What follows belongs to an exercise in optimizing a design on an open flow for small area; a production flow would make more cautious choices.
Where RTL was checked, it was by simulation tests only, not by an equivalence proof against the original.
Not every run is shown, and edits may drop behaviour that the tests do not exercise.
The RTL of runs 5 and 6 was laid out without a check of its function.

==> flow/run.sh <==
#!/bin/bash
# synth_recipe.tcl (not shown) runs the flow's synth.tcl, then flattens the netlist and writes it again
# the make line also repeats each setting of config.mk as NAME=value (left out here)
make -C /OpenROAD-flow-scripts/flow DESIGN_CONFIG=/design/flow/config.mk WORK_HOME=/design/flow/orfs CLKGATE_MAP_FILE= SYNTH_SCRIPT=/design/flow/synth_recipe.tcl finish
==> flow/config.mk <==
export PLATFORM = sky130hd
export DESIGN_NAME = pe_group
export DESIGN_NICKNAME = pe_group
export VERILOG_FILES = /design/flow/design.v
export SDC_FILE = /design/flow/constraint.sdc
export NUM_CORES = 4
export LEC_CHECK = 0
export CAP_MARGIN = 20
export CORE_MARGIN = 2
export CORE_UTILIZATION = 40
export SLEW_MARGIN = 20
==> flow/constraint.sdc <==
create_clock -name core_clock -period 5.5 [get_ports {clk}]
set_input_delay 1.1000 -clock core_clock [delete_from_list [all_inputs] [get_ports {clk}]]
set_output_delay 1.1000 -clock core_clock [all_outputs]
set_load 0.01 [all_outputs]
==> flow/design.v <==
module Mult_8 (
	input CLK,
	input [7:0] A,
	input [7:0] B,
	output reg [15:0] P
);
	always @ (posedge CLK) begin
		P <= $signed(A) * $signed(B);
	end
endmodule
module Adder_16 (
	input [15:0] A,
	input [15:0] B,
	input CLK,
	output reg [15:0] S
);
	always @ (posedge CLK) begin
		S <= A + B;
	end
endmodule
module reduction_mux # (
	parameter W = 16, 
	parameter NUM_IN = 4,  
	parameter SEL_IN = 2,  
	parameter NUM_OUT = 2) (  
	i_data,
	i_sel,
	o_data
);
	parameter SEL_IN_LEFT_END = SEL_IN/2 -1;
	parameter SEL_IN_RIGHT_START = SEL_IN/2;
	input [(NUM_IN * W)-1:0] i_data;  
	input [SEL_IN-1:0] i_sel;  
	output reg [(NUM_OUT * W)-1:0] o_data;  
	wire [(NUM_IN/2 * W )-1:0] w_data_left;
	wire [(NUM_IN/2 * W )-1:0] w_data_right;
	wire [SEL_IN/2 -1:0] w_sel_in_left;
	wire [SEL_IN/2 -1:0] w_sel_in_right;
	assign w_data_left = i_data[NUM_IN/2 * W -1:0];
	assign w_data_right = i_data[NUM_IN * W - 1: NUM_IN/2 * W];
	assign w_sel_in_left = i_sel[SEL_IN_LEFT_END:0];
	assign w_sel_in_right = i_sel[SEL_IN-1:SEL_IN_RIGHT_START];
	always @ (*) begin
		if (w_sel_in_left <= NUM_IN/2) begin
			o_data[0*W+:W] <= w_data_left[w_sel_in_left*W +: W];
		end else begin
			o_data[0*W+:W] <= 'b0;
		end
	end
	always @ (*) begin
		if (w_sel_in_right <= NUM_IN/2) begin
			o_data[1*W+:W] <= w_data_right[w_sel_in_right*W +: W];
		end else begin
			o_data[1*W+:W] <= 'b0;
		end
	end
endmodule
module adder_switch # (
	parameter DATA_TYPE = 16,
	parameter NUM_IN = 4,
	parameter SEL_IN = 2) (
	clk,
	rst,
	i_valid,  
	i_data_bus,  
	i_add_en,  
	i_cmd,  
	i_sel,  
	o_vn,  
	o_vn_valid,  
	o_adder  
);
	parameter NUM_OUT = 2;
	input clk;
	input rst;
	input i_valid;  
	input [(DATA_TYPE*NUM_IN)-1:0] i_data_bus;  
	input i_add_en;
	input [2:0] i_cmd;  
	input [SEL_IN-1:0] i_sel;  
	output reg [(2*DATA_TYPE)-1:0] o_vn;  
	output reg [1:0] o_vn_valid;  
	output reg [(DATA_TYPE*NUM_OUT)-1:0] o_adder;  
	wire [(2 * DATA_TYPE)-1:0] w_sel_data;  
	wire [DATA_TYPE-1:0] w_O;  
	reg [(DATA_TYPE*NUM_OUT)-1:0] r_adder;
	reg r_add_en;
	reg [(2*DATA_TYPE)-1:0] r_vn;
	reg [1:0] r_vn_valid;
	reduction_mux # (
		.W(DATA_TYPE),
		.NUM_IN(NUM_IN),
		.SEL_IN(SEL_IN),
		.NUM_OUT(NUM_OUT)) my_reduction_mux (
		.i_data(i_data_bus),
		.i_sel(i_sel),
		.o_data(w_sel_data)
	);
	always @ (posedge clk) begin
		if (rst == 1'b1) begin
			r_adder <= 'b0;
			r_vn <= 'b0;
			r_vn_valid <= 'b0;
		end else begin
			if (i_valid == 1'b1) begin
				case (i_cmd)
					3'b000 : begin
						r_vn_valid <= 2'b00;
					end
					3'b001 : begin
						r_adder <= w_sel_data;
						r_vn_valid <= 2'b00;
					end
					3'b010 : begin
						r_vn_valid <= 2'b00;
					end
					3'b011 : begin
						r_adder[2*DATA_TYPE-1:DATA_TYPE] <= w_sel_data[2*DATA_TYPE-1:DATA_TYPE];
						r_vn[DATA_TYPE-1:0] <= i_data_bus[DATA_TYPE-1:0];
						r_vn_valid <= 2'b01;
					end
					3'b100 : begin
						r_adder[DATA_TYPE-1:0] <= w_sel_data[DATA_TYPE-1:0];
						r_vn[2*DATA_TYPE-1:DATA_TYPE] <= i_data_bus[(DATA_TYPE*NUM_IN)-1:DATA_TYPE*(NUM_IN-1)];
						r_vn_valid <= 2'b10;
					end
					3'b101: begin
						r_vn[DATA_TYPE-1:0] <= i_data_bus[DATA_TYPE-1:0];
						r_vn[2*DATA_TYPE-1:DATA_TYPE] <= i_data_bus[(DATA_TYPE*NUM_IN)-1:DATA_TYPE*(NUM_IN-1)];
						r_vn_valid <= 2'b11;
					end
					default: begin
						r_vn_valid <= 2'b00;
					end
				endcase
			end
		end
	end
	always @ (posedge clk) begin
		if (rst == 1'b1) begin
			r_add_en <= 'b0;
		end else begin
			r_add_en <= i_add_en;
		end
	end
	always @ (*) begin
		if (rst == 1'b1) begin
			o_adder <= 'd0;
			o_vn <= 'd0;
			o_vn_valid <= 'd0;
		end else begin
			if (r_add_en == 1'b0) begin
				o_adder <= r_adder;
			end else begin
				o_adder <= {(NUM_OUT){w_O}};
			end
			o_vn <= r_vn;
			o_vn_valid <= r_vn_valid;
		end
	end
	Adder_16 my_Adder_16 (
		.A(w_sel_data[DATA_TYPE+:DATA_TYPE]),
		.B(w_sel_data[0+:DATA_TYPE]),
		.CLK(clk),
		.S(w_O)
	);
endmodule
module edge_adder_switch # (
	parameter DATA_TYPE = 16,
	parameter NUM_IN = 4,
	parameter SEL_IN = 2) (
	clk,
	rst,
	i_valid,  
	i_data_bus,  
	i_add_en,  
	i_cmd,  
	i_sel,  
	o_vn,  
	o_vn_valid,  
	o_adder  
);
	parameter NUM_OUT = 1;
	input clk;
	input rst;
	input i_valid;  
	input [(DATA_TYPE*NUM_IN)-1:0] i_data_bus;  
	input i_add_en;
	input [2:0] i_cmd;  
	input [SEL_IN-1:0] i_sel;  
	output reg [(2*DATA_TYPE)-1:0] o_vn;  
	output reg [1:0] o_vn_valid;  
	output reg [(DATA_TYPE*NUM_OUT)-1:0] o_adder;  
	wire [(2 * DATA_TYPE)-1:0] w_sel_data;  
	wire [DATA_TYPE-1:0] w_O;  
	reg [(DATA_TYPE*NUM_OUT)-1:0] r_adder;
	reg r_add_en;
	reg [(2*DATA_TYPE)-1:0] r_vn;
	reg [1:0] r_vn_valid;
	reduction_mux # (
		.W(DATA_TYPE),
		.NUM_IN(NUM_IN),
		.SEL_IN(SEL_IN),
		.NUM_OUT(2)) my_reduction_mux (
		.i_data(i_data_bus),
		.i_sel(i_sel),
		.o_data(w_sel_data)
	);
	always @ (posedge clk) begin
		if (rst == 1'b1) begin
			r_adder <= 'b0;
			r_vn <= 'b0;
			r_vn_valid <= 'b0;
		end else begin
			if (i_valid == 1'b1) begin
				case (i_cmd)
					3'b000 : begin
						r_vn_valid <= 2'b00;
					end
					3'b001 : begin
						r_vn_valid <= 2'b00;
					end
					3'b010 : begin
						r_vn_valid <= 2'b00;
					end
					3'b011 : begin
						r_adder <= w_sel_data[2*DATA_TYPE-1:DATA_TYPE];
						r_vn[DATA_TYPE-1:0] <= i_data_bus[DATA_TYPE-1:0];
						r_vn_valid <= 2'b01;
					end
					3'b100 : begin
						r_adder <= w_sel_data[DATA_TYPE-1:0];
						r_vn[2*DATA_TYPE-1:DATA_TYPE] <= i_data_bus[(DATA_TYPE*NUM_IN)-1:DATA_TYPE*(NUM_IN-1)];
						r_vn_valid <= 2'b10;
					end
					3'b101: begin
						r_vn[DATA_TYPE-1:0] <= i_data_bus[DATA_TYPE-1:0];
						r_vn[2*DATA_TYPE-1:DATA_TYPE] <= i_data_bus[(DATA_TYPE*NUM_IN)-1:DATA_TYPE*(NUM_IN-1)];
						r_vn_valid <= 2'b11;
					end
					default: begin
						r_vn_valid <= 2'b00;
					end
				endcase
			end
		end
	end
	always @ (posedge clk) begin
		if (rst == 1'b1) begin
			r_add_en <= 'b0;
		end else begin
			r_add_en <= i_add_en;
		end
	end
	always @ (*) begin
		if (rst == 1'b1) begin
			o_adder <= 'd0;
			o_vn <= 'd0;
			o_vn_valid <= 'd0;
		end else begin
			if (r_add_en == 1'b0) begin
				o_adder <= r_adder;
			end else begin
				o_adder <= {(NUM_OUT){w_O}};
			end
			o_vn <= r_vn;
			o_vn_valid <= r_vn_valid;
		end
	end
	Adder_16 my_Adder_16 (
		.A(w_sel_data[DATA_TYPE+:DATA_TYPE]),
		.B(w_sel_data[0+:DATA_TYPE]),
		.CLK(clk),
		.S(w_O)
	);
endmodule
module fan_network # (
	parameter DATA_TYPE =  16 ,
	parameter NUM_PES =  8 ,
	parameter LOG2_PES =  3 ) (
	clk,
	rst,
	i_valid,
	i_data_bus,
	i_add_en_bus,
	i_cmd_bus,
	i_sel_bus,
	o_valid,
	o_data_bus
);
	input clk;
	input rst;
	input i_valid;  
	input [NUM_PES*DATA_TYPE-1 : 0] i_data_bus;  
	input [(NUM_PES-1)-1 : 0] i_add_en_bus;  
	input [3*(NUM_PES-1)-1 : 0] i_cmd_bus;  
	input [1 : 0] i_sel_bus;  
	output reg [NUM_PES-1 : 0] o_valid;  
	output reg [NUM_PES*DATA_TYPE-1 : 0] o_data_bus;  
	wire [95 : 0] w_fan_lvl_0;
	wire [31 : 0] w_fan_lvl_1;
	wire [15 : 0] w_fan_lvl_2;
	reg [31 : 0] r_fan_ff_lvl_0_to_2;
	wire [127 : 0] w_vn_lvl_0;
	wire [7 : 0] w_vn_lvl_0_valid;
	wire [63 : 0] w_vn_lvl_1;
	wire [3 : 0] w_vn_lvl_1_valid;
	wire [31 : 0] w_vn_lvl_2;
	wire [1 : 0] w_vn_lvl_2_valid;
	reg [383 : 0] r_lvl_output_ff;
	reg [23 : 0] r_lvl_output_ff_valid;
	reg [4 : 0] r_valid;
	reg [DATA_TYPE-1:0] r_final_sum;
	reg r_final_add;
	reg r_final_add2;
	always @ (posedge clk) begin
		if (rst == 1'b1) begin
			r_fan_ff_lvl_0_to_2 <= 'd0;
		end else begin
			r_fan_ff_lvl_0_to_2[15:0] <= w_fan_lvl_0[47:32];
			r_fan_ff_lvl_0_to_2[31:16] <= w_fan_lvl_0[63:48];
		end
	end
	always @ (posedge clk) begin
		if (rst == 1'b1) begin
			r_lvl_output_ff[127:0] <= 'd0;
			r_lvl_output_ff_valid[7:0] <= 'd0;
		end else begin
			if (w_vn_lvl_0_valid[1:0] == 2'b11) begin  
				r_lvl_output_ff[31:0] <= w_vn_lvl_0[31:0];
				r_lvl_output_ff_valid[1:0] <= 2'b11;
			end else if (w_vn_lvl_0_valid[1:0] == 2'b10) begin  
				r_lvl_output_ff[31:16] <= w_vn_lvl_0[31:16];
				r_lvl_output_ff[15:0] <= 'd0;
				r_lvl_output_ff_valid[1:0] <= 2'b10;
			end else if (w_vn_lvl_0_valid[1:0] == 2'b01) begin  
				r_lvl_output_ff[31:0] <= 'd0;
				r_lvl_output_ff[15:0] <= w_vn_lvl_0[15:0];
				r_lvl_output_ff_valid[1:0] <= 2'b01;
			end else begin  
				r_lvl_output_ff[31:0] <= 'd0; 
				r_lvl_output_ff_valid[1:0] <= 2'b00;
			end
			if (w_vn_lvl_0_valid[3:2] == 2'b11) begin  
				r_lvl_output_ff[63:32] <= w_vn_lvl_0[63:32];
				r_lvl_output_ff_valid[3:2] <= 2'b11;
			end else if (w_vn_lvl_0_valid[3:2] == 2'b10) begin  
				r_lvl_output_ff[63:48] <= w_vn_lvl_0[63:48];
				r_lvl_output_ff[47:32] <= 'd0;
				r_lvl_output_ff_valid[3:2] <= 2'b10;
			end else if (w_vn_lvl_0_valid[3:2] == 2'b01) begin  
				r_lvl_output_ff[63:32] <= 'd0;
				r_lvl_output_ff[47:32] <= w_vn_lvl_0[47:32];
				r_lvl_output_ff_valid[3:2] <= 2'b01;
			end else begin  
				r_lvl_output_ff[63:32] <= 'd0; 
				r_lvl_output_ff_valid[3:2] <= 2'b00;
			end
			if (w_vn_lvl_0_valid[5:4] == 2'b11) begin  
				r_lvl_output_ff[95:64] <= w_vn_lvl_0[95:64];
				r_lvl_output_ff_valid[5:4] <= 2'b11;
			end else if (w_vn_lvl_0_valid[5:4] == 2'b10) begin  
				r_lvl_output_ff[95:80] <= w_vn_lvl_0[95:80];
				r_lvl_output_ff[79:64] <= 'd0;
				r_lvl_output_ff_valid[5:4] <= 2'b10;
			end else if (w_vn_lvl_0_valid[5:4] == 2'b01) begin  
				r_lvl_output_ff[95:64] <= 'd0;
				r_lvl_output_ff[79:64] <= w_vn_lvl_0[79:64];
				r_lvl_output_ff_valid[5:4] <= 2'b01;
			end else begin  
				r_lvl_output_ff[95:64] <= 'd0; 
				r_lvl_output_ff_valid[5:4] <= 2'b00;
			end
			if (w_vn_lvl_0_valid[7:6] == 2'b11) begin  
				r_lvl_output_ff[127:96] <= w_vn_lvl_0[127:96];
				r_lvl_output_ff_valid[7:6] <= 2'b11;
			end else if (w_vn_lvl_0_valid[7:6] == 2'b10) begin  
				r_lvl_output_ff[127:112] <= w_vn_lvl_0[127:112];
				r_lvl_output_ff[111:96] <= 'd0;
				r_lvl_output_ff_valid[7:6] <= 2'b10;
			end else if (w_vn_lvl_0_valid[7:6] == 2'b01) begin  
				r_lvl_output_ff[127:96] <= 'd0;
				r_lvl_output_ff[111:96] <= w_vn_lvl_0[111:96];
				r_lvl_output_ff_valid[7:6] <= 2'b01;
			end else begin  
				r_lvl_output_ff[127:96] <= 'd0; 
				r_lvl_output_ff_valid[7:6] <= 2'b00;
			end
		end
	end
	always @ (posedge clk) begin
		if (rst == 1'b1) begin
			r_lvl_output_ff[255:128] <= 'd0;
			r_lvl_output_ff_valid[15:8] <= 'd0;
		end else begin
			if (w_vn_lvl_1_valid[0] == 1'b1) begin
				r_lvl_output_ff[143:128] <= w_vn_lvl_1[15:0];
				r_lvl_output_ff_valid[8] <= 1'b1;
			end else begin
				r_lvl_output_ff[143:128] <= r_lvl_output_ff[15:0];
				r_lvl_output_ff_valid[8] <= r_lvl_output_ff_valid[0];
			end
			r_lvl_output_ff[159:144] <= r_lvl_output_ff[31:16];
			r_lvl_output_ff_valid[9] <= r_lvl_output_ff_valid[1];
			if (w_vn_lvl_1_valid[1] == 1'b1) begin
				r_lvl_output_ff[175:160] <= w_vn_lvl_1[31:16];
				r_lvl_output_ff_valid[10] <= 1'b1;
			end else begin
				r_lvl_output_ff[175:160] <= r_lvl_output_ff[47:32];
				r_lvl_output_ff_valid[10] <= r_lvl_output_ff_valid[2];
			end
			r_lvl_output_ff[191:176] <= r_lvl_output_ff[63:48];
			r_lvl_output_ff_valid[11] <= r_lvl_output_ff_valid[3];
			if (w_vn_lvl_1_valid[2] == 1'b1) begin
				r_lvl_output_ff[207:192] <= w_vn_lvl_1[47:32];
				r_lvl_output_ff_valid[12] <= 1'b1;
			end else begin
				r_lvl_output_ff[207:192] <= r_lvl_output_ff[79:64];
				r_lvl_output_ff_valid[12] <= r_lvl_output_ff_valid[4];
			end
			r_lvl_output_ff[223:208] <= r_lvl_output_ff[95:80];
			r_lvl_output_ff_valid[13] <= r_lvl_output_ff_valid[5];
			if (w_vn_lvl_1_valid[3] == 1'b1) begin
				r_lvl_output_ff[239:224] <= w_vn_lvl_1[63:48];
				r_lvl_output_ff_valid[14] <= 1'b1;
			end else begin
				r_lvl_output_ff[239:224] <= r_lvl_output_ff[111:96];
				r_lvl_output_ff_valid[14] <= r_lvl_output_ff_valid[6];
			end
			r_lvl_output_ff[255:240] <= r_lvl_output_ff[127:112];
			r_lvl_output_ff_valid[15] <= r_lvl_output_ff_valid[7];
		end
	end
	always @ (posedge clk) begin
		if (rst == 1'b1) begin
			r_lvl_output_ff[383:256] <= 'd0;
			r_lvl_output_ff_valid[23:16] <= 'd0;
		end else begin
			r_lvl_output_ff[271:256] <= r_lvl_output_ff[143:128];
			r_lvl_output_ff_valid[16] <= r_lvl_output_ff_valid[8];
			if (w_vn_lvl_2_valid[0] == 1'b1) begin
				r_lvl_output_ff[287:272] <= w_vn_lvl_2[15:0];
				r_lvl_output_ff_valid[17] <= 1'b1;
			end else begin
				r_lvl_output_ff[287:272] <= r_lvl_output_ff[159:144];
				r_lvl_output_ff_valid[17] <= r_lvl_output_ff_valid[9];
			end
			r_lvl_output_ff[303:288] <= r_lvl_output_ff[175:160];
			r_lvl_output_ff_valid[18] <= r_lvl_output_ff_valid[10];
			r_lvl_output_ff[319:304] <= r_lvl_output_ff[191:176];
			r_lvl_output_ff_valid[19] <= r_lvl_output_ff_valid[11];
			r_lvl_output_ff[335:320] <= r_lvl_output_ff[207:192];
			r_lvl_output_ff_valid[20] <= r_lvl_output_ff_valid[12];
			if (w_vn_lvl_2_valid[1] == 1'b1) begin
				r_lvl_output_ff[351:336] <= w_vn_lvl_2[31:16];
				r_lvl_output_ff_valid[21] <= 1'b1;
			end else begin
				r_lvl_output_ff[351:336] <= r_lvl_output_ff[223:208];
				r_lvl_output_ff_valid[21] <= r_lvl_output_ff_valid[13];
			end
			r_lvl_output_ff[367:352] <= r_lvl_output_ff[239:224];
			r_lvl_output_ff_valid[22] <= r_lvl_output_ff_valid[14];
			r_lvl_output_ff[383:368] <= r_lvl_output_ff[255:240];
			r_lvl_output_ff_valid[23] <= r_lvl_output_ff_valid[15];
		end
	end
	always @ (*) begin
		if (i_valid == 1'b1) begin
			r_valid[0] <= 1'b1;
		end else begin
			r_valid[0] <= 1'b0;
		end
	end
	genvar i;
	generate
		for (i=0; i < 4; i=i+1) begin
			always @ (posedge clk) begin
				if (rst == 1'b1) begin
					r_valid[i+1] <= 1'b0;
				end else begin
					r_valid[i+1] <= r_valid[i];
				end
			end
		end
	endgenerate
	edge_adder_switch #(
		.DATA_TYPE( 16 ),
		.NUM_IN( 2 ),
		.SEL_IN( 2 )) my_adder_0 (
		.clk(clk),
		.rst(rst),
		.i_valid(r_valid[0]),
		.i_data_bus(i_data_bus[31 : 0]),
		.i_add_en(i_add_en_bus[0]),
		.i_cmd(i_cmd_bus[2:0]),
		.i_sel(2'b00),
		.o_vn(w_vn_lvl_0[31 : 0]),
		.o_vn_valid(w_vn_lvl_0_valid[1 : 0]),
		.o_adder(w_fan_lvl_0[15 : 0])
	);
	edge_adder_switch #(
		.DATA_TYPE( 16 ),
		.NUM_IN( 2 ),
		.SEL_IN( 2 )) my_adder_1 (
		.clk(clk),
		.rst(rst),
		.i_valid(r_valid[1]),
		.i_data_bus({ w_fan_lvl_0[31:16], w_fan_lvl_0[15:0]}),
		.i_add_en(i_add_en_bus[4]),
		.i_cmd(i_cmd_bus[14:12]),
		.i_sel(2'b00),
		.o_vn(w_vn_lvl_1[31 : 0]),
		.o_vn_valid(w_vn_lvl_1_valid[1 : 0]),
		.o_adder(w_fan_lvl_1[15 : 0])
	);
	adder_switch #(
		.DATA_TYPE( 16 ),
		.NUM_IN( 2 ),
		.SEL_IN( 2 )) my_adder_2 (
		.clk(clk),
		.rst(rst),
		.i_valid(r_valid[0]),
		.i_data_bus(i_data_bus[63 : 32]),
		.i_add_en(i_add_en_bus[1]),
		.i_cmd(i_cmd_bus[5:3]),
		.i_sel(2'b00),
		.o_vn(w_vn_lvl_0[63 : 32]),
		.o_vn_valid(w_vn_lvl_0_valid[3 : 2]),
		.o_adder(w_fan_lvl_0[47 : 16])
	);
	edge_adder_switch #(
		.DATA_TYPE( 16 ),
		.NUM_IN( 4 ),
		.SEL_IN( 2 )) my_adder_3 (
		.clk(clk),
		.rst(rst),
		.i_valid(r_valid[2]),
		.i_data_bus({ w_fan_lvl_1[31:16], r_fan_ff_lvl_0_to_2[31:16], r_fan_ff_lvl_0_to_2[15:0], w_fan_lvl_1[15:0]}),
		.i_add_en(i_add_en_bus[6]),
		.i_cmd(i_cmd_bus[20:18]),
		.i_sel(i_sel_bus[1:0]),
		.o_vn(w_vn_lvl_2[31 : 0]),
		.o_vn_valid(w_vn_lvl_2_valid[1 : 0]),
		.o_adder(w_fan_lvl_2[15 : 0])
	);
	adder_switch #(
		.DATA_TYPE( 16 ),
		.NUM_IN( 2 ),
		.SEL_IN( 2 )) my_adder_4 (
		.clk(clk),
		.rst(rst),
		.i_valid(r_valid[0]),
		.i_data_bus(i_data_bus[95 : 64]),
		.i_add_en(i_add_en_bus[2]),
		.i_cmd(i_cmd_bus[8:6]),
		.i_sel(2'b00),
		.o_vn(w_vn_lvl_0[95 : 64]),
		.o_vn_valid(w_vn_lvl_0_valid[5 : 4]),
		.o_adder(w_fan_lvl_0[79 : 48])
	);
	edge_adder_switch #(
		.DATA_TYPE( 16 ),
		.NUM_IN( 2 ),
		.SEL_IN( 2 )) my_adder_5 (
		.clk(clk),
		.rst(rst),
		.i_valid(r_valid[1]),
		.i_data_bus({ w_fan_lvl_0[95:80], w_fan_lvl_0[79:64]}),
		.i_add_en(i_add_en_bus[5]),
		.i_cmd(i_cmd_bus[17:15]),
		.i_sel(2'b00),
		.o_vn(w_vn_lvl_1[63 : 32]),
		.o_vn_valid(w_vn_lvl_1_valid[3 : 2]),
		.o_adder(w_fan_lvl_1[31 : 16])
	);
	edge_adder_switch #(
		.DATA_TYPE( 16 ),
		.NUM_IN( 2 ),
		.SEL_IN( 2 )) my_adder_6 (
		.clk(clk),
		.rst(rst),
		.i_valid(r_valid[0]),
		.i_data_bus(i_data_bus[127 : 96]),
		.i_add_en(i_add_en_bus[3]),
		.i_cmd(i_cmd_bus[11:9]),
		.i_sel(2'b00),
		.o_vn(w_vn_lvl_0[127 : 96]),
		.o_vn_valid(w_vn_lvl_0_valid[7 : 6]),
		.o_adder(w_fan_lvl_0[95 : 80])
	);
	always @ (posedge clk) begin
		if (rst == 1'b1) begin
			r_final_add <= 'd0;
			r_final_add2 <= 'd0;
			r_final_sum <= 'd0;
		end else begin
			r_final_add <= i_add_en_bus[6];
			r_final_add2 <= r_final_add;
			r_final_sum <= w_fan_lvl_2;
			end
	end
	always @ (*) begin
		if (rst == 1'b1) begin
			o_data_bus <= 'd0;
		end else begin
			o_data_bus[47:0] <= r_lvl_output_ff[303:256];
			if (r_final_add2 == 1'b1) begin
				o_data_bus[63:48] <= r_final_sum;
			end else begin
				o_data_bus[63:48] <= r_lvl_output_ff[319:304];
			end
			o_data_bus[127:64] <= r_lvl_output_ff[383:320];
		end
	end
	always @ (*) begin
		if (rst == 1'b1 || r_valid[4] == 1'b0) begin
			o_valid <= 'd0;
		end else begin
			o_valid[2:0] <= r_lvl_output_ff_valid[19:16];
			if (r_final_add2 == 1'b1) begin
				o_valid[3] <= 1'b1 ;
			end else begin
				o_valid[3] <= r_lvl_output_ff_valid[19];
			end
			o_valid[7:4] <= r_lvl_output_ff_valid[23:20];
		end
	end
endmodule
module fan_ctrl # (
	parameter DATA_TYPE = 16,
	parameter NUM_PES = 8,
	parameter LOG2_PES = 3) (
	clk,
	rst,
	i_vn,
	i_stationary,
	i_data_valid,
	o_reduction_add,
	o_reduction_cmd,
	o_reduction_sel,
	o_reduction_valid
);
	input clk;
	input rst;
	input [NUM_PES*LOG2_PES-1: 0] i_vn;  
	input i_stationary;  
	input i_data_valid;  
	output reg [(NUM_PES-1)-1:0] o_reduction_add;  
	output reg [3*(NUM_PES-1)-1:0] o_reduction_cmd;  
	output reg [1 : 0] o_reduction_sel;  
	output reg o_reduction_valid;  
	reg [(NUM_PES-1)-1:0] r_reduction_add;
	reg [3*(NUM_PES-1)-1:0] r_reduction_cmd;
	reg [1 : 0] r_reduction_sel;
	reg [3 : 0] r_add_lvl_0;
	reg [3 : 0] r_add_lvl_1;
	reg [2 : 0] r_add_lvl_2;
	reg [11 : 0] r_cmd_lvl_0;
	reg [11 : 0] r_cmd_lvl_1;
	reg [8 : 0] r_cmd_lvl_2;
	reg [5 : 0] r_sel_lvl_2;
	reg [2*NUM_PES*LOG2_PES-1:0] r_vn;
	reg [NUM_PES*LOG2_PES-1:0] w_vn;
	reg [3 : 0 ] r_valid;
	genvar i, x;
	generate
		for (i=0; i < 2; i=i+1) begin : vn_ff
			if (i == 0) begin: pass
				always @ (posedge clk) begin
					if (rst == 1'b1) begin
						r_vn[(i+1)*NUM_PES*LOG2_PES-1:i*NUM_PES*LOG2_PES] <= 'd0;
					end else begin
						r_vn[(i+1)*NUM_PES*LOG2_PES-1:i*NUM_PES*LOG2_PES] <= i_vn;
					end
				end
			end else begin: flop
				always @ (posedge clk) begin
					if (rst == 1'b1) begin
						r_vn[(i+1)*NUM_PES*LOG2_PES-1:i*NUM_PES*LOG2_PES] <= 'd0;
					end else begin
						r_vn[(i+1)*NUM_PES*LOG2_PES-1:i*NUM_PES*LOG2_PES] <= r_vn[i*NUM_PES*LOG2_PES-1:(i-1)*NUM_PES*LOG2_PES];
					end
				end
			end
		end
	endgenerate
	always @(*) begin
		w_vn = r_vn[2*NUM_PES*LOG2_PES-1:1*NUM_PES*LOG2_PES];
	end
	generate
		for (x=0; x < 4; x=x+1) begin: adders_lvl_0
			if (x == 0) begin: l_edge_case
				always @ (posedge clk) begin
					if (rst == 1'b1) begin
						r_reduction_add[0+x] <= 'd0;
						r_reduction_cmd[3*0+3*x+:3] <= 'd0;
					end else begin
						if (r_valid[1] == 1'b1) begin
							if (w_vn[(2*x+0)*LOG2_PES+:LOG2_PES] == w_vn[(2*x+1)*LOG2_PES+:LOG2_PES]) begin
								r_reduction_add[0+x] <= 1'b1;  
							end else begin
								r_reduction_add[0+x] <= 1'b0;
							end
							if (w_vn[(2*x+1)*LOG2_PES+:LOG2_PES] != w_vn[(2*x+2)*LOG2_PES+:LOG2_PES] && w_vn[(2*x+0)*LOG2_PES+:LOG2_PES] != w_vn[(2*x+1)*LOG2_PES+:LOG2_PES]) begin
								r_reduction_cmd[3*0+3*x+:3] <= 3'b101;  
							end else if (w_vn[(2*x+1)*LOG2_PES+:LOG2_PES] == w_vn[(2*x+2)*LOG2_PES+:LOG2_PES] && w_vn[(2*x+0)*LOG2_PES+:LOG2_PES] != w_vn[(2*x+1)*LOG2_PES+:LOG2_PES]) begin
								r_reduction_cmd[3*0+3*x+:3] <= 3'b011;  
							end else begin
								r_reduction_cmd[3*0+3*x+:3] <= 3'b000;  
							end
						end else begin
							r_reduction_add[0+x] <= 1'b0;
							r_reduction_cmd[3*0+3*x+:3] <= 3'b000;  
						end
					end
				end
			end else if (x == 3) begin: r_edge_case
				always @ (posedge clk) begin
					if (rst == 1'b1) begin
						r_reduction_add[0+x] <= 'd0;
						r_reduction_cmd[3*0+3*x+:3] <= 'd0;
					end else begin
						if (r_valid[1] == 1'b1) begin
							if (w_vn[(2*x+0)*LOG2_PES+:LOG2_PES] == w_vn[(2*x+1)*LOG2_PES+:LOG2_PES]) begin
								r_reduction_add[0+x] <= 1'b1;  
							end else begin
								r_reduction_add[0+x] <= 1'b0;
							end
							if (w_vn[(2*x+0)*LOG2_PES+:LOG2_PES] != w_vn[(2*x+-1)*LOG2_PES+:LOG2_PES] && w_vn[(2*x+0)*LOG2_PES+:LOG2_PES] != w_vn[(2*x+1)*LOG2_PES+:LOG2_PES]) begin
								r_reduction_cmd[3*0+3*x+:3] <= 3'b101;  
							end else if (w_vn[(2*x+0)*LOG2_PES+:LOG2_PES] == w_vn[(2*x+-1)*LOG2_PES+:LOG2_PES] && w_vn[(2*x+0)*LOG2_PES+:LOG2_PES] != w_vn[(2*x+1)*LOG2_PES+:LOG2_PES]) begin
								r_reduction_cmd[3*0+3*x+:3] <= 3'b100;  
							end else begin
								r_reduction_cmd[3*0+3*x+:3] <= 3'b000;  
							end
						end else begin
							r_reduction_add[0+x] <= 1'b0;
							r_reduction_cmd[3*0+3*x+:3] <= 3'b000;  
						end
					end
				end
			end else begin: normal
				always @ (posedge clk) begin
					if (rst == 1'b1) begin
						r_reduction_add[0+x] <= 'd0;
						r_reduction_cmd[3*0+3*x+:3] <= 'd0;
					end else begin
						if (r_valid[1] == 1'b1) begin
							if (w_vn[(2*x+0)*LOG2_PES+:LOG2_PES] == w_vn[(2*x+1)*LOG2_PES+:LOG2_PES]) begin
								r_reduction_add[0+x] <= 1'b1;  
							end else begin
								r_reduction_add[0+x] <= 1'b0;
							end
							if ((w_vn[(2*x+0)*LOG2_PES+:LOG2_PES] != w_vn[(2*x+-1)*LOG2_PES+:LOG2_PES]) && (w_vn[(2*x+1)*LOG2_PES+:LOG2_PES] != w_vn[(2*x+2)*LOG2_PES+:LOG2_PES]) && w_vn[(2*x+0)*LOG2_PES+:LOG2_PES] != w_vn[(2*x+1)*LOG2_PES+:LOG2_PES]) begin
								r_reduction_cmd[3*0+3*x+:3] <= 3'b101;  
							end else if ((w_vn[(2*x+0)*LOG2_PES+:LOG2_PES] == w_vn[(2*x+-1)*LOG2_PES+:LOG2_PES]) && (w_vn[(2*x+1)*LOG2_PES+:LOG2_PES] != w_vn[(2*x+2)*LOG2_PES+:LOG2_PES]) && w_vn[(2*x+0)*LOG2_PES+:LOG2_PES] != w_vn[(2*x+1)*LOG2_PES+:LOG2_PES]) begin
								r_reduction_cmd[3*0+3*x+:3] <= 3'b100;  
							end else if ((w_vn[(2*x+0)*LOG2_PES+:LOG2_PES] != w_vn[(2*x+-1)*LOG2_PES+:LOG2_PES]) && (w_vn[(2*x+1)*LOG2_PES+:LOG2_PES] == w_vn[(2*x+2)*LOG2_PES+:LOG2_PES]) && w_vn[(2*x+0)*LOG2_PES+:LOG2_PES] != w_vn[(2*x+1)*LOG2_PES+:LOG2_PES]) begin
								r_reduction_cmd[3*0+3*x+:3] <= 3'b011;  
							end else begin
								r_reduction_cmd[3*0+3*x+:3] <= 3'b001;  
							end
						end else begin
							r_reduction_add[0+x] <= 1'b0;
					r_reduction_cmd[3*0+3*x+:3] <= 3'b000;  
						end
					end
				end
			end
		end
	endgenerate
	generate
		for (x=0; x < 2; x=x+1) begin: adders_lvl_1
			if (x == 0) begin: l_edge_case
				always @ (posedge clk) begin
					if (rst == 1'b1) begin
						r_reduction_add[4+x] <= 'd0;
						r_reduction_cmd[3*4+3*x+:3] <= 'd0;
					end else begin
						if (r_valid[1] == 1'b1) begin
							if (w_vn[(4*x+1)*LOG2_PES+:LOG2_PES] == w_vn[(4*x+2)*LOG2_PES+:LOG2_PES]) begin
								r_reduction_add[4+x] <= 1'b1;  
							end else begin
								r_reduction_add[4+x] <= 1'b0;
							end
							if ((w_vn[(4*x+0)*LOG2_PES+:LOG2_PES] == w_vn[(4*x+1)*LOG2_PES+:LOG2_PES]) && (w_vn[(4*x+2)*LOG2_PES+:LOG2_PES] == w_vn[(4*x+3)*LOG2_PES+:LOG2_PES]) && (w_vn[(4*x+4)*LOG2_PES+:LOG2_PES] != w_vn[(4*x+3)*LOG2_PES+:LOG2_PES]) && w_vn[(4*x+1)*LOG2_PES+:LOG2_PES] != w_vn[(4*x+2)*LOG2_PES+:LOG2_PES]) begin
								r_reduction_cmd[3*4+3*x+:3] <= 3'b101;  
							end else if ((w_vn[(4*x+2)*LOG2_PES+:LOG2_PES] == w_vn[(4*x+3)*LOG2_PES+:LOG2_PES]) && (w_vn[(4*x+4)*LOG2_PES+:LOG2_PES] != w_vn[(4*x+3)*LOG2_PES+:LOG2_PES]) && w_vn[(4*x+1)*LOG2_PES+:LOG2_PES] != w_vn[(4*x+2)*LOG2_PES+:LOG2_PES]) begin
								r_reduction_cmd[3*4+3*x+:3] <= 3'b100;  
							end else if ((w_vn[(4*x+0)*LOG2_PES+:LOG2_PES] == w_vn[(4*x+1)*LOG2_PES+:LOG2_PES]) && w_vn[(4*x+1)*LOG2_PES+:LOG2_PES] != w_vn[(4*x+2)*LOG2_PES+:LOG2_PES]) begin
								r_reduction_cmd[3*4+3*x+:3] <= 3'b011;  
							end else begin
								r_reduction_cmd[3*4+3*x+:3] <= 3'b000;  
							end
						end else begin
							r_reduction_add[4+x] <= 1'b0;
							r_reduction_cmd[3*4+3*x+:3] <= 3'b000;  
						end
					end
				end
			end else if (x == 1) begin: r_edge_case
				always @ (posedge clk) begin
					if (rst == 1'b1) begin
						r_reduction_add[4+x] <= 'd0;
						r_reduction_cmd[3*4+3*x+:3] <= 'd0;
					end else begin
						if (r_valid[1] == 1'b1) begin
							if (w_vn[(4*x+1)*LOG2_PES+:LOG2_PES] == w_vn[(4*x+2)*LOG2_PES+:LOG2_PES]) begin
								r_reduction_add[4+x] <= 1'b1;  
							end else begin
								r_reduction_add[4+x] <= 1'b0;
							end
							if ((w_vn[(4*x+0)*LOG2_PES+:LOG2_PES] == w_vn[(4*x+1)*LOG2_PES+:LOG2_PES]) && (w_vn[(4*x+2)*LOG2_PES+:LOG2_PES] == w_vn[(4*x+3)*LOG2_PES+:LOG2_PES]) && (w_vn[(4*x+0)*LOG2_PES+:LOG2_PES] != w_vn[(4*x+-1)*LOG2_PES+:LOG2_PES]) && w_vn[(4*x+1)*LOG2_PES+:LOG2_PES] != w_vn[(4*x+2)*LOG2_PES+:LOG2_PES]) begin
								r_reduction_cmd[3*4+3*x+:3] <= 3'b101;  
							end else if ((w_vn[(4*x+0)*LOG2_PES+:LOG2_PES] == w_vn[(4*x+1)*LOG2_PES+:LOG2_PES]) && (w_vn[(4*x+0)*LOG2_PES+:LOG2_PES] != w_vn[(4*x+-1)*LOG2_PES+:LOG2_PES]) && w_vn[(4*x+1)*LOG2_PES+:LOG2_PES] != w_vn[(4*x+2)*LOG2_PES+:LOG2_PES]) begin
								r_reduction_cmd[3*4+3*x+:3] <= 3'b011;  
							end else if ((w_vn[(4*x+2)*LOG2_PES+:LOG2_PES] == w_vn[(4*x+3)*LOG2_PES+:LOG2_PES]) && w_vn[(4*x+1)*LOG2_PES+:LOG2_PES] != w_vn[(4*x+2)*LOG2_PES+:LOG2_PES]) begin
								r_reduction_cmd[3*4+3*x+:3] <= 3'b100;  
							end else begin
								r_reduction_cmd[3*4+3*x+:3] <= 3'b000;  
							end
						end else begin
							r_reduction_add[4+x] <= 1'b0;
							r_reduction_cmd[3*4+3*x+:3] <= 3'b000;  
						end
					end
				end
			end else begin: normal
				always @ (posedge clk) begin
					if (rst == 1'b1) begin
						r_reduction_add[4+x] <= 'd0;
						r_reduction_cmd[3*4+3*x+:3] <= 'd0;
					end else begin
						if (r_valid[1] == 1'b1) begin
							if (w_vn[(4*x+1)*LOG2_PES+:LOG2_PES] == w_vn[(4*x+2)*LOG2_PES+:LOG2_PES]) begin
								r_reduction_add[4+x] <= 1'b1;  
							end else begin
								r_reduction_add[4+x] <= 1'b0;
							end
							if ((w_vn[(4*x+0)*LOG2_PES+:LOG2_PES] == w_vn[(4*x+1)*LOG2_PES+:LOG2_PES]) && (w_vn[(4*x+2)*LOG2_PES+:LOG2_PES] == w_vn[(4*x+3)*LOG2_PES+:LOG2_PES]) && (w_vn[(4*x+0)*LOG2_PES+:LOG2_PES] != w_vn[(4*x+-1)*LOG2_PES+:LOG2_PES]) && (w_vn[(4*x+4)*LOG2_PES+:LOG2_PES] != w_vn[(4*x+3)*LOG2_PES+:LOG2_PES]) && w_vn[(4*x+1)*LOG2_PES+:LOG2_PES] != w_vn[(4*x+2)*LOG2_PES+:LOG2_PES]) begin
								r_reduction_cmd[3*4+3*x+:3] <= 3'b101;  
							end else if ((w_vn[(4*x+2)*LOG2_PES+:LOG2_PES] == w_vn[(4*x+3)*LOG2_PES+:LOG2_PES]) && (w_vn[(4*x+4)*LOG2_PES+:LOG2_PES] != w_vn[(4*x+3)*LOG2_PES+:LOG2_PES]) && w_vn[(4*x+1)*LOG2_PES+:LOG2_PES] != w_vn[(4*x+2)*LOG2_PES+:LOG2_PES]) begin
								r_reduction_cmd[3*4+3*x+:3] <= 3'b100;  
							end else if ((w_vn[(4*x+0)*LOG2_PES+:LOG2_PES] == w_vn[(4*x+1)*LOG2_PES+:LOG2_PES]) && (w_vn[(4*x+0)*LOG2_PES+:LOG2_PES] != w_vn[(4*x+-1)*LOG2_PES+:LOG2_PES]) && w_vn[(4*x+1)*LOG2_PES+:LOG2_PES] != w_vn[(4*x+2)*LOG2_PES+:LOG2_PES]) begin
								r_reduction_cmd[3*4+3*x+:3] <= 3'b011;  
							end else begin
								r_reduction_cmd[3*4+3*x+:3] <= 3'b000;  
							end
						end else begin
							r_reduction_add[4+x] <= 1'b0;
					r_reduction_cmd[3*4+3*x+:3] <= 3'b000;  
						end
					end
				end
			end
		end
	endgenerate
	generate
		for (x=0; x < 1; x=x+1) begin: adders_lvl_2
			if (x == 0) begin: middle_case
				always @ (posedge clk) begin
					if (rst == 1'b1) begin
						r_reduction_add[6+x] <= 'd0;
						r_reduction_cmd[3*6+3*x+:3] <= 'd0;
						r_reduction_sel[(x*2)+0+:2] <= 'd0;
					end else begin
						if (r_valid[1] == 1'b1) begin
							if (w_vn[(8*x+3)*LOG2_PES+:LOG2_PES] == w_vn[(8*x+4)*LOG2_PES+:LOG2_PES]) begin
								r_reduction_add[6+x] <= 1'b1;  
							end else begin
								r_reduction_add[6+x] <= 1'b0;
							end
							if ((w_vn[(8*x+1)*LOG2_PES+:LOG2_PES] == w_vn[(8*x+2)*LOG2_PES+:LOG2_PES]) && (w_vn[(8*x+5)*LOG2_PES+:LOG2_PES] == w_vn[(8*x+6)*LOG2_PES+:LOG2_PES]) && (w_vn[(8*x+2)*LOG2_PES+:LOG2_PES] != w_vn[(8*x+4)*LOG2_PES+:LOG2_PES]) && (w_vn[(8*x+5)*LOG2_PES+:LOG2_PES] != w_vn[(8*x+3)*LOG2_PES+:LOG2_PES])) begin
								r_reduction_cmd[3*6+3*x+:3] <= 3'b101;  
							end else if ((w_vn[(8*x+5)*LOG2_PES+:LOG2_PES] == w_vn[(8*x+6)*LOG2_PES+:LOG2_PES]) && (w_vn[(8*x+5)*LOG2_PES+:LOG2_PES] != w_vn[(8*x+3)*LOG2_PES+:LOG2_PES])) begin
								r_reduction_cmd[3*6+3*x+:3] <= 3'b100;  
							end else if ((w_vn[(8*x+1)*LOG2_PES+:LOG2_PES] == w_vn[(8*x+2)*LOG2_PES+:LOG2_PES]) && (w_vn[(8*x+4)*LOG2_PES+:LOG2_PES] != w_vn[(8*x+2)*LOG2_PES+:LOG2_PES])) begin
								r_reduction_cmd[3*6+3*x+:3] <= 3'b011;  
							end else begin
								r_reduction_cmd[3*6+3*x+:3] <= 3'b000;  
							end
						end else begin
							r_reduction_add[6+x] <= 1'b0;
							r_reduction_cmd[3*6+3*x+:3] <= 3'b000;  
						end
						if (r_valid[1] == 1'b1) begin
							if (w_vn[(8*x+3)*LOG2_PES+:LOG2_PES] == w_vn[(8*x+1)*LOG2_PES+:LOG2_PES]) begin
								r_reduction_sel[(x*2)+0+:1] <= 'd0;
							end else begin
								r_reduction_sel[(x*2)+0+:1] <= 'd1;
							end
						end else begin
							r_reduction_sel[(x*2)+0+:2] <= 'd0;
						end
						if (r_valid[1] == 1'b1) begin
							if (w_vn[(8*x+4)*LOG2_PES+:LOG2_PES] == w_vn[(8*x+6)*LOG2_PES+:LOG2_PES]) begin
								r_reduction_sel[(x*2)+1+:1] <= 'd1;
							end else begin
								r_reduction_sel[(x*2)+1+:1] <= 'd0;
							end
						end else begin
							r_reduction_sel[(x*2)+0+:2] <= 'd0;
						end
					end
				end
			end
		end
	endgenerate
	always @ (posedge clk) begin
		if (rst == 1'b1) begin
			r_add_lvl_0 <= 'd0;
			r_add_lvl_1 <= 'd0;
			r_add_lvl_2 <= 'd0;
			r_cmd_lvl_0 <= 'd0;
			r_cmd_lvl_1 <= 'd0;
			r_cmd_lvl_2 <= 'd0;
			r_sel_lvl_2 <= 'd0;
		end else begin
			r_add_lvl_0[3:0] <= r_reduction_add[3:0];
			r_add_lvl_1[1:0] <= r_reduction_add[5:4];
			r_add_lvl_1[3:2] <= r_add_lvl_1[1:0];
			r_add_lvl_2[0:0] <= r_reduction_add[6:6];
			r_add_lvl_2[1:1] <= r_add_lvl_2[0:0];
			r_add_lvl_2[2:2] <= r_add_lvl_2[1:1];
			r_cmd_lvl_0[11:0] <= r_reduction_cmd[11:0];
			r_cmd_lvl_1[5:0] <= r_reduction_cmd[17:12];
			r_cmd_lvl_1[11:6] <= r_cmd_lvl_1[5:0];
			r_cmd_lvl_2[2:0] <= r_reduction_cmd[20:18];
			r_cmd_lvl_2[5:3] <= r_cmd_lvl_2[2:0];
			r_cmd_lvl_2[8:6] <= r_cmd_lvl_2[5:3];
			r_sel_lvl_2[1:0] <= r_reduction_sel[1:0];
			r_sel_lvl_2[3:2] <= r_sel_lvl_2[1:0];
			r_sel_lvl_2[5:4] <= r_sel_lvl_2[3:2];
		end
	end
	always @ (posedge clk) begin
		if (i_stationary == 1'b0 && i_data_valid == 1'b1) begin
			r_valid[0] <= 1'b1;
		end else begin
			r_valid[0] <= 1'b0;
		end
	end
	generate
		for (i=0; i < 3; i=i+1) begin
			always @ (posedge clk) begin
				if (rst == 1'b1) begin
					r_valid[i+1] <= 1'b0;
				end else begin
					r_valid[i+1] <= r_valid[i];
				end
			end
		end
	endgenerate
	always @ (*) begin
		if (rst == 1'b1) begin
			o_reduction_valid <= 1'b0;
		end else begin
			o_reduction_valid <= r_valid[3];
		end
	end
	always @ (*) begin
		if (rst == 1'b1) begin
			o_reduction_add <= 'd0;
			o_reduction_cmd <= 'd0;
			o_reduction_sel <= 'd0;
		end else begin
			o_reduction_add <= {r_add_lvl_2[2:2],r_add_lvl_1[3:2],r_add_lvl_0[3:0]};
			o_reduction_cmd <= {r_cmd_lvl_2[8:6],r_cmd_lvl_1[11:6],r_cmd_lvl_0[11:0]};
			o_reduction_sel <= {r_sel_lvl_2[5:4]};
		end
	end
endmodule
module xbar # (
	parameter DATA_TYPE = 8,
	parameter NUM_PES = 32,
	parameter INPUT_BW = 32,
	parameter LOG2_PES = 5) (
	clk,
	rst,
	i_data_bus,  
	i_mux_bus,  
	o_dist_bus  
);
	input clk;
	input rst;
	input [INPUT_BW * DATA_TYPE -1 : 0] i_data_bus;
	input [LOG2_PES * NUM_PES -1 : 0] i_mux_bus;
	output reg [NUM_PES * DATA_TYPE -1 : 0] o_dist_bus;
	wire [NUM_PES * DATA_TYPE -1 : 0] w_dist_bus;
	genvar i;
	generate
		for (i=0; i < NUM_PES; i=i+1) begin : gen_out
			mux # (
				.DATA_TYPE(DATA_TYPE),
				.INPUT_BW(INPUT_BW),
				.SEL_SIZE(LOG2_PES)) my_mux (
				.clk(clk),
				.rst(rst),
				.i_data_bus(i_data_bus),
				.i_mux_sel(i_mux_bus[i*LOG2_PES+:LOG2_PES]),
				.o_dist(w_dist_bus[i*DATA_TYPE+:DATA_TYPE])
			);
		end
	endgenerate
	always @ (posedge clk) begin
		o_dist_bus <= w_dist_bus;
	end
endmodule
module mux # (
	parameter DATA_TYPE = 8,
	parameter INPUT_BW = 32,
	parameter SEL_SIZE = 5) (
	clk,
	rst,
	i_data_bus,
	i_mux_sel,
	o_dist
);
	input clk;
	input rst;
	input [INPUT_BW*DATA_TYPE-1 : 0] i_data_bus;
	input [SEL_SIZE-1 : 0] i_mux_sel;
	output reg [DATA_TYPE-1 : 0] o_dist;
	always @ (*) begin
		o_dist = i_data_bus[i_mux_sel*DATA_TYPE+:DATA_TYPE];
	end
endmodule
module mult_switch #(
	parameter IN_DATA_TYPE  = 8,
	parameter OUT_DATA_TYPE = 16)(
	clk,
	rst,
	i_valid,  
	i_data,  
	i_stationary,  
	o_valid,  
	o_data  
);
	input clk;
	input rst;
	input i_valid;
	input [IN_DATA_TYPE-1:0] i_data;
	input i_stationary;
	output reg o_valid;
	output [OUT_DATA_TYPE-1:0] o_data;
	reg [IN_DATA_TYPE-1:0] r_buffer;  
	reg r_buffer_valid;  
	wire [IN_DATA_TYPE-1:0] w_A;
	wire [IN_DATA_TYPE-1:0] w_B;
	always @ (posedge clk) begin
		if (rst == 1'b1) begin
			r_buffer <= 'd0;  
			r_buffer_valid <= 1'b0;  
		end else begin
			if (i_stationary == 1'b1 && i_valid == 1'b1) begin
				r_buffer <= i_data;  
				r_buffer_valid <= 1'b1;  
			end
		end
	end
	assign w_A = (r_buffer_valid == 1'b1 && i_valid == 1'b1) ? i_data : 'd0;  
	assign w_B = (r_buffer_valid == 1'b1 && i_valid == 1'b1) ? r_buffer : 'd0;  
	always @ (posedge clk) begin
		if (r_buffer_valid == 1'b1 && i_valid == 1'b1) begin
				o_valid <= 1'b1;
		end else begin
				o_valid <= 1'b0;
		end
	end
	Mult_8 my_Mult_8 (
		.CLK(clk),
		.A(w_A),         
		.B(w_B),         
		.P(o_data[OUT_DATA_TYPE-1:0])
	);
endmodule
module mult_gen # (
	parameter IN_DATA_TYPE = 8,
	parameter OUT_DATA_TYPE = 16,
	parameter NUM_PES = 32) (
	clk, 
	rst,
	i_valid, 
	i_data_bus,
	i_stationary,
	o_valid,
	o_data_bus
);
	input clk;
	input rst;
	input i_valid;
	input [NUM_PES * IN_DATA_TYPE -1 :0] i_data_bus;
	input i_stationary;
	output o_valid;
	output [NUM_PES * OUT_DATA_TYPE -1 :0] o_data_bus;
	reg r_valid;
	reg r_stationary;
	always @ (posedge clk) begin
		r_valid <= i_valid;
		r_stationary <= i_stationary;
	end
	genvar i;
	generate
		for (i=0; i < NUM_PES; i=i+1) begin: mult_units
			if (i == 0) begin : with_valid
				mult_switch #(
                    .IN_DATA_TYPE(IN_DATA_TYPE),
                    .OUT_DATA_TYPE(OUT_DATA_TYPE))
                    my_mult_switch (
					.clk(clk),
					.rst(rst),
					.i_valid(r_valid),
					.i_data(i_data_bus[i*IN_DATA_TYPE +: IN_DATA_TYPE]),
					.i_stationary(r_stationary),
					.o_valid(o_valid),
					.o_data(o_data_bus[i*OUT_DATA_TYPE +: OUT_DATA_TYPE])
				);
			end else begin : without_valid
				mult_switch #(
                    .IN_DATA_TYPE(IN_DATA_TYPE),
                    .OUT_DATA_TYPE(OUT_DATA_TYPE))
                    my_mult_switch (
					.clk(clk),
					.rst(rst),
					.i_valid(r_valid),
					.i_stationary(r_stationary),
					.i_data(i_data_bus[i*IN_DATA_TYPE +: IN_DATA_TYPE]),
					.o_valid(),  
					.o_data(o_data_bus[i*OUT_DATA_TYPE +: OUT_DATA_TYPE])
				);
			end
		end
	endgenerate
endmodule
module pe_group # (
	parameter NUM_PEGS = 4,  
	parameter NUM_PES = 8,  
	parameter LOG2_PES = 3,
	parameter IN_DATA_TYPE = 8,  
	parameter OUT_DATA_TYPE = 16)(  
		clk,
		rst,
		i_data_valid,  
		i_data_bus,  
		i_stationary,  
		i_dest_bus,  
		i_vn_seperator,  
		o_data_valid,  
		o_data_bus  
);
	input clk;
	input rst;
	input [NUM_PEGS -1 : 0] i_data_valid;
	input [NUM_PEGS * NUM_PES * IN_DATA_TYPE -1 : 0] i_data_bus;
	input [NUM_PEGS -1 : 0] i_stationary;
	input [NUM_PEGS * NUM_PES * LOG2_PES -1:0] i_dest_bus;
	input [NUM_PEGS * NUM_PES * LOG2_PES -1:0] i_vn_seperator;
	output [NUM_PEGS * NUM_PES -1:0] o_data_valid;
	output [NUM_PEGS * NUM_PES * OUT_DATA_TYPE -1:0] o_data_bus;
	wire [NUM_PEGS*(NUM_PES-1)-1:0] w_reduction_add;
	wire [3*NUM_PEGS*(NUM_PES-1)-1:0] w_reduction_cmd;
	wire [NUM_PEGS*2-1 : 0] w_reduction_sel;
	wire [NUM_PEGS-1:0] w_reduction_valid;
	wire [NUM_PEGS * NUM_PES * OUT_DATA_TYPE -1: 0] r_mult;
	wire [NUM_PEGS * NUM_PES * IN_DATA_TYPE -1 : 0]  w_dist_bus;  
	wire [NUM_PEGS - 1 : 0] w_mult_valid;
	reg [NUM_PEGS * NUM_PES * IN_DATA_TYPE -1 : 0] r_data_bus_ff, r_data_bus_ff2;
	reg [NUM_PEGS - 1 : 0] r_data_valid_ff, r_data_valid_ff2;
	reg [NUM_PEGS - 1 : 0] r_stationary_ff, r_stationary_ff2;
	reg [NUM_PEGS * NUM_PES * LOG2_PES -1:0] r_dest_bus_ff, r_dest_bus_ff2;
	genvar i;
	generate
		for (i=0; i < NUM_PEGS; i=i+1) begin
			always @ (posedge clk) begin
				r_data_bus_ff[(i+1) * NUM_PES * IN_DATA_TYPE -1 : i * NUM_PES * IN_DATA_TYPE] <= i_data_bus[(i+1) * NUM_PES * IN_DATA_TYPE -1 : i * NUM_PES * IN_DATA_TYPE];
				r_data_bus_ff2[(i+1) * NUM_PES * IN_DATA_TYPE -1 : i * NUM_PES * IN_DATA_TYPE] <= r_data_bus_ff[(i+1) * NUM_PES * IN_DATA_TYPE -1 : i * NUM_PES * IN_DATA_TYPE];
				r_data_valid_ff[i] <= i_data_valid[i];
				r_data_valid_ff2[i] <= r_data_valid_ff[i];
				r_stationary_ff[i] <= i_stationary[i];
				r_stationary_ff2[i] <= r_stationary_ff[i];
				r_dest_bus_ff[(i+1) * NUM_PES * LOG2_PES -1 : i * NUM_PES * LOG2_PES] <= i_dest_bus[(i+1) * NUM_PES * LOG2_PES -1 : i * NUM_PES * LOG2_PES];
				r_dest_bus_ff2[(i+1) * NUM_PES * LOG2_PES -1 : i * NUM_PES * LOG2_PES] <= r_dest_bus_ff[(i+1) * NUM_PES * LOG2_PES -1 : i * NUM_PES * LOG2_PES];
			end
			fan_ctrl #(
				.DATA_TYPE(IN_DATA_TYPE),
				.NUM_PES(NUM_PES),
				.LOG2_PES(LOG2_PES))
				my_fan_ctrl (
				.clk(clk),
				.rst(rst),
				.i_vn(i_vn_seperator[i*NUM_PES*LOG2_PES +: NUM_PES*LOG2_PES]),
				.i_stationary(i_stationary[i]),
				.i_data_valid(i_data_valid[i]),
				.o_reduction_add(w_reduction_add[(i+1)*(NUM_PES-1)-1:i*(NUM_PES-1)]),
				.o_reduction_cmd(w_reduction_cmd[3*(i+1)*(NUM_PES-1)-1:3*i*(NUM_PES-1)]),
				.o_reduction_sel(w_reduction_sel[(i+1)*2-1:i*2]),
				.o_reduction_valid(w_reduction_valid[i])
			);
			xbar #(
				.DATA_TYPE(IN_DATA_TYPE),
				.NUM_PES(NUM_PES),
				.INPUT_BW(NUM_PES),
				.LOG2_PES(LOG2_PES))
				my_xbar (
				.clk(clk),
				.rst(rst),
				.i_data_bus(r_data_bus_ff2[(i+1) * NUM_PES * IN_DATA_TYPE -1 : i * NUM_PES * IN_DATA_TYPE]),
				.i_mux_bus(r_dest_bus_ff2[(i+1) * NUM_PES * LOG2_PES -1 : i * NUM_PES * LOG2_PES]),
				.o_dist_bus(w_dist_bus[(i+1)*NUM_PES*IN_DATA_TYPE-1:i*NUM_PES*IN_DATA_TYPE])
			);
			mult_gen #(
				.IN_DATA_TYPE(IN_DATA_TYPE),
				.OUT_DATA_TYPE(OUT_DATA_TYPE),
				.NUM_PES(NUM_PES))
				my_mult_gen (
				.clk(clk),
				.rst(rst),
				.i_valid(r_data_valid_ff2[i]),
				.i_data_bus(w_dist_bus[(i+1)*NUM_PES*IN_DATA_TYPE-1:i*NUM_PES*IN_DATA_TYPE]),
				.i_stationary(r_stationary_ff2[i]),
				.o_valid(w_mult_valid[i]),
				.o_data_bus(r_mult[(i+1)*NUM_PES*OUT_DATA_TYPE-1:i*NUM_PES*OUT_DATA_TYPE])
			);
			fan_network #(
				.DATA_TYPE(OUT_DATA_TYPE),
				.NUM_PES(NUM_PES),
				.LOG2_PES(LOG2_PES))
				my_fan_network (
				.clk(clk),
				.rst(rst),
				.i_valid(w_reduction_valid[i]),
				.i_data_bus(r_mult[(i+1)*NUM_PES*OUT_DATA_TYPE-1:i*NUM_PES*OUT_DATA_TYPE]),
				.i_add_en_bus(w_reduction_add[(i+1)*(NUM_PES-1)-1:i*(NUM_PES-1)]),
				.i_cmd_bus(w_reduction_cmd[3*(i+1)*(NUM_PES-1)-1:3*i*(NUM_PES-1)]),
				.i_sel_bus(w_reduction_sel[(i+1)*2-1:i*2]),
				.o_valid(o_data_valid[(i+1)*NUM_PES-1:i*NUM_PES]),
				.o_data_bus(o_data_bus[(i+1)*NUM_PES*OUT_DATA_TYPE-1:i*NUM_PES*OUT_DATA_TYPE])
			);
		end
	endgenerate
endmodule
**Run 1: clock wires, drivers and flops**

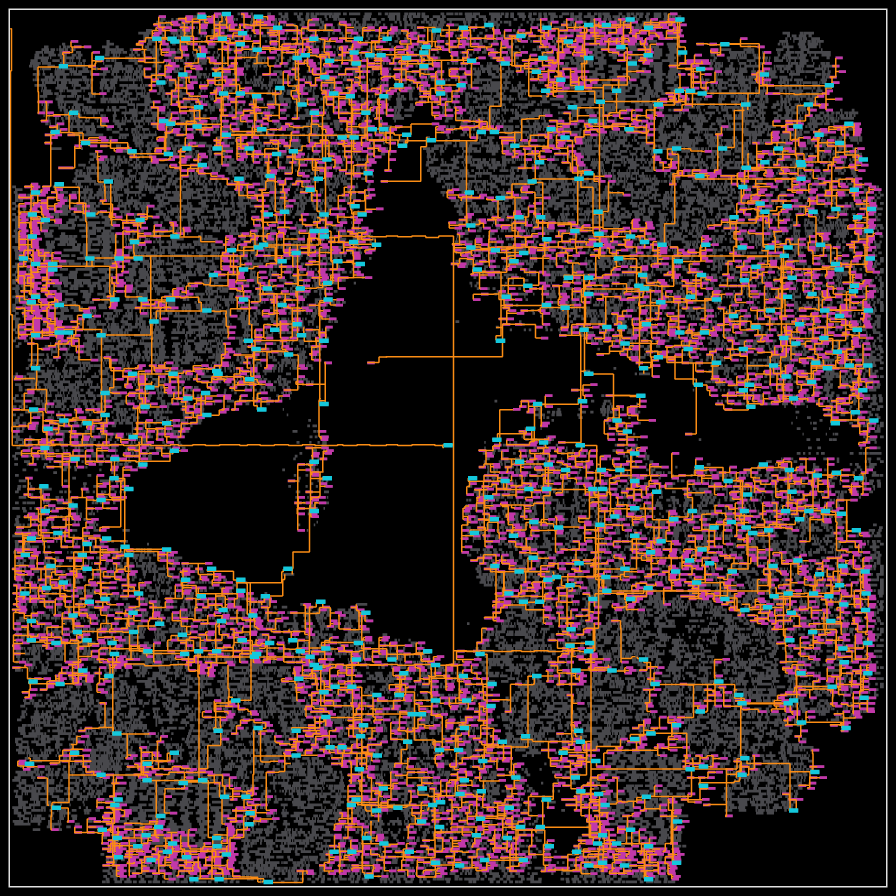
[clock drivers] cyan | count: 658
[flip-flops] magenta | count: 6,124
[clock wires] orange | length: 76.6 mm
routed clock nets: 659
setup skew after layout: 0.0899 ns
clock latency reported for the late side of the worst-skew pair: 1.15 ns

**Run 1: ports around the boundary**

Pins as bars across the die edge, other pins in gray.
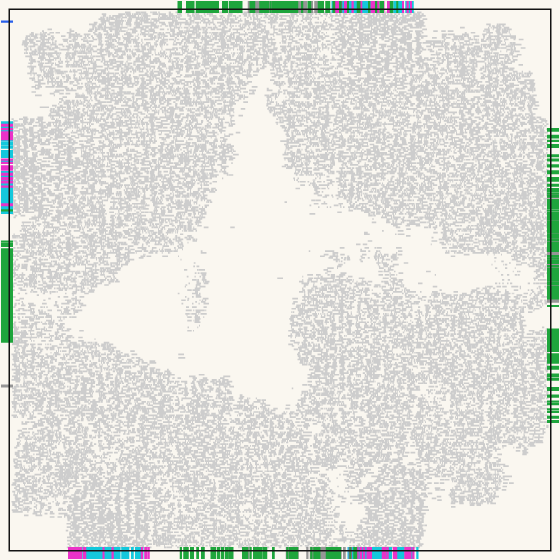
[`o_data_bus`] green | pins: 512 | direction: output | edge: 160 right, 145 top, 107 left, 100 bottom
[`i_dest_bus`] magenta | pins: 96 | direction: input | edge: 48 bottom, 24 top, 24 left
[`i_data_bus`] cyan | pins: 256 | direction: input | edge: 128 bottom, 64 top, 64 left
[`clk`] blue | pins: 1 | direction: input | edge: left
Die X: 868 um
Buffers on Ports: 1,001
vertical die dimension: 868 um

==> out/qor.tcl, run 1 <==
set qor(run_status) {complete, no violations}
set qor(gr-usage-met1) 0.292
set qor(dpl.cell_count) 39400
set qor(crit_path_start_kind) {register}
set qor(yosysTopAreaCell) {dfxtp_1}
set qor(async_reset_ff_frac) 0
set qor(crit_fanout) 38
set qor(p_r_area_growth_vs_syn_pct) 14.3
set qor(drt_drc_violations_left) 0
set qor(cts_made_buffers) 658
set qor(fraction_of_synthesized_area_in_multiplexers) 0.100
set qor(setup-tns-final_ns) 0
set qor(postRouteAntennaNets) 0
set qor(globalplace.congestion) 0.900
set qor(top_signal_layer_used) {met5}
set qor(path_cells) {and2_4 -> buf_12 -> buf_4 -> buf_12 -> and3_1 -> fa_1 -> inv_1 -> fa_1 -> inv_1 -> fa_1 -> inv_1 -> fa_1 -> inv_1 -> ha_1 -> o21ai_2 -> a21boi_1 -> o21ai_2 -> nand2_1 -> a311o_1 -> and4_1 -> a2111o_1}
set qor(cap_viol_max_count) 0
set qor(proportion_of_layout_cells_with_a_drive_suffix_above_1) 0.0820
set qor(detailed_place.area_um2) 318000
set qor(critical_path.max_stage_delay_ns) 0.53
set qor(post-route-period-util) 0.959
set qor(synth_top_family_by_area) {adder cells}
set qor(peak_clock_frequency_supported_by_timing_mhz) 190
set qor(grt_start_max_net_pins) 168
set qor(critPathArrivalTime_ns) 6.27
set qor(yosys.area_share.adder) 0.177
set qor(hpwlAfterDp_um) 640000
set qor(netlist-cell-type-count) 95
set qor(synth_top_flop_cell) {dfxtp_1}
set qor(min-delay-path-class) {register to register}
set qor(grt_first_pass_wirelength_um) 1270000
set qor(clock_path_buffers) 4
set qor(synthesis.area_per_instance_um2) 10.1
set qor(cts.htree.levels) 6
set qor(synth_top_cell_area_share) 0.411
set qor(endpoint_kind_of_the_worst_setup_timing_path) {register}
set qor(hold_slack_ns) 0.317
set qor(initial_core_util) 0.401
set qor(first_pass_iters) 6
set qor(timing.final.setup_violations) 0
set qor(root_buffer) {clkbuf_16}
set qor(first_global_vias) 206000
set qor(worst_slack_ns) 0.224
set qor(drt-initial-drc-count) 14100
set qor(clk_pin_slew_ns) 0.07
set qor(worstPathRequired_ns) 6.49
set qor(number_of_antenna_violations_at_the_first_check_in_global_routing) 57
set qor(ys_seq_area_frac) 0.411
set qor(detailedPlace.worstSlack_ns) 0.164
set qor(met3RoutedLength_um) 40600
set qor(compound_gate_fraction_of_synth_area) 0.0628
set qor(vias_per_cell) 5.03
set qor(detail_route.wirelength.met1_um) 370000
set qor(timing.final.crit_period_ns) 5.28
set qor(tritoncts) {done}
set qor(worstMarginPinSlew_ns) 1.22
set qor(groute.layer.met2.usage) 0.361
set qor(globalRouteOverflowTotal) 0
set qor(timing.critical_path.max_delay_family) {adder cells}
set qor(timing.critical_path.slowest_stage_cell) {fa_1}
set qor(kind_of_critical_path) {register to register}
set qor(post_synth_main_area_contributors) {dfxtp_1 41%, fa_1 12%, ha_1 5.7%}
set qor(synthesis.instances) 29700
set qor(stdcell_count) 40700
set qor(nets) 33800
**Run 1: the whole layout, all layers**

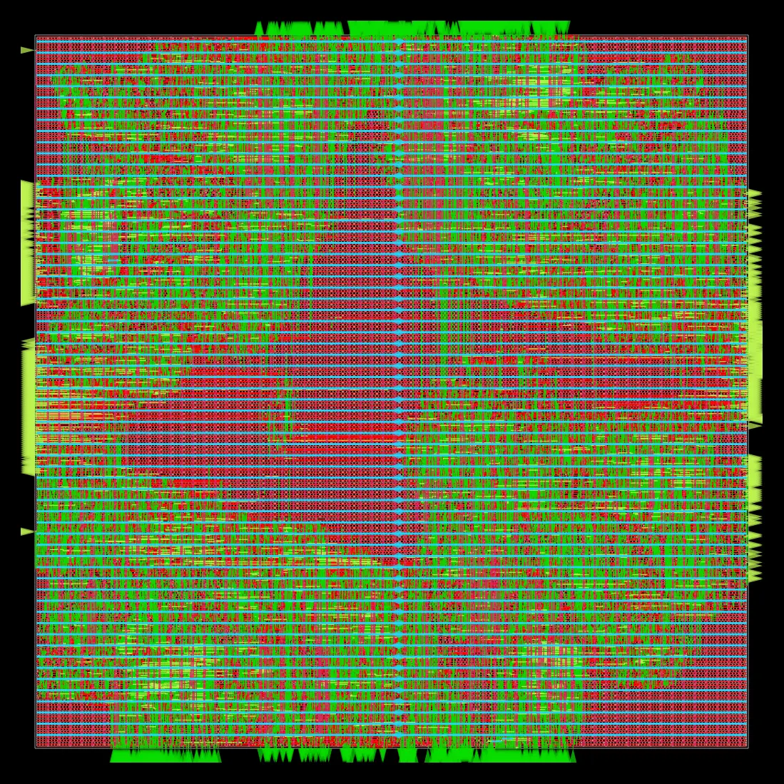
num rows: 317
core occupancy in the finished layout: 0.458
Post-Layout Inst Area: 341,000 um2
Die Area: 753,000 um2

**Run 1: metal layers overlaid**

The bar under the picture is 200 um long.
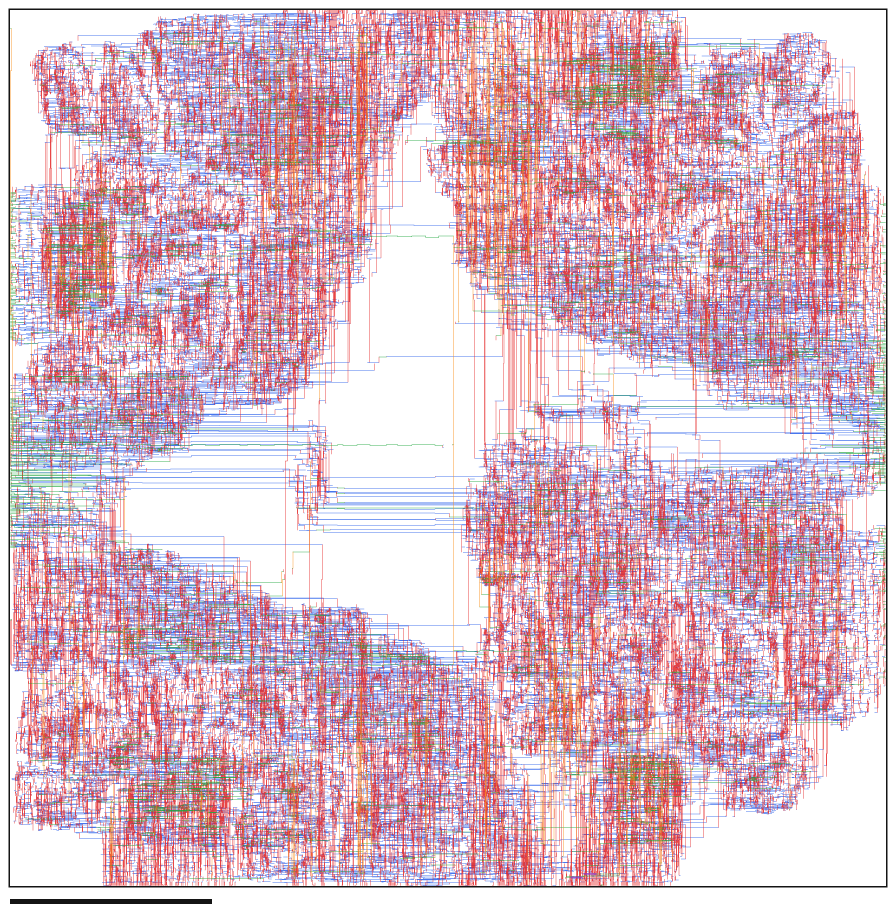
[metal 4] orange | wire length: 34.5 mm
[metal 2] red | wire length: 394 mm
[metal 3] green | wire length: 40.6 mm
[metal 1] blue | wire length: 370 mm
[metal 5] purple | wire length: 32.2 um
total wire length: 839,000 um
vias after detailed routing: 205k
all-layer global routing usage: 0.217
per-cell routed wire length: 20.6 um

[run 1: layout make-up]
cell class	count	area, um2
antenna	68	170
multi-input combinational	19200	159000
timing repair buffer	1370	13300
sequential	6124	123000
clock inverter	278	3910
clock buffer	908	18900
tap	9889	12400
fill	70100	403000
inverter	2847	10700
[run 1: cells in the final DEF, fill, tap and decap left out, types with 32 or more instances in the layout]
cell type	n
nand3_1	567
and3_1	1311
o22a_1	40
mux2_2	260
buf_4	320
nor3_1	125
mux2i_1	1550
inv_1	2840
clkinv_2	102
a211oi_1	465
o31ai_1	71
o21ai_0	586
clkdlybuf4s50_1	1000
a21oi_1	1098
dfxtp_2	38
or2_2	73
dfxtp_1	6085
nand3b_1	145
nand2b_1	340
o21a_1	77
o21ai_1	86
a21boi_0	38
clkbuf_8	131
nor2b_1	1729
xnor2_1	802
clkbuf_16	666
a21o_1	201
o21bai_1	40
mux4_2	512
clkbuf_1	112
a31oi_1	56
fa_1	1787
and2_1	607
clkinvlp_4	32
nor2_1	2650
xor2_1	205
ha_1	1348
bufinv_16	54
nand2_1	1966
diode_2	68
[run 1: cell usage after synthesis (all sizes together), types with 20 or more instances]
cell	count
a21boi	60
nor2	2682
o211ai	27
a31oi	57
clkbuf	995
ha	1348
nand4	22
nand2b	341
nor4	22
a21o	201
or2	73
nand2	1973
o21a	77
xnor2	802
o21ai	677
and3	1312
o31ai	73
fa	1788
mux2	260
a2111oi	22
nand3b	145
mux4	512
inv	2847
buf	539
nor2b	1746
nor3	146
mux2i	1550
o311ai	25
a21oi	1125
xor2	205
nand3	567
or3	20
a211oi	467
and2	617
o21bai	40
dfxtp	6124
o22a	40
[run 1: final timing paths]
check                                           startpoint                     endpoint  cells after the start  slack (ns)
worst min register to register  r_data_bus_ff[208]$_DFF_P_  r_data_bus_ff2[208]$_DFF_P_                      0        0.32
worst max register to register                    register                     register                     21        0.22
worst min-delay path            r_data_bus_ff[208]$_DFF_P_  r_data_bus_ff2[208]$_DFF_P_                      0        0.32
worst max-delay path                              register                     register                     21        0.22
[run 1: what timing repair did]
| item | CTS | global route |
|---|---|---|
| setup buffers | 0 | 11 |
| resized for setup | 0 | 23 |
| endpoints found under the setup margin | 0 | 37 |
**Run 1: port wiring**

The bar under the picture is 200 um long.
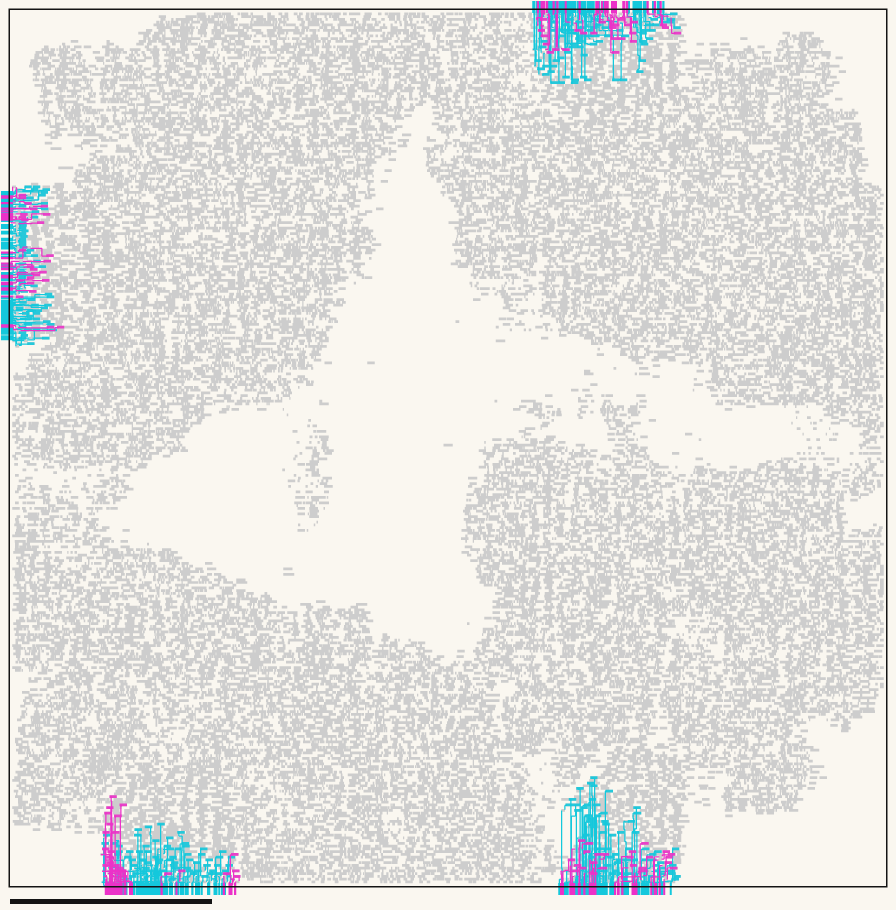

==> run 2: a larger rewrite; changed files in full <==
==> flow/design.v <==
module peg_fan (
	input clk,
	input rst,
	input i_valid,
	input [10:0] i_eq,
	input [127:0] i_p,
	output [7:0] o_valid,
	output [127:0] o_data
);
	wire [15:0] p0 = i_p[0 +: 16];
	wire [15:0] p1 = i_p[16 +: 16];
	wire [15:0] p2 = i_p[32 +: 16];
	wire [15:0] p3 = i_p[48 +: 16];
	wire [15:0] p4 = i_p[64 +: 16];
	wire [15:0] p5 = i_p[80 +: 16];
	wire [15:0] p6 = i_p[96 +: 16];
	wire [15:0] p7 = i_p[112 +: 16];
	wire e0 = i_eq[0], e1 = i_eq[1], e2 = i_eq[2], e3 = i_eq[3];
	wire e4 = i_eq[4], e5 = i_eq[5], e6 = i_eq[6];
	wire x13 = i_eq[7], x46 = i_eq[8], x24 = i_eq[9], x35 = i_eq[10];
	wire a0_both = ~e0 & ~e1;
	wire a0_left = ~e0 & e1;
	wire a6_both = ~e6 & ~e5;
	wire a6_right = ~e6 & e5;
	wire a2_both = ~e1 & ~e3 & ~e2;
	wire a2_right = e1 & ~e3 & ~e2;
	wire a2_left = ~e1 & e3 & ~e2;
	wire a2_byp = ~(a2_both | a2_right | a2_left);
	wire a4_both = ~e3 & ~e5 & ~e4;
	wire a4_right = e3 & ~e5 & ~e4;
	wire a4_left = ~e3 & e5 & ~e4;
	wire a4_byp = ~(a4_both | a4_right | a4_left);
	wire a1_both = e0 & e2 & ~e3 & ~e1;
	wire a1_right = ~a1_both & e2 & ~e3 & ~e1;
	wire a1_left = ~a1_both & ~a1_right & e0 & ~e1;
	wire a5_both = e4 & e6 & ~e3 & ~e5;
	wire a5_left = ~a5_both & e4 & ~e3 & ~e5;
	wire a5_right = ~a5_both & ~a5_left & e6 & ~e5;
	wire a3_both = e1 & e5 & ~x24 & ~x35;
	wire a3_right = ~a3_both & e5 & ~x35;
	wire a3_left = ~a3_both & ~a3_right & e1 & ~x24;
	reg [15:0] r_a0, r_a1, r_a2, r_a4, r_a5, r_a6;
	wire [15:0] n_a0 = (i_valid & a0_left) ? p1 : r_a0;
	wire [15:0] n_a2 = (i_valid & (a2_byp | a2_right)) ? p2 : r_a2;
	wire [15:0] n_a4 = (i_valid & (a4_byp | a4_left)) ? p5 : r_a4;
	wire [15:0] n_a6 = (i_valid & a6_right) ? p6 : r_a6;
	wire [15:0] o0 = e0 ? p0 + p1 : n_a0;
	wire [15:0] o2lo = e2 ? p2 + p3 : n_a2;
	wire [15:0] o2hi = e2 ? p2 + p3 : p3;
	wire [15:0] o4lo = e4 ? p4 + p5 : p4;
	wire [15:0] o4hi = e4 ? p4 + p5 : n_a4;
	wire [15:0] o6 = e6 ? p6 + p7 : n_a6;
	wire [15:0] n_a1 = (i_valid & a1_left) ? o2lo : (i_valid & a1_right) ? o0 : r_a1;
	wire [15:0] n_a5 = (i_valid & a5_left) ? o6 : (i_valid & a5_right) ? o4hi : r_a5;
	wire [15:0] o1 = e1 ? o0 + o2lo : n_a1;
	wire [15:0] o5 = e5 ? o4hi + o6 : n_a5;
	wire [15:0] s3 = (x13 ? o1 : o2hi) + (x46 ? o5 : o4lo);
	always @ (posedge clk) begin
		if (rst) begin
			r_a0 <= 16'd0;
			r_a1 <= 16'd0;
			r_a2 <= 16'd0;
			r_a4 <= 16'd0;
			r_a5 <= 16'd0;
			r_a6 <= 16'd0;
		end else begin
			r_a0 <= n_a0;
			r_a1 <= n_a1;
			r_a2 <= n_a2;
			r_a4 <= n_a4;
			r_a5 <= n_a5;
			r_a6 <= n_a6;
		end
	end
	wire l1_0 = a1_both | a1_left;
	wire l1_2 = a1_both | a1_right;
	wire l5_4 = a5_both | a5_left;
	wire l5_6 = a5_both | a5_right;
	wire l3_1 = a3_both | a3_left;
	wire l3_5 = a3_both | a3_right;
	wire [7:0] w_v;
	assign w_v[0] = l1_0 | a0_both | a0_left;
	assign w_v[1] = l3_1 | a0_both;
	assign w_v[2] = l1_2 | a2_both | a2_left;
	assign w_v[3] = e3 | a2_both | a2_right;
	assign w_v[4] = l5_4 | a4_both | a4_left;
	assign w_v[5] = l3_5 | a4_both | a4_right;
	assign w_v[6] = l5_6 | a6_both;
	assign w_v[7] = a6_both | a6_right;
	assign o_valid = i_valid ? w_v : 8'd0;
	assign o_data[0 +: 16] = l1_0 ? o0 : p0;
	assign o_data[16 +: 16] = l3_1 ? o1 : p1;
	assign o_data[32 +: 16] = l1_2 ? o2lo : p2;
	assign o_data[48 +: 16] = e3 ? s3 : p3;
	assign o_data[64 +: 16] = l5_4 ? o4hi : p4;
	assign o_data[80 +: 16] = l3_5 ? o5 : p5;
	assign o_data[96 +: 16] = l5_6 ? o6 : p6;
	assign o_data[112 +: 16] = p7;
endmodule
module pe_group # (
	parameter NUM_PEGS = 4,
	parameter NUM_PES = 8,
	parameter LOG2_PES = 3,
	parameter IN_DATA_TYPE = 8,
	parameter OUT_DATA_TYPE = 16)(
		clk,
		rst,
		i_data_valid,
		i_data_bus,
		i_stationary,
		i_dest_bus,
		i_vn_seperator,
		o_data_valid,
		o_data_bus
);
	input clk;
	input rst;
	input [NUM_PEGS -1 : 0] i_data_valid;
	input [NUM_PEGS * NUM_PES * IN_DATA_TYPE -1 : 0] i_data_bus;
	input [NUM_PEGS -1 : 0] i_stationary;
	input [NUM_PEGS * NUM_PES * LOG2_PES -1:0] i_dest_bus;
	input [NUM_PEGS * NUM_PES * LOG2_PES -1:0] i_vn_seperator;
	output [NUM_PEGS * NUM_PES -1:0] o_data_valid;
	output [NUM_PEGS * NUM_PES * OUT_DATA_TYPE -1:0] o_data_bus;
	genvar g;
	generate
		for (g = 0; g < NUM_PEGS; g = g + 1) begin : grp
			peg_slice u_peg (
				.clk(clk),
				.rst(rst),
				.i_valid(i_data_valid[g]),
				.i_stationary(i_stationary[g]),
				.i_data(i_data_bus[g*64 +: 64]),
				.i_dest(i_dest_bus[g*24 +: 24]),
				.i_vn(i_vn_seperator[g*24 +: 24]),
				.o_valid(o_data_valid[g*8 +: 8]),
				.o_data(o_data_bus[g*128 +: 128])
			);
		end
	endgenerate
endmodule
module peg_slice (
	input clk,
	input rst,
	input i_valid,
	input i_stationary,
	input [63:0] i_data,
	input [23:0] i_dest,
	input [23:0] i_vn,
	output [7:0] o_valid,
	output [127:0] o_data
);
	localparam NEQ = 11;
	localparam DEPTH = 7;  
	wire [63:0] w_sel;
	genvar p;
	generate
		for (p = 0; p < 8; p = p + 1) begin : xb
			assign w_sel[p*8 +: 8] = i_data[i_dest[p*3 +: 3]*8 +: 8];
		end
	endgenerate
	wire [2:0] v0 = i_vn[0 +: 3];
	wire [2:0] v1 = i_vn[3 +: 3];
	wire [2:0] v2 = i_vn[6 +: 3];
	wire [2:0] v3 = i_vn[9 +: 3];
	wire [2:0] v4 = i_vn[12 +: 3];
	wire [2:0] v5 = i_vn[15 +: 3];
	wire [2:0] v6 = i_vn[18 +: 3];
	wire [2:0] v7 = i_vn[21 +: 3];
	wire [NEQ-1:0] w_eq = {v3 == v5, v2 == v4, v4 == v6, v1 == v3,
		v6 == v7, v5 == v6, v4 == v5, v3 == v4, v2 == v3, v1 == v2, v0 == v1};
	reg [63:0] r_d [1:DEPTH];
	reg [NEQ-1:0] r_eq [1:DEPTH+1];
	reg [DEPTH+1:1] r_st;  
	reg [DEPTH:1] r_ld;  
	integer k;
	always @ (posedge clk) begin
		r_d[1] <= w_sel;
		r_eq[1] <= w_eq;
		r_st[1] <= i_valid & ~i_stationary;
		r_ld[1] <= i_valid & i_stationary;
		for (k = 2; k <= DEPTH; k = k + 1) begin
			r_d[k] <= r_d[k-1];
			r_eq[k] <= r_eq[k-1];
			r_st[k] <= r_st[k-1];
			r_ld[k] <= r_ld[k-1];
		end
		r_eq[DEPTH+1] <= r_eq[DEPTH];
		r_st[DEPTH+1] <= r_st[DEPTH];
	end
	reg [63:0] r_w;
	reg [127:0] r_p;
	always @ (posedge clk) begin
		if (rst) begin
			r_w <= 64'd0;
		end else if (r_ld[DEPTH]) begin
			r_w <= r_d[DEPTH];
		end
	end
	generate
		for (p = 0; p < 8; p = p + 1) begin : mul
			always @ (posedge clk) begin
				r_p[p*16 +: 16] <= $signed(r_d[DEPTH][p*8 +: 8]) * $signed(r_w[p*8 +: 8]);
			end
		end
	endgenerate
	peg_fan u_fan (
		.clk(clk),
		.rst(rst),
		.i_valid(r_st[DEPTH+1]),
		.i_eq(r_eq[DEPTH+1]),
		.i_p(r_p),
		.o_valid(o_valid),
		.o_data(o_data)
	);
endmodule
**Run 2: port wiring**

The bar under the picture is 200 um long.
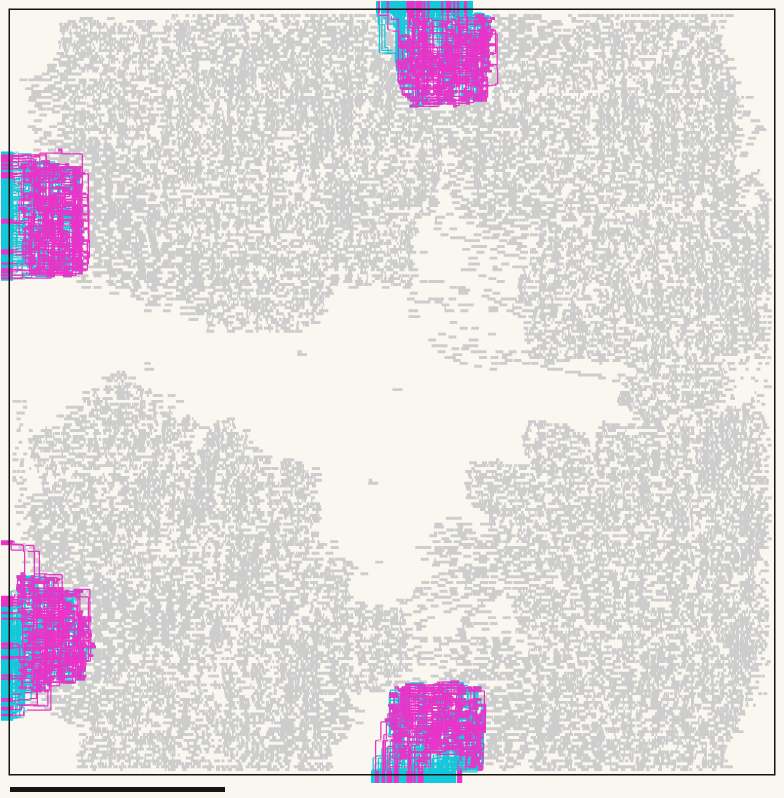
[`i_dest_bus`] magenta | bits: 96 | direction: input | edge: 48 left, 24 bottom, 24 top | end cells: 768 | buffers: 119 | wire: 21.6 mm
[`i_data_bus`] cyan | bits: 256 | direction: input | edge: 128 left, 64 bottom, 64 top | end cells: 512 | buffers: 256 | wire: 29.1 mm

**Run 2: clock wires, drivers and flops**

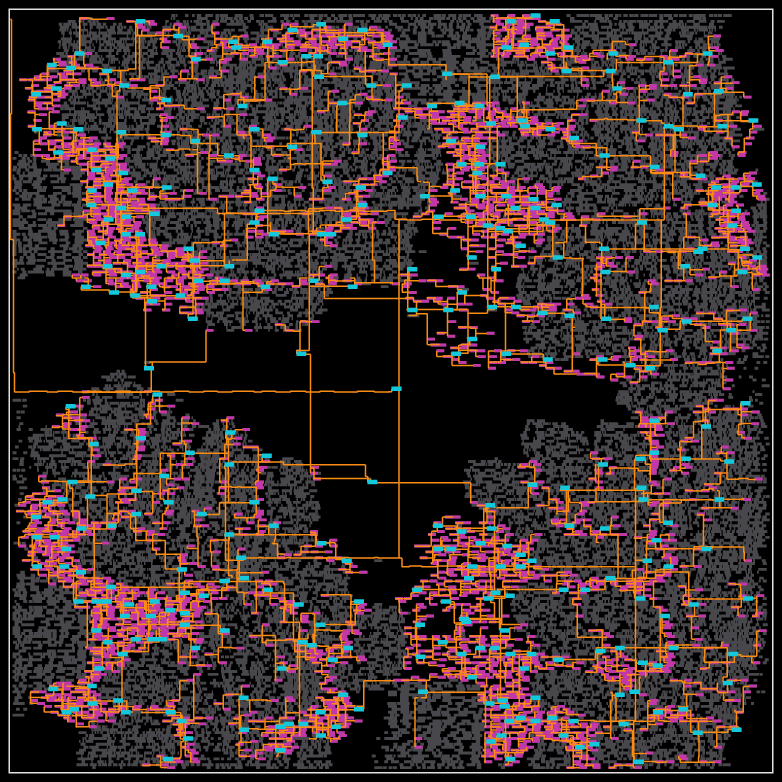
[flip-flops] magenta | count: 3,356
[clock drivers] cyan | count: 365
[clock wires] orange | length: 43.8 mm
routed clock nets: 366

==> out/qor.tcl, run 2 <==
set qor(drt-initial-drc-count) 8242
set qor(timing.final.setup_violations) 115
set qor(synthesis.area_per_instance_um2) 10.6
set qor(post-route-period-util) 1.37
set qor(finalInstanceArea_um2) 256000
set qor(hold-path-endpoint) {grp[0].u_peg.r_d[6][9]$_DFF_P_}
set qor(worst_skew_pair.late_latency_ns) 0.98
set qor(grt_first_pass_wirelength_um) 860000
set qor(std_cell_rows) 259
set qor(final_common_cell) {dfxtp_1}
set qor(ys_seq_area_frac) 0.336
set qor(clock_path_buffers) 4
set qor(groute.layer.met2.usage) 0.349
set qor(synth_top_flop_cell) {dfxtp_1}
set qor(root_buffer) {clkbuf_16}
set qor(first_pass_iters) 9
set qor(critPathArrivalTime_ns) 6.41
set qor(worstMarginPinSlew_ns) 1.07
set qor(stdcell_count) 28900
set qor(die_width_um) 711
set qor(gr-usage-met1) 0.296
set qor(timing.final.crit_period_ns) 7.51
set qor(yosys.cell_count.top_type) {dfxtp_1}
set qor(hold_depth) 0
set qor(post_synth_main_area_contributors) {dfxtp_1 34%, fa_1 18%, ha_1 8.4%}
set qor(peak_clock_frequency_supported_by_timing_mhz) 133
set qor(violatedChecks) {negative setup slack}
set qor(vias_per_cell) 4.91
set qor(rr_endpoint) {grp[3].u_peg.r_p[15]$_DFF_P_}
set qor(detailedPlace.worstSlack_ns) -2.03
set qor(globalplace.congestion) 0.918
set qor(setup-tns-final_ns) -93.43
set qor(grt_start_max_net_pins) 101
set qor(postRouteAntennaNets) 0
set qor(hpwlAfterDp_um) 431000
set qor(crit_fanout) 2
set qor(globalRouteOverflowTotal) 0
set qor(run_status) {finished with violations}
set qor(async_reset_ff_frac) 0
set qor(layout.filler_cells) 44300
set qor(timing.critical_path.max_delay_family) {compound AO/OA/AOI/OAI gates}
set qor(clk_pin_slew_ns) 0.06
set qor(crit_path_start_kind) {register}
set qor(die_area_um2) 506000
set qor(total_wire_length_um) 553000
set qor(detailroute.via_count) 142000
set qor(fp.coreArea_um2) 498000
set qor(finish.utilization) 0.515
set qor(globalRouteTotalUtil) 0.216
set qor(multiInputGateArea_um2) 130000
set qor(timing.critical_path.slowest_stage_cell) {nor4_4}
set qor(critical_path.max_stage_delay_ns) 0.38
set qor(synth_top_cell_area_share) 0.336
set qor(layout_common_cells) {3,290 x dfxtp_1, 2,397 x inv_1, 2,114 x buf_4}
set qor(worstPathRequired_ns) 4.40
set qor(endpoint_kind_of_the_worst_setup_timing_path) {output pin}
set qor(drt_drc_violations_left) 0
set qor(synthesis.instances) 18800
set qor(port_buffers) 1001
set qor(tritoncts) {done}
set qor(yosysTopAreaCell) {dfxtp_1}
set qor(area.sequential_um2) 67300
set qor(route.detailed.wl_per_inst_um) 19.2
set qor(regToRegSetupSlack_ns) 0.45
set qor(worst_slack_ns) -2.01
set qor(proportion_of_layout_cells_with_a_drive_suffix_above_1) 0.248
set qor(initial_core_util) 0.402
set qor(first_global_vias) 146000
set qor(cts.htree.levels) 5
set qor(min-delay-start) {grp[0].u_peg.r_d[5][9]$_DFF_P_}
set qor(netlist-cell-type-count) 84
set qor(hold_slack_ns) 0.282
set qor(cap_viol_max_count) 0
set qor(vertical_die_dimension_um) 711
set qor(cts_made_buffers) 365
set qor(min-delay-path-class) {register to register}
set qor(number_of_antenna_violations_at_the_first_check_in_global_routing) 50
run 2: cell count changes in the layout (fill, tap and decap cells not counted), sizes merged, moves of 387 or more:
cell / before / now
a21oi: 1125 / 676
and2: 622 / 1246
and3: 1312 / 21
buf: 369 / 2494
clkbuf: 909 / 494
dfxtp: 6124 / 3356
inv: 2888 / 2501
mux2i: 1550 / 773
nand2: 1973 / 1248
nand3: 567 / 64
nor2: 2682 / 978
nor2b: 1746 / 139
run 2: final cells by class:
type	count	share of cell area
sequential	3356	0.263
clock buffer	476	0.0401
tap	6655	0.0325
antenna	21	0.000205
clock inverter	203	0.0111
inverter	2462	0.0362
multi-input combinational	12400	0.506
timing repair buffer	3326	0.111
run 2: cells by family after synthesis:
logic type | share of synthesized area
muxes | 0.125
DFF | 0.336
AOI/OAI and AO/OA | 0.0649
buffers and inverters | 0.0601
adders and majority gates | 0.263
and+or+nand+nor | 0.103
xor gates and xnor gates | 0.0475
run 2: worst max-delay path by stage:
| stage | from | to | slack [ns] | cells past startpoint |
|---|---|---|---|---|
| 2_1_floorplan | grp[3].u_peg.r_eq[8][2]$_DFF_P_ | o_data_bus[447] | -0.48 | 26 |
| 3_3_place_gp | grp[1].u_peg.r_p[0]$_DFF_P_ | o_data_bus[191] | -2.03 | 32 |
| 3_5_place_dp | grp[1].u_peg.r_p[0]$_DFF_P_ | o_data_bus[191] | -2.03 | 32 |
| 4_1_cts | grp[3].u_peg.r_p[80]$_DFF_P_ | o_data_bus[447] | -2.16 | 28 |
| 5_1_grt | grp[1].u_peg.r_p[48]$_DFF_P_ | o_data_bus[191] | -2.34 | 28 |
| 6_report | grp[1].u_peg.r_p[48]$_DFF_P_ | o_data_bus[191] | -2.01 | 28 |
run 2: repair_timing:
item | in CTS | in global routing
gates resized for setup | 2007 | 835
setup buffers | 382 | 185
hold buffers | 0 | 0
endpoints found under the setup margin | 241 | 230
cloned | 0 | 1
pin swaps | 675 | 608
endpoints found under the hold margin | 0 | 0
run 2: per-layer routing:
layer	wire, um	part of all wire
met2	254000	0.46
met4	23700	0.043
met3	26700	0.048
met1	249000	0.45
met5	46	0.000083
**Run 2: metal layers overlaid**

The bar under the picture is 200 um long.
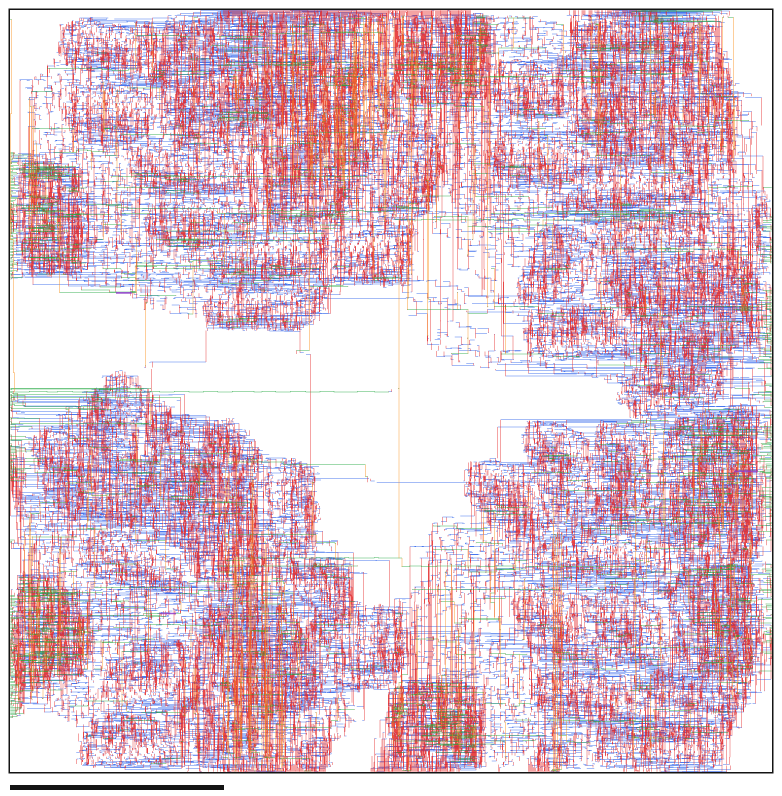

## Run 3: files that changed since run 2, shown whole
==> flow/design.v <==
module peg_fan (
	input clk,
	input rst,
	input i_valid,
	input [8:0] i_eq,
	input [127:0] i_p,
	output reg [7:0] o_valid,
	output reg [127:0] o_data
);
	wire [15:0] p0 = i_p[0 +: 16];
	wire [15:0] p1 = i_p[16 +: 16];
	wire [15:0] p2 = i_p[32 +: 16];
	wire [15:0] p3 = i_p[48 +: 16];
	wire [15:0] p4 = i_p[64 +: 16];
	wire [15:0] p5 = i_p[80 +: 16];
	wire [15:0] p6 = i_p[96 +: 16];
	wire [15:0] p7 = i_p[112 +: 16];
	wire e0 = i_eq[0], e1 = i_eq[1], e2 = i_eq[2], e3 = i_eq[3];
	wire e4 = i_eq[4], e5 = i_eq[5], e6 = i_eq[6];
	wire x13 = i_eq[7], x46 = i_eq[8];
	wire x24 = e3 ? e2 : i_eq[7];
	wire x35 = e3 ? e4 : i_eq[8];
	wire a0_both = ~e0 & ~e1;
	wire a0_left = ~e0 & e1;
	wire a6_both = ~e6 & ~e5;
	wire a6_right = ~e6 & e5;
	wire a2_both = ~e1 & ~e3 & ~e2;
	wire a2_right = e1 & ~e3 & ~e2;
	wire a2_left = ~e1 & e3 & ~e2;
	wire a2_byp = ~(a2_both | a2_right | a2_left);
	wire a4_both = ~e3 & ~e5 & ~e4;
	wire a4_right = e3 & ~e5 & ~e4;
	wire a4_left = ~e3 & e5 & ~e4;
	wire a4_byp = ~(a4_both | a4_right | a4_left);
	wire a1_both = e0 & e2 & ~e3 & ~e1;
	wire a1_right = ~a1_both & e2 & ~e3 & ~e1;
	wire a1_left = ~a1_both & ~a1_right & e0 & ~e1;
	wire a5_both = e4 & e6 & ~e3 & ~e5;
	wire a5_left = ~a5_both & e4 & ~e3 & ~e5;
	wire a5_right = ~a5_both & ~a5_left & e6 & ~e5;
	wire a3_both = e1 & e5 & ~x24 & ~x35;
	wire a3_right = ~a3_both & e5 & ~x35;
	wire a3_left = ~a3_both & ~a3_right & e1 & ~x24;
	reg [15:0] r_a0, r_a1, r_a2, r_a4, r_a5, r_a6;
	wire [15:0] n_a0 = (i_valid & a0_left) ? p1 : r_a0;
	wire [15:0] n_a2 = (i_valid & (a2_byp | a2_right)) ? p2 : r_a2;
	wire [15:0] n_a4 = (i_valid & (a4_byp | a4_left)) ? p5 : r_a4;
	wire [15:0] n_a6 = (i_valid & a6_right) ? p6 : r_a6;
	wire [15:0] o0 = e0 ? p0 + p1 : n_a0;
	wire [15:0] o2lo = e2 ? p2 + p3 : n_a2;
	wire [15:0] o2hi = e2 ? p2 + p3 : p3;
	wire [15:0] o4lo = e4 ? p4 + p5 : p4;
	wire [15:0] o4hi = e4 ? p4 + p5 : n_a4;
	wire [15:0] o6 = e6 ? p6 + p7 : n_a6;
	wire [15:0] n_a1 = (i_valid & a1_left) ? o2lo : (i_valid & a1_right) ? o0 : r_a1;
	wire [15:0] n_a5 = (i_valid & a5_left) ? o6 : (i_valid & a5_right) ? o4hi : r_a5;
	wire [15:0] o1 = e1 ? o0 + o2lo : n_a1;
	wire [15:0] o5 = e5 ? o4hi + o6 : n_a5;
	wire [15:0] s3 = (x13 ? o1 : o2hi) + (x46 ? o5 : o4lo);
	always @ (posedge clk) begin
		if (rst) begin
			r_a0 <= 16'd0;
			r_a1 <= 16'd0;
			r_a2 <= 16'd0;
			r_a4 <= 16'd0;
			r_a5 <= 16'd0;
			r_a6 <= 16'd0;
		end else begin
			r_a0 <= n_a0;
			r_a1 <= n_a1;
			r_a2 <= n_a2;
			r_a4 <= n_a4;
			r_a5 <= n_a5;
			r_a6 <= n_a6;
		end
	end
	wire l1_0 = a1_both | a1_left;
	wire l1_2 = a1_both | a1_right;
	wire l5_4 = a5_both | a5_left;
	wire l5_6 = a5_both | a5_right;
	wire l3_1 = a3_both | a3_left;
	wire l3_5 = a3_both | a3_right;
	wire [7:0] w_v;
	assign w_v[0] = l1_0 | a0_both | a0_left;
	assign w_v[1] = l3_1 | a0_both;
	assign w_v[2] = l1_2 | a2_both | a2_left;
	assign w_v[3] = e3 | a2_both | a2_right;
	assign w_v[4] = l5_4 | a4_both | a4_left;
	assign w_v[5] = l3_5 | a4_both | a4_right;
	assign w_v[6] = l5_6 | a6_both;
	assign w_v[7] = a6_both | a6_right;
	wire [127:0] w_o;
	assign w_o[0 +: 16] = l1_0 ? o0 : p0;
	assign w_o[16 +: 16] = l3_1 ? o1 : p1;
	assign w_o[32 +: 16] = l1_2 ? o2lo : p2;
	assign w_o[48 +: 16] = e3 ? s3 : p3;
	assign w_o[64 +: 16] = l5_4 ? o4hi : p4;
	assign w_o[80 +: 16] = l3_5 ? o5 : p5;
	assign w_o[96 +: 16] = l5_6 ? o6 : p6;
	assign w_o[112 +: 16] = p7;
	always @ (posedge clk) begin
		o_valid <= i_valid ? w_v : 8'd0;
		o_data <= w_o;
	end
endmodule
module mul8s (input [7:0] a, input [7:0] b, output [15:0] p);
	wire c100;
	wire c102;
	wire c104;
	wire c106;
	wire c108;
	wire c110;
	wire c112;
	wire c114;
	wire c116;
	wire c118;
	wire c120;
	wire c122;
	wire c124;
	wire c126;
	wire c128;
	wire c130;
	wire c132;
	wire c134;
	wire c136;
	wire c138;
	wire c140;
	wire c142;
	wire c144;
	wire c146;
	wire c148;
	wire c150;
	wire c152;
	wire c154;
	wire c156;
	wire c158;
	wire c160;
	wire c162;
	wire c164;
	wire c166;
	wire c66;
	wire c68;
	wire c70;
	wire c72;
	wire c74;
	wire c76;
	wire c78;
	wire c80;
	wire c82;
	wire c84;
	wire c86;
	wire c88;
	wire c90;
	wire c92;
	wire c94;
	wire c96;
	wire c98;
	wire pp1;
	wire pp10;
	wire pp11;
	wire pp12;
	wire pp13;
	wire pp14;
	wire pp15;
	wire pp16;
	wire pp17;
	wire pp18;
	wire pp19;
	wire pp2;
	wire pp20;
	wire pp21;
	wire pp22;
	wire pp23;
	wire pp24;
	wire pp25;
	wire pp26;
	wire pp27;
	wire pp28;
	wire pp29;
	wire pp3;
	wire pp30;
	wire pp31;
	wire pp32;
	wire pp33;
	wire pp34;
	wire pp35;
	wire pp36;
	wire pp37;
	wire pp38;
	wire pp39;
	wire pp4;
	wire pp40;
	wire pp41;
	wire pp42;
	wire pp43;
	wire pp44;
	wire pp45;
	wire pp46;
	wire pp47;
	wire pp48;
	wire pp49;
	wire pp5;
	wire pp50;
	wire pp51;
	wire pp52;
	wire pp53;
	wire pp54;
	wire pp55;
	wire pp56;
	wire pp57;
	wire pp58;
	wire pp59;
	wire pp6;
	wire pp60;
	wire pp61;
	wire pp62;
	wire pp63;
	wire pp64;
	wire pp7;
	wire pp8;
	wire pp9;
	wire s101;
	wire s103;
	wire s105;
	wire s107;
	wire s109;
	wire s111;
	wire s113;
	wire s115;
	wire s117;
	wire s119;
	wire s121;
	wire s123;
	wire s125;
	wire s127;
	wire s129;
	wire s131;
	wire s133;
	wire s135;
	wire s137;
	wire s139;
	wire s141;
	wire s143;
	wire s145;
	wire s147;
	wire s149;
	wire s151;
	wire s153;
	wire s155;
	wire s157;
	wire s159;
	wire s161;
	wire s163;
	wire s165;
	wire s65;
	wire s67;
	wire s69;
	wire s71;
	wire s73;
	wire s75;
	wire s77;
	wire s79;
	wire s81;
	wire s83;
	wire s85;
	wire s87;
	wire s89;
	wire s91;
	wire s93;
	wire s95;
	wire s97;
	wire s99;
	assign pp1 = a[0] & b[0];
	assign pp2 = a[0] & b[1];
	assign pp3 = a[0] & b[2];
	assign pp4 = a[0] & b[3];
	assign pp5 = a[0] & b[4];
	assign pp6 = a[0] & b[5];
	assign pp7 = a[0] & b[6];
	assign pp8 = ~(a[0] & b[7]);
	assign pp9 = a[1] & b[0];
	assign pp10 = a[1] & b[1];
	assign pp11 = a[1] & b[2];
	assign pp12 = a[1] & b[3];
	assign pp13 = a[1] & b[4];
	assign pp14 = a[1] & b[5];
	assign pp15 = a[1] & b[6];
	assign pp16 = ~(a[1] & b[7]);
	assign pp17 = a[2] & b[0];
	assign pp18 = a[2] & b[1];
	assign pp19 = a[2] & b[2];
	assign pp20 = a[2] & b[3];
	assign pp21 = a[2] & b[4];
	assign pp22 = a[2] & b[5];
	assign pp23 = a[2] & b[6];
	assign pp24 = ~(a[2] & b[7]);
	assign pp25 = a[3] & b[0];
	assign pp26 = a[3] & b[1];
	assign pp27 = a[3] & b[2];
	assign pp28 = a[3] & b[3];
	assign pp29 = a[3] & b[4];
	assign pp30 = a[3] & b[5];
	assign pp31 = a[3] & b[6];
	assign pp32 = ~(a[3] & b[7]);
	assign pp33 = a[4] & b[0];
	assign pp34 = a[4] & b[1];
	assign pp35 = a[4] & b[2];
	assign pp36 = a[4] & b[3];
	assign pp37 = a[4] & b[4];
	assign pp38 = a[4] & b[5];
	assign pp39 = a[4] & b[6];
	assign pp40 = ~(a[4] & b[7]);
	assign pp41 = a[5] & b[0];
	assign pp42 = a[5] & b[1];
	assign pp43 = a[5] & b[2];
	assign pp44 = a[5] & b[3];
	assign pp45 = a[5] & b[4];
	assign pp46 = a[5] & b[5];
	assign pp47 = a[5] & b[6];
	assign pp48 = ~(a[5] & b[7]);
	assign pp49 = a[6] & b[0];
	assign pp50 = a[6] & b[1];
	assign pp51 = a[6] & b[2];
	assign pp52 = a[6] & b[3];
	assign pp53 = a[6] & b[4];
	assign pp54 = a[6] & b[5];
	assign pp55 = a[6] & b[6];
	assign pp56 = ~(a[6] & b[7]);
	assign pp57 = ~(a[7] & b[0]);
	assign pp58 = ~(a[7] & b[1]);
	assign pp59 = ~(a[7] & b[2]);
	assign pp60 = ~(a[7] & b[3]);
	assign pp61 = ~(a[7] & b[4]);
	assign pp62 = ~(a[7] & b[5]);
	assign pp63 = ~(a[7] & b[6]);
	assign pp64 = a[7] & b[7];
	assign s65 = pp7 ^ pp14;
	assign c66 = pp7 & pp14;
	assign s67 = pp8 ^ pp15 ^ pp22;
	assign c68 = (pp8 & pp15) | (pp8 & pp22) | (pp15 & pp22);
	assign s69 = pp29 ^ pp36;
	assign c70 = pp29 & pp36;
	assign s71 = pp16 ^ pp23 ^ pp30;
	assign c72 = (pp16 & pp23) | (pp16 & pp30) | (pp23 & pp30);
	assign s73 = pp37 ^ pp44 ^ pp51;
	assign c74 = (pp37 & pp44) | (pp37 & pp51) | (pp44 & pp51);
	assign s75 = pp24 ^ pp31 ^ pp38;
	assign c76 = (pp24 & pp31) | (pp24 & pp38) | (pp31 & pp38);
	assign s77 = pp5 ^ pp12;
	assign c78 = pp5 & pp12;
	assign s79 = pp6 ^ pp13 ^ pp20;
	assign c80 = (pp6 & pp13) | (pp6 & pp20) | (pp13 & pp20);
	assign s81 = pp27 ^ pp34;
	assign c82 = pp27 & pp34;
	assign s83 = s65 ^ pp21 ^ pp28;
	assign c84 = (s65 & pp21) | (s65 & pp28) | (pp21 & pp28);
	assign s85 = pp35 ^ pp42 ^ pp49;
	assign c86 = (pp35 & pp42) | (pp35 & pp49) | (pp42 & pp49);
	assign s87 = c66 ^ s67 ^ s69;
	assign c88 = (c66 & s67) | (c66 & s69) | (s67 & s69);
	assign s89 = pp43 ^ pp50 ^ pp57;
	assign c90 = (pp43 & pp50) | (pp43 & pp57) | (pp50 & pp57);
	assign s91 = c68 ^ c70 ^ s71;
	assign c92 = (c68 & c70) | (c68 & s71) | (c70 & s71);
	assign s93 = s73 ^ pp58 ^ 1'b1;
	assign c94 = (s73 & pp58) | (s73 & 1'b1) | (pp58 & 1'b1);
	assign s95 = c72 ^ c74 ^ s75;
	assign c96 = (c72 & c74) | (c72 & s75) | (c74 & s75);
	assign s97 = pp45 ^ pp52 ^ pp59;
	assign c98 = (pp45 & pp52) | (pp45 & pp59) | (pp52 & pp59);
	assign s99 = c76 ^ pp32 ^ pp39;
	assign c100 = (c76 & pp32) | (c76 & pp39) | (pp32 & pp39);
	assign s101 = pp46 ^ pp53 ^ pp60;
	assign c102 = (pp46 & pp53) | (pp46 & pp60) | (pp53 & pp60);
	assign s103 = pp40 ^ pp47 ^ pp54;
	assign c104 = (pp40 & pp47) | (pp40 & pp54) | (pp47 & pp54);
	assign s105 = pp4 ^ pp11;
	assign c106 = pp4 & pp11;
	assign s107 = s77 ^ pp19 ^ pp26;
	assign c108 = (s77 & pp19) | (s77 & pp26) | (pp19 & pp26);
	assign s109 = c78 ^ s79 ^ s81;
	assign c110 = (c78 & s79) | (c78 & s81) | (s79 & s81);
	assign s111 = c80 ^ c82 ^ s83;
	assign c112 = (c80 & c82) | (c80 & s83) | (c82 & s83);
	assign s113 = c84 ^ c86 ^ s87;
	assign c114 = (c84 & c86) | (c84 & s87) | (c86 & s87);
	assign s115 = c88 ^ c90 ^ s91;
	assign c116 = (c88 & c90) | (c88 & s91) | (c90 & s91);
	assign s117 = c92 ^ c94 ^ s95;
	assign c118 = (c92 & c94) | (c92 & s95) | (c94 & s95);
	assign s119 = c96 ^ c98 ^ s99;
	assign c120 = (c96 & c98) | (c96 & s99) | (c98 & s99);
	assign s121 = c100 ^ c102 ^ s103;
	assign c122 = (c100 & c102) | (c100 & s103) | (c102 & s103);
	assign s123 = c104 ^ pp48 ^ pp55;
	assign c124 = (c104 & pp48) | (c104 & pp55) | (pp48 & pp55);
	assign s125 = pp3 ^ pp10;
	assign c126 = pp3 & pp10;
	assign s127 = s105 ^ pp18 ^ pp25;
	assign c128 = (s105 & pp18) | (s105 & pp25) | (pp18 & pp25);
	assign s129 = c106 ^ s107 ^ pp33;
	assign c130 = (c106 & s107) | (c106 & pp33) | (s107 & pp33);
	assign s131 = c108 ^ s109 ^ pp41;
	assign c132 = (c108 & s109) | (c108 & pp41) | (s109 & pp41);
	assign s133 = c110 ^ s111 ^ s85;
	assign c134 = (c110 & s111) | (c110 & s85) | (s111 & s85);
	assign s135 = c112 ^ s113 ^ s89;
	assign c136 = (c112 & s113) | (c112 & s89) | (s113 & s89);
	assign s137 = c114 ^ s115 ^ s93;
	assign c138 = (c114 & s115) | (c114 & s93) | (s115 & s93);
	assign s139 = c116 ^ s117 ^ s97;
	assign c140 = (c116 & s117) | (c116 & s97) | (s117 & s97);
	assign s141 = c118 ^ s119 ^ s101;
	assign c142 = (c118 & s119) | (c118 & s101) | (s119 & s101);
	assign s143 = c120 ^ s121 ^ pp61;
	assign c144 = (c120 & s121) | (c120 & pp61) | (s121 & pp61);
	assign s145 = c122 ^ s123 ^ pp62;
	assign c146 = (c122 & s123) | (c122 & pp62) | (s123 & pp62);
	assign s147 = c124 ^ pp56 ^ pp63;
	assign c148 = (c124 & pp56) | (c124 & pp63) | (pp56 & pp63);
	assign s149 = pp2 ^ pp9;
	assign c150 = pp2 & pp9;
	assign s151 = s125 ^ pp17 ^ c150;
	assign c152 = (s125 & pp17) | (s125 & c150) | (pp17 & c150);
	assign s153 = c126 ^ s127 ^ c152;
	assign c154 = (c126 & s127) | (c126 & c152) | (s127 & c152);
	assign s155 = c128 ^ s129 ^ c154;
	assign c156 = (c128 & s129) | (c128 & c154) | (s129 & c154);
	assign s157 = c130 ^ s131 ^ c156;
	assign c158 = (c130 & s131) | (c130 & c156) | (s131 & c156);
	assign s159 = c132 ^ s133 ^ c158;
	assign c160 = (c132 & s133) | (c132 & c158) | (s133 & c158);
	assign s161 = c134 ^ s135 ^ c160;
	assign c162 = (c134 & s135) | (c134 & c160) | (s135 & c160);
	assign s163 = c136 ^ s137 ^ c162;
	assign c164 = (c136 & s137) | (c136 & c162) | (s137 & c162);
	assign s165 = c138 ^ s139 ^ c164;
	assign c166 = (c138 & s139) | (c138 & c164) | (s139 & c164);
	wire [5:0] hs = {1'b1, c148, c146, c144, c142, c140} + {1'b0, pp64, s147, s145, s143, s141} + c166;
	assign p = {hs, s165, s163, s161, s159, s157, s155, s153, s151, s149, pp1};
endmodule
module pe_group # (
	parameter NUM_PEGS = 4,
	parameter NUM_PES = 8,
	parameter LOG2_PES = 3,
	parameter IN_DATA_TYPE = 8,
	parameter OUT_DATA_TYPE = 16)(
		clk,
		rst,
		i_data_valid,
		i_data_bus,
		i_stationary,
		i_dest_bus,
		i_vn_seperator,
		o_data_valid,
		o_data_bus
);
	input clk;
	input rst;
	input [NUM_PEGS -1 : 0] i_data_valid;
	input [NUM_PEGS * NUM_PES * IN_DATA_TYPE -1 : 0] i_data_bus;
	input [NUM_PEGS -1 : 0] i_stationary;
	input [NUM_PEGS * NUM_PES * LOG2_PES -1:0] i_dest_bus;
	input [NUM_PEGS * NUM_PES * LOG2_PES -1:0] i_vn_seperator;
	output [NUM_PEGS * NUM_PES -1:0] o_data_valid;
	output [NUM_PEGS * NUM_PES * OUT_DATA_TYPE -1:0] o_data_bus;
	genvar g;
	generate
		for (g = 0; g < NUM_PEGS; g = g + 1) begin : grp
			peg_slice u_peg (
				.clk(clk),
				.rst(rst),
				.i_valid(i_data_valid[g]),
				.i_stationary(i_stationary[g]),
				.i_data(i_data_bus[g*64 +: 64]),
				.i_dest(i_dest_bus[g*24 +: 24]),
				.i_vn(i_vn_seperator[g*24 +: 24]),
				.o_valid(o_data_valid[g*8 +: 8]),
				.o_data(o_data_bus[g*128 +: 128])
			);
		end
	endgenerate
endmodule
module peg_slice (
	input clk,
	input rst,
	input i_valid,
	input i_stationary,
	input [63:0] i_data,
	input [23:0] i_dest,
	input [23:0] i_vn,
	output [7:0] o_valid,
	output [127:0] o_data
);
	localparam NEQ = 9;
	localparam DEPTH = 6;  
	wire [63:0] w_sel;
	genvar p;
	generate
		for (p = 0; p < 8; p = p + 1) begin : xb
			assign w_sel[p*8 +: 8] = i_data[i_dest[p*3 +: 3]*8 +: 8];
		end
	endgenerate
	wire [2:0] v0 = i_vn[0 +: 3];
	wire [2:0] v1 = i_vn[3 +: 3];
	wire [2:0] v2 = i_vn[6 +: 3];
	wire [2:0] v3 = i_vn[9 +: 3];
	wire [2:0] v4 = i_vn[12 +: 3];
	wire [2:0] v5 = i_vn[15 +: 3];
	wire [2:0] v6 = i_vn[18 +: 3];
	wire [2:0] v7 = i_vn[21 +: 3];
	wire w_e3 = (v3 == v4);
	wire [NEQ-1:0] w_eq = {w_e3 ? (v4 == v6) : (v3 == v5), w_e3 ? (v1 == v3) : (v2 == v4),
		v6 == v7, v5 == v6, v4 == v5, w_e3, v2 == v3, v1 == v2, v0 == v1};
	reg [63:0] r_d [1:DEPTH];
	reg [NEQ-1:0] r_eq [1:DEPTH+1];
	reg [DEPTH+1:1] r_st;  
	reg [DEPTH:1] r_ld;  
	integer k;
	always @ (posedge clk) begin
		r_d[1] <= w_sel;
		r_eq[1] <= w_eq;
		r_st[1] <= i_valid & ~i_stationary;
		r_ld[1] <= i_valid & i_stationary;
		for (k = 2; k <= DEPTH; k = k + 1) begin
			r_d[k] <= r_d[k-1];
			r_eq[k] <= r_eq[k-1];
			r_st[k] <= r_st[k-1];
			r_ld[k] <= r_ld[k-1];
		end
		r_eq[DEPTH+1] <= r_eq[DEPTH];
		r_st[DEPTH+1] <= r_st[DEPTH];
	end
	reg [63:0] r_w;
	reg [127:0] r_p;
	wire [127:0] w_p;
	always @ (posedge clk) begin
		if (rst) begin
			r_w <= 64'd0;
		end else if (r_ld[DEPTH]) begin
			r_w <= r_d[DEPTH];
		end
	end
	generate
		for (p = 0; p < 8; p = p + 1) begin : mul
			mul8s u_mul (.a(r_d[DEPTH][p*8 +: 8]), .b(r_w[p*8 +: 8]), .p(w_p[p*16 +: 16]));
		end
	endgenerate
	always @ (posedge clk) begin
		r_p <= w_p;
	end
	peg_fan u_fan (
		.clk(clk),
		.rst(rst),
		.i_valid(r_st[DEPTH+1]),
		.i_eq(r_eq[DEPTH+1]),
		.i_p(r_p),
		.o_valid(o_valid),
		.o_data(o_data)
	);
endmodule
==> flow/config.mk <==
export PLATFORM = sky130hd
export DESIGN_NAME = pe_group
export DESIGN_NICKNAME = pe_group
export VERILOG_FILES = /design/flow/design.v
export SDC_FILE = /design/flow/constraint.sdc
export NUM_CORES = 4
export LEC_CHECK = 0
export CAP_MARGIN = 20
export CORE_MARGIN = 2
export CORE_UTILIZATION = 40
export GPL_TIMING_DRIVEN = 0
export SLEW_MARGIN = 20
**Run 3: metal layers overlaid**

The bar under the picture is 200 um long.
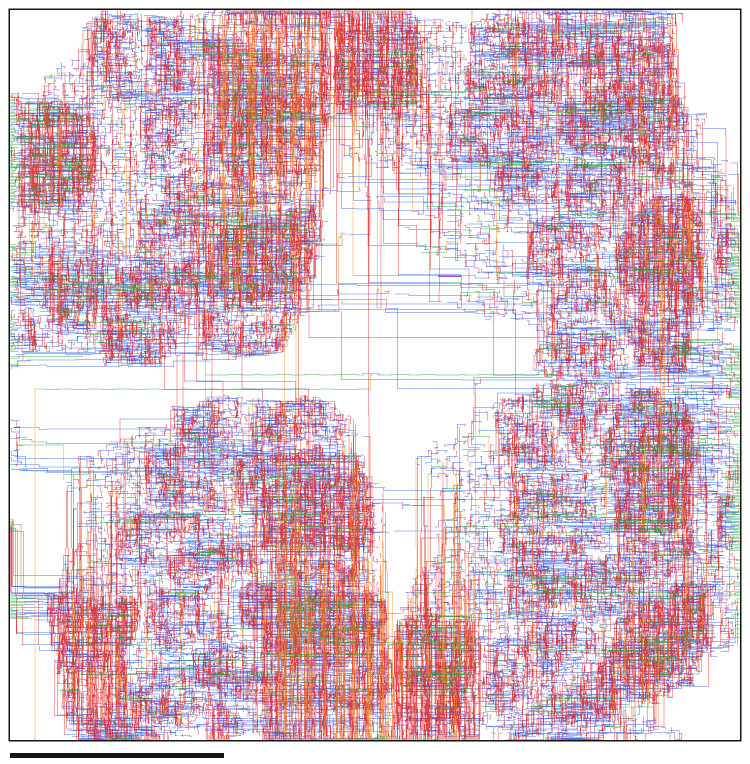
[metal 1] blue | wire length: 237 mm
[metal 5] purple | wire length: 20.2 um
[metal 2] red | wire length: 248 mm
[metal 3] green | wire length: 31.2 mm
[metal 4] orange | wire length: 32.7 mm

**Run 3: the whole layout, all layers**

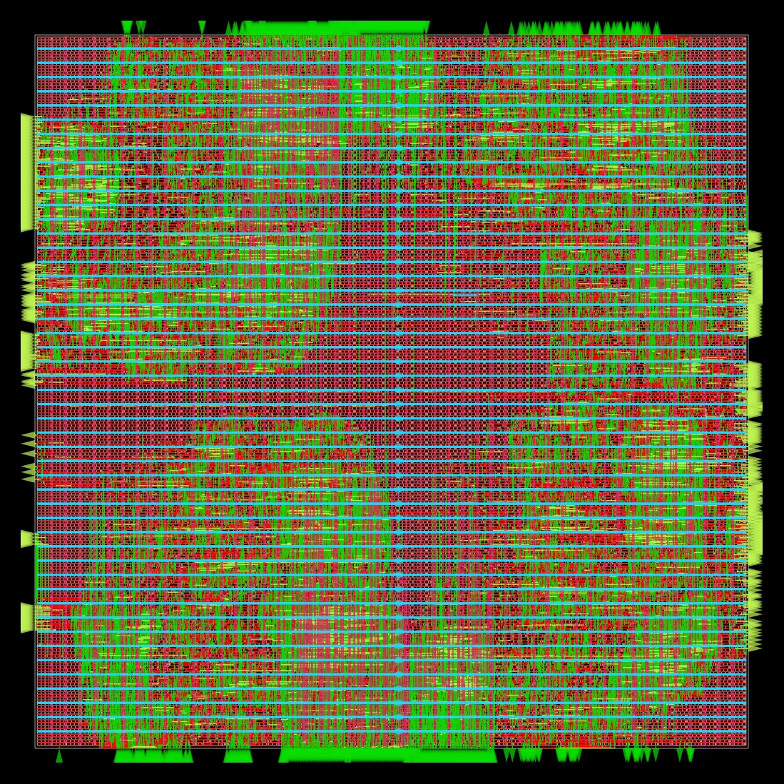
Die X: 682 um
num rows: 249
Die Area: 465,000 um2
total wire length: 548,000 um
Post-Layout Inst Area: 223,000 um2

==> out/qor.tcl, run 3 <==
set qor(crit_path_start_kind) {register}
set qor(final_common_cell) {dfxtp_1}
set qor(worstPathRequired_ns) 6.36
set qor(ys_seq_area_frac) 0.385
set qor(grtUsageMet3) 0.0290
set qor(cts_made_buffers) 385
set qor(kind_of_critical_path) {register to register}
set qor(post_synth_main_area_contributors) {dfxtp_1 38%, fa_1 16%, mux4_2 6.3%}
set qor(groute.layer.met2.usage) 0.363
set qor(peak_clock_frequency_supported_by_timing_mhz) 180
set qor(global_route_layer_with_the_greatest_usage) {met2}
set qor(nets) 21800
set qor(detailroute.via_count) 129000
set qor(cts.sinks) 3536
set qor(vias_per_cell) 5.05
set qor(first_pass_iters) 6
set qor(ys_seq_elements) 3536
set qor(hold_slack_ns) 0.287
set qor(synthesis.area_per_instance_um2) 10.6
set qor(top_level_ports) 1002
set qor(setup-tns-final_ns) -0.0982
set qor(report.final.hold_viol_count) 0
set qor(max_flop_register) {grp.u_peg.r_d}
set qor(yosys_warnings) 6
set qor(grt_start_max_net_pins) 17
set qor(gr-usage-met1) 0.308
set qor(p_r_area_growth_vs_syn_pct) 21.2
set qor(dpl.cell_count) 24500
set qor(clock_path_buffers) 4
set qor(clk_pin_slew_ns) 0.06
set qor(clock-skew-final_ns) 0.0793
set qor(cts_hold_buf) 0
set qor(drt-initial-drc-count) 8776
set qor(finish.utilization) 0.486
set qor(root_buffer) {clkbuf_16}
set qor(grt_first_pass_wirelength_um) 811000
set qor(critical_path.max_stage_delay_ns) 0.44
set qor(synth_top_cell_area_share) 0.385
set qor(flip_flop_count_of_the_largest_register_after_layout) 1536
set qor(crit_fanout) 5
set qor(timing.final.setup_violations) 3
set qor(min-delay-path-class) {register to register}
set qor(layout_common_cells) {3,326 x dfxtp_1, 2,308 x inv_1, 1,486 x and2_1}
set qor(cts.htree.levels) 5
set qor(route.detailed.wl_per_inst_um) 21.4
set qor(synth_common_cells) {3,536 x dfxtp_1, 2,368 x inv_1, 1,501 x and2_1}
set qor(worstMarginPinSlew_ns) 1.14
set qor(rsz0062_at_grt) {true}
set qor(detailedPlace.worstSlack_ns) -2.30
set qor(yosysTopAreaCell) {dfxtp_1}
set qor(detailed_place.area_um2) 201000
set qor(first_global_vias) 128000
set qor(post-route-period-util) 1.01
set qor(endpoint_kind_of_the_worst_setup_timing_path) {register}
set qor(postRouteAntennaNets) 0
set qor(timing.final.crit_period_ns) 5.55
set qor(violatedChecks) {negative setup slack}
set qor(number_of_antenna_violations_at_the_first_check_in_global_routing) 53
set qor(port_buffers) 905
set qor(stdcell_count) 25600
set qor(worst_skew_pair.late_latency_ns) 1.02
set qor(globalplace.congestion) 0.960
set qor(async_reset_ff_frac) 0
set qor(globalRouteOverflowTotal) 0
set qor(cap_viol_max_count) 0
set qor(netlist-cell-type-count) 90
set qor(yosys.cell_count.top_type) {dfxtp_1}
set qor(synth_top_flop_cell) {dfxtp_1}
set qor(drt_drc_violations_left) 0
set qor(max_slew_margin) 0.232
set qor(initial_core_util) 0.401
set qor(tritoncts) {done}
set qor(synthesis.area_um2) 184000
set qor(synthesis.instances) 17400
set qor(fp.coreArea_um2) 459000
set qor(hpwlAfterDp_um) 428000
set qor(run_status) {finished with violations}
set qor(worst_slack_ns) -0.0459
set qor(critPathArrivalTime_ns) 6.41
set qor(slew_violations) 0
set qor(proportion_of_layout_cells_with_a_drive_suffix_above_1) 0.168
set qor(globalRouteTotalUtil) 0.230
set qor(biggestRegsByFlops) {grp.u_peg.r_d (1536), grp.u_peg.r_p (512), grp.u_peg.u_fan.o_data (512)}
set qor(timing.critical_path.slowest_stage_cell) {dfxtp_4}
set qor(synth_enable_flop_cells) 0
run 3: cell types whose count changed in the layout (fill, tap and decap cells not counted), sizes merged, moves of 180 or more:
cell / delta
buf: -1953
dfxtp: +180
nand2: +191
ha: -544
xnor2: -353
nand2b: -251
fa: -320
and2: +256
clkbuf: +417
run 3: path summary, 6_finish.rpt:
check,slack [ns],start,cells past startpoint,endpoint
min reg2reg,0.29,grp[2].u_peg.r_eq[5][7]$_DFF_P_,0,grp[2].u_peg.r_eq[6][7]$_DFF_P_
max,-0.05,grp[2].u_peg.r_st[7]$_DFF_P_,27,grp[2].u_peg.u_fan.o_data[63]$_DFF_P_
max reg2reg,-0.05,grp[2].u_peg.r_st[7]$_DFF_P_,27,grp[2].u_peg.u_fan.o_data[63]$_DFF_P_
min,0.29,grp[2].u_peg.r_eq[5][7]$_DFF_P_,0,grp[2].u_peg.r_eq[6][7]$_DFF_P_
run 3: logic make-up after synthesis:
kind of cell	Yosys count	share of synthesized area
simple gates	4474	0.119
flops	3536	0.385
buf+inv	2963	0.0605
fa+ha+maj	2272	0.214
compound gates	1865	0.0630
mux	1673	0.129
xor+xnor	601	0.0293
run 3: worst max-delay path, delay by kind of cell (launching register included):
family          cells  cell delay, ns
buf+inv             2            0.28
compound gates     11            2.06
mux                 2            0.38
xor+xnor            1            0.15
fa+ha+maj           3            0.84
simple gates        8            1.21
flops               1            0.44
run 3: routing by layer:
metal / share of wire / vias up
met1: 0.43 / 64000
met4: 0.060 / 2
li1: - / 59800
met3: 0.057 / 1146
met2: 0.45 / 4254
met5: 0.000036 / -
run 3: timing repair:
item,CTS,global route
endpoints found under the setup margin,188,110
setup buffers,198,197
pin swaps,195,466
cloned,0,0
gates resized for setup,821,698
run 3: cell type report:
| class | instances | area, um2 |
|---|---|---|
| antenna | 37 | 92.6 |
| sequential | 3536 | 71400 |
| clock inverter | 222 | 3140 |
| inverter | 2375 | 8950 |
| tap | 6149 | 7690 |
| timing repair buffer | 1306 | 12300 |
| buffer | 560 | 2410 |
| multi-input combinational | 10900 | 106000 |
| clock buffer | 492 | 10800 |
| fill | 42000 | 236000 |
**Run 3: port wiring**

The bar under the picture is 200 um long.
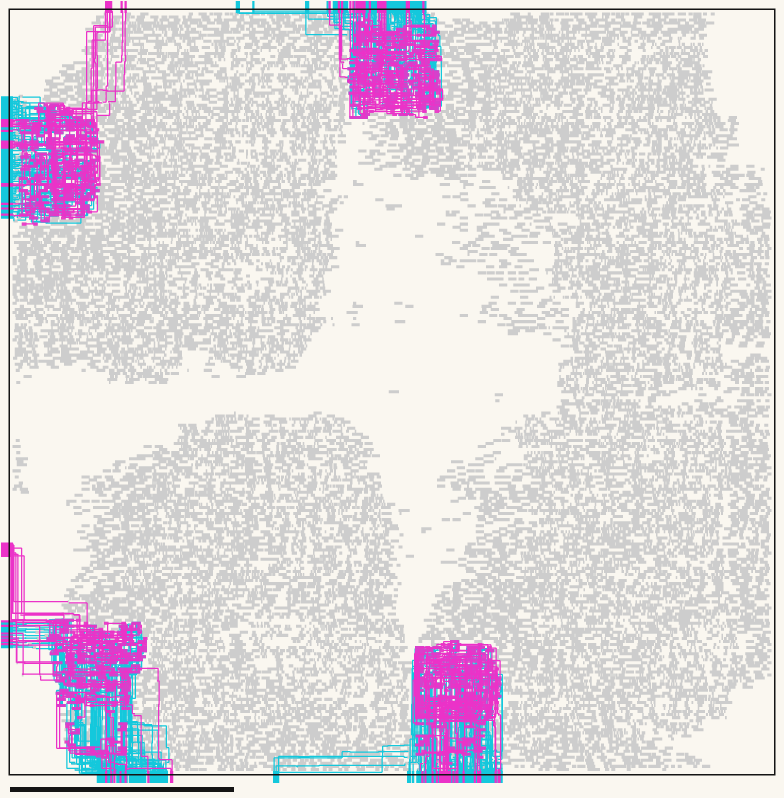

==> run 4, diff against run 3 <==
--- a/flow/config.mk
+++ b/flow/config.mk
@@ -10,3 +10,2 @@
 export CORE_UTILIZATION = 40
-export GPL_TIMING_DRIVEN = 0
 export SLEW_MARGIN = 20
**Run 4: port wiring**

The bar under the picture is 200 um long.
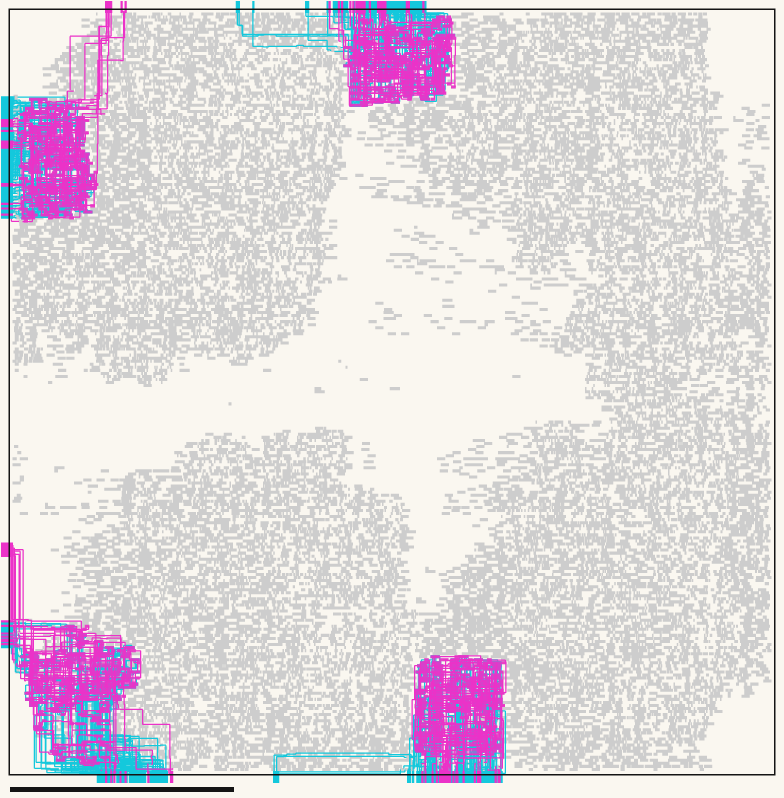
[`i_data_bus`] cyan | bits: 256 | direction: input | edge: 117 bottom, 75 left, 64 top | end cells: 512 | buffers: 256 | wire: 33.9 mm
[`i_dest_bus`] magenta | bits: 96 | direction: input | edge: 32 bottom, 32 left, 32 top | end cells: 768 | buffers: 125 | wire: 24.9 mm

**Run 4: ports around the boundary**

Pins as bars across the die edge, other pins in gray.
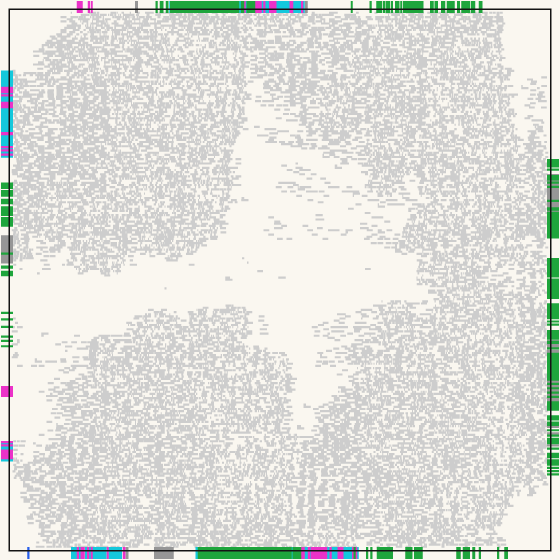
[`clk`] blue | pins: 1 | direction: input | edge: bottom
[`i_data_bus`] cyan | pins: 256 | direction: input | edge: 117 bottom, 75 left, 64 top
[`o_data_bus`] green | pins: 512 | direction: output | edge: 173 bottom, 152 top, 148 right, 39 left
[`i_dest_bus`] magenta | pins: 96 | direction: input | edge: 32 bottom, 32 left, 32 top
all pins by edge: 358 bottom, 262 top, 212 right, 170 left
vertical die dimension: 682 um

==> out/qor.tcl, run 4 <==
set qor(initial_core_util) 0.401
set qor(flip_flop_count_of_the_largest_register_after_layout) 1536
set qor(yosys.cell_count.top_type) {dfxtp_1}
set qor(synthesis.area_per_instance_um2) 10.6
set qor(detailroute.via_count) 129000
set qor(biggestRegsByFlops) {grp.u_peg.r_d (1536), grp.u_peg.r_p (512), grp.u_peg.u_fan.o_data (512)}
set qor(area.sequential_um2) 70900
set qor(die_width_um) 682
set qor(rsz0062_at_grt) {true}
set qor(worstPathRequired_ns) 6.39
set qor(synth_top_flop_cell) {dfxtp_1}
set qor(top_level_ports) 1002
set qor(dpl.cell_count) 25300
set qor(worstMarginPinSlew_ns) 1.14
set qor(finalInstanceArea_um2) 227000
set qor(met3RoutedLength_um) 28900
set qor(non_clock_buffer_area_share) 0.0932
set qor(ys_seq_area_frac) 0.385
set qor(regToRegSetupSlack_ns) -0.01
set qor(num-multi-input-gates) 10900
set qor(synth_common_cells) {3,536 x dfxtp_1, 2,368 x inv_1, 1,501 x and2_1}
set qor(cts_made_buffers) 381
set qor(netlist-cell-type-count) 90
set qor(fp.coreArea_um2) 459000
set qor(crit_path_start_kind) {register}
set qor(post_synth_main_area_contributors) {dfxtp_1 38%, fa_1 16%, mux4_2 6.3%}
set qor(setup-tns-final_ns) -0.0115
set qor(hold_slack_ns) 0.302
set qor(synthesis.area_um2) 184000
set qor(hold-path-endpoint) {grp[0].u_peg.r_d[5][17]$_DFF_P_}
set qor(globalplace.congestion) 0.928
set qor(detailed_place.area_um2) 210000
set qor(first_pass_iters) 6
set qor(clkbuf_count) 477
set qor(globalRouteOverflowTotal) 0
set qor(root_buffer) {clkbuf_16}
set qor(layout.area.top_class) {multi-input combinational cells}
set qor(cap_viol_max_count) 0
set qor(globalRouteTotalUtil) 0.223
set qor(synthesis.instances) 17400
set qor(yosys_warnings) 6
set qor(drt_drc_violations_left) 0
set qor(critPathArrivalTime_ns) 6.40
set qor(run_status) {finished with violations}
set qor(numSequentialCells) 3536
set qor(violatedChecks) {negative setup slack}
set qor(cts.sinks) 3536
set qor(proportion_of_layout_cells_with_a_drive_suffix_above_1) 0.191
set qor(endpoint_kind_of_the_worst_setup_timing_path) {register}
set qor(peak_clock_frequency_supported_by_timing_mhz) 181
set qor(finish.utilization) 0.494
set qor(non_clock_inverter_count) 2375
set qor(rr_worst_depth) 28
set qor(post-route-period-util) 1.00
set qor(hpwlAfterDp_um) 413000
set qor(postRouteAntennaNets) 0
set qor(hold_depth) 0
set qor(critical_path.max_stage_delay_ns) 0.41
set qor(route.detailed.wl_per_inst_um) 20.3
set qor(total_wire_length_um) 530000
set qor(timing.final.crit_period_ns) 5.51
set qor(buffers) 2478
set qor(max_flop_register) {grp.u_peg.r_d}
set qor(first_global_vias) 130000
set qor(clock_path_buffers) 4
set qor(nets) 22400
set qor(drt-initial-drc-count) 8265
set qor(grt_first_pass_wirelength_um) 797000
set qor(timing.final.setup_violations) 1
set qor(area.share.sequential) 0.312
set qor(min-delay-start) {grp[0].u_peg.r_d[4][17]$_DFF_P_}
set qor(detail_route.wirelength.met1_um) 236000
set qor(area_share_clock_buf_inv) 0.0606
set qor(layout_common_cells) {3,483 x dfxtp_1, 2,338 x inv_1, 1,499 x and2_1}
set qor(die_area_um2) 465000
set qor(yosysTopAreaCell) {dfxtp_1}
set qor(timing.critical_path.slowest_stage_cell) {fa_2}
set qor(async_reset_ff_frac) 0
set qor(tritoncts) {done}
set qor(antenna_cells_inserted) 10
set qor(kind_of_critical_path) {register to register}
set qor(worst_slack_ns) -0.0115
set qor(number_of_antenna_violations_at_the_first_check_in_global_routing) 35
set qor(floorplan.tapcells) 6149
set qor(detailedPlace.worstSlack_ns) -0.275
set qor(rr_endpoint) {grp[2].u_peg.u_fan.o_data[63]$_DFF_P_}
set qor(crit_fanout) 3
set qor(stdcell_count) 26100
set qor(report.final.hold_viol_count) 0
set qor(clk_pin_slew_ns) 0.07
set qor(port_buffers) 1001
set qor(layout.filler_cells) 41600
set qor(worst_skew_pair.late_latency_ns) 0.99
-- run 4: cell families (layout without fill, tap and decap cells) --
kind of cell | after synthesis | after routing | synth area share
adder cells (fa/ha/maj) | 2272 | 2272 | 0.214
AO/OA/AOI/OAI | 1865 | 1865 | 0.0630
other | 0 | 10 | 0
buffers and inverters | 2963 | 5562 | 0.0605
XOR/XNOR | 601 | 601 | 0.0293
flip-flops | 3536 | 3536 | 0.385
AND/OR/NAND/NOR | 4474 | 4474 | 0.119
multiplexers | 1673 | 1673 | 0.129
-- run 4: routing by layer --
metal  GRT usage  vias up
met5           0        -
met4      0.0985        4
met3      0.0306      958
met2       0.352     3626
met1       0.305    63000
li1            -    61000
-- run 4: worst max-delay path, delay by kind of cell (launching register included) --
family | cells | cell delay, ns
compound gates | 14 | 2.41
xor+xnor | 1 | 0.17
fa+ha+maj | 4 | 1.18
buf+inv | 4 | 0.58
flops | 1 | 0.36
simple gates | 5 | 0.73
-- run 4: repair_timing --
| item | CTS | global route |
|---|---|---|
| endpoints found under the hold margin | 0 | 0 |
| setup endpoints to repair | 77 | 124 |
| resized for setup | 173 | 539 |
| buffers inserted | 19 | 70 |
| pin swaps | 43 | 313 |
-- run 4: how the worst max path moves through the flow --
stage                               startpoint                               endpoint  slack [ns]  cells past startpoint
2_1_floorplan  grp[2].u_peg.r_eq[7][4]$_DFF_P_  grp[2].u_peg.u_fan.o_data[63]$_DFF_P_       -0.05                     28
3_3_place_gp      grp[0].u_peg.r_p[32]$_DFF_P_  grp[0].u_peg.u_fan.o_data[63]$_DFF_P_       -0.28                     27
3_5_place_dp      grp[0].u_peg.r_p[32]$_DFF_P_  grp[0].u_peg.u_fan.o_data[63]$_DFF_P_       -0.28                     27
4_1_cts           grp[3].u_peg.r_st[7]$_DFF_P_  grp[3].u_peg.u_fan.o_data[63]$_DFF_P_       -0.07                     26
5_1_grt           grp[2].u_peg.r_p[80]$_DFF_P_  grp[2].u_peg.u_fan.o_data[63]$_DFF_P_       -0.23                     28
6_report          grp[2].u_peg.r_p[80]$_DFF_P_  grp[2].u_peg.u_fan.o_data[63]$_DFF_P_       -0.01                     28
**Run 4: clock wires, drivers and flops**

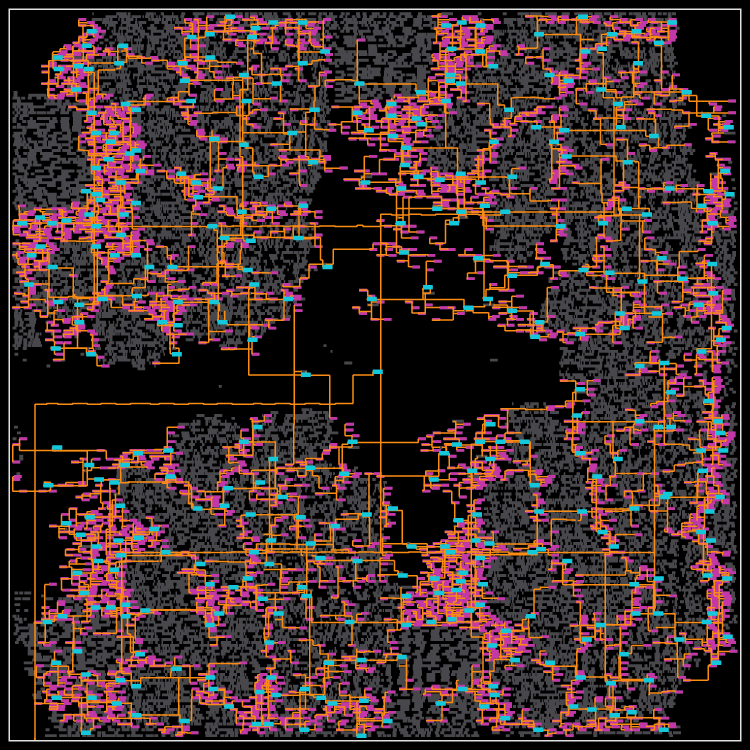

==> run 5, diff against run 4 <==
--- a/flow/design.v
+++ b/flow/design.v
@@ -56,5 +56,9 @@
 	wire [15:0] n_a5 = (i_valid & a5_left) ? o6 : (i_valid & a5_right) ? o4hi : r_a5;
-	wire [15:0] o1 = e1 ? o0 + o2lo : n_a1;
-	wire [15:0] o5 = e5 ? o4hi + o6 : n_a5;
-	wire [15:0] s3 = (x13 ? o1 : o2hi) + (x46 ? o5 : o4lo);
+	wire [15:0] s1 = o0 + o2lo;
+	wire [15:0] o1 = e1 ? s1 : n_a1;
+	wire [15:0] s5 = o4hi + o6;
+	wire [15:0] o5 = e5 ? s5 : n_a5;
+	wire [15:0] l3 = (x13 & e1) ? s1 : x13 ? n_a1 : o2hi;
+	wire [15:0] r3 = (x46 & e5) ? s5 : x46 ? n_a5 : o4lo;
+	wire [15:0] s3 = l3 + r3;
 	always @ (posedge clk) begin
@@ -93,3 +97,3 @@
 	assign w_o[0 +: 16] = l1_0 ? o0 : p0;
-	assign w_o[16 +: 16] = l3_1 ? o1 : p1;
+	assign w_o[16 +: 16] = e1 ? s1 : p1;  
 	assign w_o[32 +: 16] = l1_2 ? o2lo : p2;
@@ -97,3 +101,3 @@
 	assign w_o[64 +: 16] = l5_4 ? o4hi : p4;
-	assign w_o[80 +: 16] = l3_5 ? o5 : p5;
+	assign w_o[80 +: 16] = e5 ? s5 : p5;  
 	assign w_o[96 +: 16] = l5_6 ? o6 : p6;
@@ -138,4 +142,2 @@
 	wire c162;
-	wire c164;
-	wire c166;
 	wire c66;
@@ -252,4 +254,2 @@
 	wire s161;
-	wire s163;
-	wire s165;
 	wire s65;
@@ -434,8 +434,4 @@
 	assign c162 = (c134 & s135) | (c134 & c160) | (s135 & c160);
-	assign s163 = c136 ^ s137 ^ c162;
-	assign c164 = (c136 & s137) | (c136 & c162) | (s137 & c162);
-	assign s165 = c138 ^ s139 ^ c164;
-	assign c166 = (c138 & s139) | (c138 & c164) | (s139 & c164);
-	wire [5:0] hs = {1'b1, c148, c146, c144, c142, c140} + {1'b0, pp64, s147, s145, s143, s141} + c166;
-	assign p = {hs, s165, s163, s161, s159, s157, s155, s153, s151, s149, pp1};
+	wire [7:0] hs = {1'b1, c148, c146, c144, c142, c140, c138, c136} + {1'b0, pp64, s147, s145, s143, s141, s139, s137} + c162;
+	assign p = {hs, s161, s159, s157, s155, s153, s151, s149, pp1};
 endmodule
--- a/flow/config.mk
+++ b/flow/config.mk
@@ -10,2 +10,5 @@
 export CORE_UTILIZATION = 40
+export CTS_BUF_LIST = sky130_fd_sc_hd__clkbuf_4 sky130_fd_sc_hd__clkbuf_8
+export GPL_TIMING_DRIVEN = 0
+export SETUP_SLACK_MARGIN = 0.2
 export SLEW_MARGIN = 20
**Run 5: clock wires, drivers and flops**

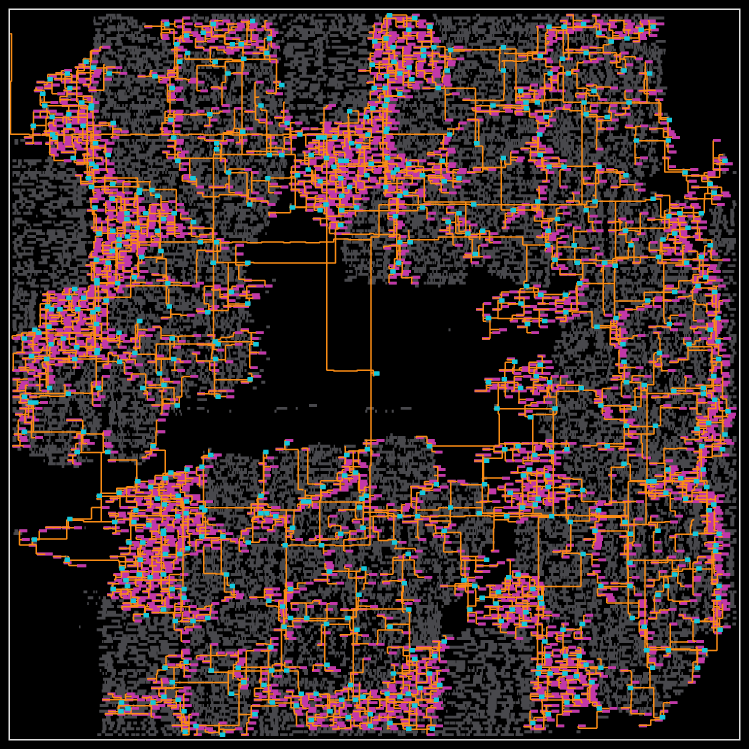
[clock drivers] cyan | count: 600
[flip-flops] magenta | count: 3,536
[clock wires] orange | length: 46.9 mm
routed clock nets: 601
flops lie: spread over the die

==> out/qor.tcl, run 5 <==
set qor(timing.final.crit_period_ns) 5.81
set qor(root_buffer) {clkbuf_8}
set qor(finish.utilization) 0.484
set qor(endpoint_kind_of_the_worst_setup_timing_path) {register}
set qor(top_signal_layer_used) {met5}
set qor(hpwlAfterDp_um) 421000
set qor(grt_first_pass_wirelength_um) 800000
set qor(worst_slack_ns) -0.309
set qor(worstMarginPinSlew_ns) 1.14
set qor(crit_path_start_kind) {register}
set qor(ys_seq_area_frac) 0.386
set qor(initial_core_util) 0.402
set qor(rr_endpoint) {grp[3].u_peg.u_fan.o_data[63]$_DFF_P_}
set qor(drt-initial-drc-count) 9094
set qor(cp_num_buf_inv) 5
set qor(rsz0062_at_grt) {true}
set qor(synthesis.instances) 17300
set qor(vias_per_cell) 5.00
set qor(min-delay-start) {grp[2].u_peg.r_d[5][6]$_DFF_P_}
set qor(detail_route.wirelength.met1_um) 230000
set qor(vertical_die_dimension_um) 681
set qor(stdcell_count) 25600
set qor(cap_viol_max_count) 0
set qor(die_width_um) 681
set qor(port_buffers) 904
set qor(cts_hold_buf) 0
set qor(top_level_ports) 1002
set qor(report.final.hold_viol_count) 0
set qor(yosys.area_share.simple) 0.113
set qor(drt_drc_violations_left) 0
set qor(clock-skew-final_ns) 0.0868
set qor(max_slew_margin) 0.231
set qor(timing.final.setup_violations) 8
set qor(hold-path-endpoint) {grp[2].u_peg.r_d[6][6]$_DFF_P_}
set qor(detailroute.via_count) 128000
set qor(worstPathRequired_ns) 6.61
set qor(final_common_cell) {dfxtp_1}
set qor(critical_path.max_stage_delay_ns) 0.42
set qor(critical-path-top-cell-by-count) {a21oi_2}
set qor(hold_slack_ns) 0.273
set qor(yosys.area_share.adder) 0.213
set qor(layout_common_cells) {3,333 x dfxtp_1, 2,310 x inv_1, 1,522 x and2_1}
set qor(std_cell_rows) 248
set qor(yosysTopAreaCell) {dfxtp_1}
set qor(die_area_um2) 463000
set qor(hold_depth) 0
set qor(synthesis.area_um2) 183000
set qor(grt_start_max_net_pins) 17
set qor(clk_pin_slew_ns) 0.06
set qor(detailedPlace.worstSlack_ns) -2.52
set qor(cts.htree.levels) 6
set qor(timing.critical_path.slowest_stage_cell) {dfxtp_4}
set qor(globalRouteOverflowTotal) 0
set qor(crit_fanout) 8
set qor(critical_path.reg2reg.startpoint) {grp[3].u_peg.r_st[7]$_DFF_P_}
set qor(route.detailed.wl_per_inst_um) 21.0
set qor(post-route-period-util) 1.06
set qor(netlist-cell-type-count) 100
set qor(p_r_area_growth_vs_syn_pct) 20.4
set qor(clock_path_buffers) 4
set qor(nets) 21800
set qor(rr_worst_depth) 30
set qor(regToRegSetupSlack_ns) -0.31
set qor(fraction_of_synthesized_area_in_multiplexers) 0.127
set qor(timing.critical_path.max_delay_family) {compound AO/OA/AOI/OAI gates}
set qor(globalplace.congestion) 0.943
set qor(compound_gate_fraction_of_synth_area) 0.0680
set qor(worst_skew_pair.late_latency_ns) 1.28
set qor(number_of_antenna_violations_at_the_first_check_in_global_routing) 52
set qor(synth_xor_xnor_area_share) 0.0329
set qor(synth_enable_flop_cells) 0
set qor(biggestRegsByFlops) {grp.u_peg.r_d (1536), grp.u_peg.r_p (512), grp.u_peg.u_fan.o_data (512)}
set qor(flip_flop_count_of_the_largest_register_after_layout) 1536
set qor(synth_top_flop_cell) {dfxtp_1}
set qor(tritoncts) {done}
set qor(cts.sinks) 3536
set qor(synthesis.area_per_instance_um2) 10.6
set qor(total_wire_length_um) 537000
set qor(yosys.cell_count.top_type) {dfxtp_1}
set qor(async_reset_ff_frac) 0
set qor(proportion_of_layout_cells_with_a_drive_suffix_above_1) 0.173
set qor(ys_seq_elements) 3536
set qor(route.met2.wl_um) 245000
set qor(met3RoutedLength_um) 33400
set qor(slew_violations) 0
set qor(first_global_vias) 128000
set qor(synth_top_family_by_area) {adder cells}
set qor(run_status) {finished with violations}
set qor(min-delay-path-class) {register to register}
set qor(synth_top_cell_area_share) 0.386
set qor(peak_clock_frequency_supported_by_timing_mhz) 172
set qor(max_flop_register) {grp.u_peg.r_d}
set qor(globalRouteTotalUtil) 0.226
set qor(postRouteAntennaNets) 0
set qor(cts_made_buffers) 600
set qor(post_synth_main_area_contributors) {dfxtp_1 39%, fa_1 15%, mux4_2 6.3%}
set qor(yosys_warnings) 6
set qor(violatedChecks) {negative setup slack}
set qor(kind_of_critical_path) {register to register}
set qor(first_pass_iters) 6
set qor(synth_common_cells) {3,536 x dfxtp_1, 2,323 x inv_1, 1,523 x and2_1}
set qor(critPathArrivalTime_ns) 6.92
set qor(fp.coreArea_um2) 456000
set qor(dpl.cell_count) 24200
**Run 5: metal layers overlaid**

The bar under the picture is 200 um long.
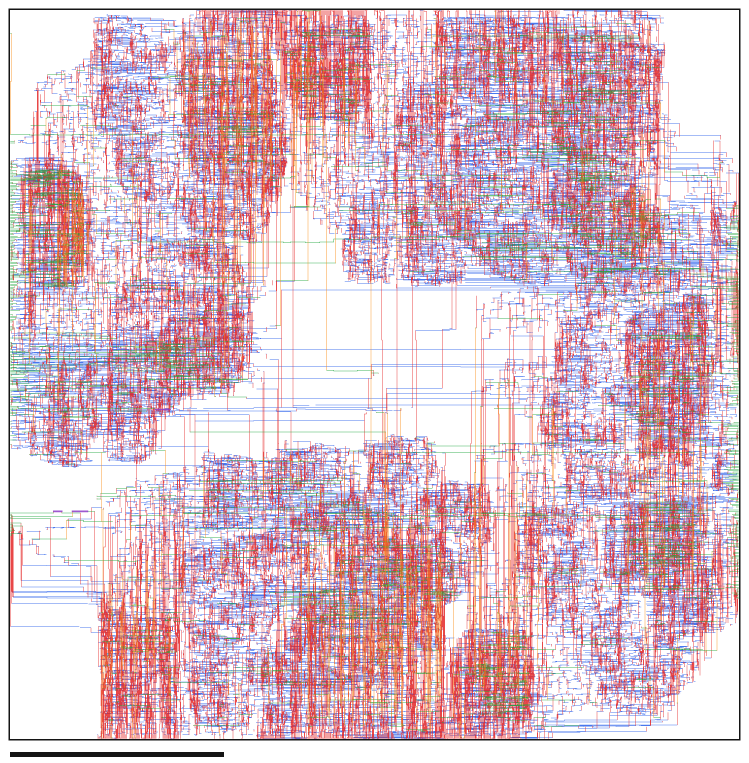
[metal 1] blue | wire length: 230 mm
[metal 4] orange | wire length: 28.8 mm
[metal 5] purple | wire length: 35.0 um
[metal 2] red | wire length: 245 mm
[metal 3] green | wire length: 33.4 mm

-- run 5: worst max-delay path by stage --
stage                                  from                                     to  slack (ns)  cells after the start
4_1_cts        grp[3].u_peg.r_st[7]$_DFF_P_  grp[3].u_peg.u_fan.o_data[63]$_DFF_P_       -0.23                     29
3_5_place_dp   grp[3].u_peg.r_st[7]$_DFF_P_  grp[3].u_peg.u_fan.o_data[63]$_DFF_P_       -2.52                     26
6_report       grp[3].u_peg.r_st[7]$_DFF_P_  grp[3].u_peg.u_fan.o_data[63]$_DFF_P_       -0.31                     30
5_1_grt        grp[3].u_peg.r_st[7]$_DFF_P_  grp[3].u_peg.u_fan.o_data[63]$_DFF_P_       -0.46                     30
2_1_floorplan  grp[3].u_peg.r_st[7]$_DFF_P_  grp[3].u_peg.u_fan.o_data[63]$_DFF_P_        0.20                     27
3_3_place_gp   grp[3].u_peg.r_st[7]$_DFF_P_  grp[3].u_peg.u_fan.o_data[63]$_DFF_P_       -2.61                     25
-- run 5: what timing repair did --
action,CTS,global route
pin swaps,191,258
setup endpoints to repair,112,91
gates resized for setup,758,590
buffers inserted,157,109
endpoints found under the hold margin,0,0
-- run 5: area by class of cell --
cell class / instances / area [um2]
diodes: 72 / 180
plain buffers: 562 / 2590
clock buffers: 857 / 10900
clock inverters: 215 / 2840
fillers: 42000 / 236000
inverters: 2338 / 8840
multi-input cells: 10800 / 105000
flip-flops and latches: 3536 / 71100
well taps: 6000 / 7510
repair buffers: 1178 / 11300
-- run 5: per-layer routing --
metal | up-vias | GRT usage
met1 | 62800 | 0.300
met3 | 1060 | 0.0362
met4 | 6 | 0.112
met2 | 4151 | 0.359
li1 | 59800 | -
met5 | - | 0
-- run 5: metrics by stage --
stage,setup TNS (ns),area [um2]
after CTS,-0.878,218000
after global placement,-43.55,200000
after global routing,-3.14,221000
after floorplan,0,183000
after detailed placement,-44.19,200000
final,-1.28,221000
**Run 5: port wiring**

The bar under the picture is 200 um long.
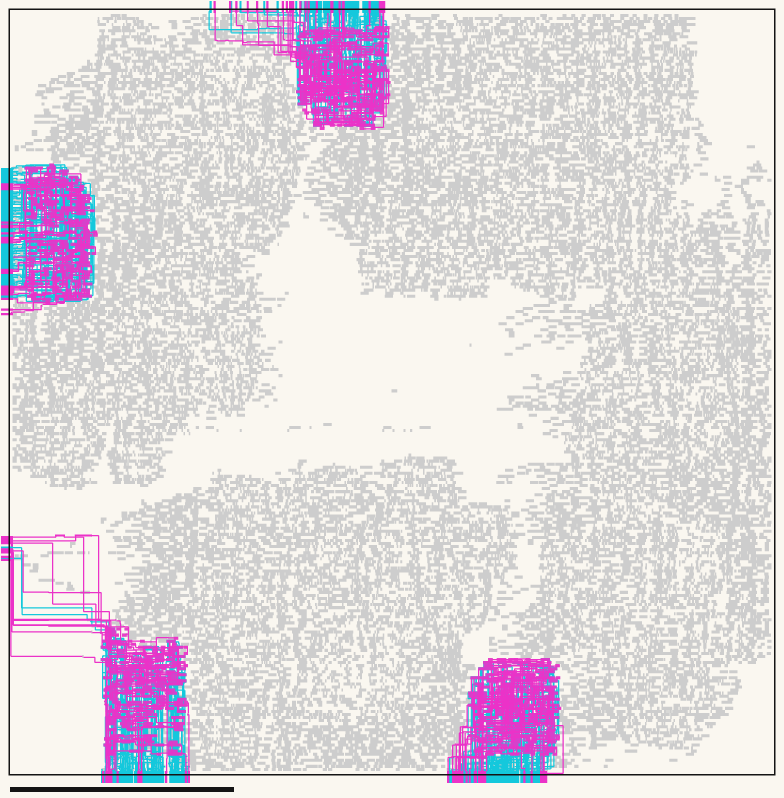

==> run 6, diff against run 5 <==
--- a/flow/config.mk
+++ b/flow/config.mk
@@ -10,3 +10,2 @@
 export CORE_UTILIZATION = 40
-export CTS_BUF_LIST = sky130_fd_sc_hd__clkbuf_4 sky130_fd_sc_hd__clkbuf_8
 export GPL_TIMING_DRIVEN = 0
**Run 6: port wiring**

The bar under the picture is 200 um long.
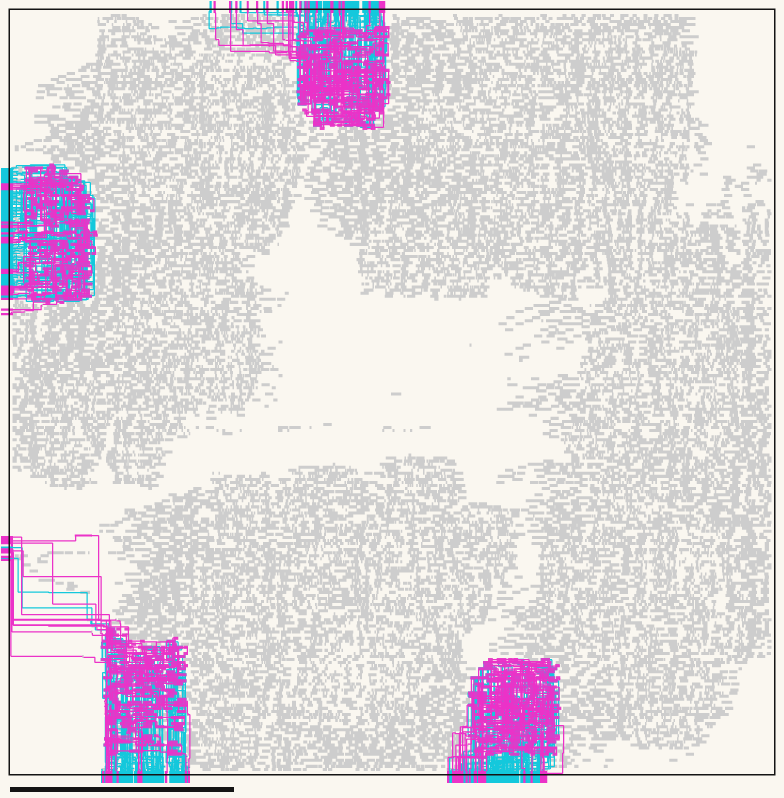
[`i_dest_bus`] magenta | bits: 96 | direction: input | edge: 38 bottom, 34 left, 24 top | end cells: 768 | buffers: 160 | wire: 22.2 mm
[`i_data_bus`] cyan | bits: 256 | direction: input | edge: 126 bottom, 66 left, 64 top | end cells: 512 | buffers: 256 | wire: 36.1 mm

**Run 6: clock wires, drivers and flops**

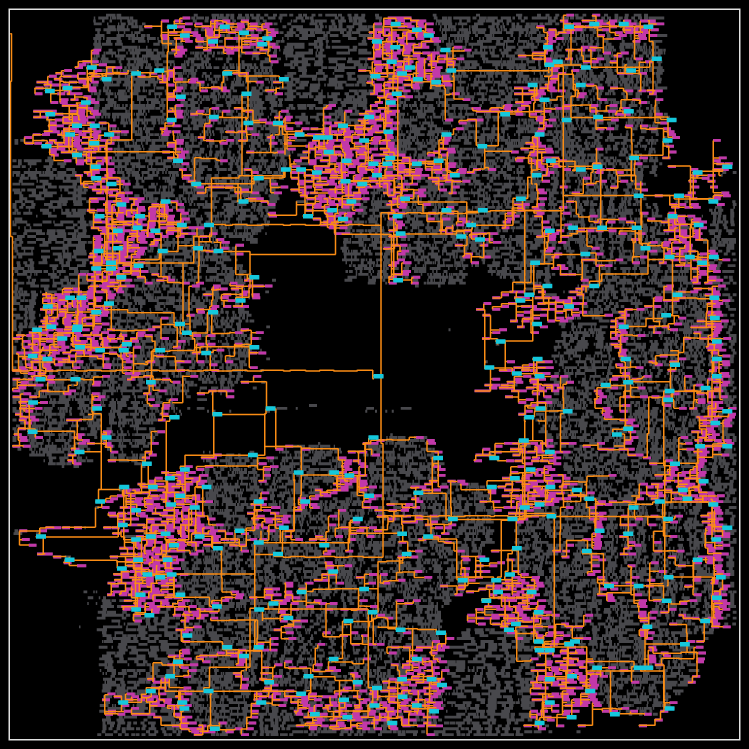
[flip-flops] magenta | count: 3,536
[clock wires] orange | length: 43.7 mm
[clock drivers] cyan | count: 377
flops lie: spread over the die
setup skew after layout: 0.0957 ns

==> out/qor.tcl, run 6 <==
set qor(run_status) {finished with violations}
set qor(violatedChecks) {negative setup slack}
set qor(root_buffer) {clkbuf_16}
set qor(clock_path_buffers) 4
set qor(post_synth_main_area_contributors) {dfxtp_1 39%, fa_1 15%, mux4_2 6.3%}
set qor(detailroute.via_count) 127000
set qor(hpwlAfterDp_um) 421000
set qor(ys_seq_area_frac) 0.386
set qor(async_reset_ff_frac) 0
set qor(synth_enable_flop_cells) 0
set qor(critPathLaunch) {grp[3].u_peg.r_st[7]$_DFF_P_}
set qor(worstPathRequired_ns) 6.34
set qor(synthesis.area_um2) 183000
set qor(kind_of_critical_path) {register to register}
set qor(hold_slack_ns) 0.258
set qor(slew_violations) 0
set qor(cap_viol_max_count) 0
set qor(finish.utilization) 0.483
set qor(min-delay-path-class) {register to register}
set qor(worst_skew_pair.late_latency_ns) 1.04
set qor(synth_common_cells) {3,536 x dfxtp_1, 2,323 x inv_1, 1,523 x and2_1}
set qor(max_flop_register) {grp.u_peg.r_d}
set qor(layout_common_cells) {3,339 x dfxtp_1, 2,309 x inv_1, 1,521 x and2_1}
set qor(crit_path_start_kind) {register}
set qor(synth_top_flop_cell) {dfxtp_1}
set qor(ys_seq_elements) 3536
set qor(first_pass_iters) 5
set qor(fp.coreArea_um2) 456000
set qor(cts.htree.levels) 5
set qor(timing.final.crit_period_ns) 5.86
set qor(clk_pin_slew_ns) 0.07
set qor(final_common_cell) {dfxtp_1}
set qor(globalRouteOverflowTotal) 0
set qor(rr_endpoint) {grp[3].u_peg.u_fan.o_data[63]$_DFF_P_}
set qor(port_buffers) 904
set qor(worst_slack_ns) -0.365
set qor(synth_top_cell_area_share) 0.386
set qor(cts.sinks) 3536
set qor(globalRouteTotalUtil) 0.225
set qor(globalplace.congestion) 0.943
set qor(critical-path-top-cell-by-count) {a21oi_2}
set qor(detailed_place.area_um2) 200000
set qor(route.detailed.wl_per_inst_um) 21.2
set qor(hold-path-endpoint) {grp[2].u_peg.r_d[6][1]$_DFF_P_}
set qor(flip_flop_count_of_the_largest_register_after_layout) 1536
set qor(top_level_ports) 1002
set qor(vias_per_cell) 5.02
set qor(drt_drc_violations_left) 0
set qor(proportion_of_layout_cells_with_a_drive_suffix_above_1) 0.152
set qor(min-delay-start) {grp[2].u_peg.r_d[5][1]$_DFF_P_}
set qor(timing.final.setup_violations) 8
set qor(initial_core_util) 0.402
set qor(last_element_of_the_critical_path) {grp[3].u_peg.u_fan.o_data[63]$_DFF_P_}
set qor(grt_first_pass_wirelength_um) 796000
set qor(layout.filler_cells) 41800
set qor(p_r_area_growth_vs_syn_pct) 20.2
set qor(number_of_antenna_violations_at_the_first_check_in_global_routing) 51
set qor(synthesis.instances) 17300
set qor(grt_start_max_net_pins) 18
set qor(cts_made_buffers) 377
set qor(synthesis.area_per_instance_um2) 10.6
set qor(std_cell_rows) 248
set qor(yosys.cell_count.top_type) {dfxtp_1}
set qor(biggestRegsByFlops) {grp.u_peg.r_d (1536), grp.u_peg.r_p (512), grp.u_peg.u_fan.o_data (512)}
set qor(tritoncts) {done}
set qor(critPathArrivalTime_ns) 6.71
set qor(max_slew_margin) 0.197
set qor(die_width_um) 681
set qor(post-route-period-util) 1.07
set qor(timing.critical_path.slowest_stage_cell) {dfxtp_4}
set qor(first_global_vias) 126000
set qor(drt-initial-drc-count) 8929
set qor(regToRegSetupSlack_ns) -0.36
set qor(vertical_die_dimension_um) 681
set qor(setup-tns-final_ns) -1.71
set qor(cts_hold_buf) 0
-- run 6: cell types whose count changed in the layout (fill, tap and decap cells not counted), moves of 12 or more --
| cell | change |
|---|---|
| clkinv_2 | -43 |
| clkbuf_4 | -150 |
| clkbuf_8 | -660 |
| clkbuf_1 | +38 |
| clkinvlp_4 | +12 |
| clkinv_4 | +23 |
| clkbuf_16 | +377 |
| inv_12 | -16 |
| clkinv_16 | +15 |
| o21ai_2 | -18 |
| inv_6 | +26 |
| buf_4 | -16 |
-- run 6: per-stage QoR --
stage | worst slack, ns | instances
2_1_floorplan | 0.202 | 17300
3_3_place_gp | -2.61 | 24200
3_5_place_dp | -2.52 | 24200
4_1_cts | -0.352 | 25000
5_1_grt | -0.542 | 25200
6_report | -0.365 | 25200
-- run 6: layout make-up --
class,instances,area [um2],area share
sequential,3536,71100,0.323
buffer,562,2580,0.0117
inverter,2338,8840,0.0402
tap,6000,7510,0.0341
clock inverter,227,3290,0.0150
multi-input combinational,10800,105000,0.477
antenna,61,153,0.000693
timing repair buffer,1168,11300,0.0514
clock buffer,465,10300,0.0466
-- run 6: logic make-up (layout without fill, tap and decap cells) --
family,Yosys count,count (layout),synth area share
DFF,3536,3536,0.386
and+or+nand+nor,4212,4212,0.113
muxes,1624,1624,0.127
xor gates and xnor gates,675,675,0.0329
adders and majority gates,2272,2272,0.213
other,0,61,0
AOI/OAI and AO/OA,2041,2041,0.0680
buffers and inverters,2900,4760,0.0597
-- run 6: worst max-delay path, delay by kind of cell (launching register included) --
kind,cells,cell delay (ns)
and+or+nand+nor,4,0.64
muxes,2,0.42
DFF,1,0.42
adders and majority gates,2,0.59
xor gates and xnor gates,3,0.37
buffers and inverters,6,0.87
AOI/OAI and AO/OA,13,2.39
-- run 6: layer usage --
| layer | routed length [um] | track usage |
|---|---|---|
| met2 | 242000 | 0.359 |
| met1 | 230000 | 0.300 |
| met5 | 44 | 0 |
| met4 | 29700 | 0.109 |
| met3 | 32200 | 0.0335 |
-- run 6: repair_timing --
action / in CTS / in global routing
pin swaps: 193 / 232
resized for setup: 759 / 537
buffers inserted: 169 / 87
setup endpoints to repair: 116 / 93
**Run 6: the whole layout, all layers**

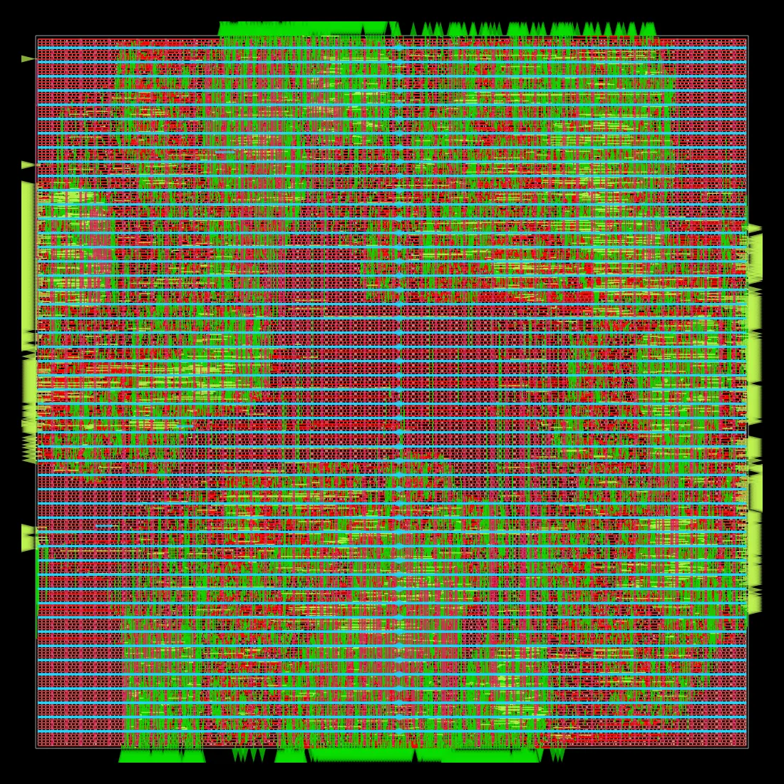

==> run 7, diff against run 6 <==
--- a/flow/design.v
+++ b/flow/design.v
@@ -7,3 +7,3 @@
 	output reg [7:0] o_valid,
-	output reg [127:0] o_data
+	output [127:0] o_data
 );
@@ -62,3 +62,2 @@
 	wire [15:0] r3 = (x46 & e5) ? s5 : x46 ? n_a5 : o4lo;
-	wire [15:0] s3 = l3 + r3;
 	always @ (posedge clk) begin
@@ -99,3 +98,3 @@
 	assign w_o[32 +: 16] = l1_2 ? o2lo : p2;
-	assign w_o[48 +: 16] = e3 ? s3 : p3;
+	assign w_o[48 +: 16] = e3 ? l3 : p3;  
 	assign w_o[64 +: 16] = l5_4 ? o4hi : p4;
@@ -104,5 +103,11 @@
 	assign w_o[112 +: 16] = p7;
+	reg [127:0] r_o;
+	reg [15:0] r_r3;
+	assign o_data[47:0] = r_o[47:0];
+	assign o_data[63:48] = r_o[63:48] + r_r3;
+	assign o_data[127:64] = r_o[127:64];
 	always @ (posedge clk) begin
 		o_valid <= i_valid ? w_v : 8'd0;
-		o_data <= w_o;
+		r_o <= w_o;
+		r_r3 <= e3 ? r3 : 16'd0;
 	end
@@ -510,6 +515,7 @@
 		v6 == v7, v5 == v6, v4 == v5, w_e3, v2 == v3, v1 == v2, v0 == v1};
+	localparam [NEQ-1:0] C_IDLE = 9'b0_0000_1110;
+	localparam [NEQ-1:0] C_LOAD = 9'b0_0011_1000;
+	wire [NEQ-1:0] w_code = ~i_valid ? C_IDLE : i_stationary ? C_LOAD : w_eq;
 	reg [63:0] r_d [1:DEPTH];
 	reg [NEQ-1:0] r_eq [1:DEPTH+1];
-	reg [DEPTH+1:1] r_st;  
-	reg [DEPTH:1] r_ld;  
 	integer k;
@@ -517,5 +523,3 @@
 		r_d[1] <= w_sel;
-		r_eq[1] <= w_eq;
-		r_st[1] <= i_valid & ~i_stationary;
-		r_ld[1] <= i_valid & i_stationary;
+		r_eq[1] <= w_code;
 		for (k = 2; k <= DEPTH; k = k + 1) begin
@@ -523,8 +527,9 @@
 			r_eq[k] <= r_eq[k-1];
-			r_st[k] <= r_st[k-1];
-			r_ld[k] <= r_ld[k-1];
 		end
 		r_eq[DEPTH+1] <= r_eq[DEPTH];
-		r_st[DEPTH+1] <= r_st[DEPTH];
 	end
+	wire [NEQ-1:0] c6 = r_eq[DEPTH];
+	wire [NEQ-1:0] c7 = r_eq[DEPTH+1];
+	wire w_ld6 = c6[3] & c6[4] & c6[5] & ~c6[8] & ~c6[1];
+	wire w_st7 = ~(c7[3] & ((c7[1] & c7[2] & ~c7[7]) | (c7[4] & c7[5] & ~c7[8])));
 	reg [63:0] r_w;
@@ -535,3 +540,3 @@
 			r_w <= 64'd0;
-		end else if (r_ld[DEPTH]) begin
+		end else if (w_ld6) begin
 			r_w <= r_d[DEPTH];
@@ -550,3 +555,3 @@
 		.rst(rst),
-		.i_valid(r_st[DEPTH+1]),
+		.i_valid(w_st7),
 		.i_eq(r_eq[DEPTH+1]),
--- a/flow/config.mk
+++ b/flow/config.mk
@@ -11,3 +11,3 @@
 export GPL_TIMING_DRIVEN = 0
-export SETUP_SLACK_MARGIN = 0.2
+export SETUP_SLACK_MARGIN = 0.1
 export SLEW_MARGIN = 20
**Run 7: the whole layout, all layers**

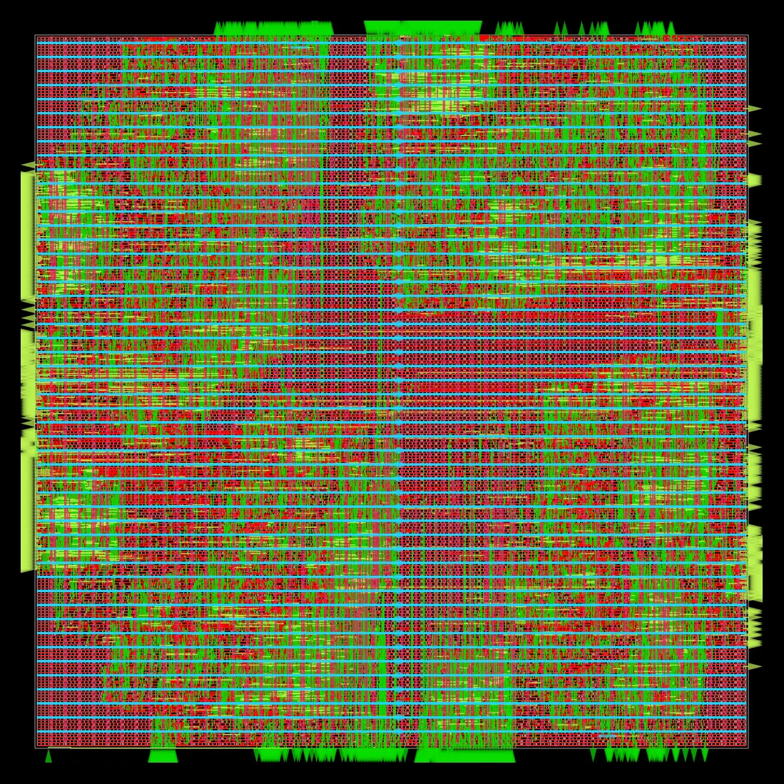
Die X: 690 um
total wire length: 551,000 um
core occupancy in the finished layout: 0.469

**Run 7: metal layers overlaid**

The bar under the picture is 200 um long.
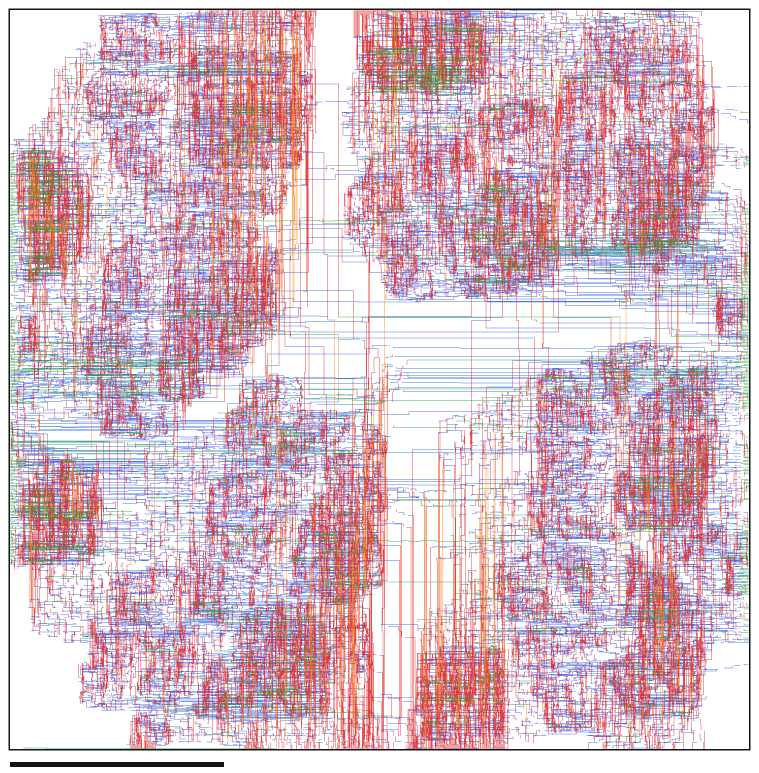
[metal 2] red | wire length: 244 mm
[metal 3] green | wire length: 35.9 mm
[metal 5] purple | wire length: 27.6 um
[metal 1] blue | wire length: 244 mm
[metal 4] orange | wire length: 26.3 mm
all-layer global routing usage: 0.225
per-cell routed wire length: 21.0 um

==> out/qor.tcl, run 7 <==
set qor(run_status) {complete, no violations}
set qor(worst_slack_ns) 0.235
set qor(top_level_ports) 1002
set qor(cts.sinks) 3548
set qor(postRouteAntennaNets) 0
set qor(yosys_warnings) 6
set qor(cts_hold_buf) 0
set qor(biggestRegsByFlops) {grp.u_peg.r_d (1536), grp.u_peg.r_p (512), grp.u_peg.u_fan.r_o (512)}
set qor(globalRouteOverflowTotal) 0
set qor(min-delay-path-class) {register to register}
set qor(port_buffers) 904
set qor(crit_fanout) 10
set qor(drt-initial-drc-count) 9750
set qor(yosys.cell_count.top_type) {dfxtp_1}
set qor(kind_of_critical_path) {register to register}
set qor(detailroute.via_count) 131000
set qor(grt_start_max_net_pins) 18
set qor(globalplace.congestion) 0.959
set qor(first_global_vias) 130000
set qor(rsz0062_at_grt) {true}
set qor(worstMarginPinSlew_ns) 1.24
set qor(synthesis.area_um2) 188000
set qor(cap_viol_max_count) 0
set qor(timing.final.crit_period_ns) 5.27
set qor(critical-path-top-cell-by-count) {nand2_1}
set qor(endpoint_kind_of_the_worst_setup_timing_path) {register}
set qor(cts.htree.levels) 5
set qor(final_common_cell) {dfxtp_1}
set qor(yosysTopAreaCell) {dfxtp_1}
set qor(max_flop_register) {grp.u_peg.r_d}
set qor(ys_seq_elements) 3548
set qor(synth_top_cell_area_share) 0.377
set qor(netlist-cell-type-count) 101
set qor(synth_enable_flop_cells) 0
set qor(detailedPlace.worstSlack_ns) -1.02
set qor(post-route-period-util) 0.957
set qor(die_area_um2) 477000
set qor(peak_clock_frequency_supported_by_timing_mhz) 190
set qor(vias_per_cell) 4.99
set qor(slew_violations) 0
set qor(clock_path_buffers) 4
set qor(drt_drc_violations_left) 0
set qor(report.final.hold_viol_count) 0
set qor(synth_top_flop_cell) {dfxtp_1}
set qor(clock-skew-final_ns) 0.0817
set qor(proportion_of_layout_cells_with_a_drive_suffix_above_1) 0.130
set qor(synthesis.area_per_instance_um2) 10.3
set qor(layout.area.top_class) {multi-input combinational cells}
set qor(area_share_clock_buf_inv) 0.0610
set qor(layout.filler_cells) 44000
set qor(clkbuf_count) 462
set qor(buffers) 2062
set qor(critical_path.max_stage_delay_ns) 0.54
set qor(post_synth_main_area_contributors) {dfxtp_1 38%, fa_1 15%, mux4_2 6.1%}
set qor(timing.critical_path.slowest_stage_cell) {clkbuf_1}
set qor(antenna_cells_inserted) 53
set qor(dpl.cell_count) 25500
set qor(timing.final.setup_violations) 0
set qor(synthesis.instances) 18300
set qor(multiInputGateArea_um2) 103000
set qor(non_clock_buffer_area_share) 0.0714
set qor(worstPathRequired_ns) 6.38
set qor(ys_seq_area_frac) 0.377
set qor(area.sequential_um2) 71200
set qor(synth_common_cells) {3,548 x dfxtp_1, 2,421 x inv_1, 1,690 x nand2_1}
set qor(max_slew_margin) 0.167
set qor(num-multi-input-gates) 11300
set qor(numSequentialCells) 3548
set qor(std_cell_rows) 252
set qor(stdcell_count) 26300
set qor(detailed_place.area_um2) 206000
set qor(share_of_cell_area_taken_by_multi_input_logic_gates) 0.468
set qor(cts_made_buffers) 380
set qor(nets) 22400
set qor(initial_core_util) 0.401
set qor(p_r_area_growth_vs_syn_pct) 17.1
set qor(finalInstanceArea_um2) 221000
set qor(flip_flop_count_of_the_largest_register_after_layout) 1536
set qor(floorplan.tapcells) 6223
set qor(timing.critical_path.max_delay_family) {compound AO/OA/AOI/OAI gates}
set qor(crit_path_start_kind) {register}
set qor(number_of_antenna_violations_at_the_first_check_in_global_routing) 48
set qor(async_reset_ff_frac) 0
set qor(hpwlAfterDp_um) 438000
set qor(tritoncts) {done}
set qor(non_clock_inverter_count) 2432
set qor(critPathArrivalTime_ns) 6.15
set qor(root_buffer) {clkbuf_16}
set qor(area.share.sequential) 0.323
set qor(grt_first_pass_wirelength_um) 823000
set qor(clk_pin_slew_ns) 0.07
set qor(path_cells) {clkbuf_1 -> a22oi_4 -> nand2b_2 -> nand3_4 -> clkbuf_4 -> nor2_1 -> a21oi_2 -> nand2_1 -> nand2_1 -> inv_1 -> ha_1 -> a21o_1 -> a21oi_1 -> o21a_1 -> nor3_1 -> a2111oi_2 -> o2bb2ai_1 -> o21ai_1 -> a31oi_1 -> xnor3_1 -> nand2_1 -> a31o_2}
set qor(worst_skew_pair.late_latency_ns) 1.02
set qor(first_pass_iters) 8
set qor(cp_num_buf_inv) 3
set qor(fp.coreArea_um2) 470000
set qor(layout_common_cells) {3,442 x dfxtp_1, 2,420 x inv_1, 1,686 x nand2_1}
## run 7: cells by family (layout without fill, tap and decap cells)
kind of cell,after synthesis,after routing,synth area share
mux,1379,1379,0.110
simple gates,4617,4617,0.119
fa+ha+maj,2272,2272,0.207
compound gates,2319,2319,0.0756
other cells,0,53,0
flops,3548,3548,0.377
xor+xnor,664,664,0.0311
buf+inv,3533,5193,0.0799
## run 7: routing by layer
layer / vias up / global-route usage / routed length [um]
met5: - / 0 / 27
met4: 4 / 0.0952 / 26300
met3: 911 / 0.0363 / 35900
met2: 4381 / 0.352 / 244000
met1: 64100 / 0.310 / 244000
li1: 61800 / - / -
## run 7: worst reg2reg max path: stages (launching register included)
cell       delay [ns]
dfxtp_1          0.32
clkbuf_1         0.54
a22oi_4          0.22
nand2b_2         0.35
nand3_4          0.25
clkbuf_4         0.29
nor2_1           0.08
a21oi_2          0.16
nand2_1          0.07
nand2_1          0.14
inv_1            0.06
ha_1             0.26
a21o_1           0.15
a21oi_1          0.26
o21a_1           0.19
nor3_1           0.08
a2111oi_2        0.41
o2bb2ai_1        0.25
o21ai_1          0.17
a31oi_1          0.31
xnor3_1          0.26
nand2_1          0.07
a31o_2           0.27
## run 7: final timing paths
| path | start | to | slack [ns] | depth (start not counted) |
|---|---|---|---|---|
| worst max-delay path | grp[0].u_peg.r_eq[7][1]$_DFF_P_ | grp[0].u_peg.u_fan.r_o[63]$_DFF_P_ | 0.23 | 22 |
| worst min-delay path | grp[1].u_peg.r_d[5][14]$_DFF_P_ | grp[1].u_peg.r_d[6][14]$_DFF_P_ | 0.26 | 0 |
| worst max register to register | grp[0].u_peg.r_eq[7][1]$_DFF_P_ | grp[0].u_peg.u_fan.r_o[63]$_DFF_P_ | 0.23 | 22 |
| worst min register to register | grp[1].u_peg.r_d[5][14]$_DFF_P_ | grp[1].u_peg.r_d[6][14]$_DFF_P_ | 0.26 | 0 |
## run 7: per-stage QoR
step                hold slack (ns)   util  TNS [ns]
floorplan                     0.310      -         0
global placement              0.310  0.437    -24.00
detailed placement            0.312  0.438    -20.06
CTS                           0.251  0.467   -0.0268
global route                  0.268  0.469  -0.00319
finish                        0.259  0.469         0
## run 7: timing repair
item / CTS / global route
gates resized for setup: 190 / 267
setup buffers: 10 / 23
pin swaps: 21 / 48
setup endpoints to repair: 123 / 123
endpoints found under the hold margin: 0 / 0
**Run 7: ports around the boundary**

Pins as bars across the die edge, other pins in gray.
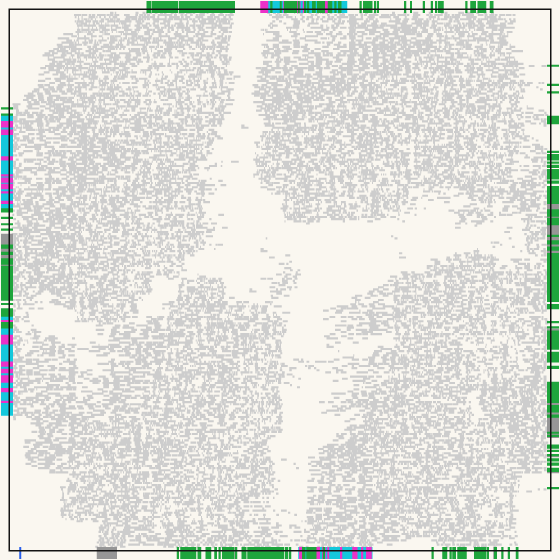

==> run 8, diff against run 7 <==
--- a/flow/config.mk
+++ b/flow/config.mk
@@ -9,3 +9,3 @@
 export CORE_MARGIN = 2
-export CORE_UTILIZATION = 40
+export CORE_UTILIZATION = 55
 export GPL_TIMING_DRIVEN = 0
**Run 8: ports around the boundary**

Pins as bars across the die edge, other pins in gray.
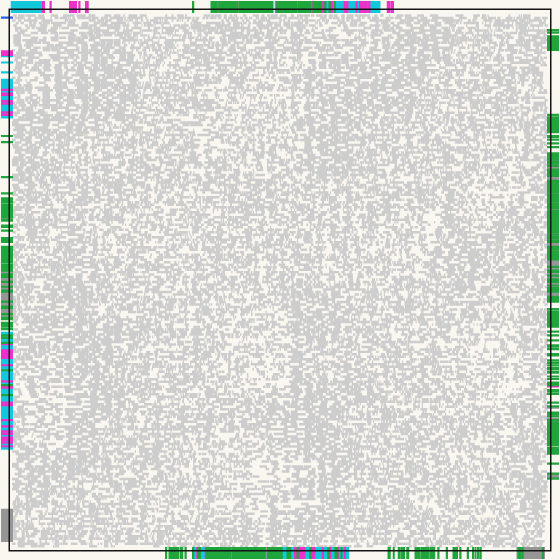
[`i_dest_bus`] magenta | pins: 96 | direction: input | edge: 37 top, 35 left, 23 bottom, 1 right
[`clk`] blue | pins: 1 | direction: input | edge: left
[`i_data_bus`] cyan | pins: 256 | direction: input | edge: 101 top, 91 left, 64 bottom
[`o_data_bus`] green | pins: 512 | direction: output | edge: 190 right, 147 bottom, 104 top, 71 left
all pins by edge: 269 bottom, 251 left, 250 top, 232 right

**Run 8: clock wires, drivers and flops**

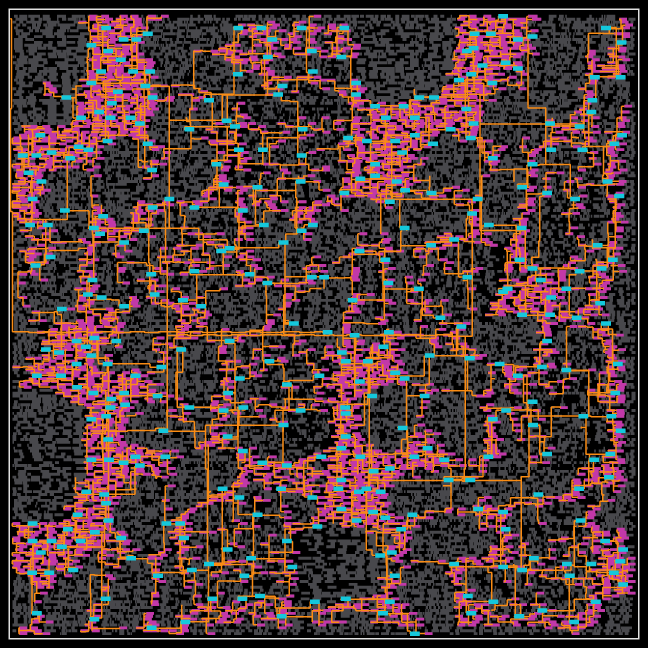
[flip-flops] magenta | count: 3,548
[clock drivers] cyan | count: 363
[clock wires] orange | length: 41.0 mm
flops lie: spread over the die
setup skew after layout: 0.0521 ns
clock latency reported for the late side of the worst-skew pair: 0.96 ns

==> out/qor.tcl, run 8 <==
set qor(run_status) {complete, no violations}
set qor(cts.htree.levels) 5
set qor(vertical_die_dimension_um) 589
set qor(drt-initial-drc-count) 10100
set qor(worstMarginPinSlew_ns) 1.29
set qor(post_synth_main_area_contributors) {dfxtp_1 38%, fa_1 15%, mux4_2 6.1%}
set qor(max_flop_register) {grp.u_peg.r_d}
set qor(synth_top_flop_cell) {dfxtp_1}
set qor(synth_enable_flop_cells) 0
set qor(peak_clock_frequency_supported_by_timing_mhz) 189
set qor(p_r_area_growth_vs_syn_pct) 15.5
set qor(setup-tns-final_ns) 0
set qor(critical_path.reg2reg.startpoint) {grp[1].u_peg.r_eq[7][4]$_DFF_P_}
set qor(fp.coreArea_um2) 340000
set qor(slew_violations) 0
set qor(endpoint_kind_of_the_worst_setup_timing_path) {register}
set qor(top_level_ports) 1002
set qor(ys_seq_elements) 3548
set qor(number_of_antenna_violations_at_the_first_check_in_global_routing) 41
set qor(multiInputGateArea_um2) 103000
set qor(dpl.cell_count) 23800
set qor(clock_path_buffers) 4
set qor(regToRegSetupSlack_ns) 0.22
set qor(area.sequential_um2) 71200
set qor(fraction_of_synthesized_area_in_multiplexers) 0.110
set qor(synthesis.area_per_instance_um2) 10.3
set qor(total_wire_length_um) 532000
set qor(critPathArrivalTime_ns) 6.13
set qor(post-route-period-util) 0.960
set qor(synth_top_cell_area_share) 0.377
set qor(critPathLaunch) {grp[1].u_peg.r_eq[7][4]$_DFF_P_}
set qor(compound_gate_fraction_of_synth_area) 0.0756
set qor(synth_xor_xnor_area_share) 0.0311
set qor(yosys.area_share.simple) 0.119
set qor(last_element_of_the_critical_path) {grp[1].u_peg.u_fan.r_o[57]$_DFF_P_}
set qor(ys_seq_area_frac) 0.377
set qor(cts.sinks) 3548
set qor(synthesis.area_um2) 188000
set qor(layout_common_cells) {3,434 x dfxtp_1, 2,421 x inv_1, 1,686 x nand2_1}
set qor(report.final.hold_viol_count) 0
set qor(cts_made_buffers) 363
set qor(initial_core_util) 0.554
set qor(hold_slack_ns) 0.304
set qor(layout.filler_cells) 28000
set qor(yosys.cell_count.top_type) {dfxtp_1}
set qor(route.detailed.wl_per_inst_um) 21.7
set qor(yosys_warnings) 6
set qor(worst_slack_ns) 0.221
set qor(die_width_um) 589
set qor(yosysTopAreaCell) {dfxtp_1}
set qor(synth_common_cells) {3,548 x dfxtp_1, 2,421 x inv_1, 1,690 x nand2_1}
set qor(flip_flop_count_of_the_largest_register_after_layout) 1536
set qor(first_global_vias) 129000
set qor(max_slew_margin) 0.133
set qor(globalRouteOverflowTotal) 0
set qor(timing.final.crit_period_ns) 5.28
set qor(timing.final.setup_violations) 0
set qor(detailedPlace.worstSlack_ns) -1.01
set qor(rr_endpoint) {grp[1].u_peg.u_fan.r_o[57]$_DFF_P_}
set qor(cts_hold_buf) 0
set qor(yosys.area_share.adder) 0.207
set qor(postRouteAntennaNets) 0
set qor(nets) 22400
set qor(synthesis.instances) 18300
set qor(rsz0062_at_grt) {false}
set qor(die_area_um2) 347000
set qor(netlist-cell-type-count) 101
set qor(grt_first_pass_wirelength_um) 799000
set qor(cap_viol_max_count) 0
set qor(detailroute.via_count) 132000
set qor(finalInstanceArea_um2) 218000
set qor(clk_pin_slew_ns) 0.06
set qor(min-delay-path-class) {register to register}
set qor(finish.utilization) 0.640
set qor(tritoncts) {done}
set qor(synth_top_family_by_area) {adder cells}
set qor(first_pass_iters) 6
set qor(min-delay-start) {grp[3].u_peg.r_d[4][55]$_DFF_P_}
set qor(rr_worst_depth) 19
set qor(crit_path_start_kind) {register}
set qor(crit_fanout) 10
set qor(kind_of_critical_path) {register to register}
set qor(grt_start_max_net_pins) 17
set qor(vias_per_cell) 5.37
set qor(root_buffer) {clkbuf_16}
set qor(globalRouteTotalUtil) 0.302
set qor(hpwlAfterDp_um) 420000
set qor(biggestRegsByFlops) {grp.u_peg.r_d (1536), grp.u_peg.r_p (512), grp.u_peg.u_fan.r_o (512)}
set qor(drt_drc_violations_left) 0
set qor(std_cell_rows) 214
set qor(detailed_place.area_um2) 203000
set qor(proportion_of_layout_cells_with_a_drive_suffix_above_1) 0.128
set qor(port_buffers) 904
set qor(worstPathRequired_ns) 6.35
set qor(final_common_cell) {dfxtp_1}
run 8: cell types whose count changed in the layout (fill, tap and decap cells not counted), sizes merged:
cell           previous run  this run
clkinv                  114        77
diode                    53        17
clkbuf                  981      1012
clkinvlp                 41        22
buf                     644       635
inv                    2471      2466
bufinv                   43        39
clkdlybuf4s15             1         2
dlymetal6s2s              5         6
run 8: timing repair:
item | CTS | global route
endpoints found under the setup margin | 103 | 130
pin swaps | 11 | 44
buffers inserted | 8 | 31
hold endpoints to repair | 0 | 0
gates resized for setup | 163 | 283
run 8: worst min-delay path by stage:
| stage | to | slack (ns) | cells after the start |
|---|---|---|---|
| finish | grp[3].u_peg.r_d[5][55]$_DFF_P_ | 0.30 | 0 |
| global route | grp[3].u_peg.r_d[5][6]$_DFF_P_ | 0.31 | 0 |
| CTS | grp[3].u_peg.r_d[5][6]$_DFF_P_ | 0.30 | 0 |
| detailed placement | grp[0].u_peg.r_d[3][4]$_DFF_P_ | 0.31 | 0 |
| global placement | grp[2].u_peg.r_d[6][8]$_DFF_P_ | 0.31 | 0 |
| floorplan | grp[0].u_peg.r_d[2][0]$_DFF_P_ | 0.31 | 0 |
run 8: final cells by class:
| class | count | share of cell area |
|---|---|---|
| Timing Repair Buffer | 955 | 0.0441 |
| Sequential cell | 3548 | 0.327 |
| Clock buffer | 492 | 0.0475 |
| Tap cell | 4536 | 0.0261 |
| Antenna cell | 17 | 0.000195 |
| Inverter | 2432 | 0.0420 |
| Buffer | 1101 | 0.0277 |
| Multi-Input combinational cell | 11300 | 0.474 |
| Clock inverter | 172 | 0.0113 |
run 8: metal layers:
metal / vias to the layer above / track usage / wire length [um]
met5: - / 0 / 81
met4: 10 / 0.156 / 31500
met3: 1100 / 0.0429 / 36600
met2: 4663 / 0.462 / 233000
met1: 64200 / 0.418 / 230000
li1: 61600 / - / -
run 8: critical path, cell delays in order (launching register included):
cell and delay (ns):
dfxtp_1 0.30, clkbuf_2 0.30, a32o_1 0.37, and2_1 0.17
buf_6 0.17, or3_1 0.30, buf_2 0.19, buf_6 0.17
a21oi_1 0.38, a21oi_1 0.13, ha_1 0.37, a21o_1 0.17
a21oi_1 0.10, o21ai_1 0.38, a21oi_1 0.21, nor2b_1 0.14
o21ai_0 0.08, a211oi_1 0.59, o21ai_0 0.32, a21oi_1 0.33
**Run 8: the whole layout, all layers**

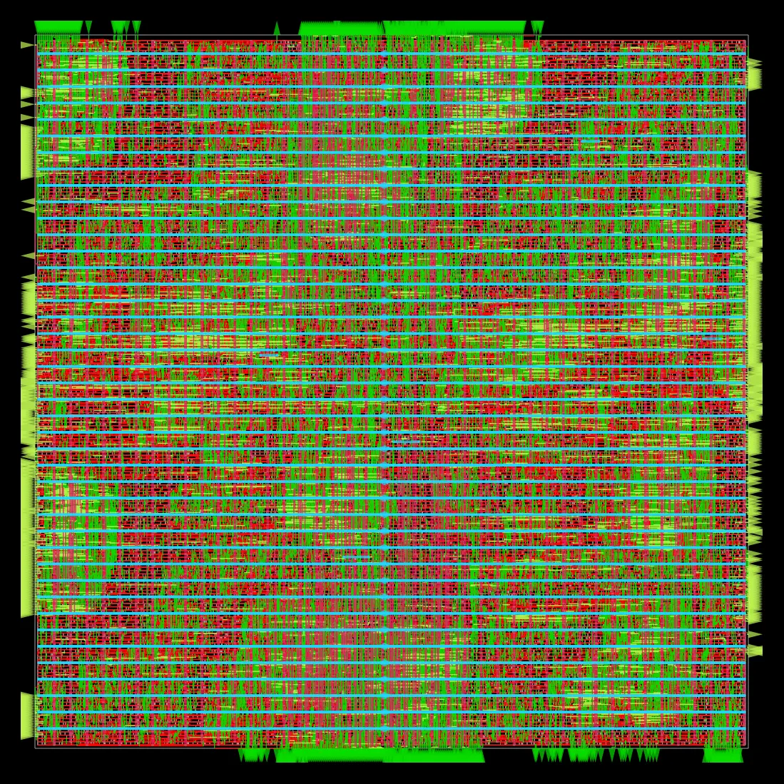

==> run 9, diff against run 8 <==
--- a/flow/config.mk
+++ b/flow/config.mk
@@ -10,2 +10,4 @@
 export CORE_UTILIZATION = 55
+export CTS_CLUSTER_DIAMETER = 60
+export CTS_CLUSTER_SIZE = 30
 export GPL_TIMING_DRIVEN = 0
**Run 9: the whole layout, all layers**

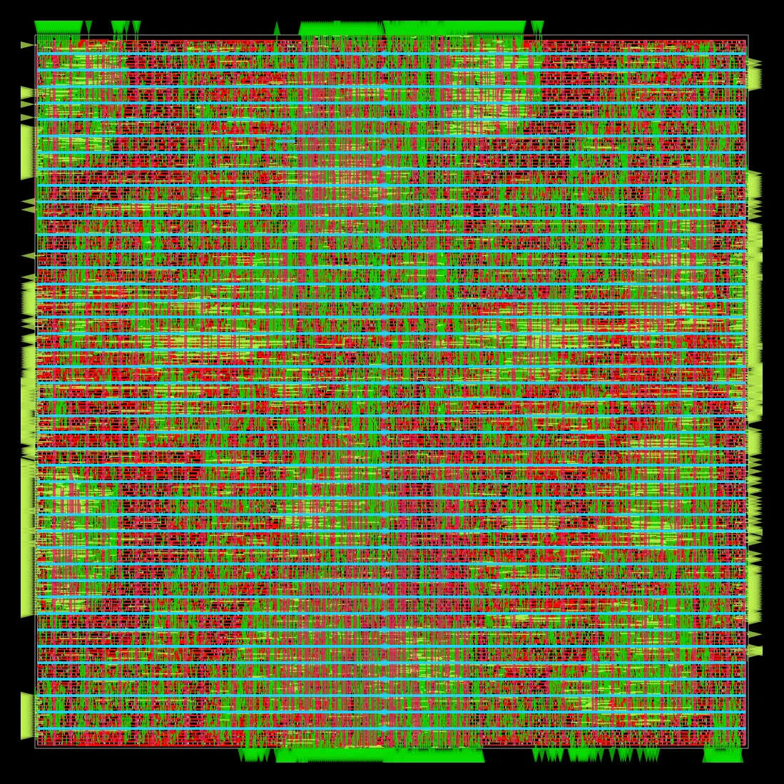
final non-filler cell total: 24.4k
Die Area: 347,000 um2

==> out/qor.tcl, run 9 <==
set qor(port_buffers) 904
set qor(worstMarginPinSlew_ns) 1.27
set qor(synthesis.area_um2) 188000
set qor(yosys.area_share.simple) 0.119
set qor(max_slew_margin) 0.142
set qor(netlist-cell-type-count) 101
set qor(grt_first_pass_wirelength_um) 794000
set qor(synth_common_cells) {3,548 x dfxtp_1, 2,421 x inv_1, 1,690 x nand2_1}
set qor(yosysTopAreaCell) {dfxtp_1}
set qor(drt-initial-drc-count) 10400
set qor(first_pass_iters) 10
set qor(min-delay-path-class) {register to register}
set qor(tritoncts) {done}
set qor(timing.final.crit_period_ns) 5.27
set qor(layout_common_cells) {3,437 x dfxtp_1, 2,421 x inv_1, 1,686 x nand2_1}
set qor(synth_top_cell_area_share) 0.377
set qor(cts.sinks) 3548
set qor(root_buffer) {clkbuf_16}
set qor(ys_seq_elements) 3548
set qor(clk_pin_slew_ns) 0.10
set qor(yosys.cell_count.top_type) {dfxtp_1}
set qor(route.detailed.wl_per_inst_um) 21.7
set qor(finish.utilization) 0.634
set qor(globalplace.congestion) 0.993
set qor(worst_slack_ns) 0.229
set qor(crit_path_start_kind) {register}
set qor(cts_hold_buf) 0
set qor(regToRegSetupSlack_ns) 0.23
set qor(cap_viol_max_count) 0
set qor(peak_clock_frequency_supported_by_timing_mhz) 190
set qor(synthesis.instances) 18300
set qor(grt_start_max_net_pins) 31
set qor(std_cell_rows) 214
set qor(run_status) {complete, no violations}
set qor(biggestRegsByFlops) {grp.u_peg.r_d (1536), grp.u_peg.r_p (512), grp.u_peg.u_fan.r_o (512)}
set qor(endpoint_kind_of_the_worst_setup_timing_path) {register}
set qor(setup-tns-final_ns) 0
set qor(synth_top_family_by_area) {adder cells}
set qor(globalRouteTotalUtil) 0.300
set qor(first_global_vias) 128000
set qor(total_wire_length_um) 529000
set qor(globalRouteOverflowTotal) 0
set qor(initial_core_util) 0.554
set qor(post_synth_main_area_contributors) {dfxtp_1 38%, fa_1 15%, mux4_2 6.1%}
set qor(hold_slack_ns) 0.288
set qor(slew_violations) 0
set qor(report.final.hold_viol_count) 0
set qor(async_reset_ff_frac) 0
set qor(ys_seq_area_frac) 0.377
set qor(synthesis.area_per_instance_um2) 10.3
set qor(vertical_die_dimension_um) 589
set qor(timing.final.setup_violations) 0
set qor(crit_fanout) 10
set qor(drt_drc_violations_left) 0
set qor(die_width_um) 589
set qor(cts_made_buffers) 286
set qor(vias_per_cell) 5.38
set qor(critPathArrivalTime_ns) 6.03
set qor(max_flop_register) {grp.u_peg.r_d}
set qor(nets) 22300
set qor(post-route-period-util) 0.958
set qor(yosys.area_share.adder) 0.207
set qor(final_common_cell) {dfxtp_1}
set qor(top_level_ports) 1002
set qor(synth_enable_flop_cells) 0
set qor(worstPathRequired_ns) 6.26
set qor(yosys_warnings) 6
set qor(rsz0062_at_grt) {true}
set qor(detailedPlace.worstSlack_ns) -1.01
set qor(p_r_area_growth_vs_syn_pct) 14.6
set qor(postRouteAntennaNets) 0
set qor(proportion_of_layout_cells_with_a_drive_suffix_above_1) 0.125
set qor(kind_of_critical_path) {register to register}
set qor(synth_top_flop_cell) {dfxtp_1}
**Run 9: clock wires, drivers and flops**

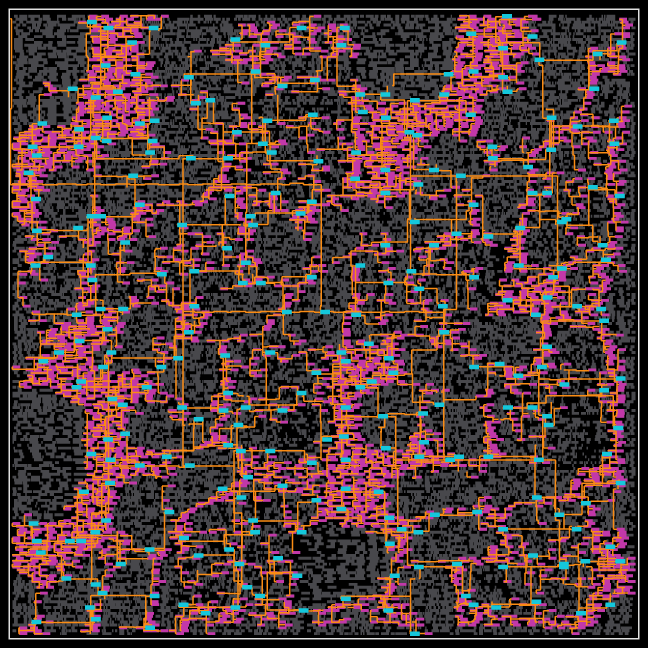
[clock drivers] cyan | count: 286
[flip-flops] magenta | count: 3,548
[clock wires] orange | length: 39.3 mm
flops lie: spread over the die
routed clock nets: 287
setup skew after layout: 0.0566 ns
clock latency reported for the late side of the worst-skew pair: 0.95 ns

## run 9: cell counts after synthesis
Identical to the previous run, type by type.
## run 9: stage by stage
stage	instance area [um2]	std cells
4_1_cts	215000	24300
6_report	216000	24400
3_5_place_dp	203000	23800
2_1_floorplan	188000	18300
5_1_grt	216000	24400
3_3_place_gp	203000	23800
## run 9: final cells by class
| type | instances | area, um2 |
|---|---|---|
| diodes | 17 | 42.5 |
| plain buffers | 1101 | 6020 |
| clock buffers | 303 | 7380 |
| clock inverters | 214 | 3550 |
| fillers | 28200 | 124000 |
| inverters | 2432 | 9130 |
| multi-input cells | 11300 | 103000 |
| flip-flops and latches | 3548 | 71300 |
| well taps | 4536 | 5680 |
| repair buffers | 960 | 9650 |
## run 9: timing repair
item	CTS	global route
pin swaps	12	47
setup endpoints to repair	110	136
gates resized for setup	170	303
endpoints found under the hold margin	0	0
setup buffers	8	36
## run 9: final timing paths
check,startpoint,to,depth (start not counted)
min reg2reg,grp[0].u_peg.r_d[1][40]$_DFF_P_,grp[0].u_peg.r_d[2][40]$_DFF_P_,0
max,grp[1].u_peg.r_eq[7][8]$_DFF_P_,grp[1].u_peg.u_fan.r_o[61]$_DFF_P_,22
min,grp[0].u_peg.r_d[1][40]$_DFF_P_,grp[0].u_peg.r_d[2][40]$_DFF_P_,0
max reg2reg,grp[1].u_peg.r_eq[7][8]$_DFF_P_,grp[1].u_peg.u_fan.r_o[61]$_DFF_P_,22
## run 9: metal layers
| layer | part of all wire | wire [um] | vias up | track usage |
|---|---|---|---|---|
| met4 | 0.057 | 30300 | 2 | 0.151 |
| met5 | 0.000025 | 13 | - | 0 |
| met3 | 0.071 | 37600 | 1060 | 0.0451 |
| met2 | 0.44 | 232000 | 4727 | 0.459 |
| li1 | - | - | 61400 | - |
| met1 | 0.43 | 229000 | 63800 | 0.417 |
## run 9: worst max-delay path: stages, from the launching register on
cell	delay, ns
dfxtp_1	0.33
buf_4	0.22
inv_4	0.13
a32o_1	0.30
and2_1	0.17
buf_6	0.18
or3_1	0.30
buf_2	0.18
buf_6	0.17
mux2i_1	0.38
mux2i_1	0.14
ha_1	0.22
a21o_1	0.18
a21o_1	0.20
a21oi_1	0.23
o21ai_1	0.22
o211a_1	0.29
a2111oi_2	0.42
xnor2_1	0.11
nand2_1	0.19
nand2_1	0.10
a21oi_1	0.28
o22ai_1	0.16
**Run 9: port wiring**

The bar under the picture is 200 um long.
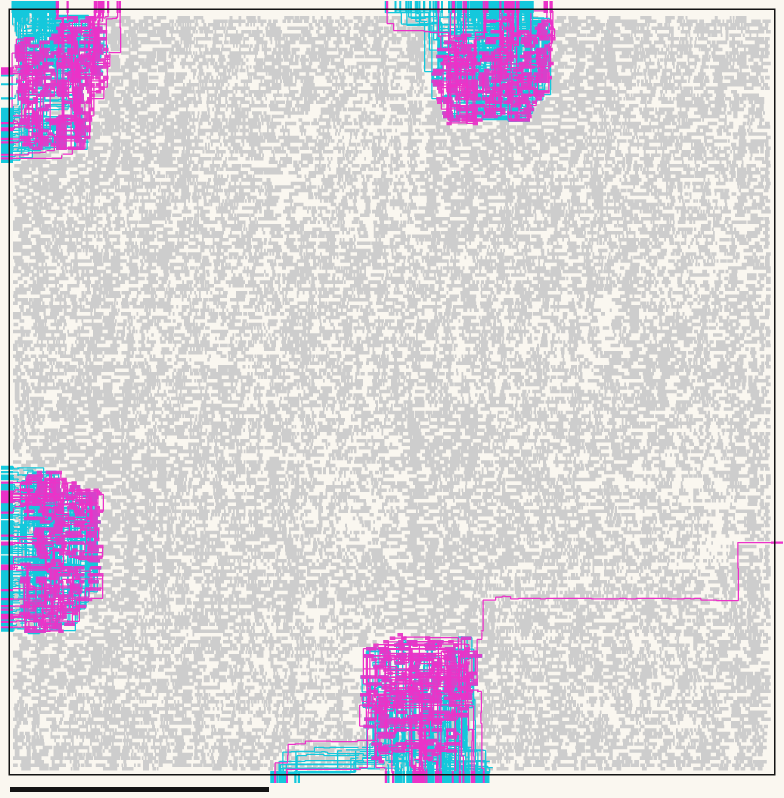

==> run 10, diff against run 9 <==
==> flow/flow/run.sh (new file) <==
#!/bin/bash
# The standard layout (standard.sh, with the standard flow's own synthesis), with the
# buffers that Yosys/ABC put in the netlist removed at floorplan instead of kept.
set -euo pipefail
bash standard.sh REMOVE_ABC_BUFFERS=1 finish > standard_flow.log 2>&1
==> flow/standard.sh (new file) <==
#!/bin/bash
# synth_recipe.tcl (not shown) runs the flow's synth.tcl, then flattens the netlist and writes it again
# the make line also repeats each setting of config.mk as NAME=value (left out here)
make -C /OpenROAD-flow-scripts/flow DESIGN_CONFIG=/design/flow/config.mk WORK_HOME=/design/flow/orfs CLKGATE_MAP_FILE= SYNTH_SCRIPT=/design/flow/synth_recipe.tcl "${@:-finish}"
removed: flow/run.sh
**Run 10: port wiring**

The bar under the picture is 200 um long.
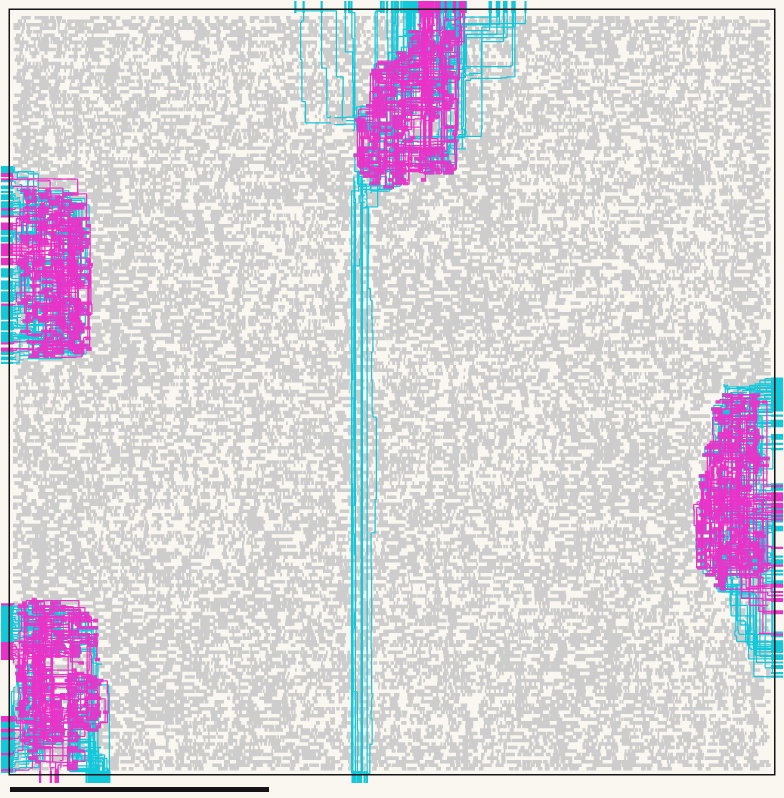
[`i_data_bus`] cyan | bits: 256 | direction: input | edge: 109 left, 64 right, 56 top, 27 bottom | end cells: 512 | buffers: 256 | wire: 34.1 mm
[`i_dest_bus`] magenta | bits: 96 | direction: input | edge: 43 left, 24 top, 24 right, 5 bottom | end cells: 768 | buffers: 96 | wire: 22.9 mm
number of top-level pins: 1,002

**Run 10: clock wires, drivers and flops**

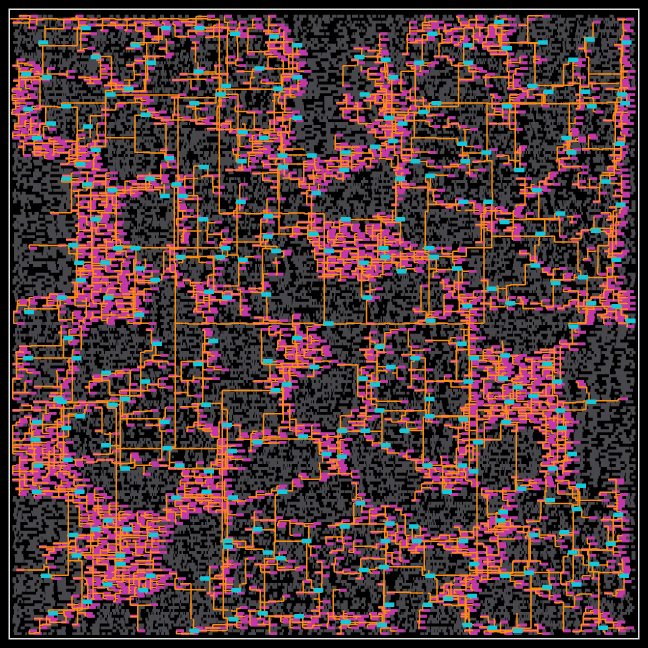
[clock wires] orange | length: 39.7 mm
[flip-flops] magenta | count: 3,548
[clock drivers] cyan | count: 285
flops lie: spread over the die
clock latency reported for the late side of the worst-skew pair: 0.96 ns
setup skew after layout: 0.0462 ns

==> out/qor.tcl, run 10 <==
set qor(run_status) {complete, no violations}
set qor(globalRouteTotalUtil) 0.291
set qor(netlist-cell-type-count) 101
set qor(p_r_area_growth_vs_syn_pct) 12.8
set qor(clk_pin_slew_ns) 0.09
set qor(report.final.hold_viol_count) 0
set qor(final_common_cell) {dfxtp_1}
set qor(antenna_cells_inserted) 89
set qor(root_buffer) {clkbuf_16}
set qor(kind_of_critical_path) {register to output pin}
set qor(numSequentialCells) 3548
set qor(die_width_um) 589
set qor(area.sequential_um2) 71300
set qor(yosysTopAreaCell) {dfxtp_1}
set qor(synth_top_flop_cell) {dfxtp_1}
set qor(area_share_clock_buf_inv) 0.0531
set qor(clock_path_buffers) 4
set qor(synth_top_cell_area_share) 0.377
set qor(vertical_die_dimension_um) 589
set qor(multiInputGateArea_um2) 103000
set qor(area.share.sequential) 0.336
set qor(min-delay-path-class) {register to register}
set qor(max_flop_register) {grp.u_peg.r_d}
set qor(floorplan.tapcells) 4536
set qor(tritoncts) {done}
set qor(slew_violations) 0
set qor(synth_common_cells) {3,548 x dfxtp_1, 2,421 x inv_1, 1,690 x nand2_1}
set qor(hpwlAfterDp_um) 394000
set qor(vias_per_cell) 5.35
set qor(non_clock_inverter_count) 2436
set qor(grt_first_pass_wirelength_um) 771000
set qor(detailroute.via_count) 126000
set qor(regToRegSetupSlack_ns) 0.29
set qor(post-cts-setup-buffer-count) 34
set qor(first_global_vias) 125000
set qor(async_reset_ff_frac) 0
set qor(cts.htree.levels) 5
set qor(detailedPlace.worstSlack_ns) -1.84
set qor(flip_flop_count_of_the_largest_register_after_layout) 1536
set qor(clkbuf_count) 303
set qor(synthesis.area_per_instance_um2) 10.3
set qor(drt-initial-drc-count) 8353
set qor(cts.sinks) 3548
set qor(post_cts.resized_instances) 222
set qor(die_area_um2) 347000
set qor(worst_slack_ns) 0.203
set qor(post-route-period-util) 0.963
set qor(drt_drc_violations_left) 0
set qor(post_synth_main_area_contributors) {dfxtp_1 38%, fa_1 15%, mux4_2 6.1%}
set qor(port_buffers) 1001
set qor(worstPathRequired_ns) 4.40
set qor(endpoint_kind_of_the_worst_setup_timing_path) {output pin}
set qor(worstMarginPinSlew_ns) 1.08
set qor(globalRouteOverflowTotal) 0
set qor(cts_hold_buf) 0
set qor(grt_start_max_net_pins) 105
set qor(layout.area.top_class) {multi-input combinational cells}
set qor(cap_viol_max_count) 0
set qor(cts_made_buffers) 285
set qor(crit_fanout) 2
set qor(ys_seq_area_frac) 0.377
set qor(detailed_place.area_um2) 199000
set qor(yosys.cell_count.top_type) {dfxtp_1}
set qor(biggestRegsByFlops) {grp.u_peg.r_d (1536), grp.u_peg.r_p (512), grp.u_peg.u_fan.r_o (512)}
set qor(postRouteAntennaNets) 0
set qor(finalInstanceArea_um2) 213000
set qor(peak_clock_frequency_supported_by_timing_mhz) 189
set qor(proportion_of_layout_cells_with_a_drive_suffix_above_1) 0.112
set qor(layout.filler_cells) 28400
set qor(timing.final.crit_period_ns) 5.30
set qor(number_of_antenna_violations_at_the_first_check_in_global_routing) 79
set qor(buffers) 1151
set qor(yosys_warnings) 6
set qor(nets) 21400
set qor(globalplace.congestion) 0.932
set qor(std_cell_rows) 214
set qor(layout_common_cells) {3,405 x dfxtp_1, 2,412 x inv_1, 1,686 x nand2_1}
set qor(synthesis.instances) 18300
set qor(first_pass_iters) 6
set qor(max_slew_margin) 0.276
set qor(crit_path_start_kind) {register}
set qor(fp.coreArea_um2) 340000
set qor(non_clock_buffer_area_share) 0.0542
set qor(rsz0062_at_grt) {false}
set qor(num-multi-input-gates) 11300
set qor(ys_seq_elements) 3548
set qor(initial_core_util) 0.554
set qor(synthesis.area_um2) 188000
set qor(synth_enable_flop_cells) 0
set qor(total_wire_length_um) 510000
set qor(route.detailed.wl_per_inst_um) 21.7
set qor(share_of_cell_area_taken_by_multi_input_logic_gates) 0.486
set qor(timing.final.setup_violations) 0
set qor(critPathArrivalTime_ns) 4.20
## run 10: metal layers
layer / GRT usage / routed length [um]
met1: 0.385 / 215000
met2: 0.468 / 235000
met3: 0.0442 / 32700
met4: 0.145 / 27400
met5: 0 / 84
## run 10: per-stage QoR
step	std cells	hold slack, ns	setup TNS, ns	utilization
2_1_floorplan	17200	0.310	0	-
3_3_place_gp	22800	0.310	-	0.583
3_5_place_dp	22800	0.312	-144.81	0.585
4_1_cts	23400	0.310	0	0.621
5_1_grt	23500	0.305	0	0.624
6_report	23500	0.299	0	0.625
## run 10: final timing paths
path / from / endpoint / cells past startpoint
setup / recovery: grp[3].u_peg.u_fan.r_r3[1]$_SDFF_PN0_ / o_data_bus[443] / 11
hold / removal: grp[2].u_peg.r_eq[1][5]$_SDFF_PN0_ / grp[2].u_peg.r_eq[2][5]$_DFF_P_ / 0
setup reg to reg: grp[3].u_peg.r_w[11]$_SDFFE_PP0P_ / grp[3].u_peg.r_p[29]$_DFF_P_ / 20
hold reg to reg: grp[2].u_peg.r_eq[1][5]$_SDFF_PN0_ / grp[2].u_peg.r_eq[2][5]$_DFF_P_ / 0
## run 10: critical path: stages, from the launching register on
cell and delay [ns]:
dfxtp_1 0.41, ha_1 0.26, a21o_1 0.18, a21oi_1 0.21, o21ai_0 0.11, a21oi_1 0.23, o21ai_0 0.15, a211o_1 0.38
a2111oi_4 0.34, nor2_1 0.14, xor2_2 0.26, clkdlybuf4s50_1 0.59
## run 10: logic make-up (layout without fill, tap and decap cells)
logic type	count (synthesis)	in the layout	synth area share
buffers and inverters	3533	4107	0.0799
other	0	89	0
XOR/XNOR	664	664	0.0311
flip-flops	3548	3548	0.377
adder cells (fa/ha/maj)	2272	2272	0.207
AND/OR/NAND/NOR	4617	4619	0.119
multiplexers	1379	1379	0.110
AO/OA/AOI/OAI	2319	2319	0.0756
**Run 10: metal layers overlaid**

The bar under the picture is 200 um long.
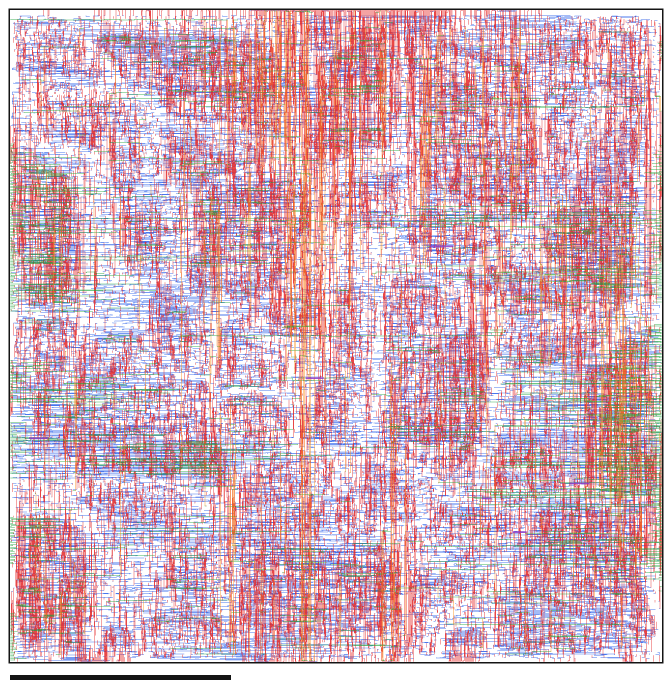

## Run 11: files that changed since run 10, shown whole
removed: flow/flow/run.sh
removed: flow/standard.sh
==> flow/design.v <==
module peg_fan (
	input clk,
	input rst,
	input i_valid,
	input [8:0] i_eq,
	input [127:0] i_p,
	output reg [7:0] o_valid,
	output [127:0] o_data
);
	wire [15:0] p0 = i_p[0 +: 16];
	wire [15:0] p1 = i_p[16 +: 16];
	wire [15:0] p2 = i_p[32 +: 16];
	wire [15:0] p3 = i_p[48 +: 16];
	wire [15:0] p4 = i_p[64 +: 16];
	wire [15:0] p5 = i_p[80 +: 16];
	wire [15:0] p6 = i_p[96 +: 16];
	wire [15:0] p7 = i_p[112 +: 16];
	wire e0 = i_eq[0], e1 = i_eq[1], e2 = i_eq[2], e3 = i_eq[3];
	wire e4 = i_eq[4], e5 = i_eq[5], e6 = i_eq[6];
	wire x13 = i_eq[7], x46 = i_eq[8];
	wire x24 = e3 ? e2 : i_eq[7];
	wire x35 = e3 ? e4 : i_eq[8];
	wire a0_both = ~e0 & ~e1;
	wire a0_left = ~e0 & e1;
	wire a6_both = ~e6 & ~e5;
	wire a6_right = ~e6 & e5;
	wire a2_both = ~e1 & ~e3 & ~e2;
	wire a2_right = e1 & ~e3 & ~e2;
	wire a2_left = ~e1 & e3 & ~e2;
	wire a2_byp = ~(a2_both | a2_right | a2_left);
	wire a4_both = ~e3 & ~e5 & ~e4;
	wire a4_right = e3 & ~e5 & ~e4;
	wire a4_left = ~e3 & e5 & ~e4;
	wire a4_byp = ~(a4_both | a4_right | a4_left);
	wire a1_both = e0 & e2 & ~e3 & ~e1;
	wire a1_right = ~a1_both & e2 & ~e3 & ~e1;
	wire a1_left = ~a1_both & ~a1_right & e0 & ~e1;
	wire a5_both = e4 & e6 & ~e3 & ~e5;
	wire a5_left = ~a5_both & e4 & ~e3 & ~e5;
	wire a5_right = ~a5_both & ~a5_left & e6 & ~e5;
	wire a3_both = e1 & e5 & ~x24 & ~x35;
	wire a3_right = ~a3_both & e5 & ~x35;
	wire a3_left = ~a3_both & ~a3_right & e1 & ~x24;
	reg [15:0] r_a0, r_a1, r_a2, r_a4, r_a5, r_a6;
	wire [15:0] n_a0 = (i_valid & a0_left) ? p1 : r_a0;
	wire [15:0] n_a2 = (i_valid & (a2_byp | a2_right)) ? p2 : r_a2;
	wire [15:0] n_a4 = (i_valid & (a4_byp | a4_left)) ? p5 : r_a4;
	wire [15:0] n_a6 = (i_valid & a6_right) ? p6 : r_a6;
	wire [15:0] o0 = e0 ? p0 + p1 : n_a0;
	wire [15:0] o2lo = e2 ? p2 + p3 : n_a2;
	wire [15:0] o2hi = e2 ? p2 + p3 : p3;
	wire [15:0] o4lo = e4 ? p4 + p5 : p4;
	wire [15:0] o4hi = e4 ? p4 + p5 : n_a4;
	wire [15:0] o6 = e6 ? p6 + p7 : n_a6;
	wire [15:0] n_a1 = (i_valid & a1_left) ? o2lo : (i_valid & a1_right) ? o0 : r_a1;
	wire [15:0] n_a5 = (i_valid & a5_left) ? o6 : (i_valid & a5_right) ? o4hi : r_a5;
	wire [15:0] s1 = o0 + o2lo;
	wire [15:0] o1 = e1 ? s1 : n_a1;
	wire [15:0] s5 = o4hi + o6;
	wire [15:0] o5 = e5 ? s5 : n_a5;
	wire [15:0] l3 = (x13 & e1) ? s1 : x13 ? n_a1 : o2hi;
	wire [15:0] r3 = (x46 & e5) ? s5 : x46 ? n_a5 : o4lo;
	always @ (posedge clk) begin
		if (rst) begin
			r_a0 <= 16'd0;
			r_a1 <= 16'd0;
			r_a2 <= 16'd0;
			r_a4 <= 16'd0;
			r_a5 <= 16'd0;
			r_a6 <= 16'd0;
		end else begin
			r_a0 <= n_a0;
			r_a1 <= n_a1;
			r_a2 <= n_a2;
			r_a4 <= n_a4;
			r_a5 <= n_a5;
			r_a6 <= n_a6;
		end
	end
	wire l1_0 = a1_both | a1_left;
	wire l1_2 = a1_both | a1_right;
	wire l5_4 = a5_both | a5_left;
	wire l5_6 = a5_both | a5_right;
	wire l3_1 = a3_both | a3_left;
	wire l3_5 = a3_both | a3_right;
	wire [7:0] w_v;
	assign w_v[0] = l1_0 | a0_both | a0_left;
	assign w_v[1] = l3_1 | a0_both;
	assign w_v[2] = l1_2 | a2_both | a2_left;
	assign w_v[3] = e3 | a2_both | a2_right;
	assign w_v[4] = l5_4 | a4_both | a4_left;
	assign w_v[5] = l3_5 | a4_both | a4_right;
	assign w_v[6] = l5_6 | a6_both;
	assign w_v[7] = a6_both | a6_right;
	wire [127:0] w_o;
	assign w_o[0 +: 16] = l1_0 ? o0 : p0;
	assign w_o[16 +: 16] = e1 ? s1 : p1;  
	assign w_o[32 +: 16] = l1_2 ? o2lo : p2;
	assign w_o[48 +: 16] = e3 ? l3 : p3;  
	assign w_o[64 +: 16] = l5_4 ? o4hi : p4;
	assign w_o[80 +: 16] = e5 ? s5 : p5;  
	assign w_o[96 +: 16] = l5_6 ? o6 : p6;
	assign w_o[112 +: 16] = p7;
	reg [127:0] r_o;
	reg [15:0] r_r3;
	assign o_data[47:0] = r_o[47:0];
	assign o_data[63:48] = r_o[63:48] + r_r3;
	assign o_data[127:64] = r_o[127:64];
	always @ (posedge clk) begin
		o_valid <= i_valid ? w_v : 8'd0;
		r_o <= w_o;
		r_r3 <= e3 ? r3 : 16'd0;
	end
endmodule
module mul8s (input [7:0] a, input [7:0] b, output [15:0] p);
	wire c100;
	wire c102;
	wire c104;
	wire c106;
	wire c108;
	wire c110;
	wire c112;
	wire c114;
	wire c116;
	wire c118;
	wire c120;
	wire c122;
	wire c124;
	wire c126;
	wire c128;
	wire c130;
	wire c132;
	wire c134;
	wire c136;
	wire c138;
	wire c140;
	wire c142;
	wire c144;
	wire c146;
	wire c148;
	wire c150;
	wire c152;
	wire c154;
	wire c156;
	wire c158;
	wire c160;
	wire c66;
	wire c68;
	wire c70;
	wire c72;
	wire c74;
	wire c76;
	wire c78;
	wire c80;
	wire c82;
	wire c84;
	wire c86;
	wire c88;
	wire c90;
	wire c92;
	wire c94;
	wire c96;
	wire c98;
	wire pp1;
	wire pp10;
	wire pp11;
	wire pp12;
	wire pp13;
	wire pp14;
	wire pp15;
	wire pp16;
	wire pp17;
	wire pp18;
	wire pp19;
	wire pp2;
	wire pp20;
	wire pp21;
	wire pp22;
	wire pp23;
	wire pp24;
	wire pp25;
	wire pp26;
	wire pp27;
	wire pp28;
	wire pp29;
	wire pp3;
	wire pp30;
	wire pp31;
	wire pp32;
	wire pp33;
	wire pp34;
	wire pp35;
	wire pp36;
	wire pp37;
	wire pp38;
	wire pp39;
	wire pp4;
	wire pp40;
	wire pp41;
	wire pp42;
	wire pp43;
	wire pp44;
	wire pp45;
	wire pp46;
	wire pp47;
	wire pp48;
	wire pp49;
	wire pp5;
	wire pp50;
	wire pp51;
	wire pp52;
	wire pp53;
	wire pp54;
	wire pp55;
	wire pp56;
	wire pp57;
	wire pp58;
	wire pp59;
	wire pp6;
	wire pp60;
	wire pp61;
	wire pp62;
	wire pp63;
	wire pp64;
	wire pp7;
	wire pp8;
	wire pp9;
	wire s101;
	wire s103;
	wire s105;
	wire s107;
	wire s109;
	wire s111;
	wire s113;
	wire s115;
	wire s117;
	wire s119;
	wire s121;
	wire s123;
	wire s125;
	wire s127;
	wire s129;
	wire s131;
	wire s133;
	wire s135;
	wire s137;
	wire s139;
	wire s141;
	wire s143;
	wire s145;
	wire s147;
	wire s149;
	wire s151;
	wire s153;
	wire s155;
	wire s157;
	wire s159;
	wire s65;
	wire s67;
	wire s69;
	wire s71;
	wire s73;
	wire s75;
	wire s77;
	wire s79;
	wire s81;
	wire s83;
	wire s85;
	wire s87;
	wire s89;
	wire s91;
	wire s93;
	wire s95;
	wire s97;
	wire s99;
	assign pp1 = ~(a[0] | b[0]);
	assign pp2 = ~(a[0] | b[1]);
	assign pp3 = ~(a[0] | b[2]);
	assign pp4 = ~(a[0] | b[3]);
	assign pp5 = ~(a[0] | b[4]);
	assign pp6 = ~(a[0] | b[5]);
	assign pp7 = ~(a[0] | b[6]);
	assign pp8 = a[0] | b[7];
	assign pp9 = ~(a[1] | b[0]);
	assign pp10 = ~(a[1] | b[1]);
	assign pp11 = ~(a[1] | b[2]);
	assign pp12 = ~(a[1] | b[3]);
	assign pp13 = ~(a[1] | b[4]);
	assign pp14 = ~(a[1] | b[5]);
	assign pp15 = ~(a[1] | b[6]);
	assign pp16 = a[1] | b[7];
	assign pp17 = ~(a[2] | b[0]);
	assign pp18 = ~(a[2] | b[1]);
	assign pp19 = ~(a[2] | b[2]);
	assign pp20 = ~(a[2] | b[3]);
	assign pp21 = ~(a[2] | b[4]);
	assign pp22 = ~(a[2] | b[5]);
	assign pp23 = ~(a[2] | b[6]);
	assign pp24 = a[2] | b[7];
	assign pp25 = ~(a[3] | b[0]);
	assign pp26 = ~(a[3] | b[1]);
	assign pp27 = ~(a[3] | b[2]);
	assign pp28 = ~(a[3] | b[3]);
	assign pp29 = ~(a[3] | b[4]);
	assign pp30 = ~(a[3] | b[5]);
	assign pp31 = ~(a[3] | b[6]);
	assign pp32 = a[3] | b[7];
	assign pp33 = ~(a[4] | b[0]);
	assign pp34 = ~(a[4] | b[1]);
	assign pp35 = ~(a[4] | b[2]);
	assign pp36 = ~(a[4] | b[3]);
	assign pp37 = ~(a[4] | b[4]);
	assign pp38 = ~(a[4] | b[5]);
	assign pp39 = ~(a[4] | b[6]);
	assign pp40 = a[4] | b[7];
	assign pp41 = ~(a[5] | b[0]);
	assign pp42 = ~(a[5] | b[1]);
	assign pp43 = ~(a[5] | b[2]);
	assign pp44 = ~(a[5] | b[3]);
	assign pp45 = ~(a[5] | b[4]);
	assign pp46 = ~(a[5] | b[5]);
	assign pp47 = ~(a[5] | b[6]);
	assign pp48 = a[5] | b[7];
	assign pp49 = ~(a[6] | b[0]);
	assign pp50 = ~(a[6] | b[1]);
	assign pp51 = ~(a[6] | b[2]);
	assign pp52 = ~(a[6] | b[3]);
	assign pp53 = ~(a[6] | b[4]);
	assign pp54 = ~(a[6] | b[5]);
	assign pp55 = ~(a[6] | b[6]);
	assign pp56 = a[6] | b[7];
	assign pp57 = a[7] | b[0];
	assign pp58 = a[7] | b[1];
	assign pp59 = a[7] | b[2];
	assign pp60 = a[7] | b[3];
	assign pp61 = a[7] | b[4];
	assign pp62 = a[7] | b[5];
	assign pp63 = a[7] | b[6];
	assign pp64 = ~(a[7] | b[7]);
	assign s65 = pp7 ^ pp14;
	assign c66 = pp7 & pp14;
	assign {c68, s67} = pp8 + pp15 + pp22;
	assign s69 = pp29 ^ pp36;
	assign c70 = pp29 & pp36;
	assign {c72, s71} = pp16 + pp23 + pp30;
	assign {c74, s73} = pp37 + pp44 + pp51;
	assign {c76, s75} = pp24 + pp31 + pp38;
	assign s77 = pp5 ^ pp12;
	assign c78 = pp5 & pp12;
	assign {c80, s79} = pp6 + pp13 + pp20;
	assign s81 = pp27 ^ pp34;
	assign c82 = pp27 & pp34;
	assign {c84, s83} = s65 + pp21 + pp28;
	assign {c86, s85} = pp35 + pp42 + pp49;
	assign {c88, s87} = c66 + s67 + s69;
	assign {c90, s89} = pp43 + pp50 + pp57;
	assign {c92, s91} = c68 + c70 + s71;
	assign {c94, s93} = s73 + pp58 + 1'b1;
	assign {c96, s95} = c72 + c74 + s75;
	assign {c98, s97} = pp45 + pp52 + pp59;
	assign {c100, s99} = c76 + pp32 + pp39;
	assign {c102, s101} = pp46 + pp53 + pp60;
	assign {c104, s103} = pp40 + pp47 + pp54;
	assign s105 = pp4 ^ pp11;
	assign c106 = pp4 & pp11;
	assign {c108, s107} = s77 + pp19 + pp26;
	assign {c110, s109} = c78 + s79 + s81;
	assign {c112, s111} = c80 + c82 + s83;
	assign {c114, s113} = c84 + c86 + s87;
	assign {c116, s115} = c88 + c90 + s91;
	assign {c118, s117} = c92 + c94 + s95;
	assign {c120, s119} = c96 + c98 + s99;
	assign {c122, s121} = c100 + c102 + s103;
	assign {c124, s123} = c104 + pp48 + pp55;
	assign s125 = pp3 ^ pp10;
	assign c126 = pp3 & pp10;
	assign {c128, s127} = s105 + pp18 + pp25;
	assign {c130, s129} = c106 + s107 + pp33;
	assign {c132, s131} = c108 + s109 + pp41;
	assign {c134, s133} = c110 + s111 + s85;
	assign {c136, s135} = c112 + s113 + s89;
	assign {c138, s137} = c114 + s115 + s93;
	assign {c140, s139} = c116 + s117 + s97;
	assign {c142, s141} = c118 + s119 + s101;
	assign {c144, s143} = c120 + s121 + pp61;
	assign {c146, s145} = c122 + s123 + pp62;
	assign {c148, s147} = c124 + pp56 + pp63;
	assign s149 = pp2 ^ pp9;
	assign c150 = pp2 & pp9;
	assign {c152, s151} = s125 + pp17 + c150;
	assign {c154, s153} = c126 + s127 + c152;
	assign {c156, s155} = c128 + s129 + c154;
	assign {c158, s157} = c130 + s131 + c156;
	assign {c160, s159} = c132 + s133 + c158;
	wire [8:0] hs = {1'b1, c148, c146, c144, c142, c140, c138, c136, c134} + {1'b0, pp64, s147, s145, s143, s141, s139, s137, s135} + c160;
	assign p = {hs, s159, s157, s155, s153, s151, s149, pp1};
endmodule
module pe_group # (
	parameter NUM_PEGS = 4,
	parameter NUM_PES = 8,
	parameter LOG2_PES = 3,
	parameter IN_DATA_TYPE = 8,
	parameter OUT_DATA_TYPE = 16)(
		clk,
		rst,
		i_data_valid,
		i_data_bus,
		i_stationary,
		i_dest_bus,
		i_vn_seperator,
		o_data_valid,
		o_data_bus
);
	input clk;
	input rst;
	input [NUM_PEGS -1 : 0] i_data_valid;
	input [NUM_PEGS * NUM_PES * IN_DATA_TYPE -1 : 0] i_data_bus;
	input [NUM_PEGS -1 : 0] i_stationary;
	input [NUM_PEGS * NUM_PES * LOG2_PES -1:0] i_dest_bus;
	input [NUM_PEGS * NUM_PES * LOG2_PES -1:0] i_vn_seperator;
	output [NUM_PEGS * NUM_PES -1:0] o_data_valid;
	output [NUM_PEGS * NUM_PES * OUT_DATA_TYPE -1:0] o_data_bus;
	genvar g;
	generate
		for (g = 0; g < NUM_PEGS; g = g + 1) begin : grp
			peg_slice u_peg (
				.clk(clk),
				.rst(rst),
				.i_valid(i_data_valid[g]),
				.i_stationary(i_stationary[g]),
				.i_data(i_data_bus[g*64 +: 64]),
				.i_dest(i_dest_bus[g*24 +: 24]),
				.i_vn(i_vn_seperator[g*24 +: 24]),
				.o_valid(o_data_valid[g*8 +: 8]),
				.o_data(o_data_bus[g*128 +: 128])
			);
		end
	endgenerate
endmodule
module peg_slice (
	input clk,
	input rst,
	input i_valid,
	input i_stationary,
	input [63:0] i_data,
	input [23:0] i_dest,
	input [23:0] i_vn,
	output [7:0] o_valid,
	output [127:0] o_data
);
	localparam NEQ = 9;
	localparam DEPTH = 6;  
	wire [63:0] w_sel;
	genvar p;
	generate
		for (p = 0; p < 8; p = p + 1) begin : xb
			assign w_sel[p*8 +: 8] = ~i_data[i_dest[p*3 +: 3]*8 +: 8];
		end
	endgenerate
	wire [2:0] v0 = i_vn[0 +: 3];
	wire [2:0] v1 = i_vn[3 +: 3];
	wire [2:0] v2 = i_vn[6 +: 3];
	wire [2:0] v3 = i_vn[9 +: 3];
	wire [2:0] v4 = i_vn[12 +: 3];
	wire [2:0] v5 = i_vn[15 +: 3];
	wire [2:0] v6 = i_vn[18 +: 3];
	wire [2:0] v7 = i_vn[21 +: 3];
	wire w_e3 = (v3 == v4);
	wire [NEQ-1:0] w_eq = {w_e3 ? (v4 == v6) : (v3 == v5), w_e3 ? (v1 == v3) : (v2 == v4),
		v6 == v7, v5 == v6, v4 == v5, w_e3, v2 == v3, v1 == v2, v0 == v1};
	localparam [NEQ-1:0] C_IDLE = 9'b0_0000_1110;
	localparam [NEQ-1:0] C_LOAD = 9'b0_0011_1000;
	wire [NEQ-1:0] w_code = ~i_valid ? C_IDLE : i_stationary ? C_LOAD : w_eq;
	reg [63:0] r_d [1:DEPTH];
	reg [NEQ-1:0] r_eq [1:DEPTH+1];
	integer k;
	always @ (posedge clk) begin
		r_d[1] <= w_sel;
		r_eq[1] <= w_code;
		for (k = 2; k <= DEPTH; k = k + 1) begin
			r_d[k] <= r_d[k-1];
			r_eq[k] <= r_eq[k-1];
		end
		r_eq[DEPTH+1] <= r_eq[DEPTH];
	end
	wire [NEQ-1:0] c6 = r_eq[DEPTH];
	wire [NEQ-1:0] c7 = r_eq[DEPTH+1];
	wire w_ld6 = c6[3] & c6[4] & c6[5] & ~c6[8] & ~c6[1];
	wire w_st7 = ~(c7[3] & ((c7[1] & c7[2] & ~c7[7]) | (c7[4] & c7[5] & ~c7[8])));
	reg [63:0] r_w;
	reg [127:0] r_p;
	wire [127:0] w_p;
	always @ (posedge clk) begin
		if (rst) begin
			r_w <= {64{1'b1}};  
		end else if (w_ld6) begin
			r_w <= r_d[DEPTH];
		end
	end
	generate
		for (p = 0; p < 8; p = p + 1) begin : mul
			mul8s u_mul (.a(r_d[DEPTH][p*8 +: 8]), .b(r_w[p*8 +: 8]), .p(w_p[p*16 +: 16]));
		end
	endgenerate
	always @ (posedge clk) begin
		r_p <= w_p;
	end
	peg_fan u_fan (
		.clk(clk),
		.rst(rst),
		.i_valid(w_st7),
		.i_eq(r_eq[DEPTH+1]),
		.i_p(r_p),
		.o_valid(o_valid),
		.o_data(o_data)
	);
endmodule
==> flow/run.sh <==
#!/bin/bash
# synth_recipe.tcl (not shown) runs the flow's synth.tcl, then flattens the netlist and writes it again
# the make line also repeats each setting of config.mk as NAME=value (left out here)
make -C /OpenROAD-flow-scripts/flow DESIGN_CONFIG=/design/flow/config.mk WORK_HOME=/design/flow/orfs CLKGATE_MAP_FILE= SYNTH_SCRIPT=/design/flow/synth_recipe.tcl finish
**Run 11: metal layers overlaid**

The bar under the picture is 200 um long.
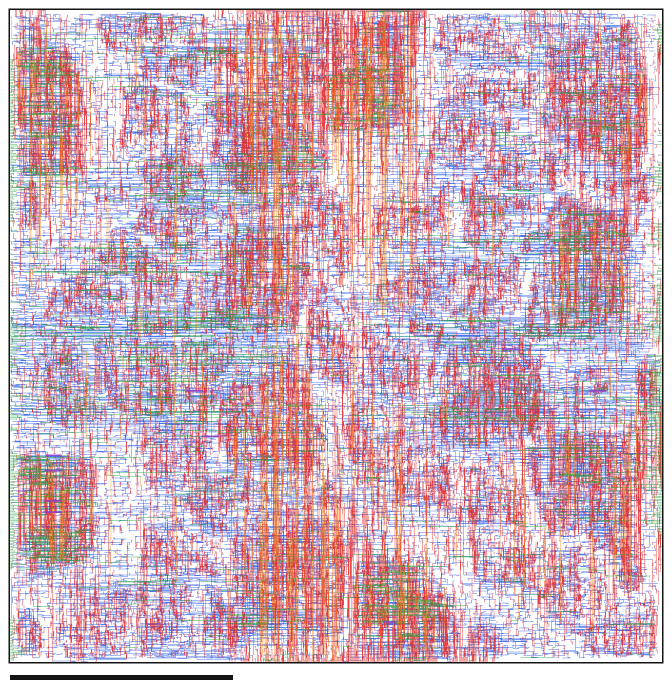
[metal 5] purple | wire length: 120 um
[metal 4] orange | wire length: 31.6 mm
[metal 2] red | wire length: 222 mm
[metal 3] green | wire length: 36.6 mm
[metal 1] blue | wire length: 229 mm

**Run 11: clock wires, drivers and flops**

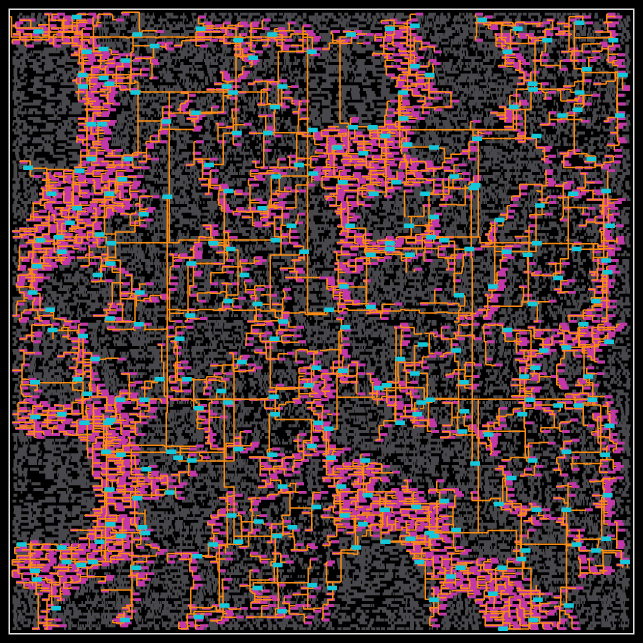
[flip-flops] magenta | count: 3,548
[clock drivers] cyan | count: 277
[clock wires] orange | length: 38.6 mm
flops lie: spread over the die
routed clock nets: 278
setup skew after layout: 0.0513 ns
clock latency reported for the late side of the worst-skew pair: 0.94 ns

==> out/qor.tcl, run 11 <==
set qor(run_status) {complete, no violations}
set qor(min-delay-path-class) {register to register}
set qor(post-route-period-util) 0.953
set qor(layout_common_cells) {3,535 x dfxtp_1, 2,196 x nor2_1, 1,837 x inv_1}
set qor(max_slew_margin) 0.171
set qor(top_signal_layer_used) {met5}
set qor(kind_of_critical_path) {register to output pin}
set qor(crit_fanout) 2
set qor(route.met2.wl_um) 222000
set qor(ys_seq_elements) 3548
set qor(globalplace.congestion) 0.985
set qor(detailed_place.area_um2) 200000
set qor(first_pass_iters) 6
set qor(globalRouteTotalUtil) 0.299
set qor(vias_per_cell) 5.38
set qor(critical_path.reg2reg.startpoint) {grp[3].u_peg.r_p[32]$_DFF_P_}
set qor(endpoint_kind_of_the_worst_setup_timing_path) {output pin}
set qor(cts.sinks) 3548
set qor(postRouteAntennaNets) 0
set qor(cts.htree.levels) 5
set qor(gr-usage-met1) 0.421
set qor(synth_top_flop_cell) {dfxtp_1}
set qor(met3RoutedLength_um) 36600
set qor(flip_flop_count_of_the_largest_register_after_layout) 1536
set qor(first_global_vias) 127000
set qor(p_r_area_growth_vs_syn_pct) 14.2
set qor(layout.filler_cells) 28200
set qor(grt_start_max_net_pins) 31
set qor(drt_drc_violations_left) 0
set qor(detailroute.via_count) 129000
set qor(netlist-cell-type-count) 103
set qor(yosys.cell_count.top_type) {dfxtp_1}
set qor(globalRouteOverflowTotal) 0
set qor(slew_violations) 0
set qor(ys_seq_area_frac) 0.383
set qor(critPathArrivalTime_ns) 4.14
set qor(clk_pin_slew_ns) 0.10
set qor(crit_path_start_kind) {register}
set qor(route.detailed.wl_per_inst_um) 21.6
set qor(yosysTopAreaCell) {dfxtp_1}
set qor(synth_common_cells) {3,548 x dfxtp_1, 2,200 x nor2_1, 1,837 x inv_1}
set qor(report.final.hold_viol_count) 0
set qor(nets) 22000
set qor(clock_path_buffers) 4
set qor(post_synth_main_area_contributors) {dfxtp_1 38%, fa_1 15%, mux4_2 6.2%}
set qor(cap_viol_max_count) 0
set qor(final_common_cell) {dfxtp_1}
set qor(synthesis.instances) 18000
set qor(cts_made_buffers) 277
set qor(yosys_warnings) 6
set qor(synthesis.area_um2) 185000
set qor(synth_top_cell_area_share) 0.383
set qor(timing.final.crit_period_ns) 5.24
set qor(biggestRegsByFlops) {grp.u_peg.r_d (1536), grp.u_peg.r_p (512), grp.u_peg.u_fan.r_o (512)}
set qor(proportion_of_layout_cells_with_a_drive_suffix_above_1) 0.140
set qor(synthesis.area_per_instance_um2) 10.3
set qor(timing.critical_path.slowest_stage_cell) {clkdlybuf4s50_1}
set qor(global_route_layer_with_the_greatest_usage) {met2}
set qor(synth_enable_flop_cells) 0
set qor(vertical_die_dimension_um) 585
set qor(detail_route.wirelength.met1_um) 229000
set qor(number_of_antenna_violations_at_the_first_check_in_global_routing) 52
set qor(min-delay-start) {grp[0].u_peg.r_d[2][27]$_DFF_P_}
set qor(port_buffers) 904
set qor(grt_first_pass_wirelength_um) 777000
set qor(rsz0062_at_grt) {false}
set qor(drt-initial-drc-count) 10500
set qor(peak_clock_frequency_supported_by_timing_mhz) 191
set qor(worstPathRequired_ns) 4.40
set qor(fp.coreArea_um2) 336000
set qor(path_cells) {ha_1 -> a21o_1 -> a21oi_1 -> o21ai_0 -> a21oi_1 -> o21ai_1 -> a21oi_2 -> o21ai_1 -> or2_2 -> xor2_1 -> clkdlybuf4s50_1}
set qor(die_area_um2) 342000
set qor(tritoncts) {done}
set qor(grtUsageMet3) 0.0454
set qor(total_wire_length_um) 519000
set qor(initial_core_util) 0.552
set qor(std_cell_rows) 213
set qor(root_buffer) {clkbuf_16}
set qor(hpwlAfterDp_um) 412000
set qor(critPathLaunch) {grp[0].u_peg.u_fan.r_o[49]$_DFF_P_}
set qor(groute.layer.met2.usage) 0.448
set qor(finalInstanceArea_um2) 212000
set qor(async_reset_ff_frac) 0
set qor(critical_path.max_stage_delay_ns) 0.65
set qor(cts_hold_buf) 0
set qor(max_flop_register) {grp.u_peg.r_d}
set qor(die_width_um) 585
set qor(worstMarginPinSlew_ns) 1.23
set qor(top_level_ports) 1002
set qor(timing.final.setup_violations) 0
set qor(setup-tns-final_ns) 0
## run 11: area by class of cell
type                            instances  area (um2)  area share
Multi-Input combinational cell      11200      101000       0.476
Sequential cell                      3548       71000       0.335
Timing Repair Buffer                  957        9600      0.0453
Clock buffer                          304        7360      0.0347
Buffer                               1387        7200      0.0340
Inverter                             1847        6940      0.0327
Tap cell                             4515        5650      0.0267
Clock inverter                        195        3090      0.0146
Antenna cell                           23        57.6    0.000272
## run 11: kinds of logic after synthesis
| logic type | count (synthesis) | share of synthesized area |
|---|---|---|
| and+or+nand+nor | 4832 | 0.120 |
| DFF | 3548 | 0.383 |
| buffers and inverters | 3254 | 0.0756 |
| adders and majority gates | 2272 | 0.209 |
| AOI/OAI and AO/OA | 2021 | 0.0674 |
| muxes | 1408 | 0.112 |
| xor gates and xnor gates | 685 | 0.0325 |
## run 11: what timing repair did
item | in CTS | in global routing
hold endpoints to repair | 0 | 0
resized for setup | 69 | 271
gates cloned | 0 | 0
pin swaps | 12 | 36
setup endpoints to repair | 87 | 117
buffers inserted | 15 | 29
## run 11: final timing paths
path | end | slack [ns] | cells after the start
worst min-delay path | grp[0].u_peg.r_d[3][27]$_DFF_P_ | 0.30 | 0
worst min register to register | grp[0].u_peg.r_d[3][27]$_DFF_P_ | 0.30 | 0
worst max-delay path | o_data_bus[57] | 0.26 | 11
worst max register to register | grp[3].u_peg.u_fan.r_o[63]$_DFF_P_ | 0.30 | 21
## run 11: per-stage QoR
step	hold slack (ns)	setup slack [ns]	instances	utilization
detailed placement	0.312	-0.663	23400	0.596
global route	0.298	0.0346	24000	0.630
floorplan	0.310	0.681	18000	-
global placement	0.310	-0.651	23400	0.595
CTS	0.301	0.0777	24000	0.628
finish	0.303	0.260	24000	0.630
## run 11: critical path: cells and delay by family (launching register included)
kind | cells | cell delay, ns
buf+inv | 1 | 0.65
compound gates | 7 | 1.16
fa+ha+maj | 1 | 0.29
simple gates | 1 | 0.30
xor+xnor | 1 | 0.49
flops | 1 | 0.32
**Run 11: port wiring**

The bar under the picture is 200 um long.
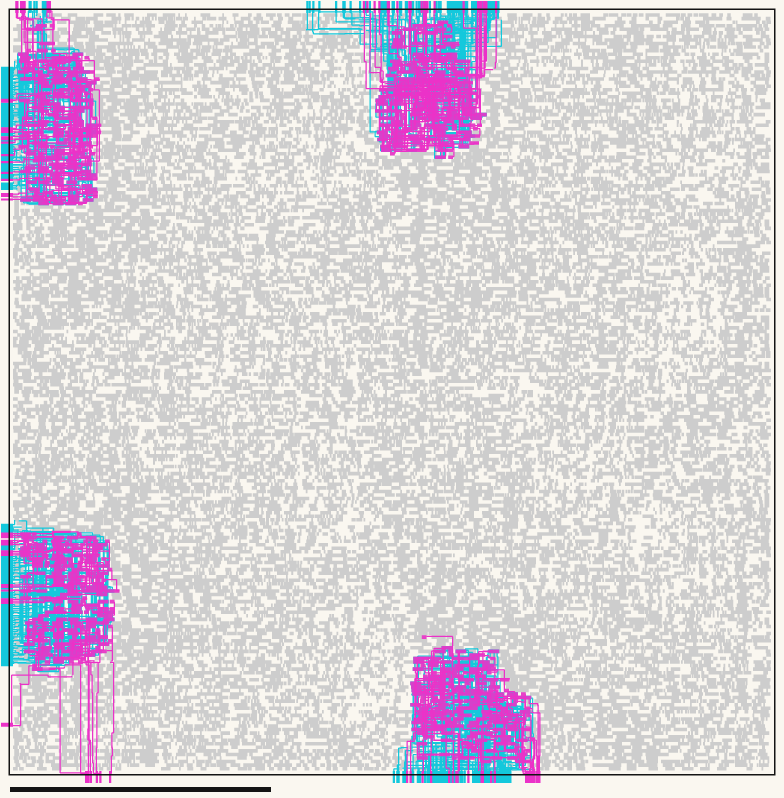

==> run 12, diff against run 11 <==
==> flow/flow/run.sh (new file) <==
#!/bin/bash
# The standard layout (standard.sh, with the standard flow's own synthesis), with the
# buffers that Yosys/ABC put in the netlist removed at floorplan instead of kept.
set -euo pipefail
bash standard.sh REMOVE_ABC_BUFFERS=1 finish > standard_flow.log 2>&1
==> flow/standard.sh (new file) <==
#!/bin/bash
# synth_recipe.tcl (not shown) runs the flow's synth.tcl, then flattens the netlist and writes it again
# the make line also repeats each setting of config.mk as NAME=value (left out here)
make -C /OpenROAD-flow-scripts/flow DESIGN_CONFIG=/design/flow/config.mk WORK_HOME=/design/flow/orfs CLKGATE_MAP_FILE= SYNTH_SCRIPT=/design/flow/synth_recipe.tcl "${@:-finish}"
removed: flow/run.sh
**Run 12: port wiring**

The bar under the picture is 200 um long.
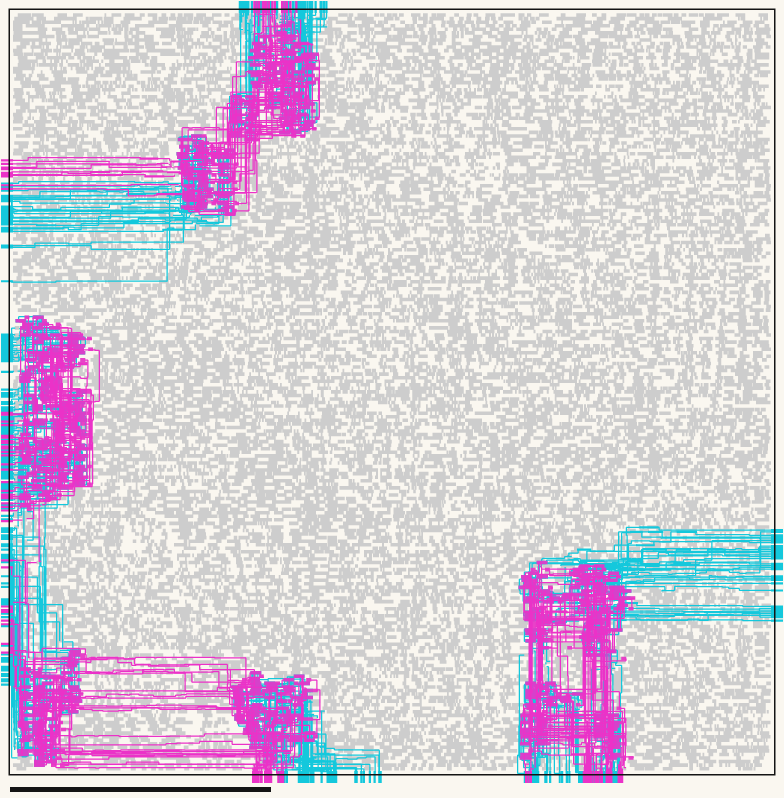
[`i_data_bus`] cyan | bits: 256 | direction: input | edge: 120 left, 64 bottom, 40 top, 32 right | end cells: 512 | buffers: 256 | wire: 38.1 mm
[`i_dest_bus`] magenta | bits: 96 | direction: input | edge: 41 left, 40 bottom, 15 top | end cells: 768 | buffers: 96 | wire: 29.8 mm

==> out/qor.tcl, run 12 <==
set qor(report.final.hold_viol_count) 0
set qor(flip_flop_count_of_the_largest_register_after_layout) 1536
set qor(cp_num_buf_inv) 5
set qor(synth_top_cell_area_share) 0.383
set qor(p_r_area_growth_vs_syn_pct) 11.7
set qor(final_common_cell) {dfxtp_1}
set qor(min-delay-path-class) {register to register}
set qor(detailedPlace.worstSlack_ns) -2.25
set qor(vertical_die_dimension_um) 585
set qor(timing.critical_path.max_delay_family) {compound AO/OA/AOI/OAI gates}
set qor(post-route-period-util) 0.953
set qor(die_area_um2) 342000
set qor(yosys.area_share.adder) 0.209
set qor(top_level_ports) 1002
set qor(ys_seq_area_frac) 0.383
set qor(grt_first_pass_wirelength_um) 767000
set qor(drt_drc_violations_left) 0
set qor(globalRouteTotalUtil) 0.298
set qor(nets) 20800
set qor(ys_seq_elements) 3548
set qor(layout_common_cells) {3,485 x dfxtp_1, 2,190 x nor2_1, 1,830 x inv_1}
set qor(hold_slack_ns) 0.286
set qor(yosys.area_share.simple) 0.120
set qor(stdcell_count) 22800
set qor(async_reset_ff_frac) 0
set qor(cts_hold_buf) 0
set qor(critical-path-top-cell-by-count) {o21ai_0}
set qor(route.detailed.wl_per_inst_um) 22.5
set qor(finalInstanceArea_um2) 207000
set qor(synth_xor_xnor_area_share) 0.0325
set qor(cts_made_buffers) 275
set qor(slew_violations) 0
set qor(fraction_of_synthesized_area_in_multiplexers) 0.112
set qor(compound_gate_fraction_of_synth_area) 0.0674
set qor(synth_top_flop_cell) {dfxtp_1}
set qor(synth_top_family_by_area) {adder cells}
set qor(finish.utilization) 0.616
set qor(cts.sinks) 3548
set qor(synthesis.instances) 18000
set qor(post_cts.resized_instances) 112
set qor(worst_slack_ns) 0.259
set qor(rsz0062_at_grt) {true}
set qor(first_global_vias) 123000
set qor(synth_enable_flop_cells) 0
set qor(critPathArrivalTime_ns) 6.04
set qor(proportion_of_layout_cells_with_a_drive_suffix_above_1) 0.128
set qor(timing.final.crit_period_ns) 5.24
set qor(globalplace.congestion) 0.959
set qor(yosys_warnings) 6
set qor(fp.coreArea_um2) 336000
set qor(vias_per_cell) 5.40
set qor(dpl.cell_count) 22200
set qor(timing.final.setup_violations) 0
set qor(max_slew_margin) 0.165
set qor(drt-initial-drc-count) 8155
set qor(biggestRegsByFlops) {grp.u_peg.r_d (1536), grp.u_peg.r_p (512), grp.u_peg.u_fan.r_o (512)}
set qor(detailroute.via_count) 123000
set qor(clk_pin_slew_ns) 0.11
set qor(endpoint_kind_of_the_worst_setup_timing_path) {register}
set qor(run_status) {complete, no violations}
set qor(synthesis.area_um2) 185000
set qor(postRouteAntennaNets) 0
set qor(root_buffer) {clkbuf_16}
set qor(globalRouteOverflowTotal) 0
set qor(timing.critical_path.slowest_stage_cell) {a311oi_4}
set qor(total_wire_length_um) 513000
set qor(post_synth_main_area_contributors) {dfxtp_1 38%, fa_1 15%, mux4_2 6.2%}
set qor(cap_viol_max_count) 0
set qor(number_of_antenna_violations_at_the_first_check_in_global_routing) 89
set qor(tritoncts) {done}
set qor(crit_fanout) 19
set qor(hpwlAfterDp_um) 399000
set qor(initial_core_util) 0.552
set qor(worstMarginPinSlew_ns) 1.25
set qor(synth_common_cells) {3,548 x dfxtp_1, 2,200 x nor2_1, 1,837 x inv_1}
set qor(post-cts-setup-buffer-count) 49
set qor(die_width_um) 585
set qor(setup-tns-final_ns) 0
set qor(kind_of_critical_path) {register to register}
set qor(critical_path.max_stage_delay_ns) 0.50
set qor(synthesis.area_per_instance_um2) 10.3
set qor(crit_path_start_kind) {register}
set qor(worst_skew_pair.late_latency_ns) 0.96
set qor(path_cells) {buf_12 -> inv_8 -> nor3_4 -> buf_12 -> o21a_4 -> buf_4 -> a21oi_4 -> mux2i_1 -> mux2i_2 -> ha_1 -> inv_1 -> fa_1 -> nor2b_1 -> o21ai_0 -> a21oi_1 -> o21ai_0 -> a21oi_1 -> o21ai_0 -> nor2b_1 -> xnor2_1 -> o22ai_1 -> a311oi_4}
set qor(clock_path_buffers) 4
set qor(peak_clock_frequency_supported_by_timing_mhz) 191
set qor(worstPathRequired_ns) 6.30
set qor(max_flop_register) {grp.u_peg.r_d}
set qor(clock-skew-final_ns) 0.0564
set qor(first_pass_iters) 7
set qor(netlist-cell-type-count) 103
set qor(cts.htree.levels) 5
set qor(port_buffers) 1001
set qor(yosys.cell_count.top_type) {dfxtp_1}
set qor(grt_start_max_net_pins) 105
set qor(std_cell_rows) 213
set qor(yosysTopAreaCell) {dfxtp_1}
set qor(detailed_place.area_um2) 195000
**Run 12: clock wires, drivers and flops**

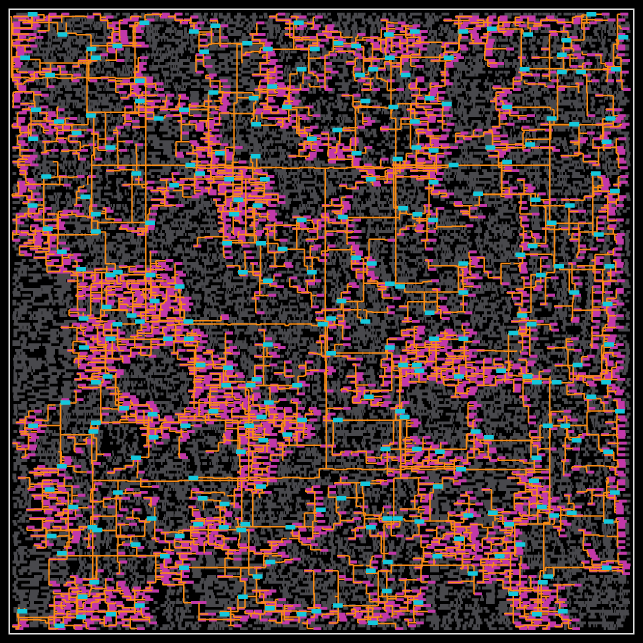
[clock wires] orange | length: 39.1 mm
[flip-flops] magenta | count: 3,548
[clock drivers] cyan | count: 275
routed clock nets: 276

[run 12: changes by cell type in the layout (fill, tap and decap cells not counted), sizes merged, moves of 5 or more]
cell           previous run  this run
diode                    23        67
clkinvlp                  9        18
dlygate4sd2               6        11
clkbuf                 1060       295
clkdlybuf4s50           889       950
buf                     685       171
[run 12: routing by layer]
layer | track usage | part of all wire
met4 | 0.137 | 0.052
met5 | 0 | 0.00082
met2 | 0.493 | 0.47
met1 | 0.381 | 0.41
met3 | 0.0503 | 0.063
[run 12: area by class of cell]
| class | count | area [um2] |
|---|---|---|
| fillers | 28000 | 129000 |
| multi-input cells | 11200 | 101000 |
| flip-flops and latches | 3548 | 71200 |
| repair buffers | 1137 | 11400 |
| clock buffers | 293 | 7180 |
| inverters | 1847 | 6970 |
| well taps | 4515 | 5650 |
| clock inverters | 208 | 3450 |
| diodes | 67 | 168 |
| repair inverters | 4 | 20.0 |
[run 12: logic make-up (layout without fill, tap and decap cells)]
family                   count (synthesis)  in the layout
buffers and inverters                 3254           3489
AND/OR/NAND/NOR                       4832           4835
flip-flops                            3548           3548
multiplexers                          1408           1408
XOR/XNOR                               685            685
AO/OA/AOI/OAI                         2021           2021
other                                    0             67
adder cells (fa/ha/maj)               2272           2272
[run 12: path summary, 6_finish.rpt]
check                                       start                                 end  slack [ns]  cells after the start
hold reg to reg   grp[0].u_peg.r_d[2][17]$_DFF_P_     grp[0].u_peg.r_d[3][17]$_DFF_P_        0.29                      0
setup / recovery  grp[1].u_peg.r_eq[7][5]$_DFF_P_  grp[1].u_peg.u_fan.r_o[56]$_DFF_P_        0.26                     22
setup reg to reg  grp[1].u_peg.r_eq[7][5]$_DFF_P_  grp[1].u_peg.u_fan.r_o[56]$_DFF_P_        0.26                     22
hold / removal    grp[0].u_peg.r_d[2][17]$_DFF_P_     grp[0].u_peg.r_d[3][17]$_DFF_P_        0.29                      0
[run 12: worst register-to-register path, delay by kind of cell (launching register included)]
family / cells / cell delay (ns)
fa+ha+maj: 2 / 0.65
mux: 2 / 0.48
xor+xnor: 1 / 0.40
simple gates: 3 / 0.51
flops: 1 / 0.48
compound gates: 9 / 1.81
buf+inv: 5 / 0.74

==> layout pictures side by side <==
Metal layers overlaid.
The bar under the picture is 200 um long.
shot_01.png
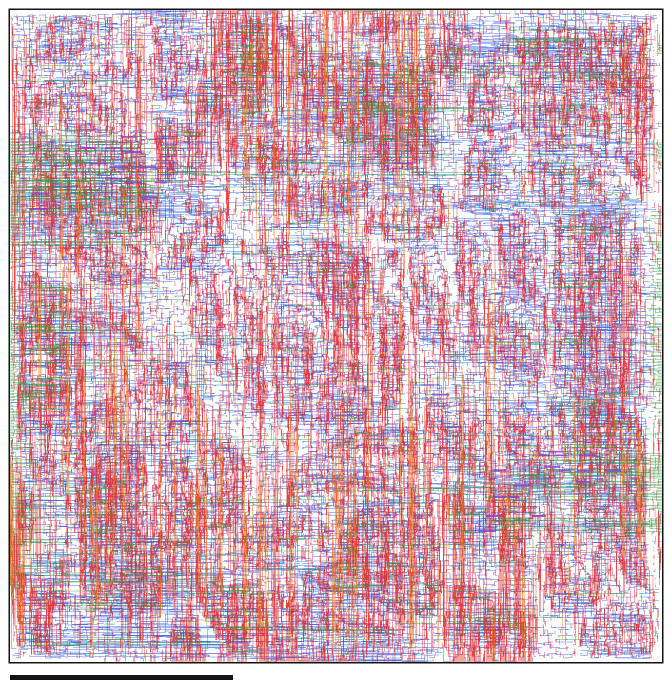
shot_02.png
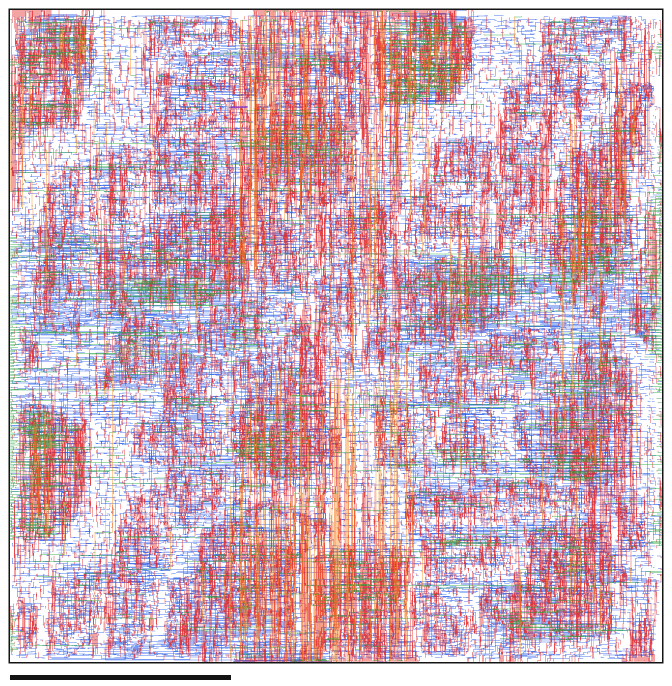
shot_03.png
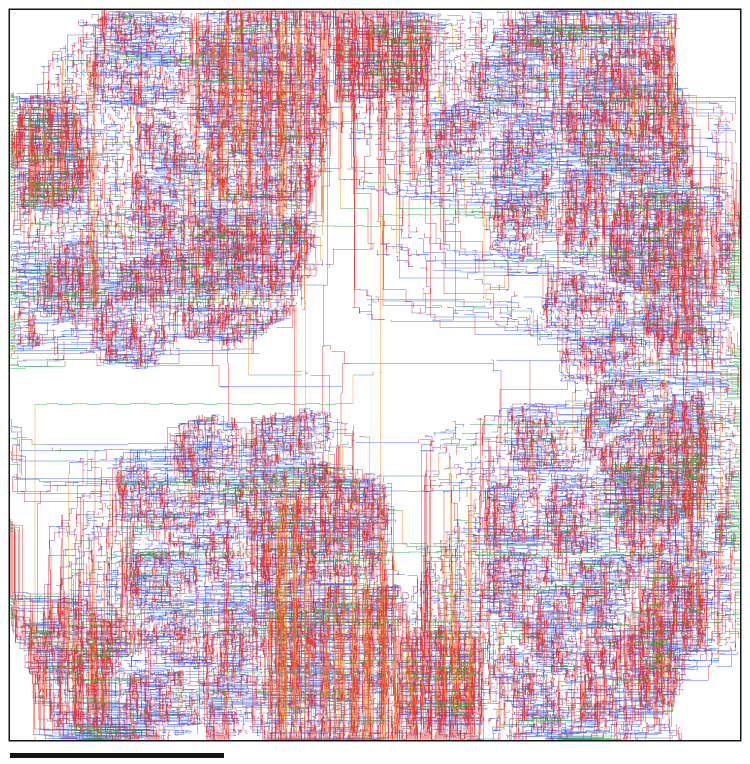
shot_04.png
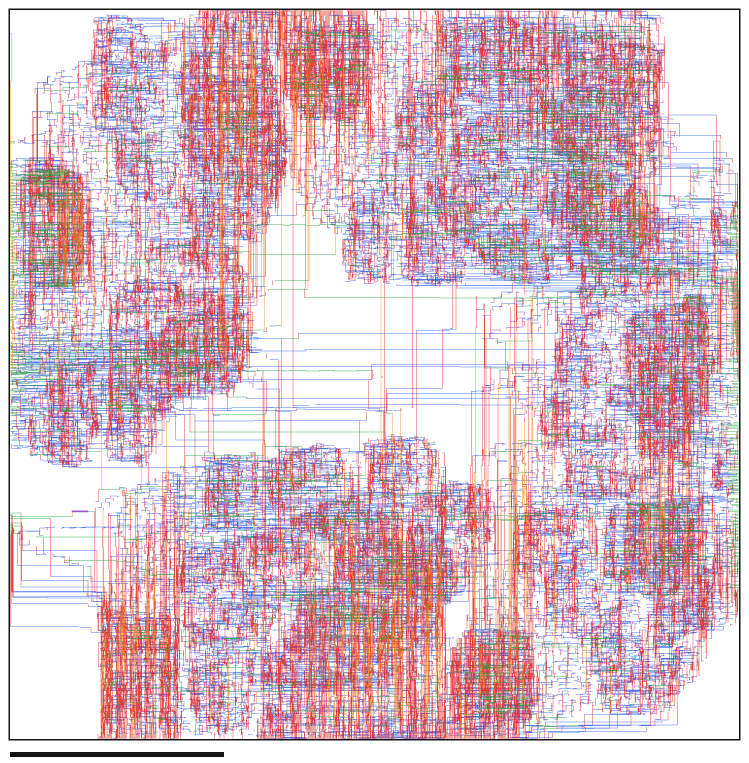
| picture | from |
|---|---|
| shot_02.png | run 9 |
| shot_04.png | run 6 |
| shot_03.png | run 4 |
| shot_01.png | run 12 |

Key to shot_02.png:
[metal 2] red | wire length: 232 mm
[metal 4] orange | wire length: 30.3 mm
[metal 3] green | wire length: 37.6 mm
[metal 5] purple | wire length: 13.8 um
[metal 1] blue | wire length: 229 mm


==> layout pictures side by side <==
Ports around the boundary.
Pins as bars across the die edge, other pins in gray.
picture 1
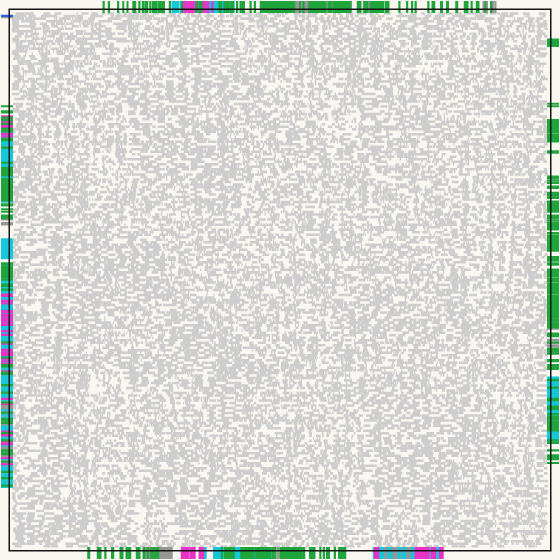
picture 2
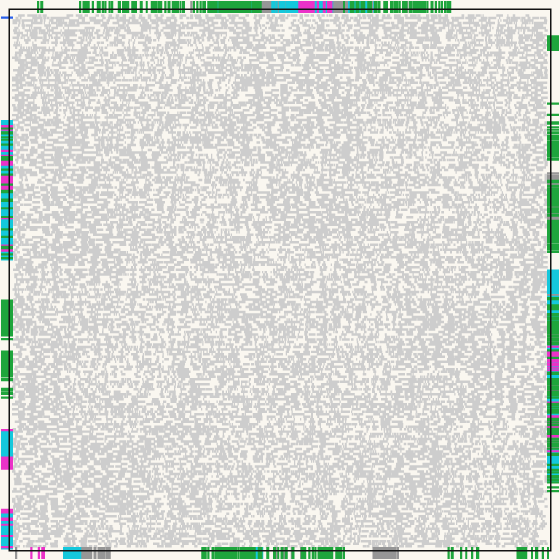
picture 3
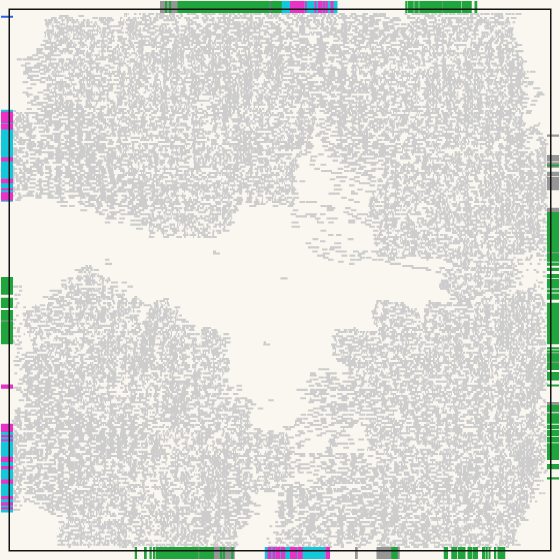
picture 4
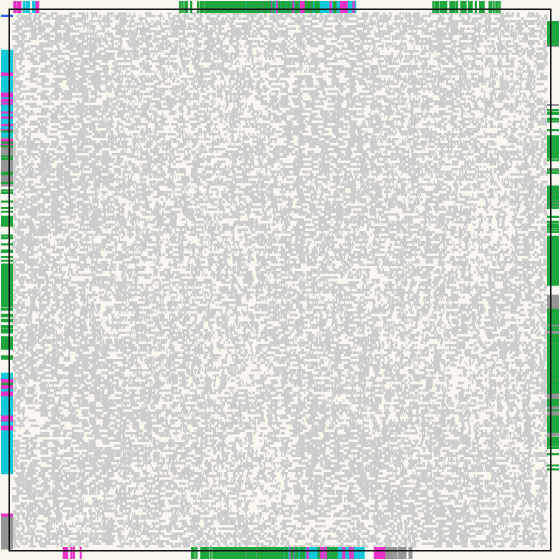
picture 5
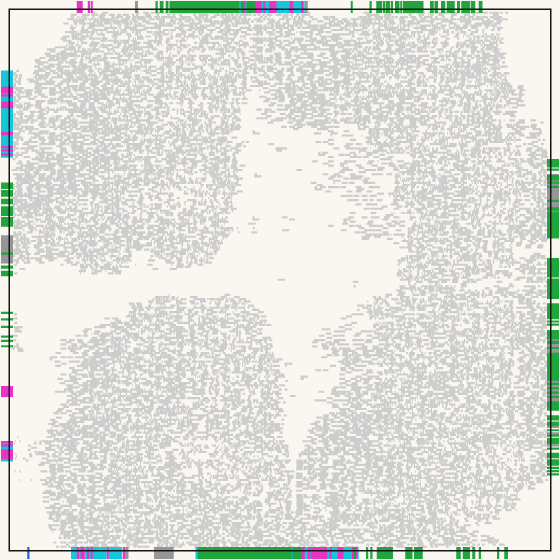
picture 6
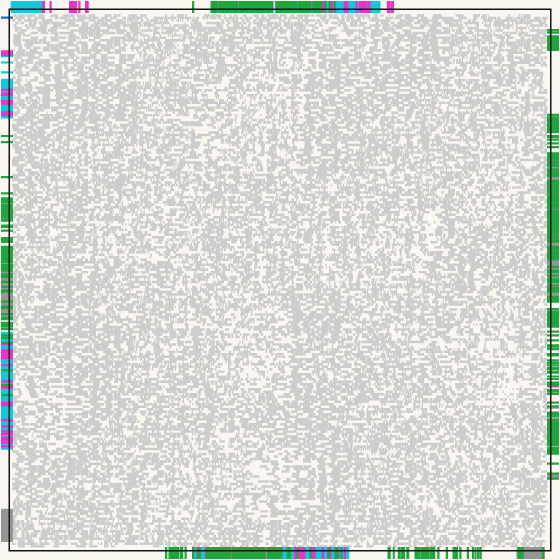
Run 11 is picture 4.
Run 10 is picture 2.
Run 12 is picture 1.
Run 3 is picture 5.
Run 2 is picture 3.
Run 9 is picture 6.

what the ideal ports hide:
The results above use ideal ports. As a check the final layouts listed here were re-extracted and re-timed, cells and wires unchanged.
Step 1 sets driving cells, clkbuf_16 on the clock port and buf_2 on the other inputs (assumed; they add their load-dependent delay and slew).
Step 2 moves the port delays by t, midway between the first and last clock arrival at a register: inputs arrive t later, outputs are due t later. That takes back most of the time a late clock gives input paths.
Three values: ideal, step 1, step 2; two values: the first two.
run	t, ns	slack for setup (ns)	worst setup path at the end	cell pins on the clock port's net
run 1	1.239	0.224 / 0.224 / 0.224	register to register	1
run 2	1.058	-2.009 / -2.121 / -1.063	register to output	1
run 3	1.083	-0.046 / -0.046 / -0.046	register to register	1
run 4	1.082	-0.012 / -0.012 / -0.012	register to register	1
run 5	1.335	-0.309 / -0.309 / -0.309	register to register	1
run 6	1.104	-0.365 / -0.365 / -0.365	register to register	1
run 7	1.100	0.235 / 0.146 / 0.235	register to register	1
run 8	1.058	0.221 / 0.145 / 0.221	register to register	1
run 9	1.043	0.229 / 0.135 / 0.229	register to register	1
run 10	1.050	0.203 / 0.083 / 0.294	register to register	1
run 11	1.045	0.260 / 0.136 / 0.297	register to register	1
run 12	1.050	0.259 / 0.167 / 0.259	register to register	1
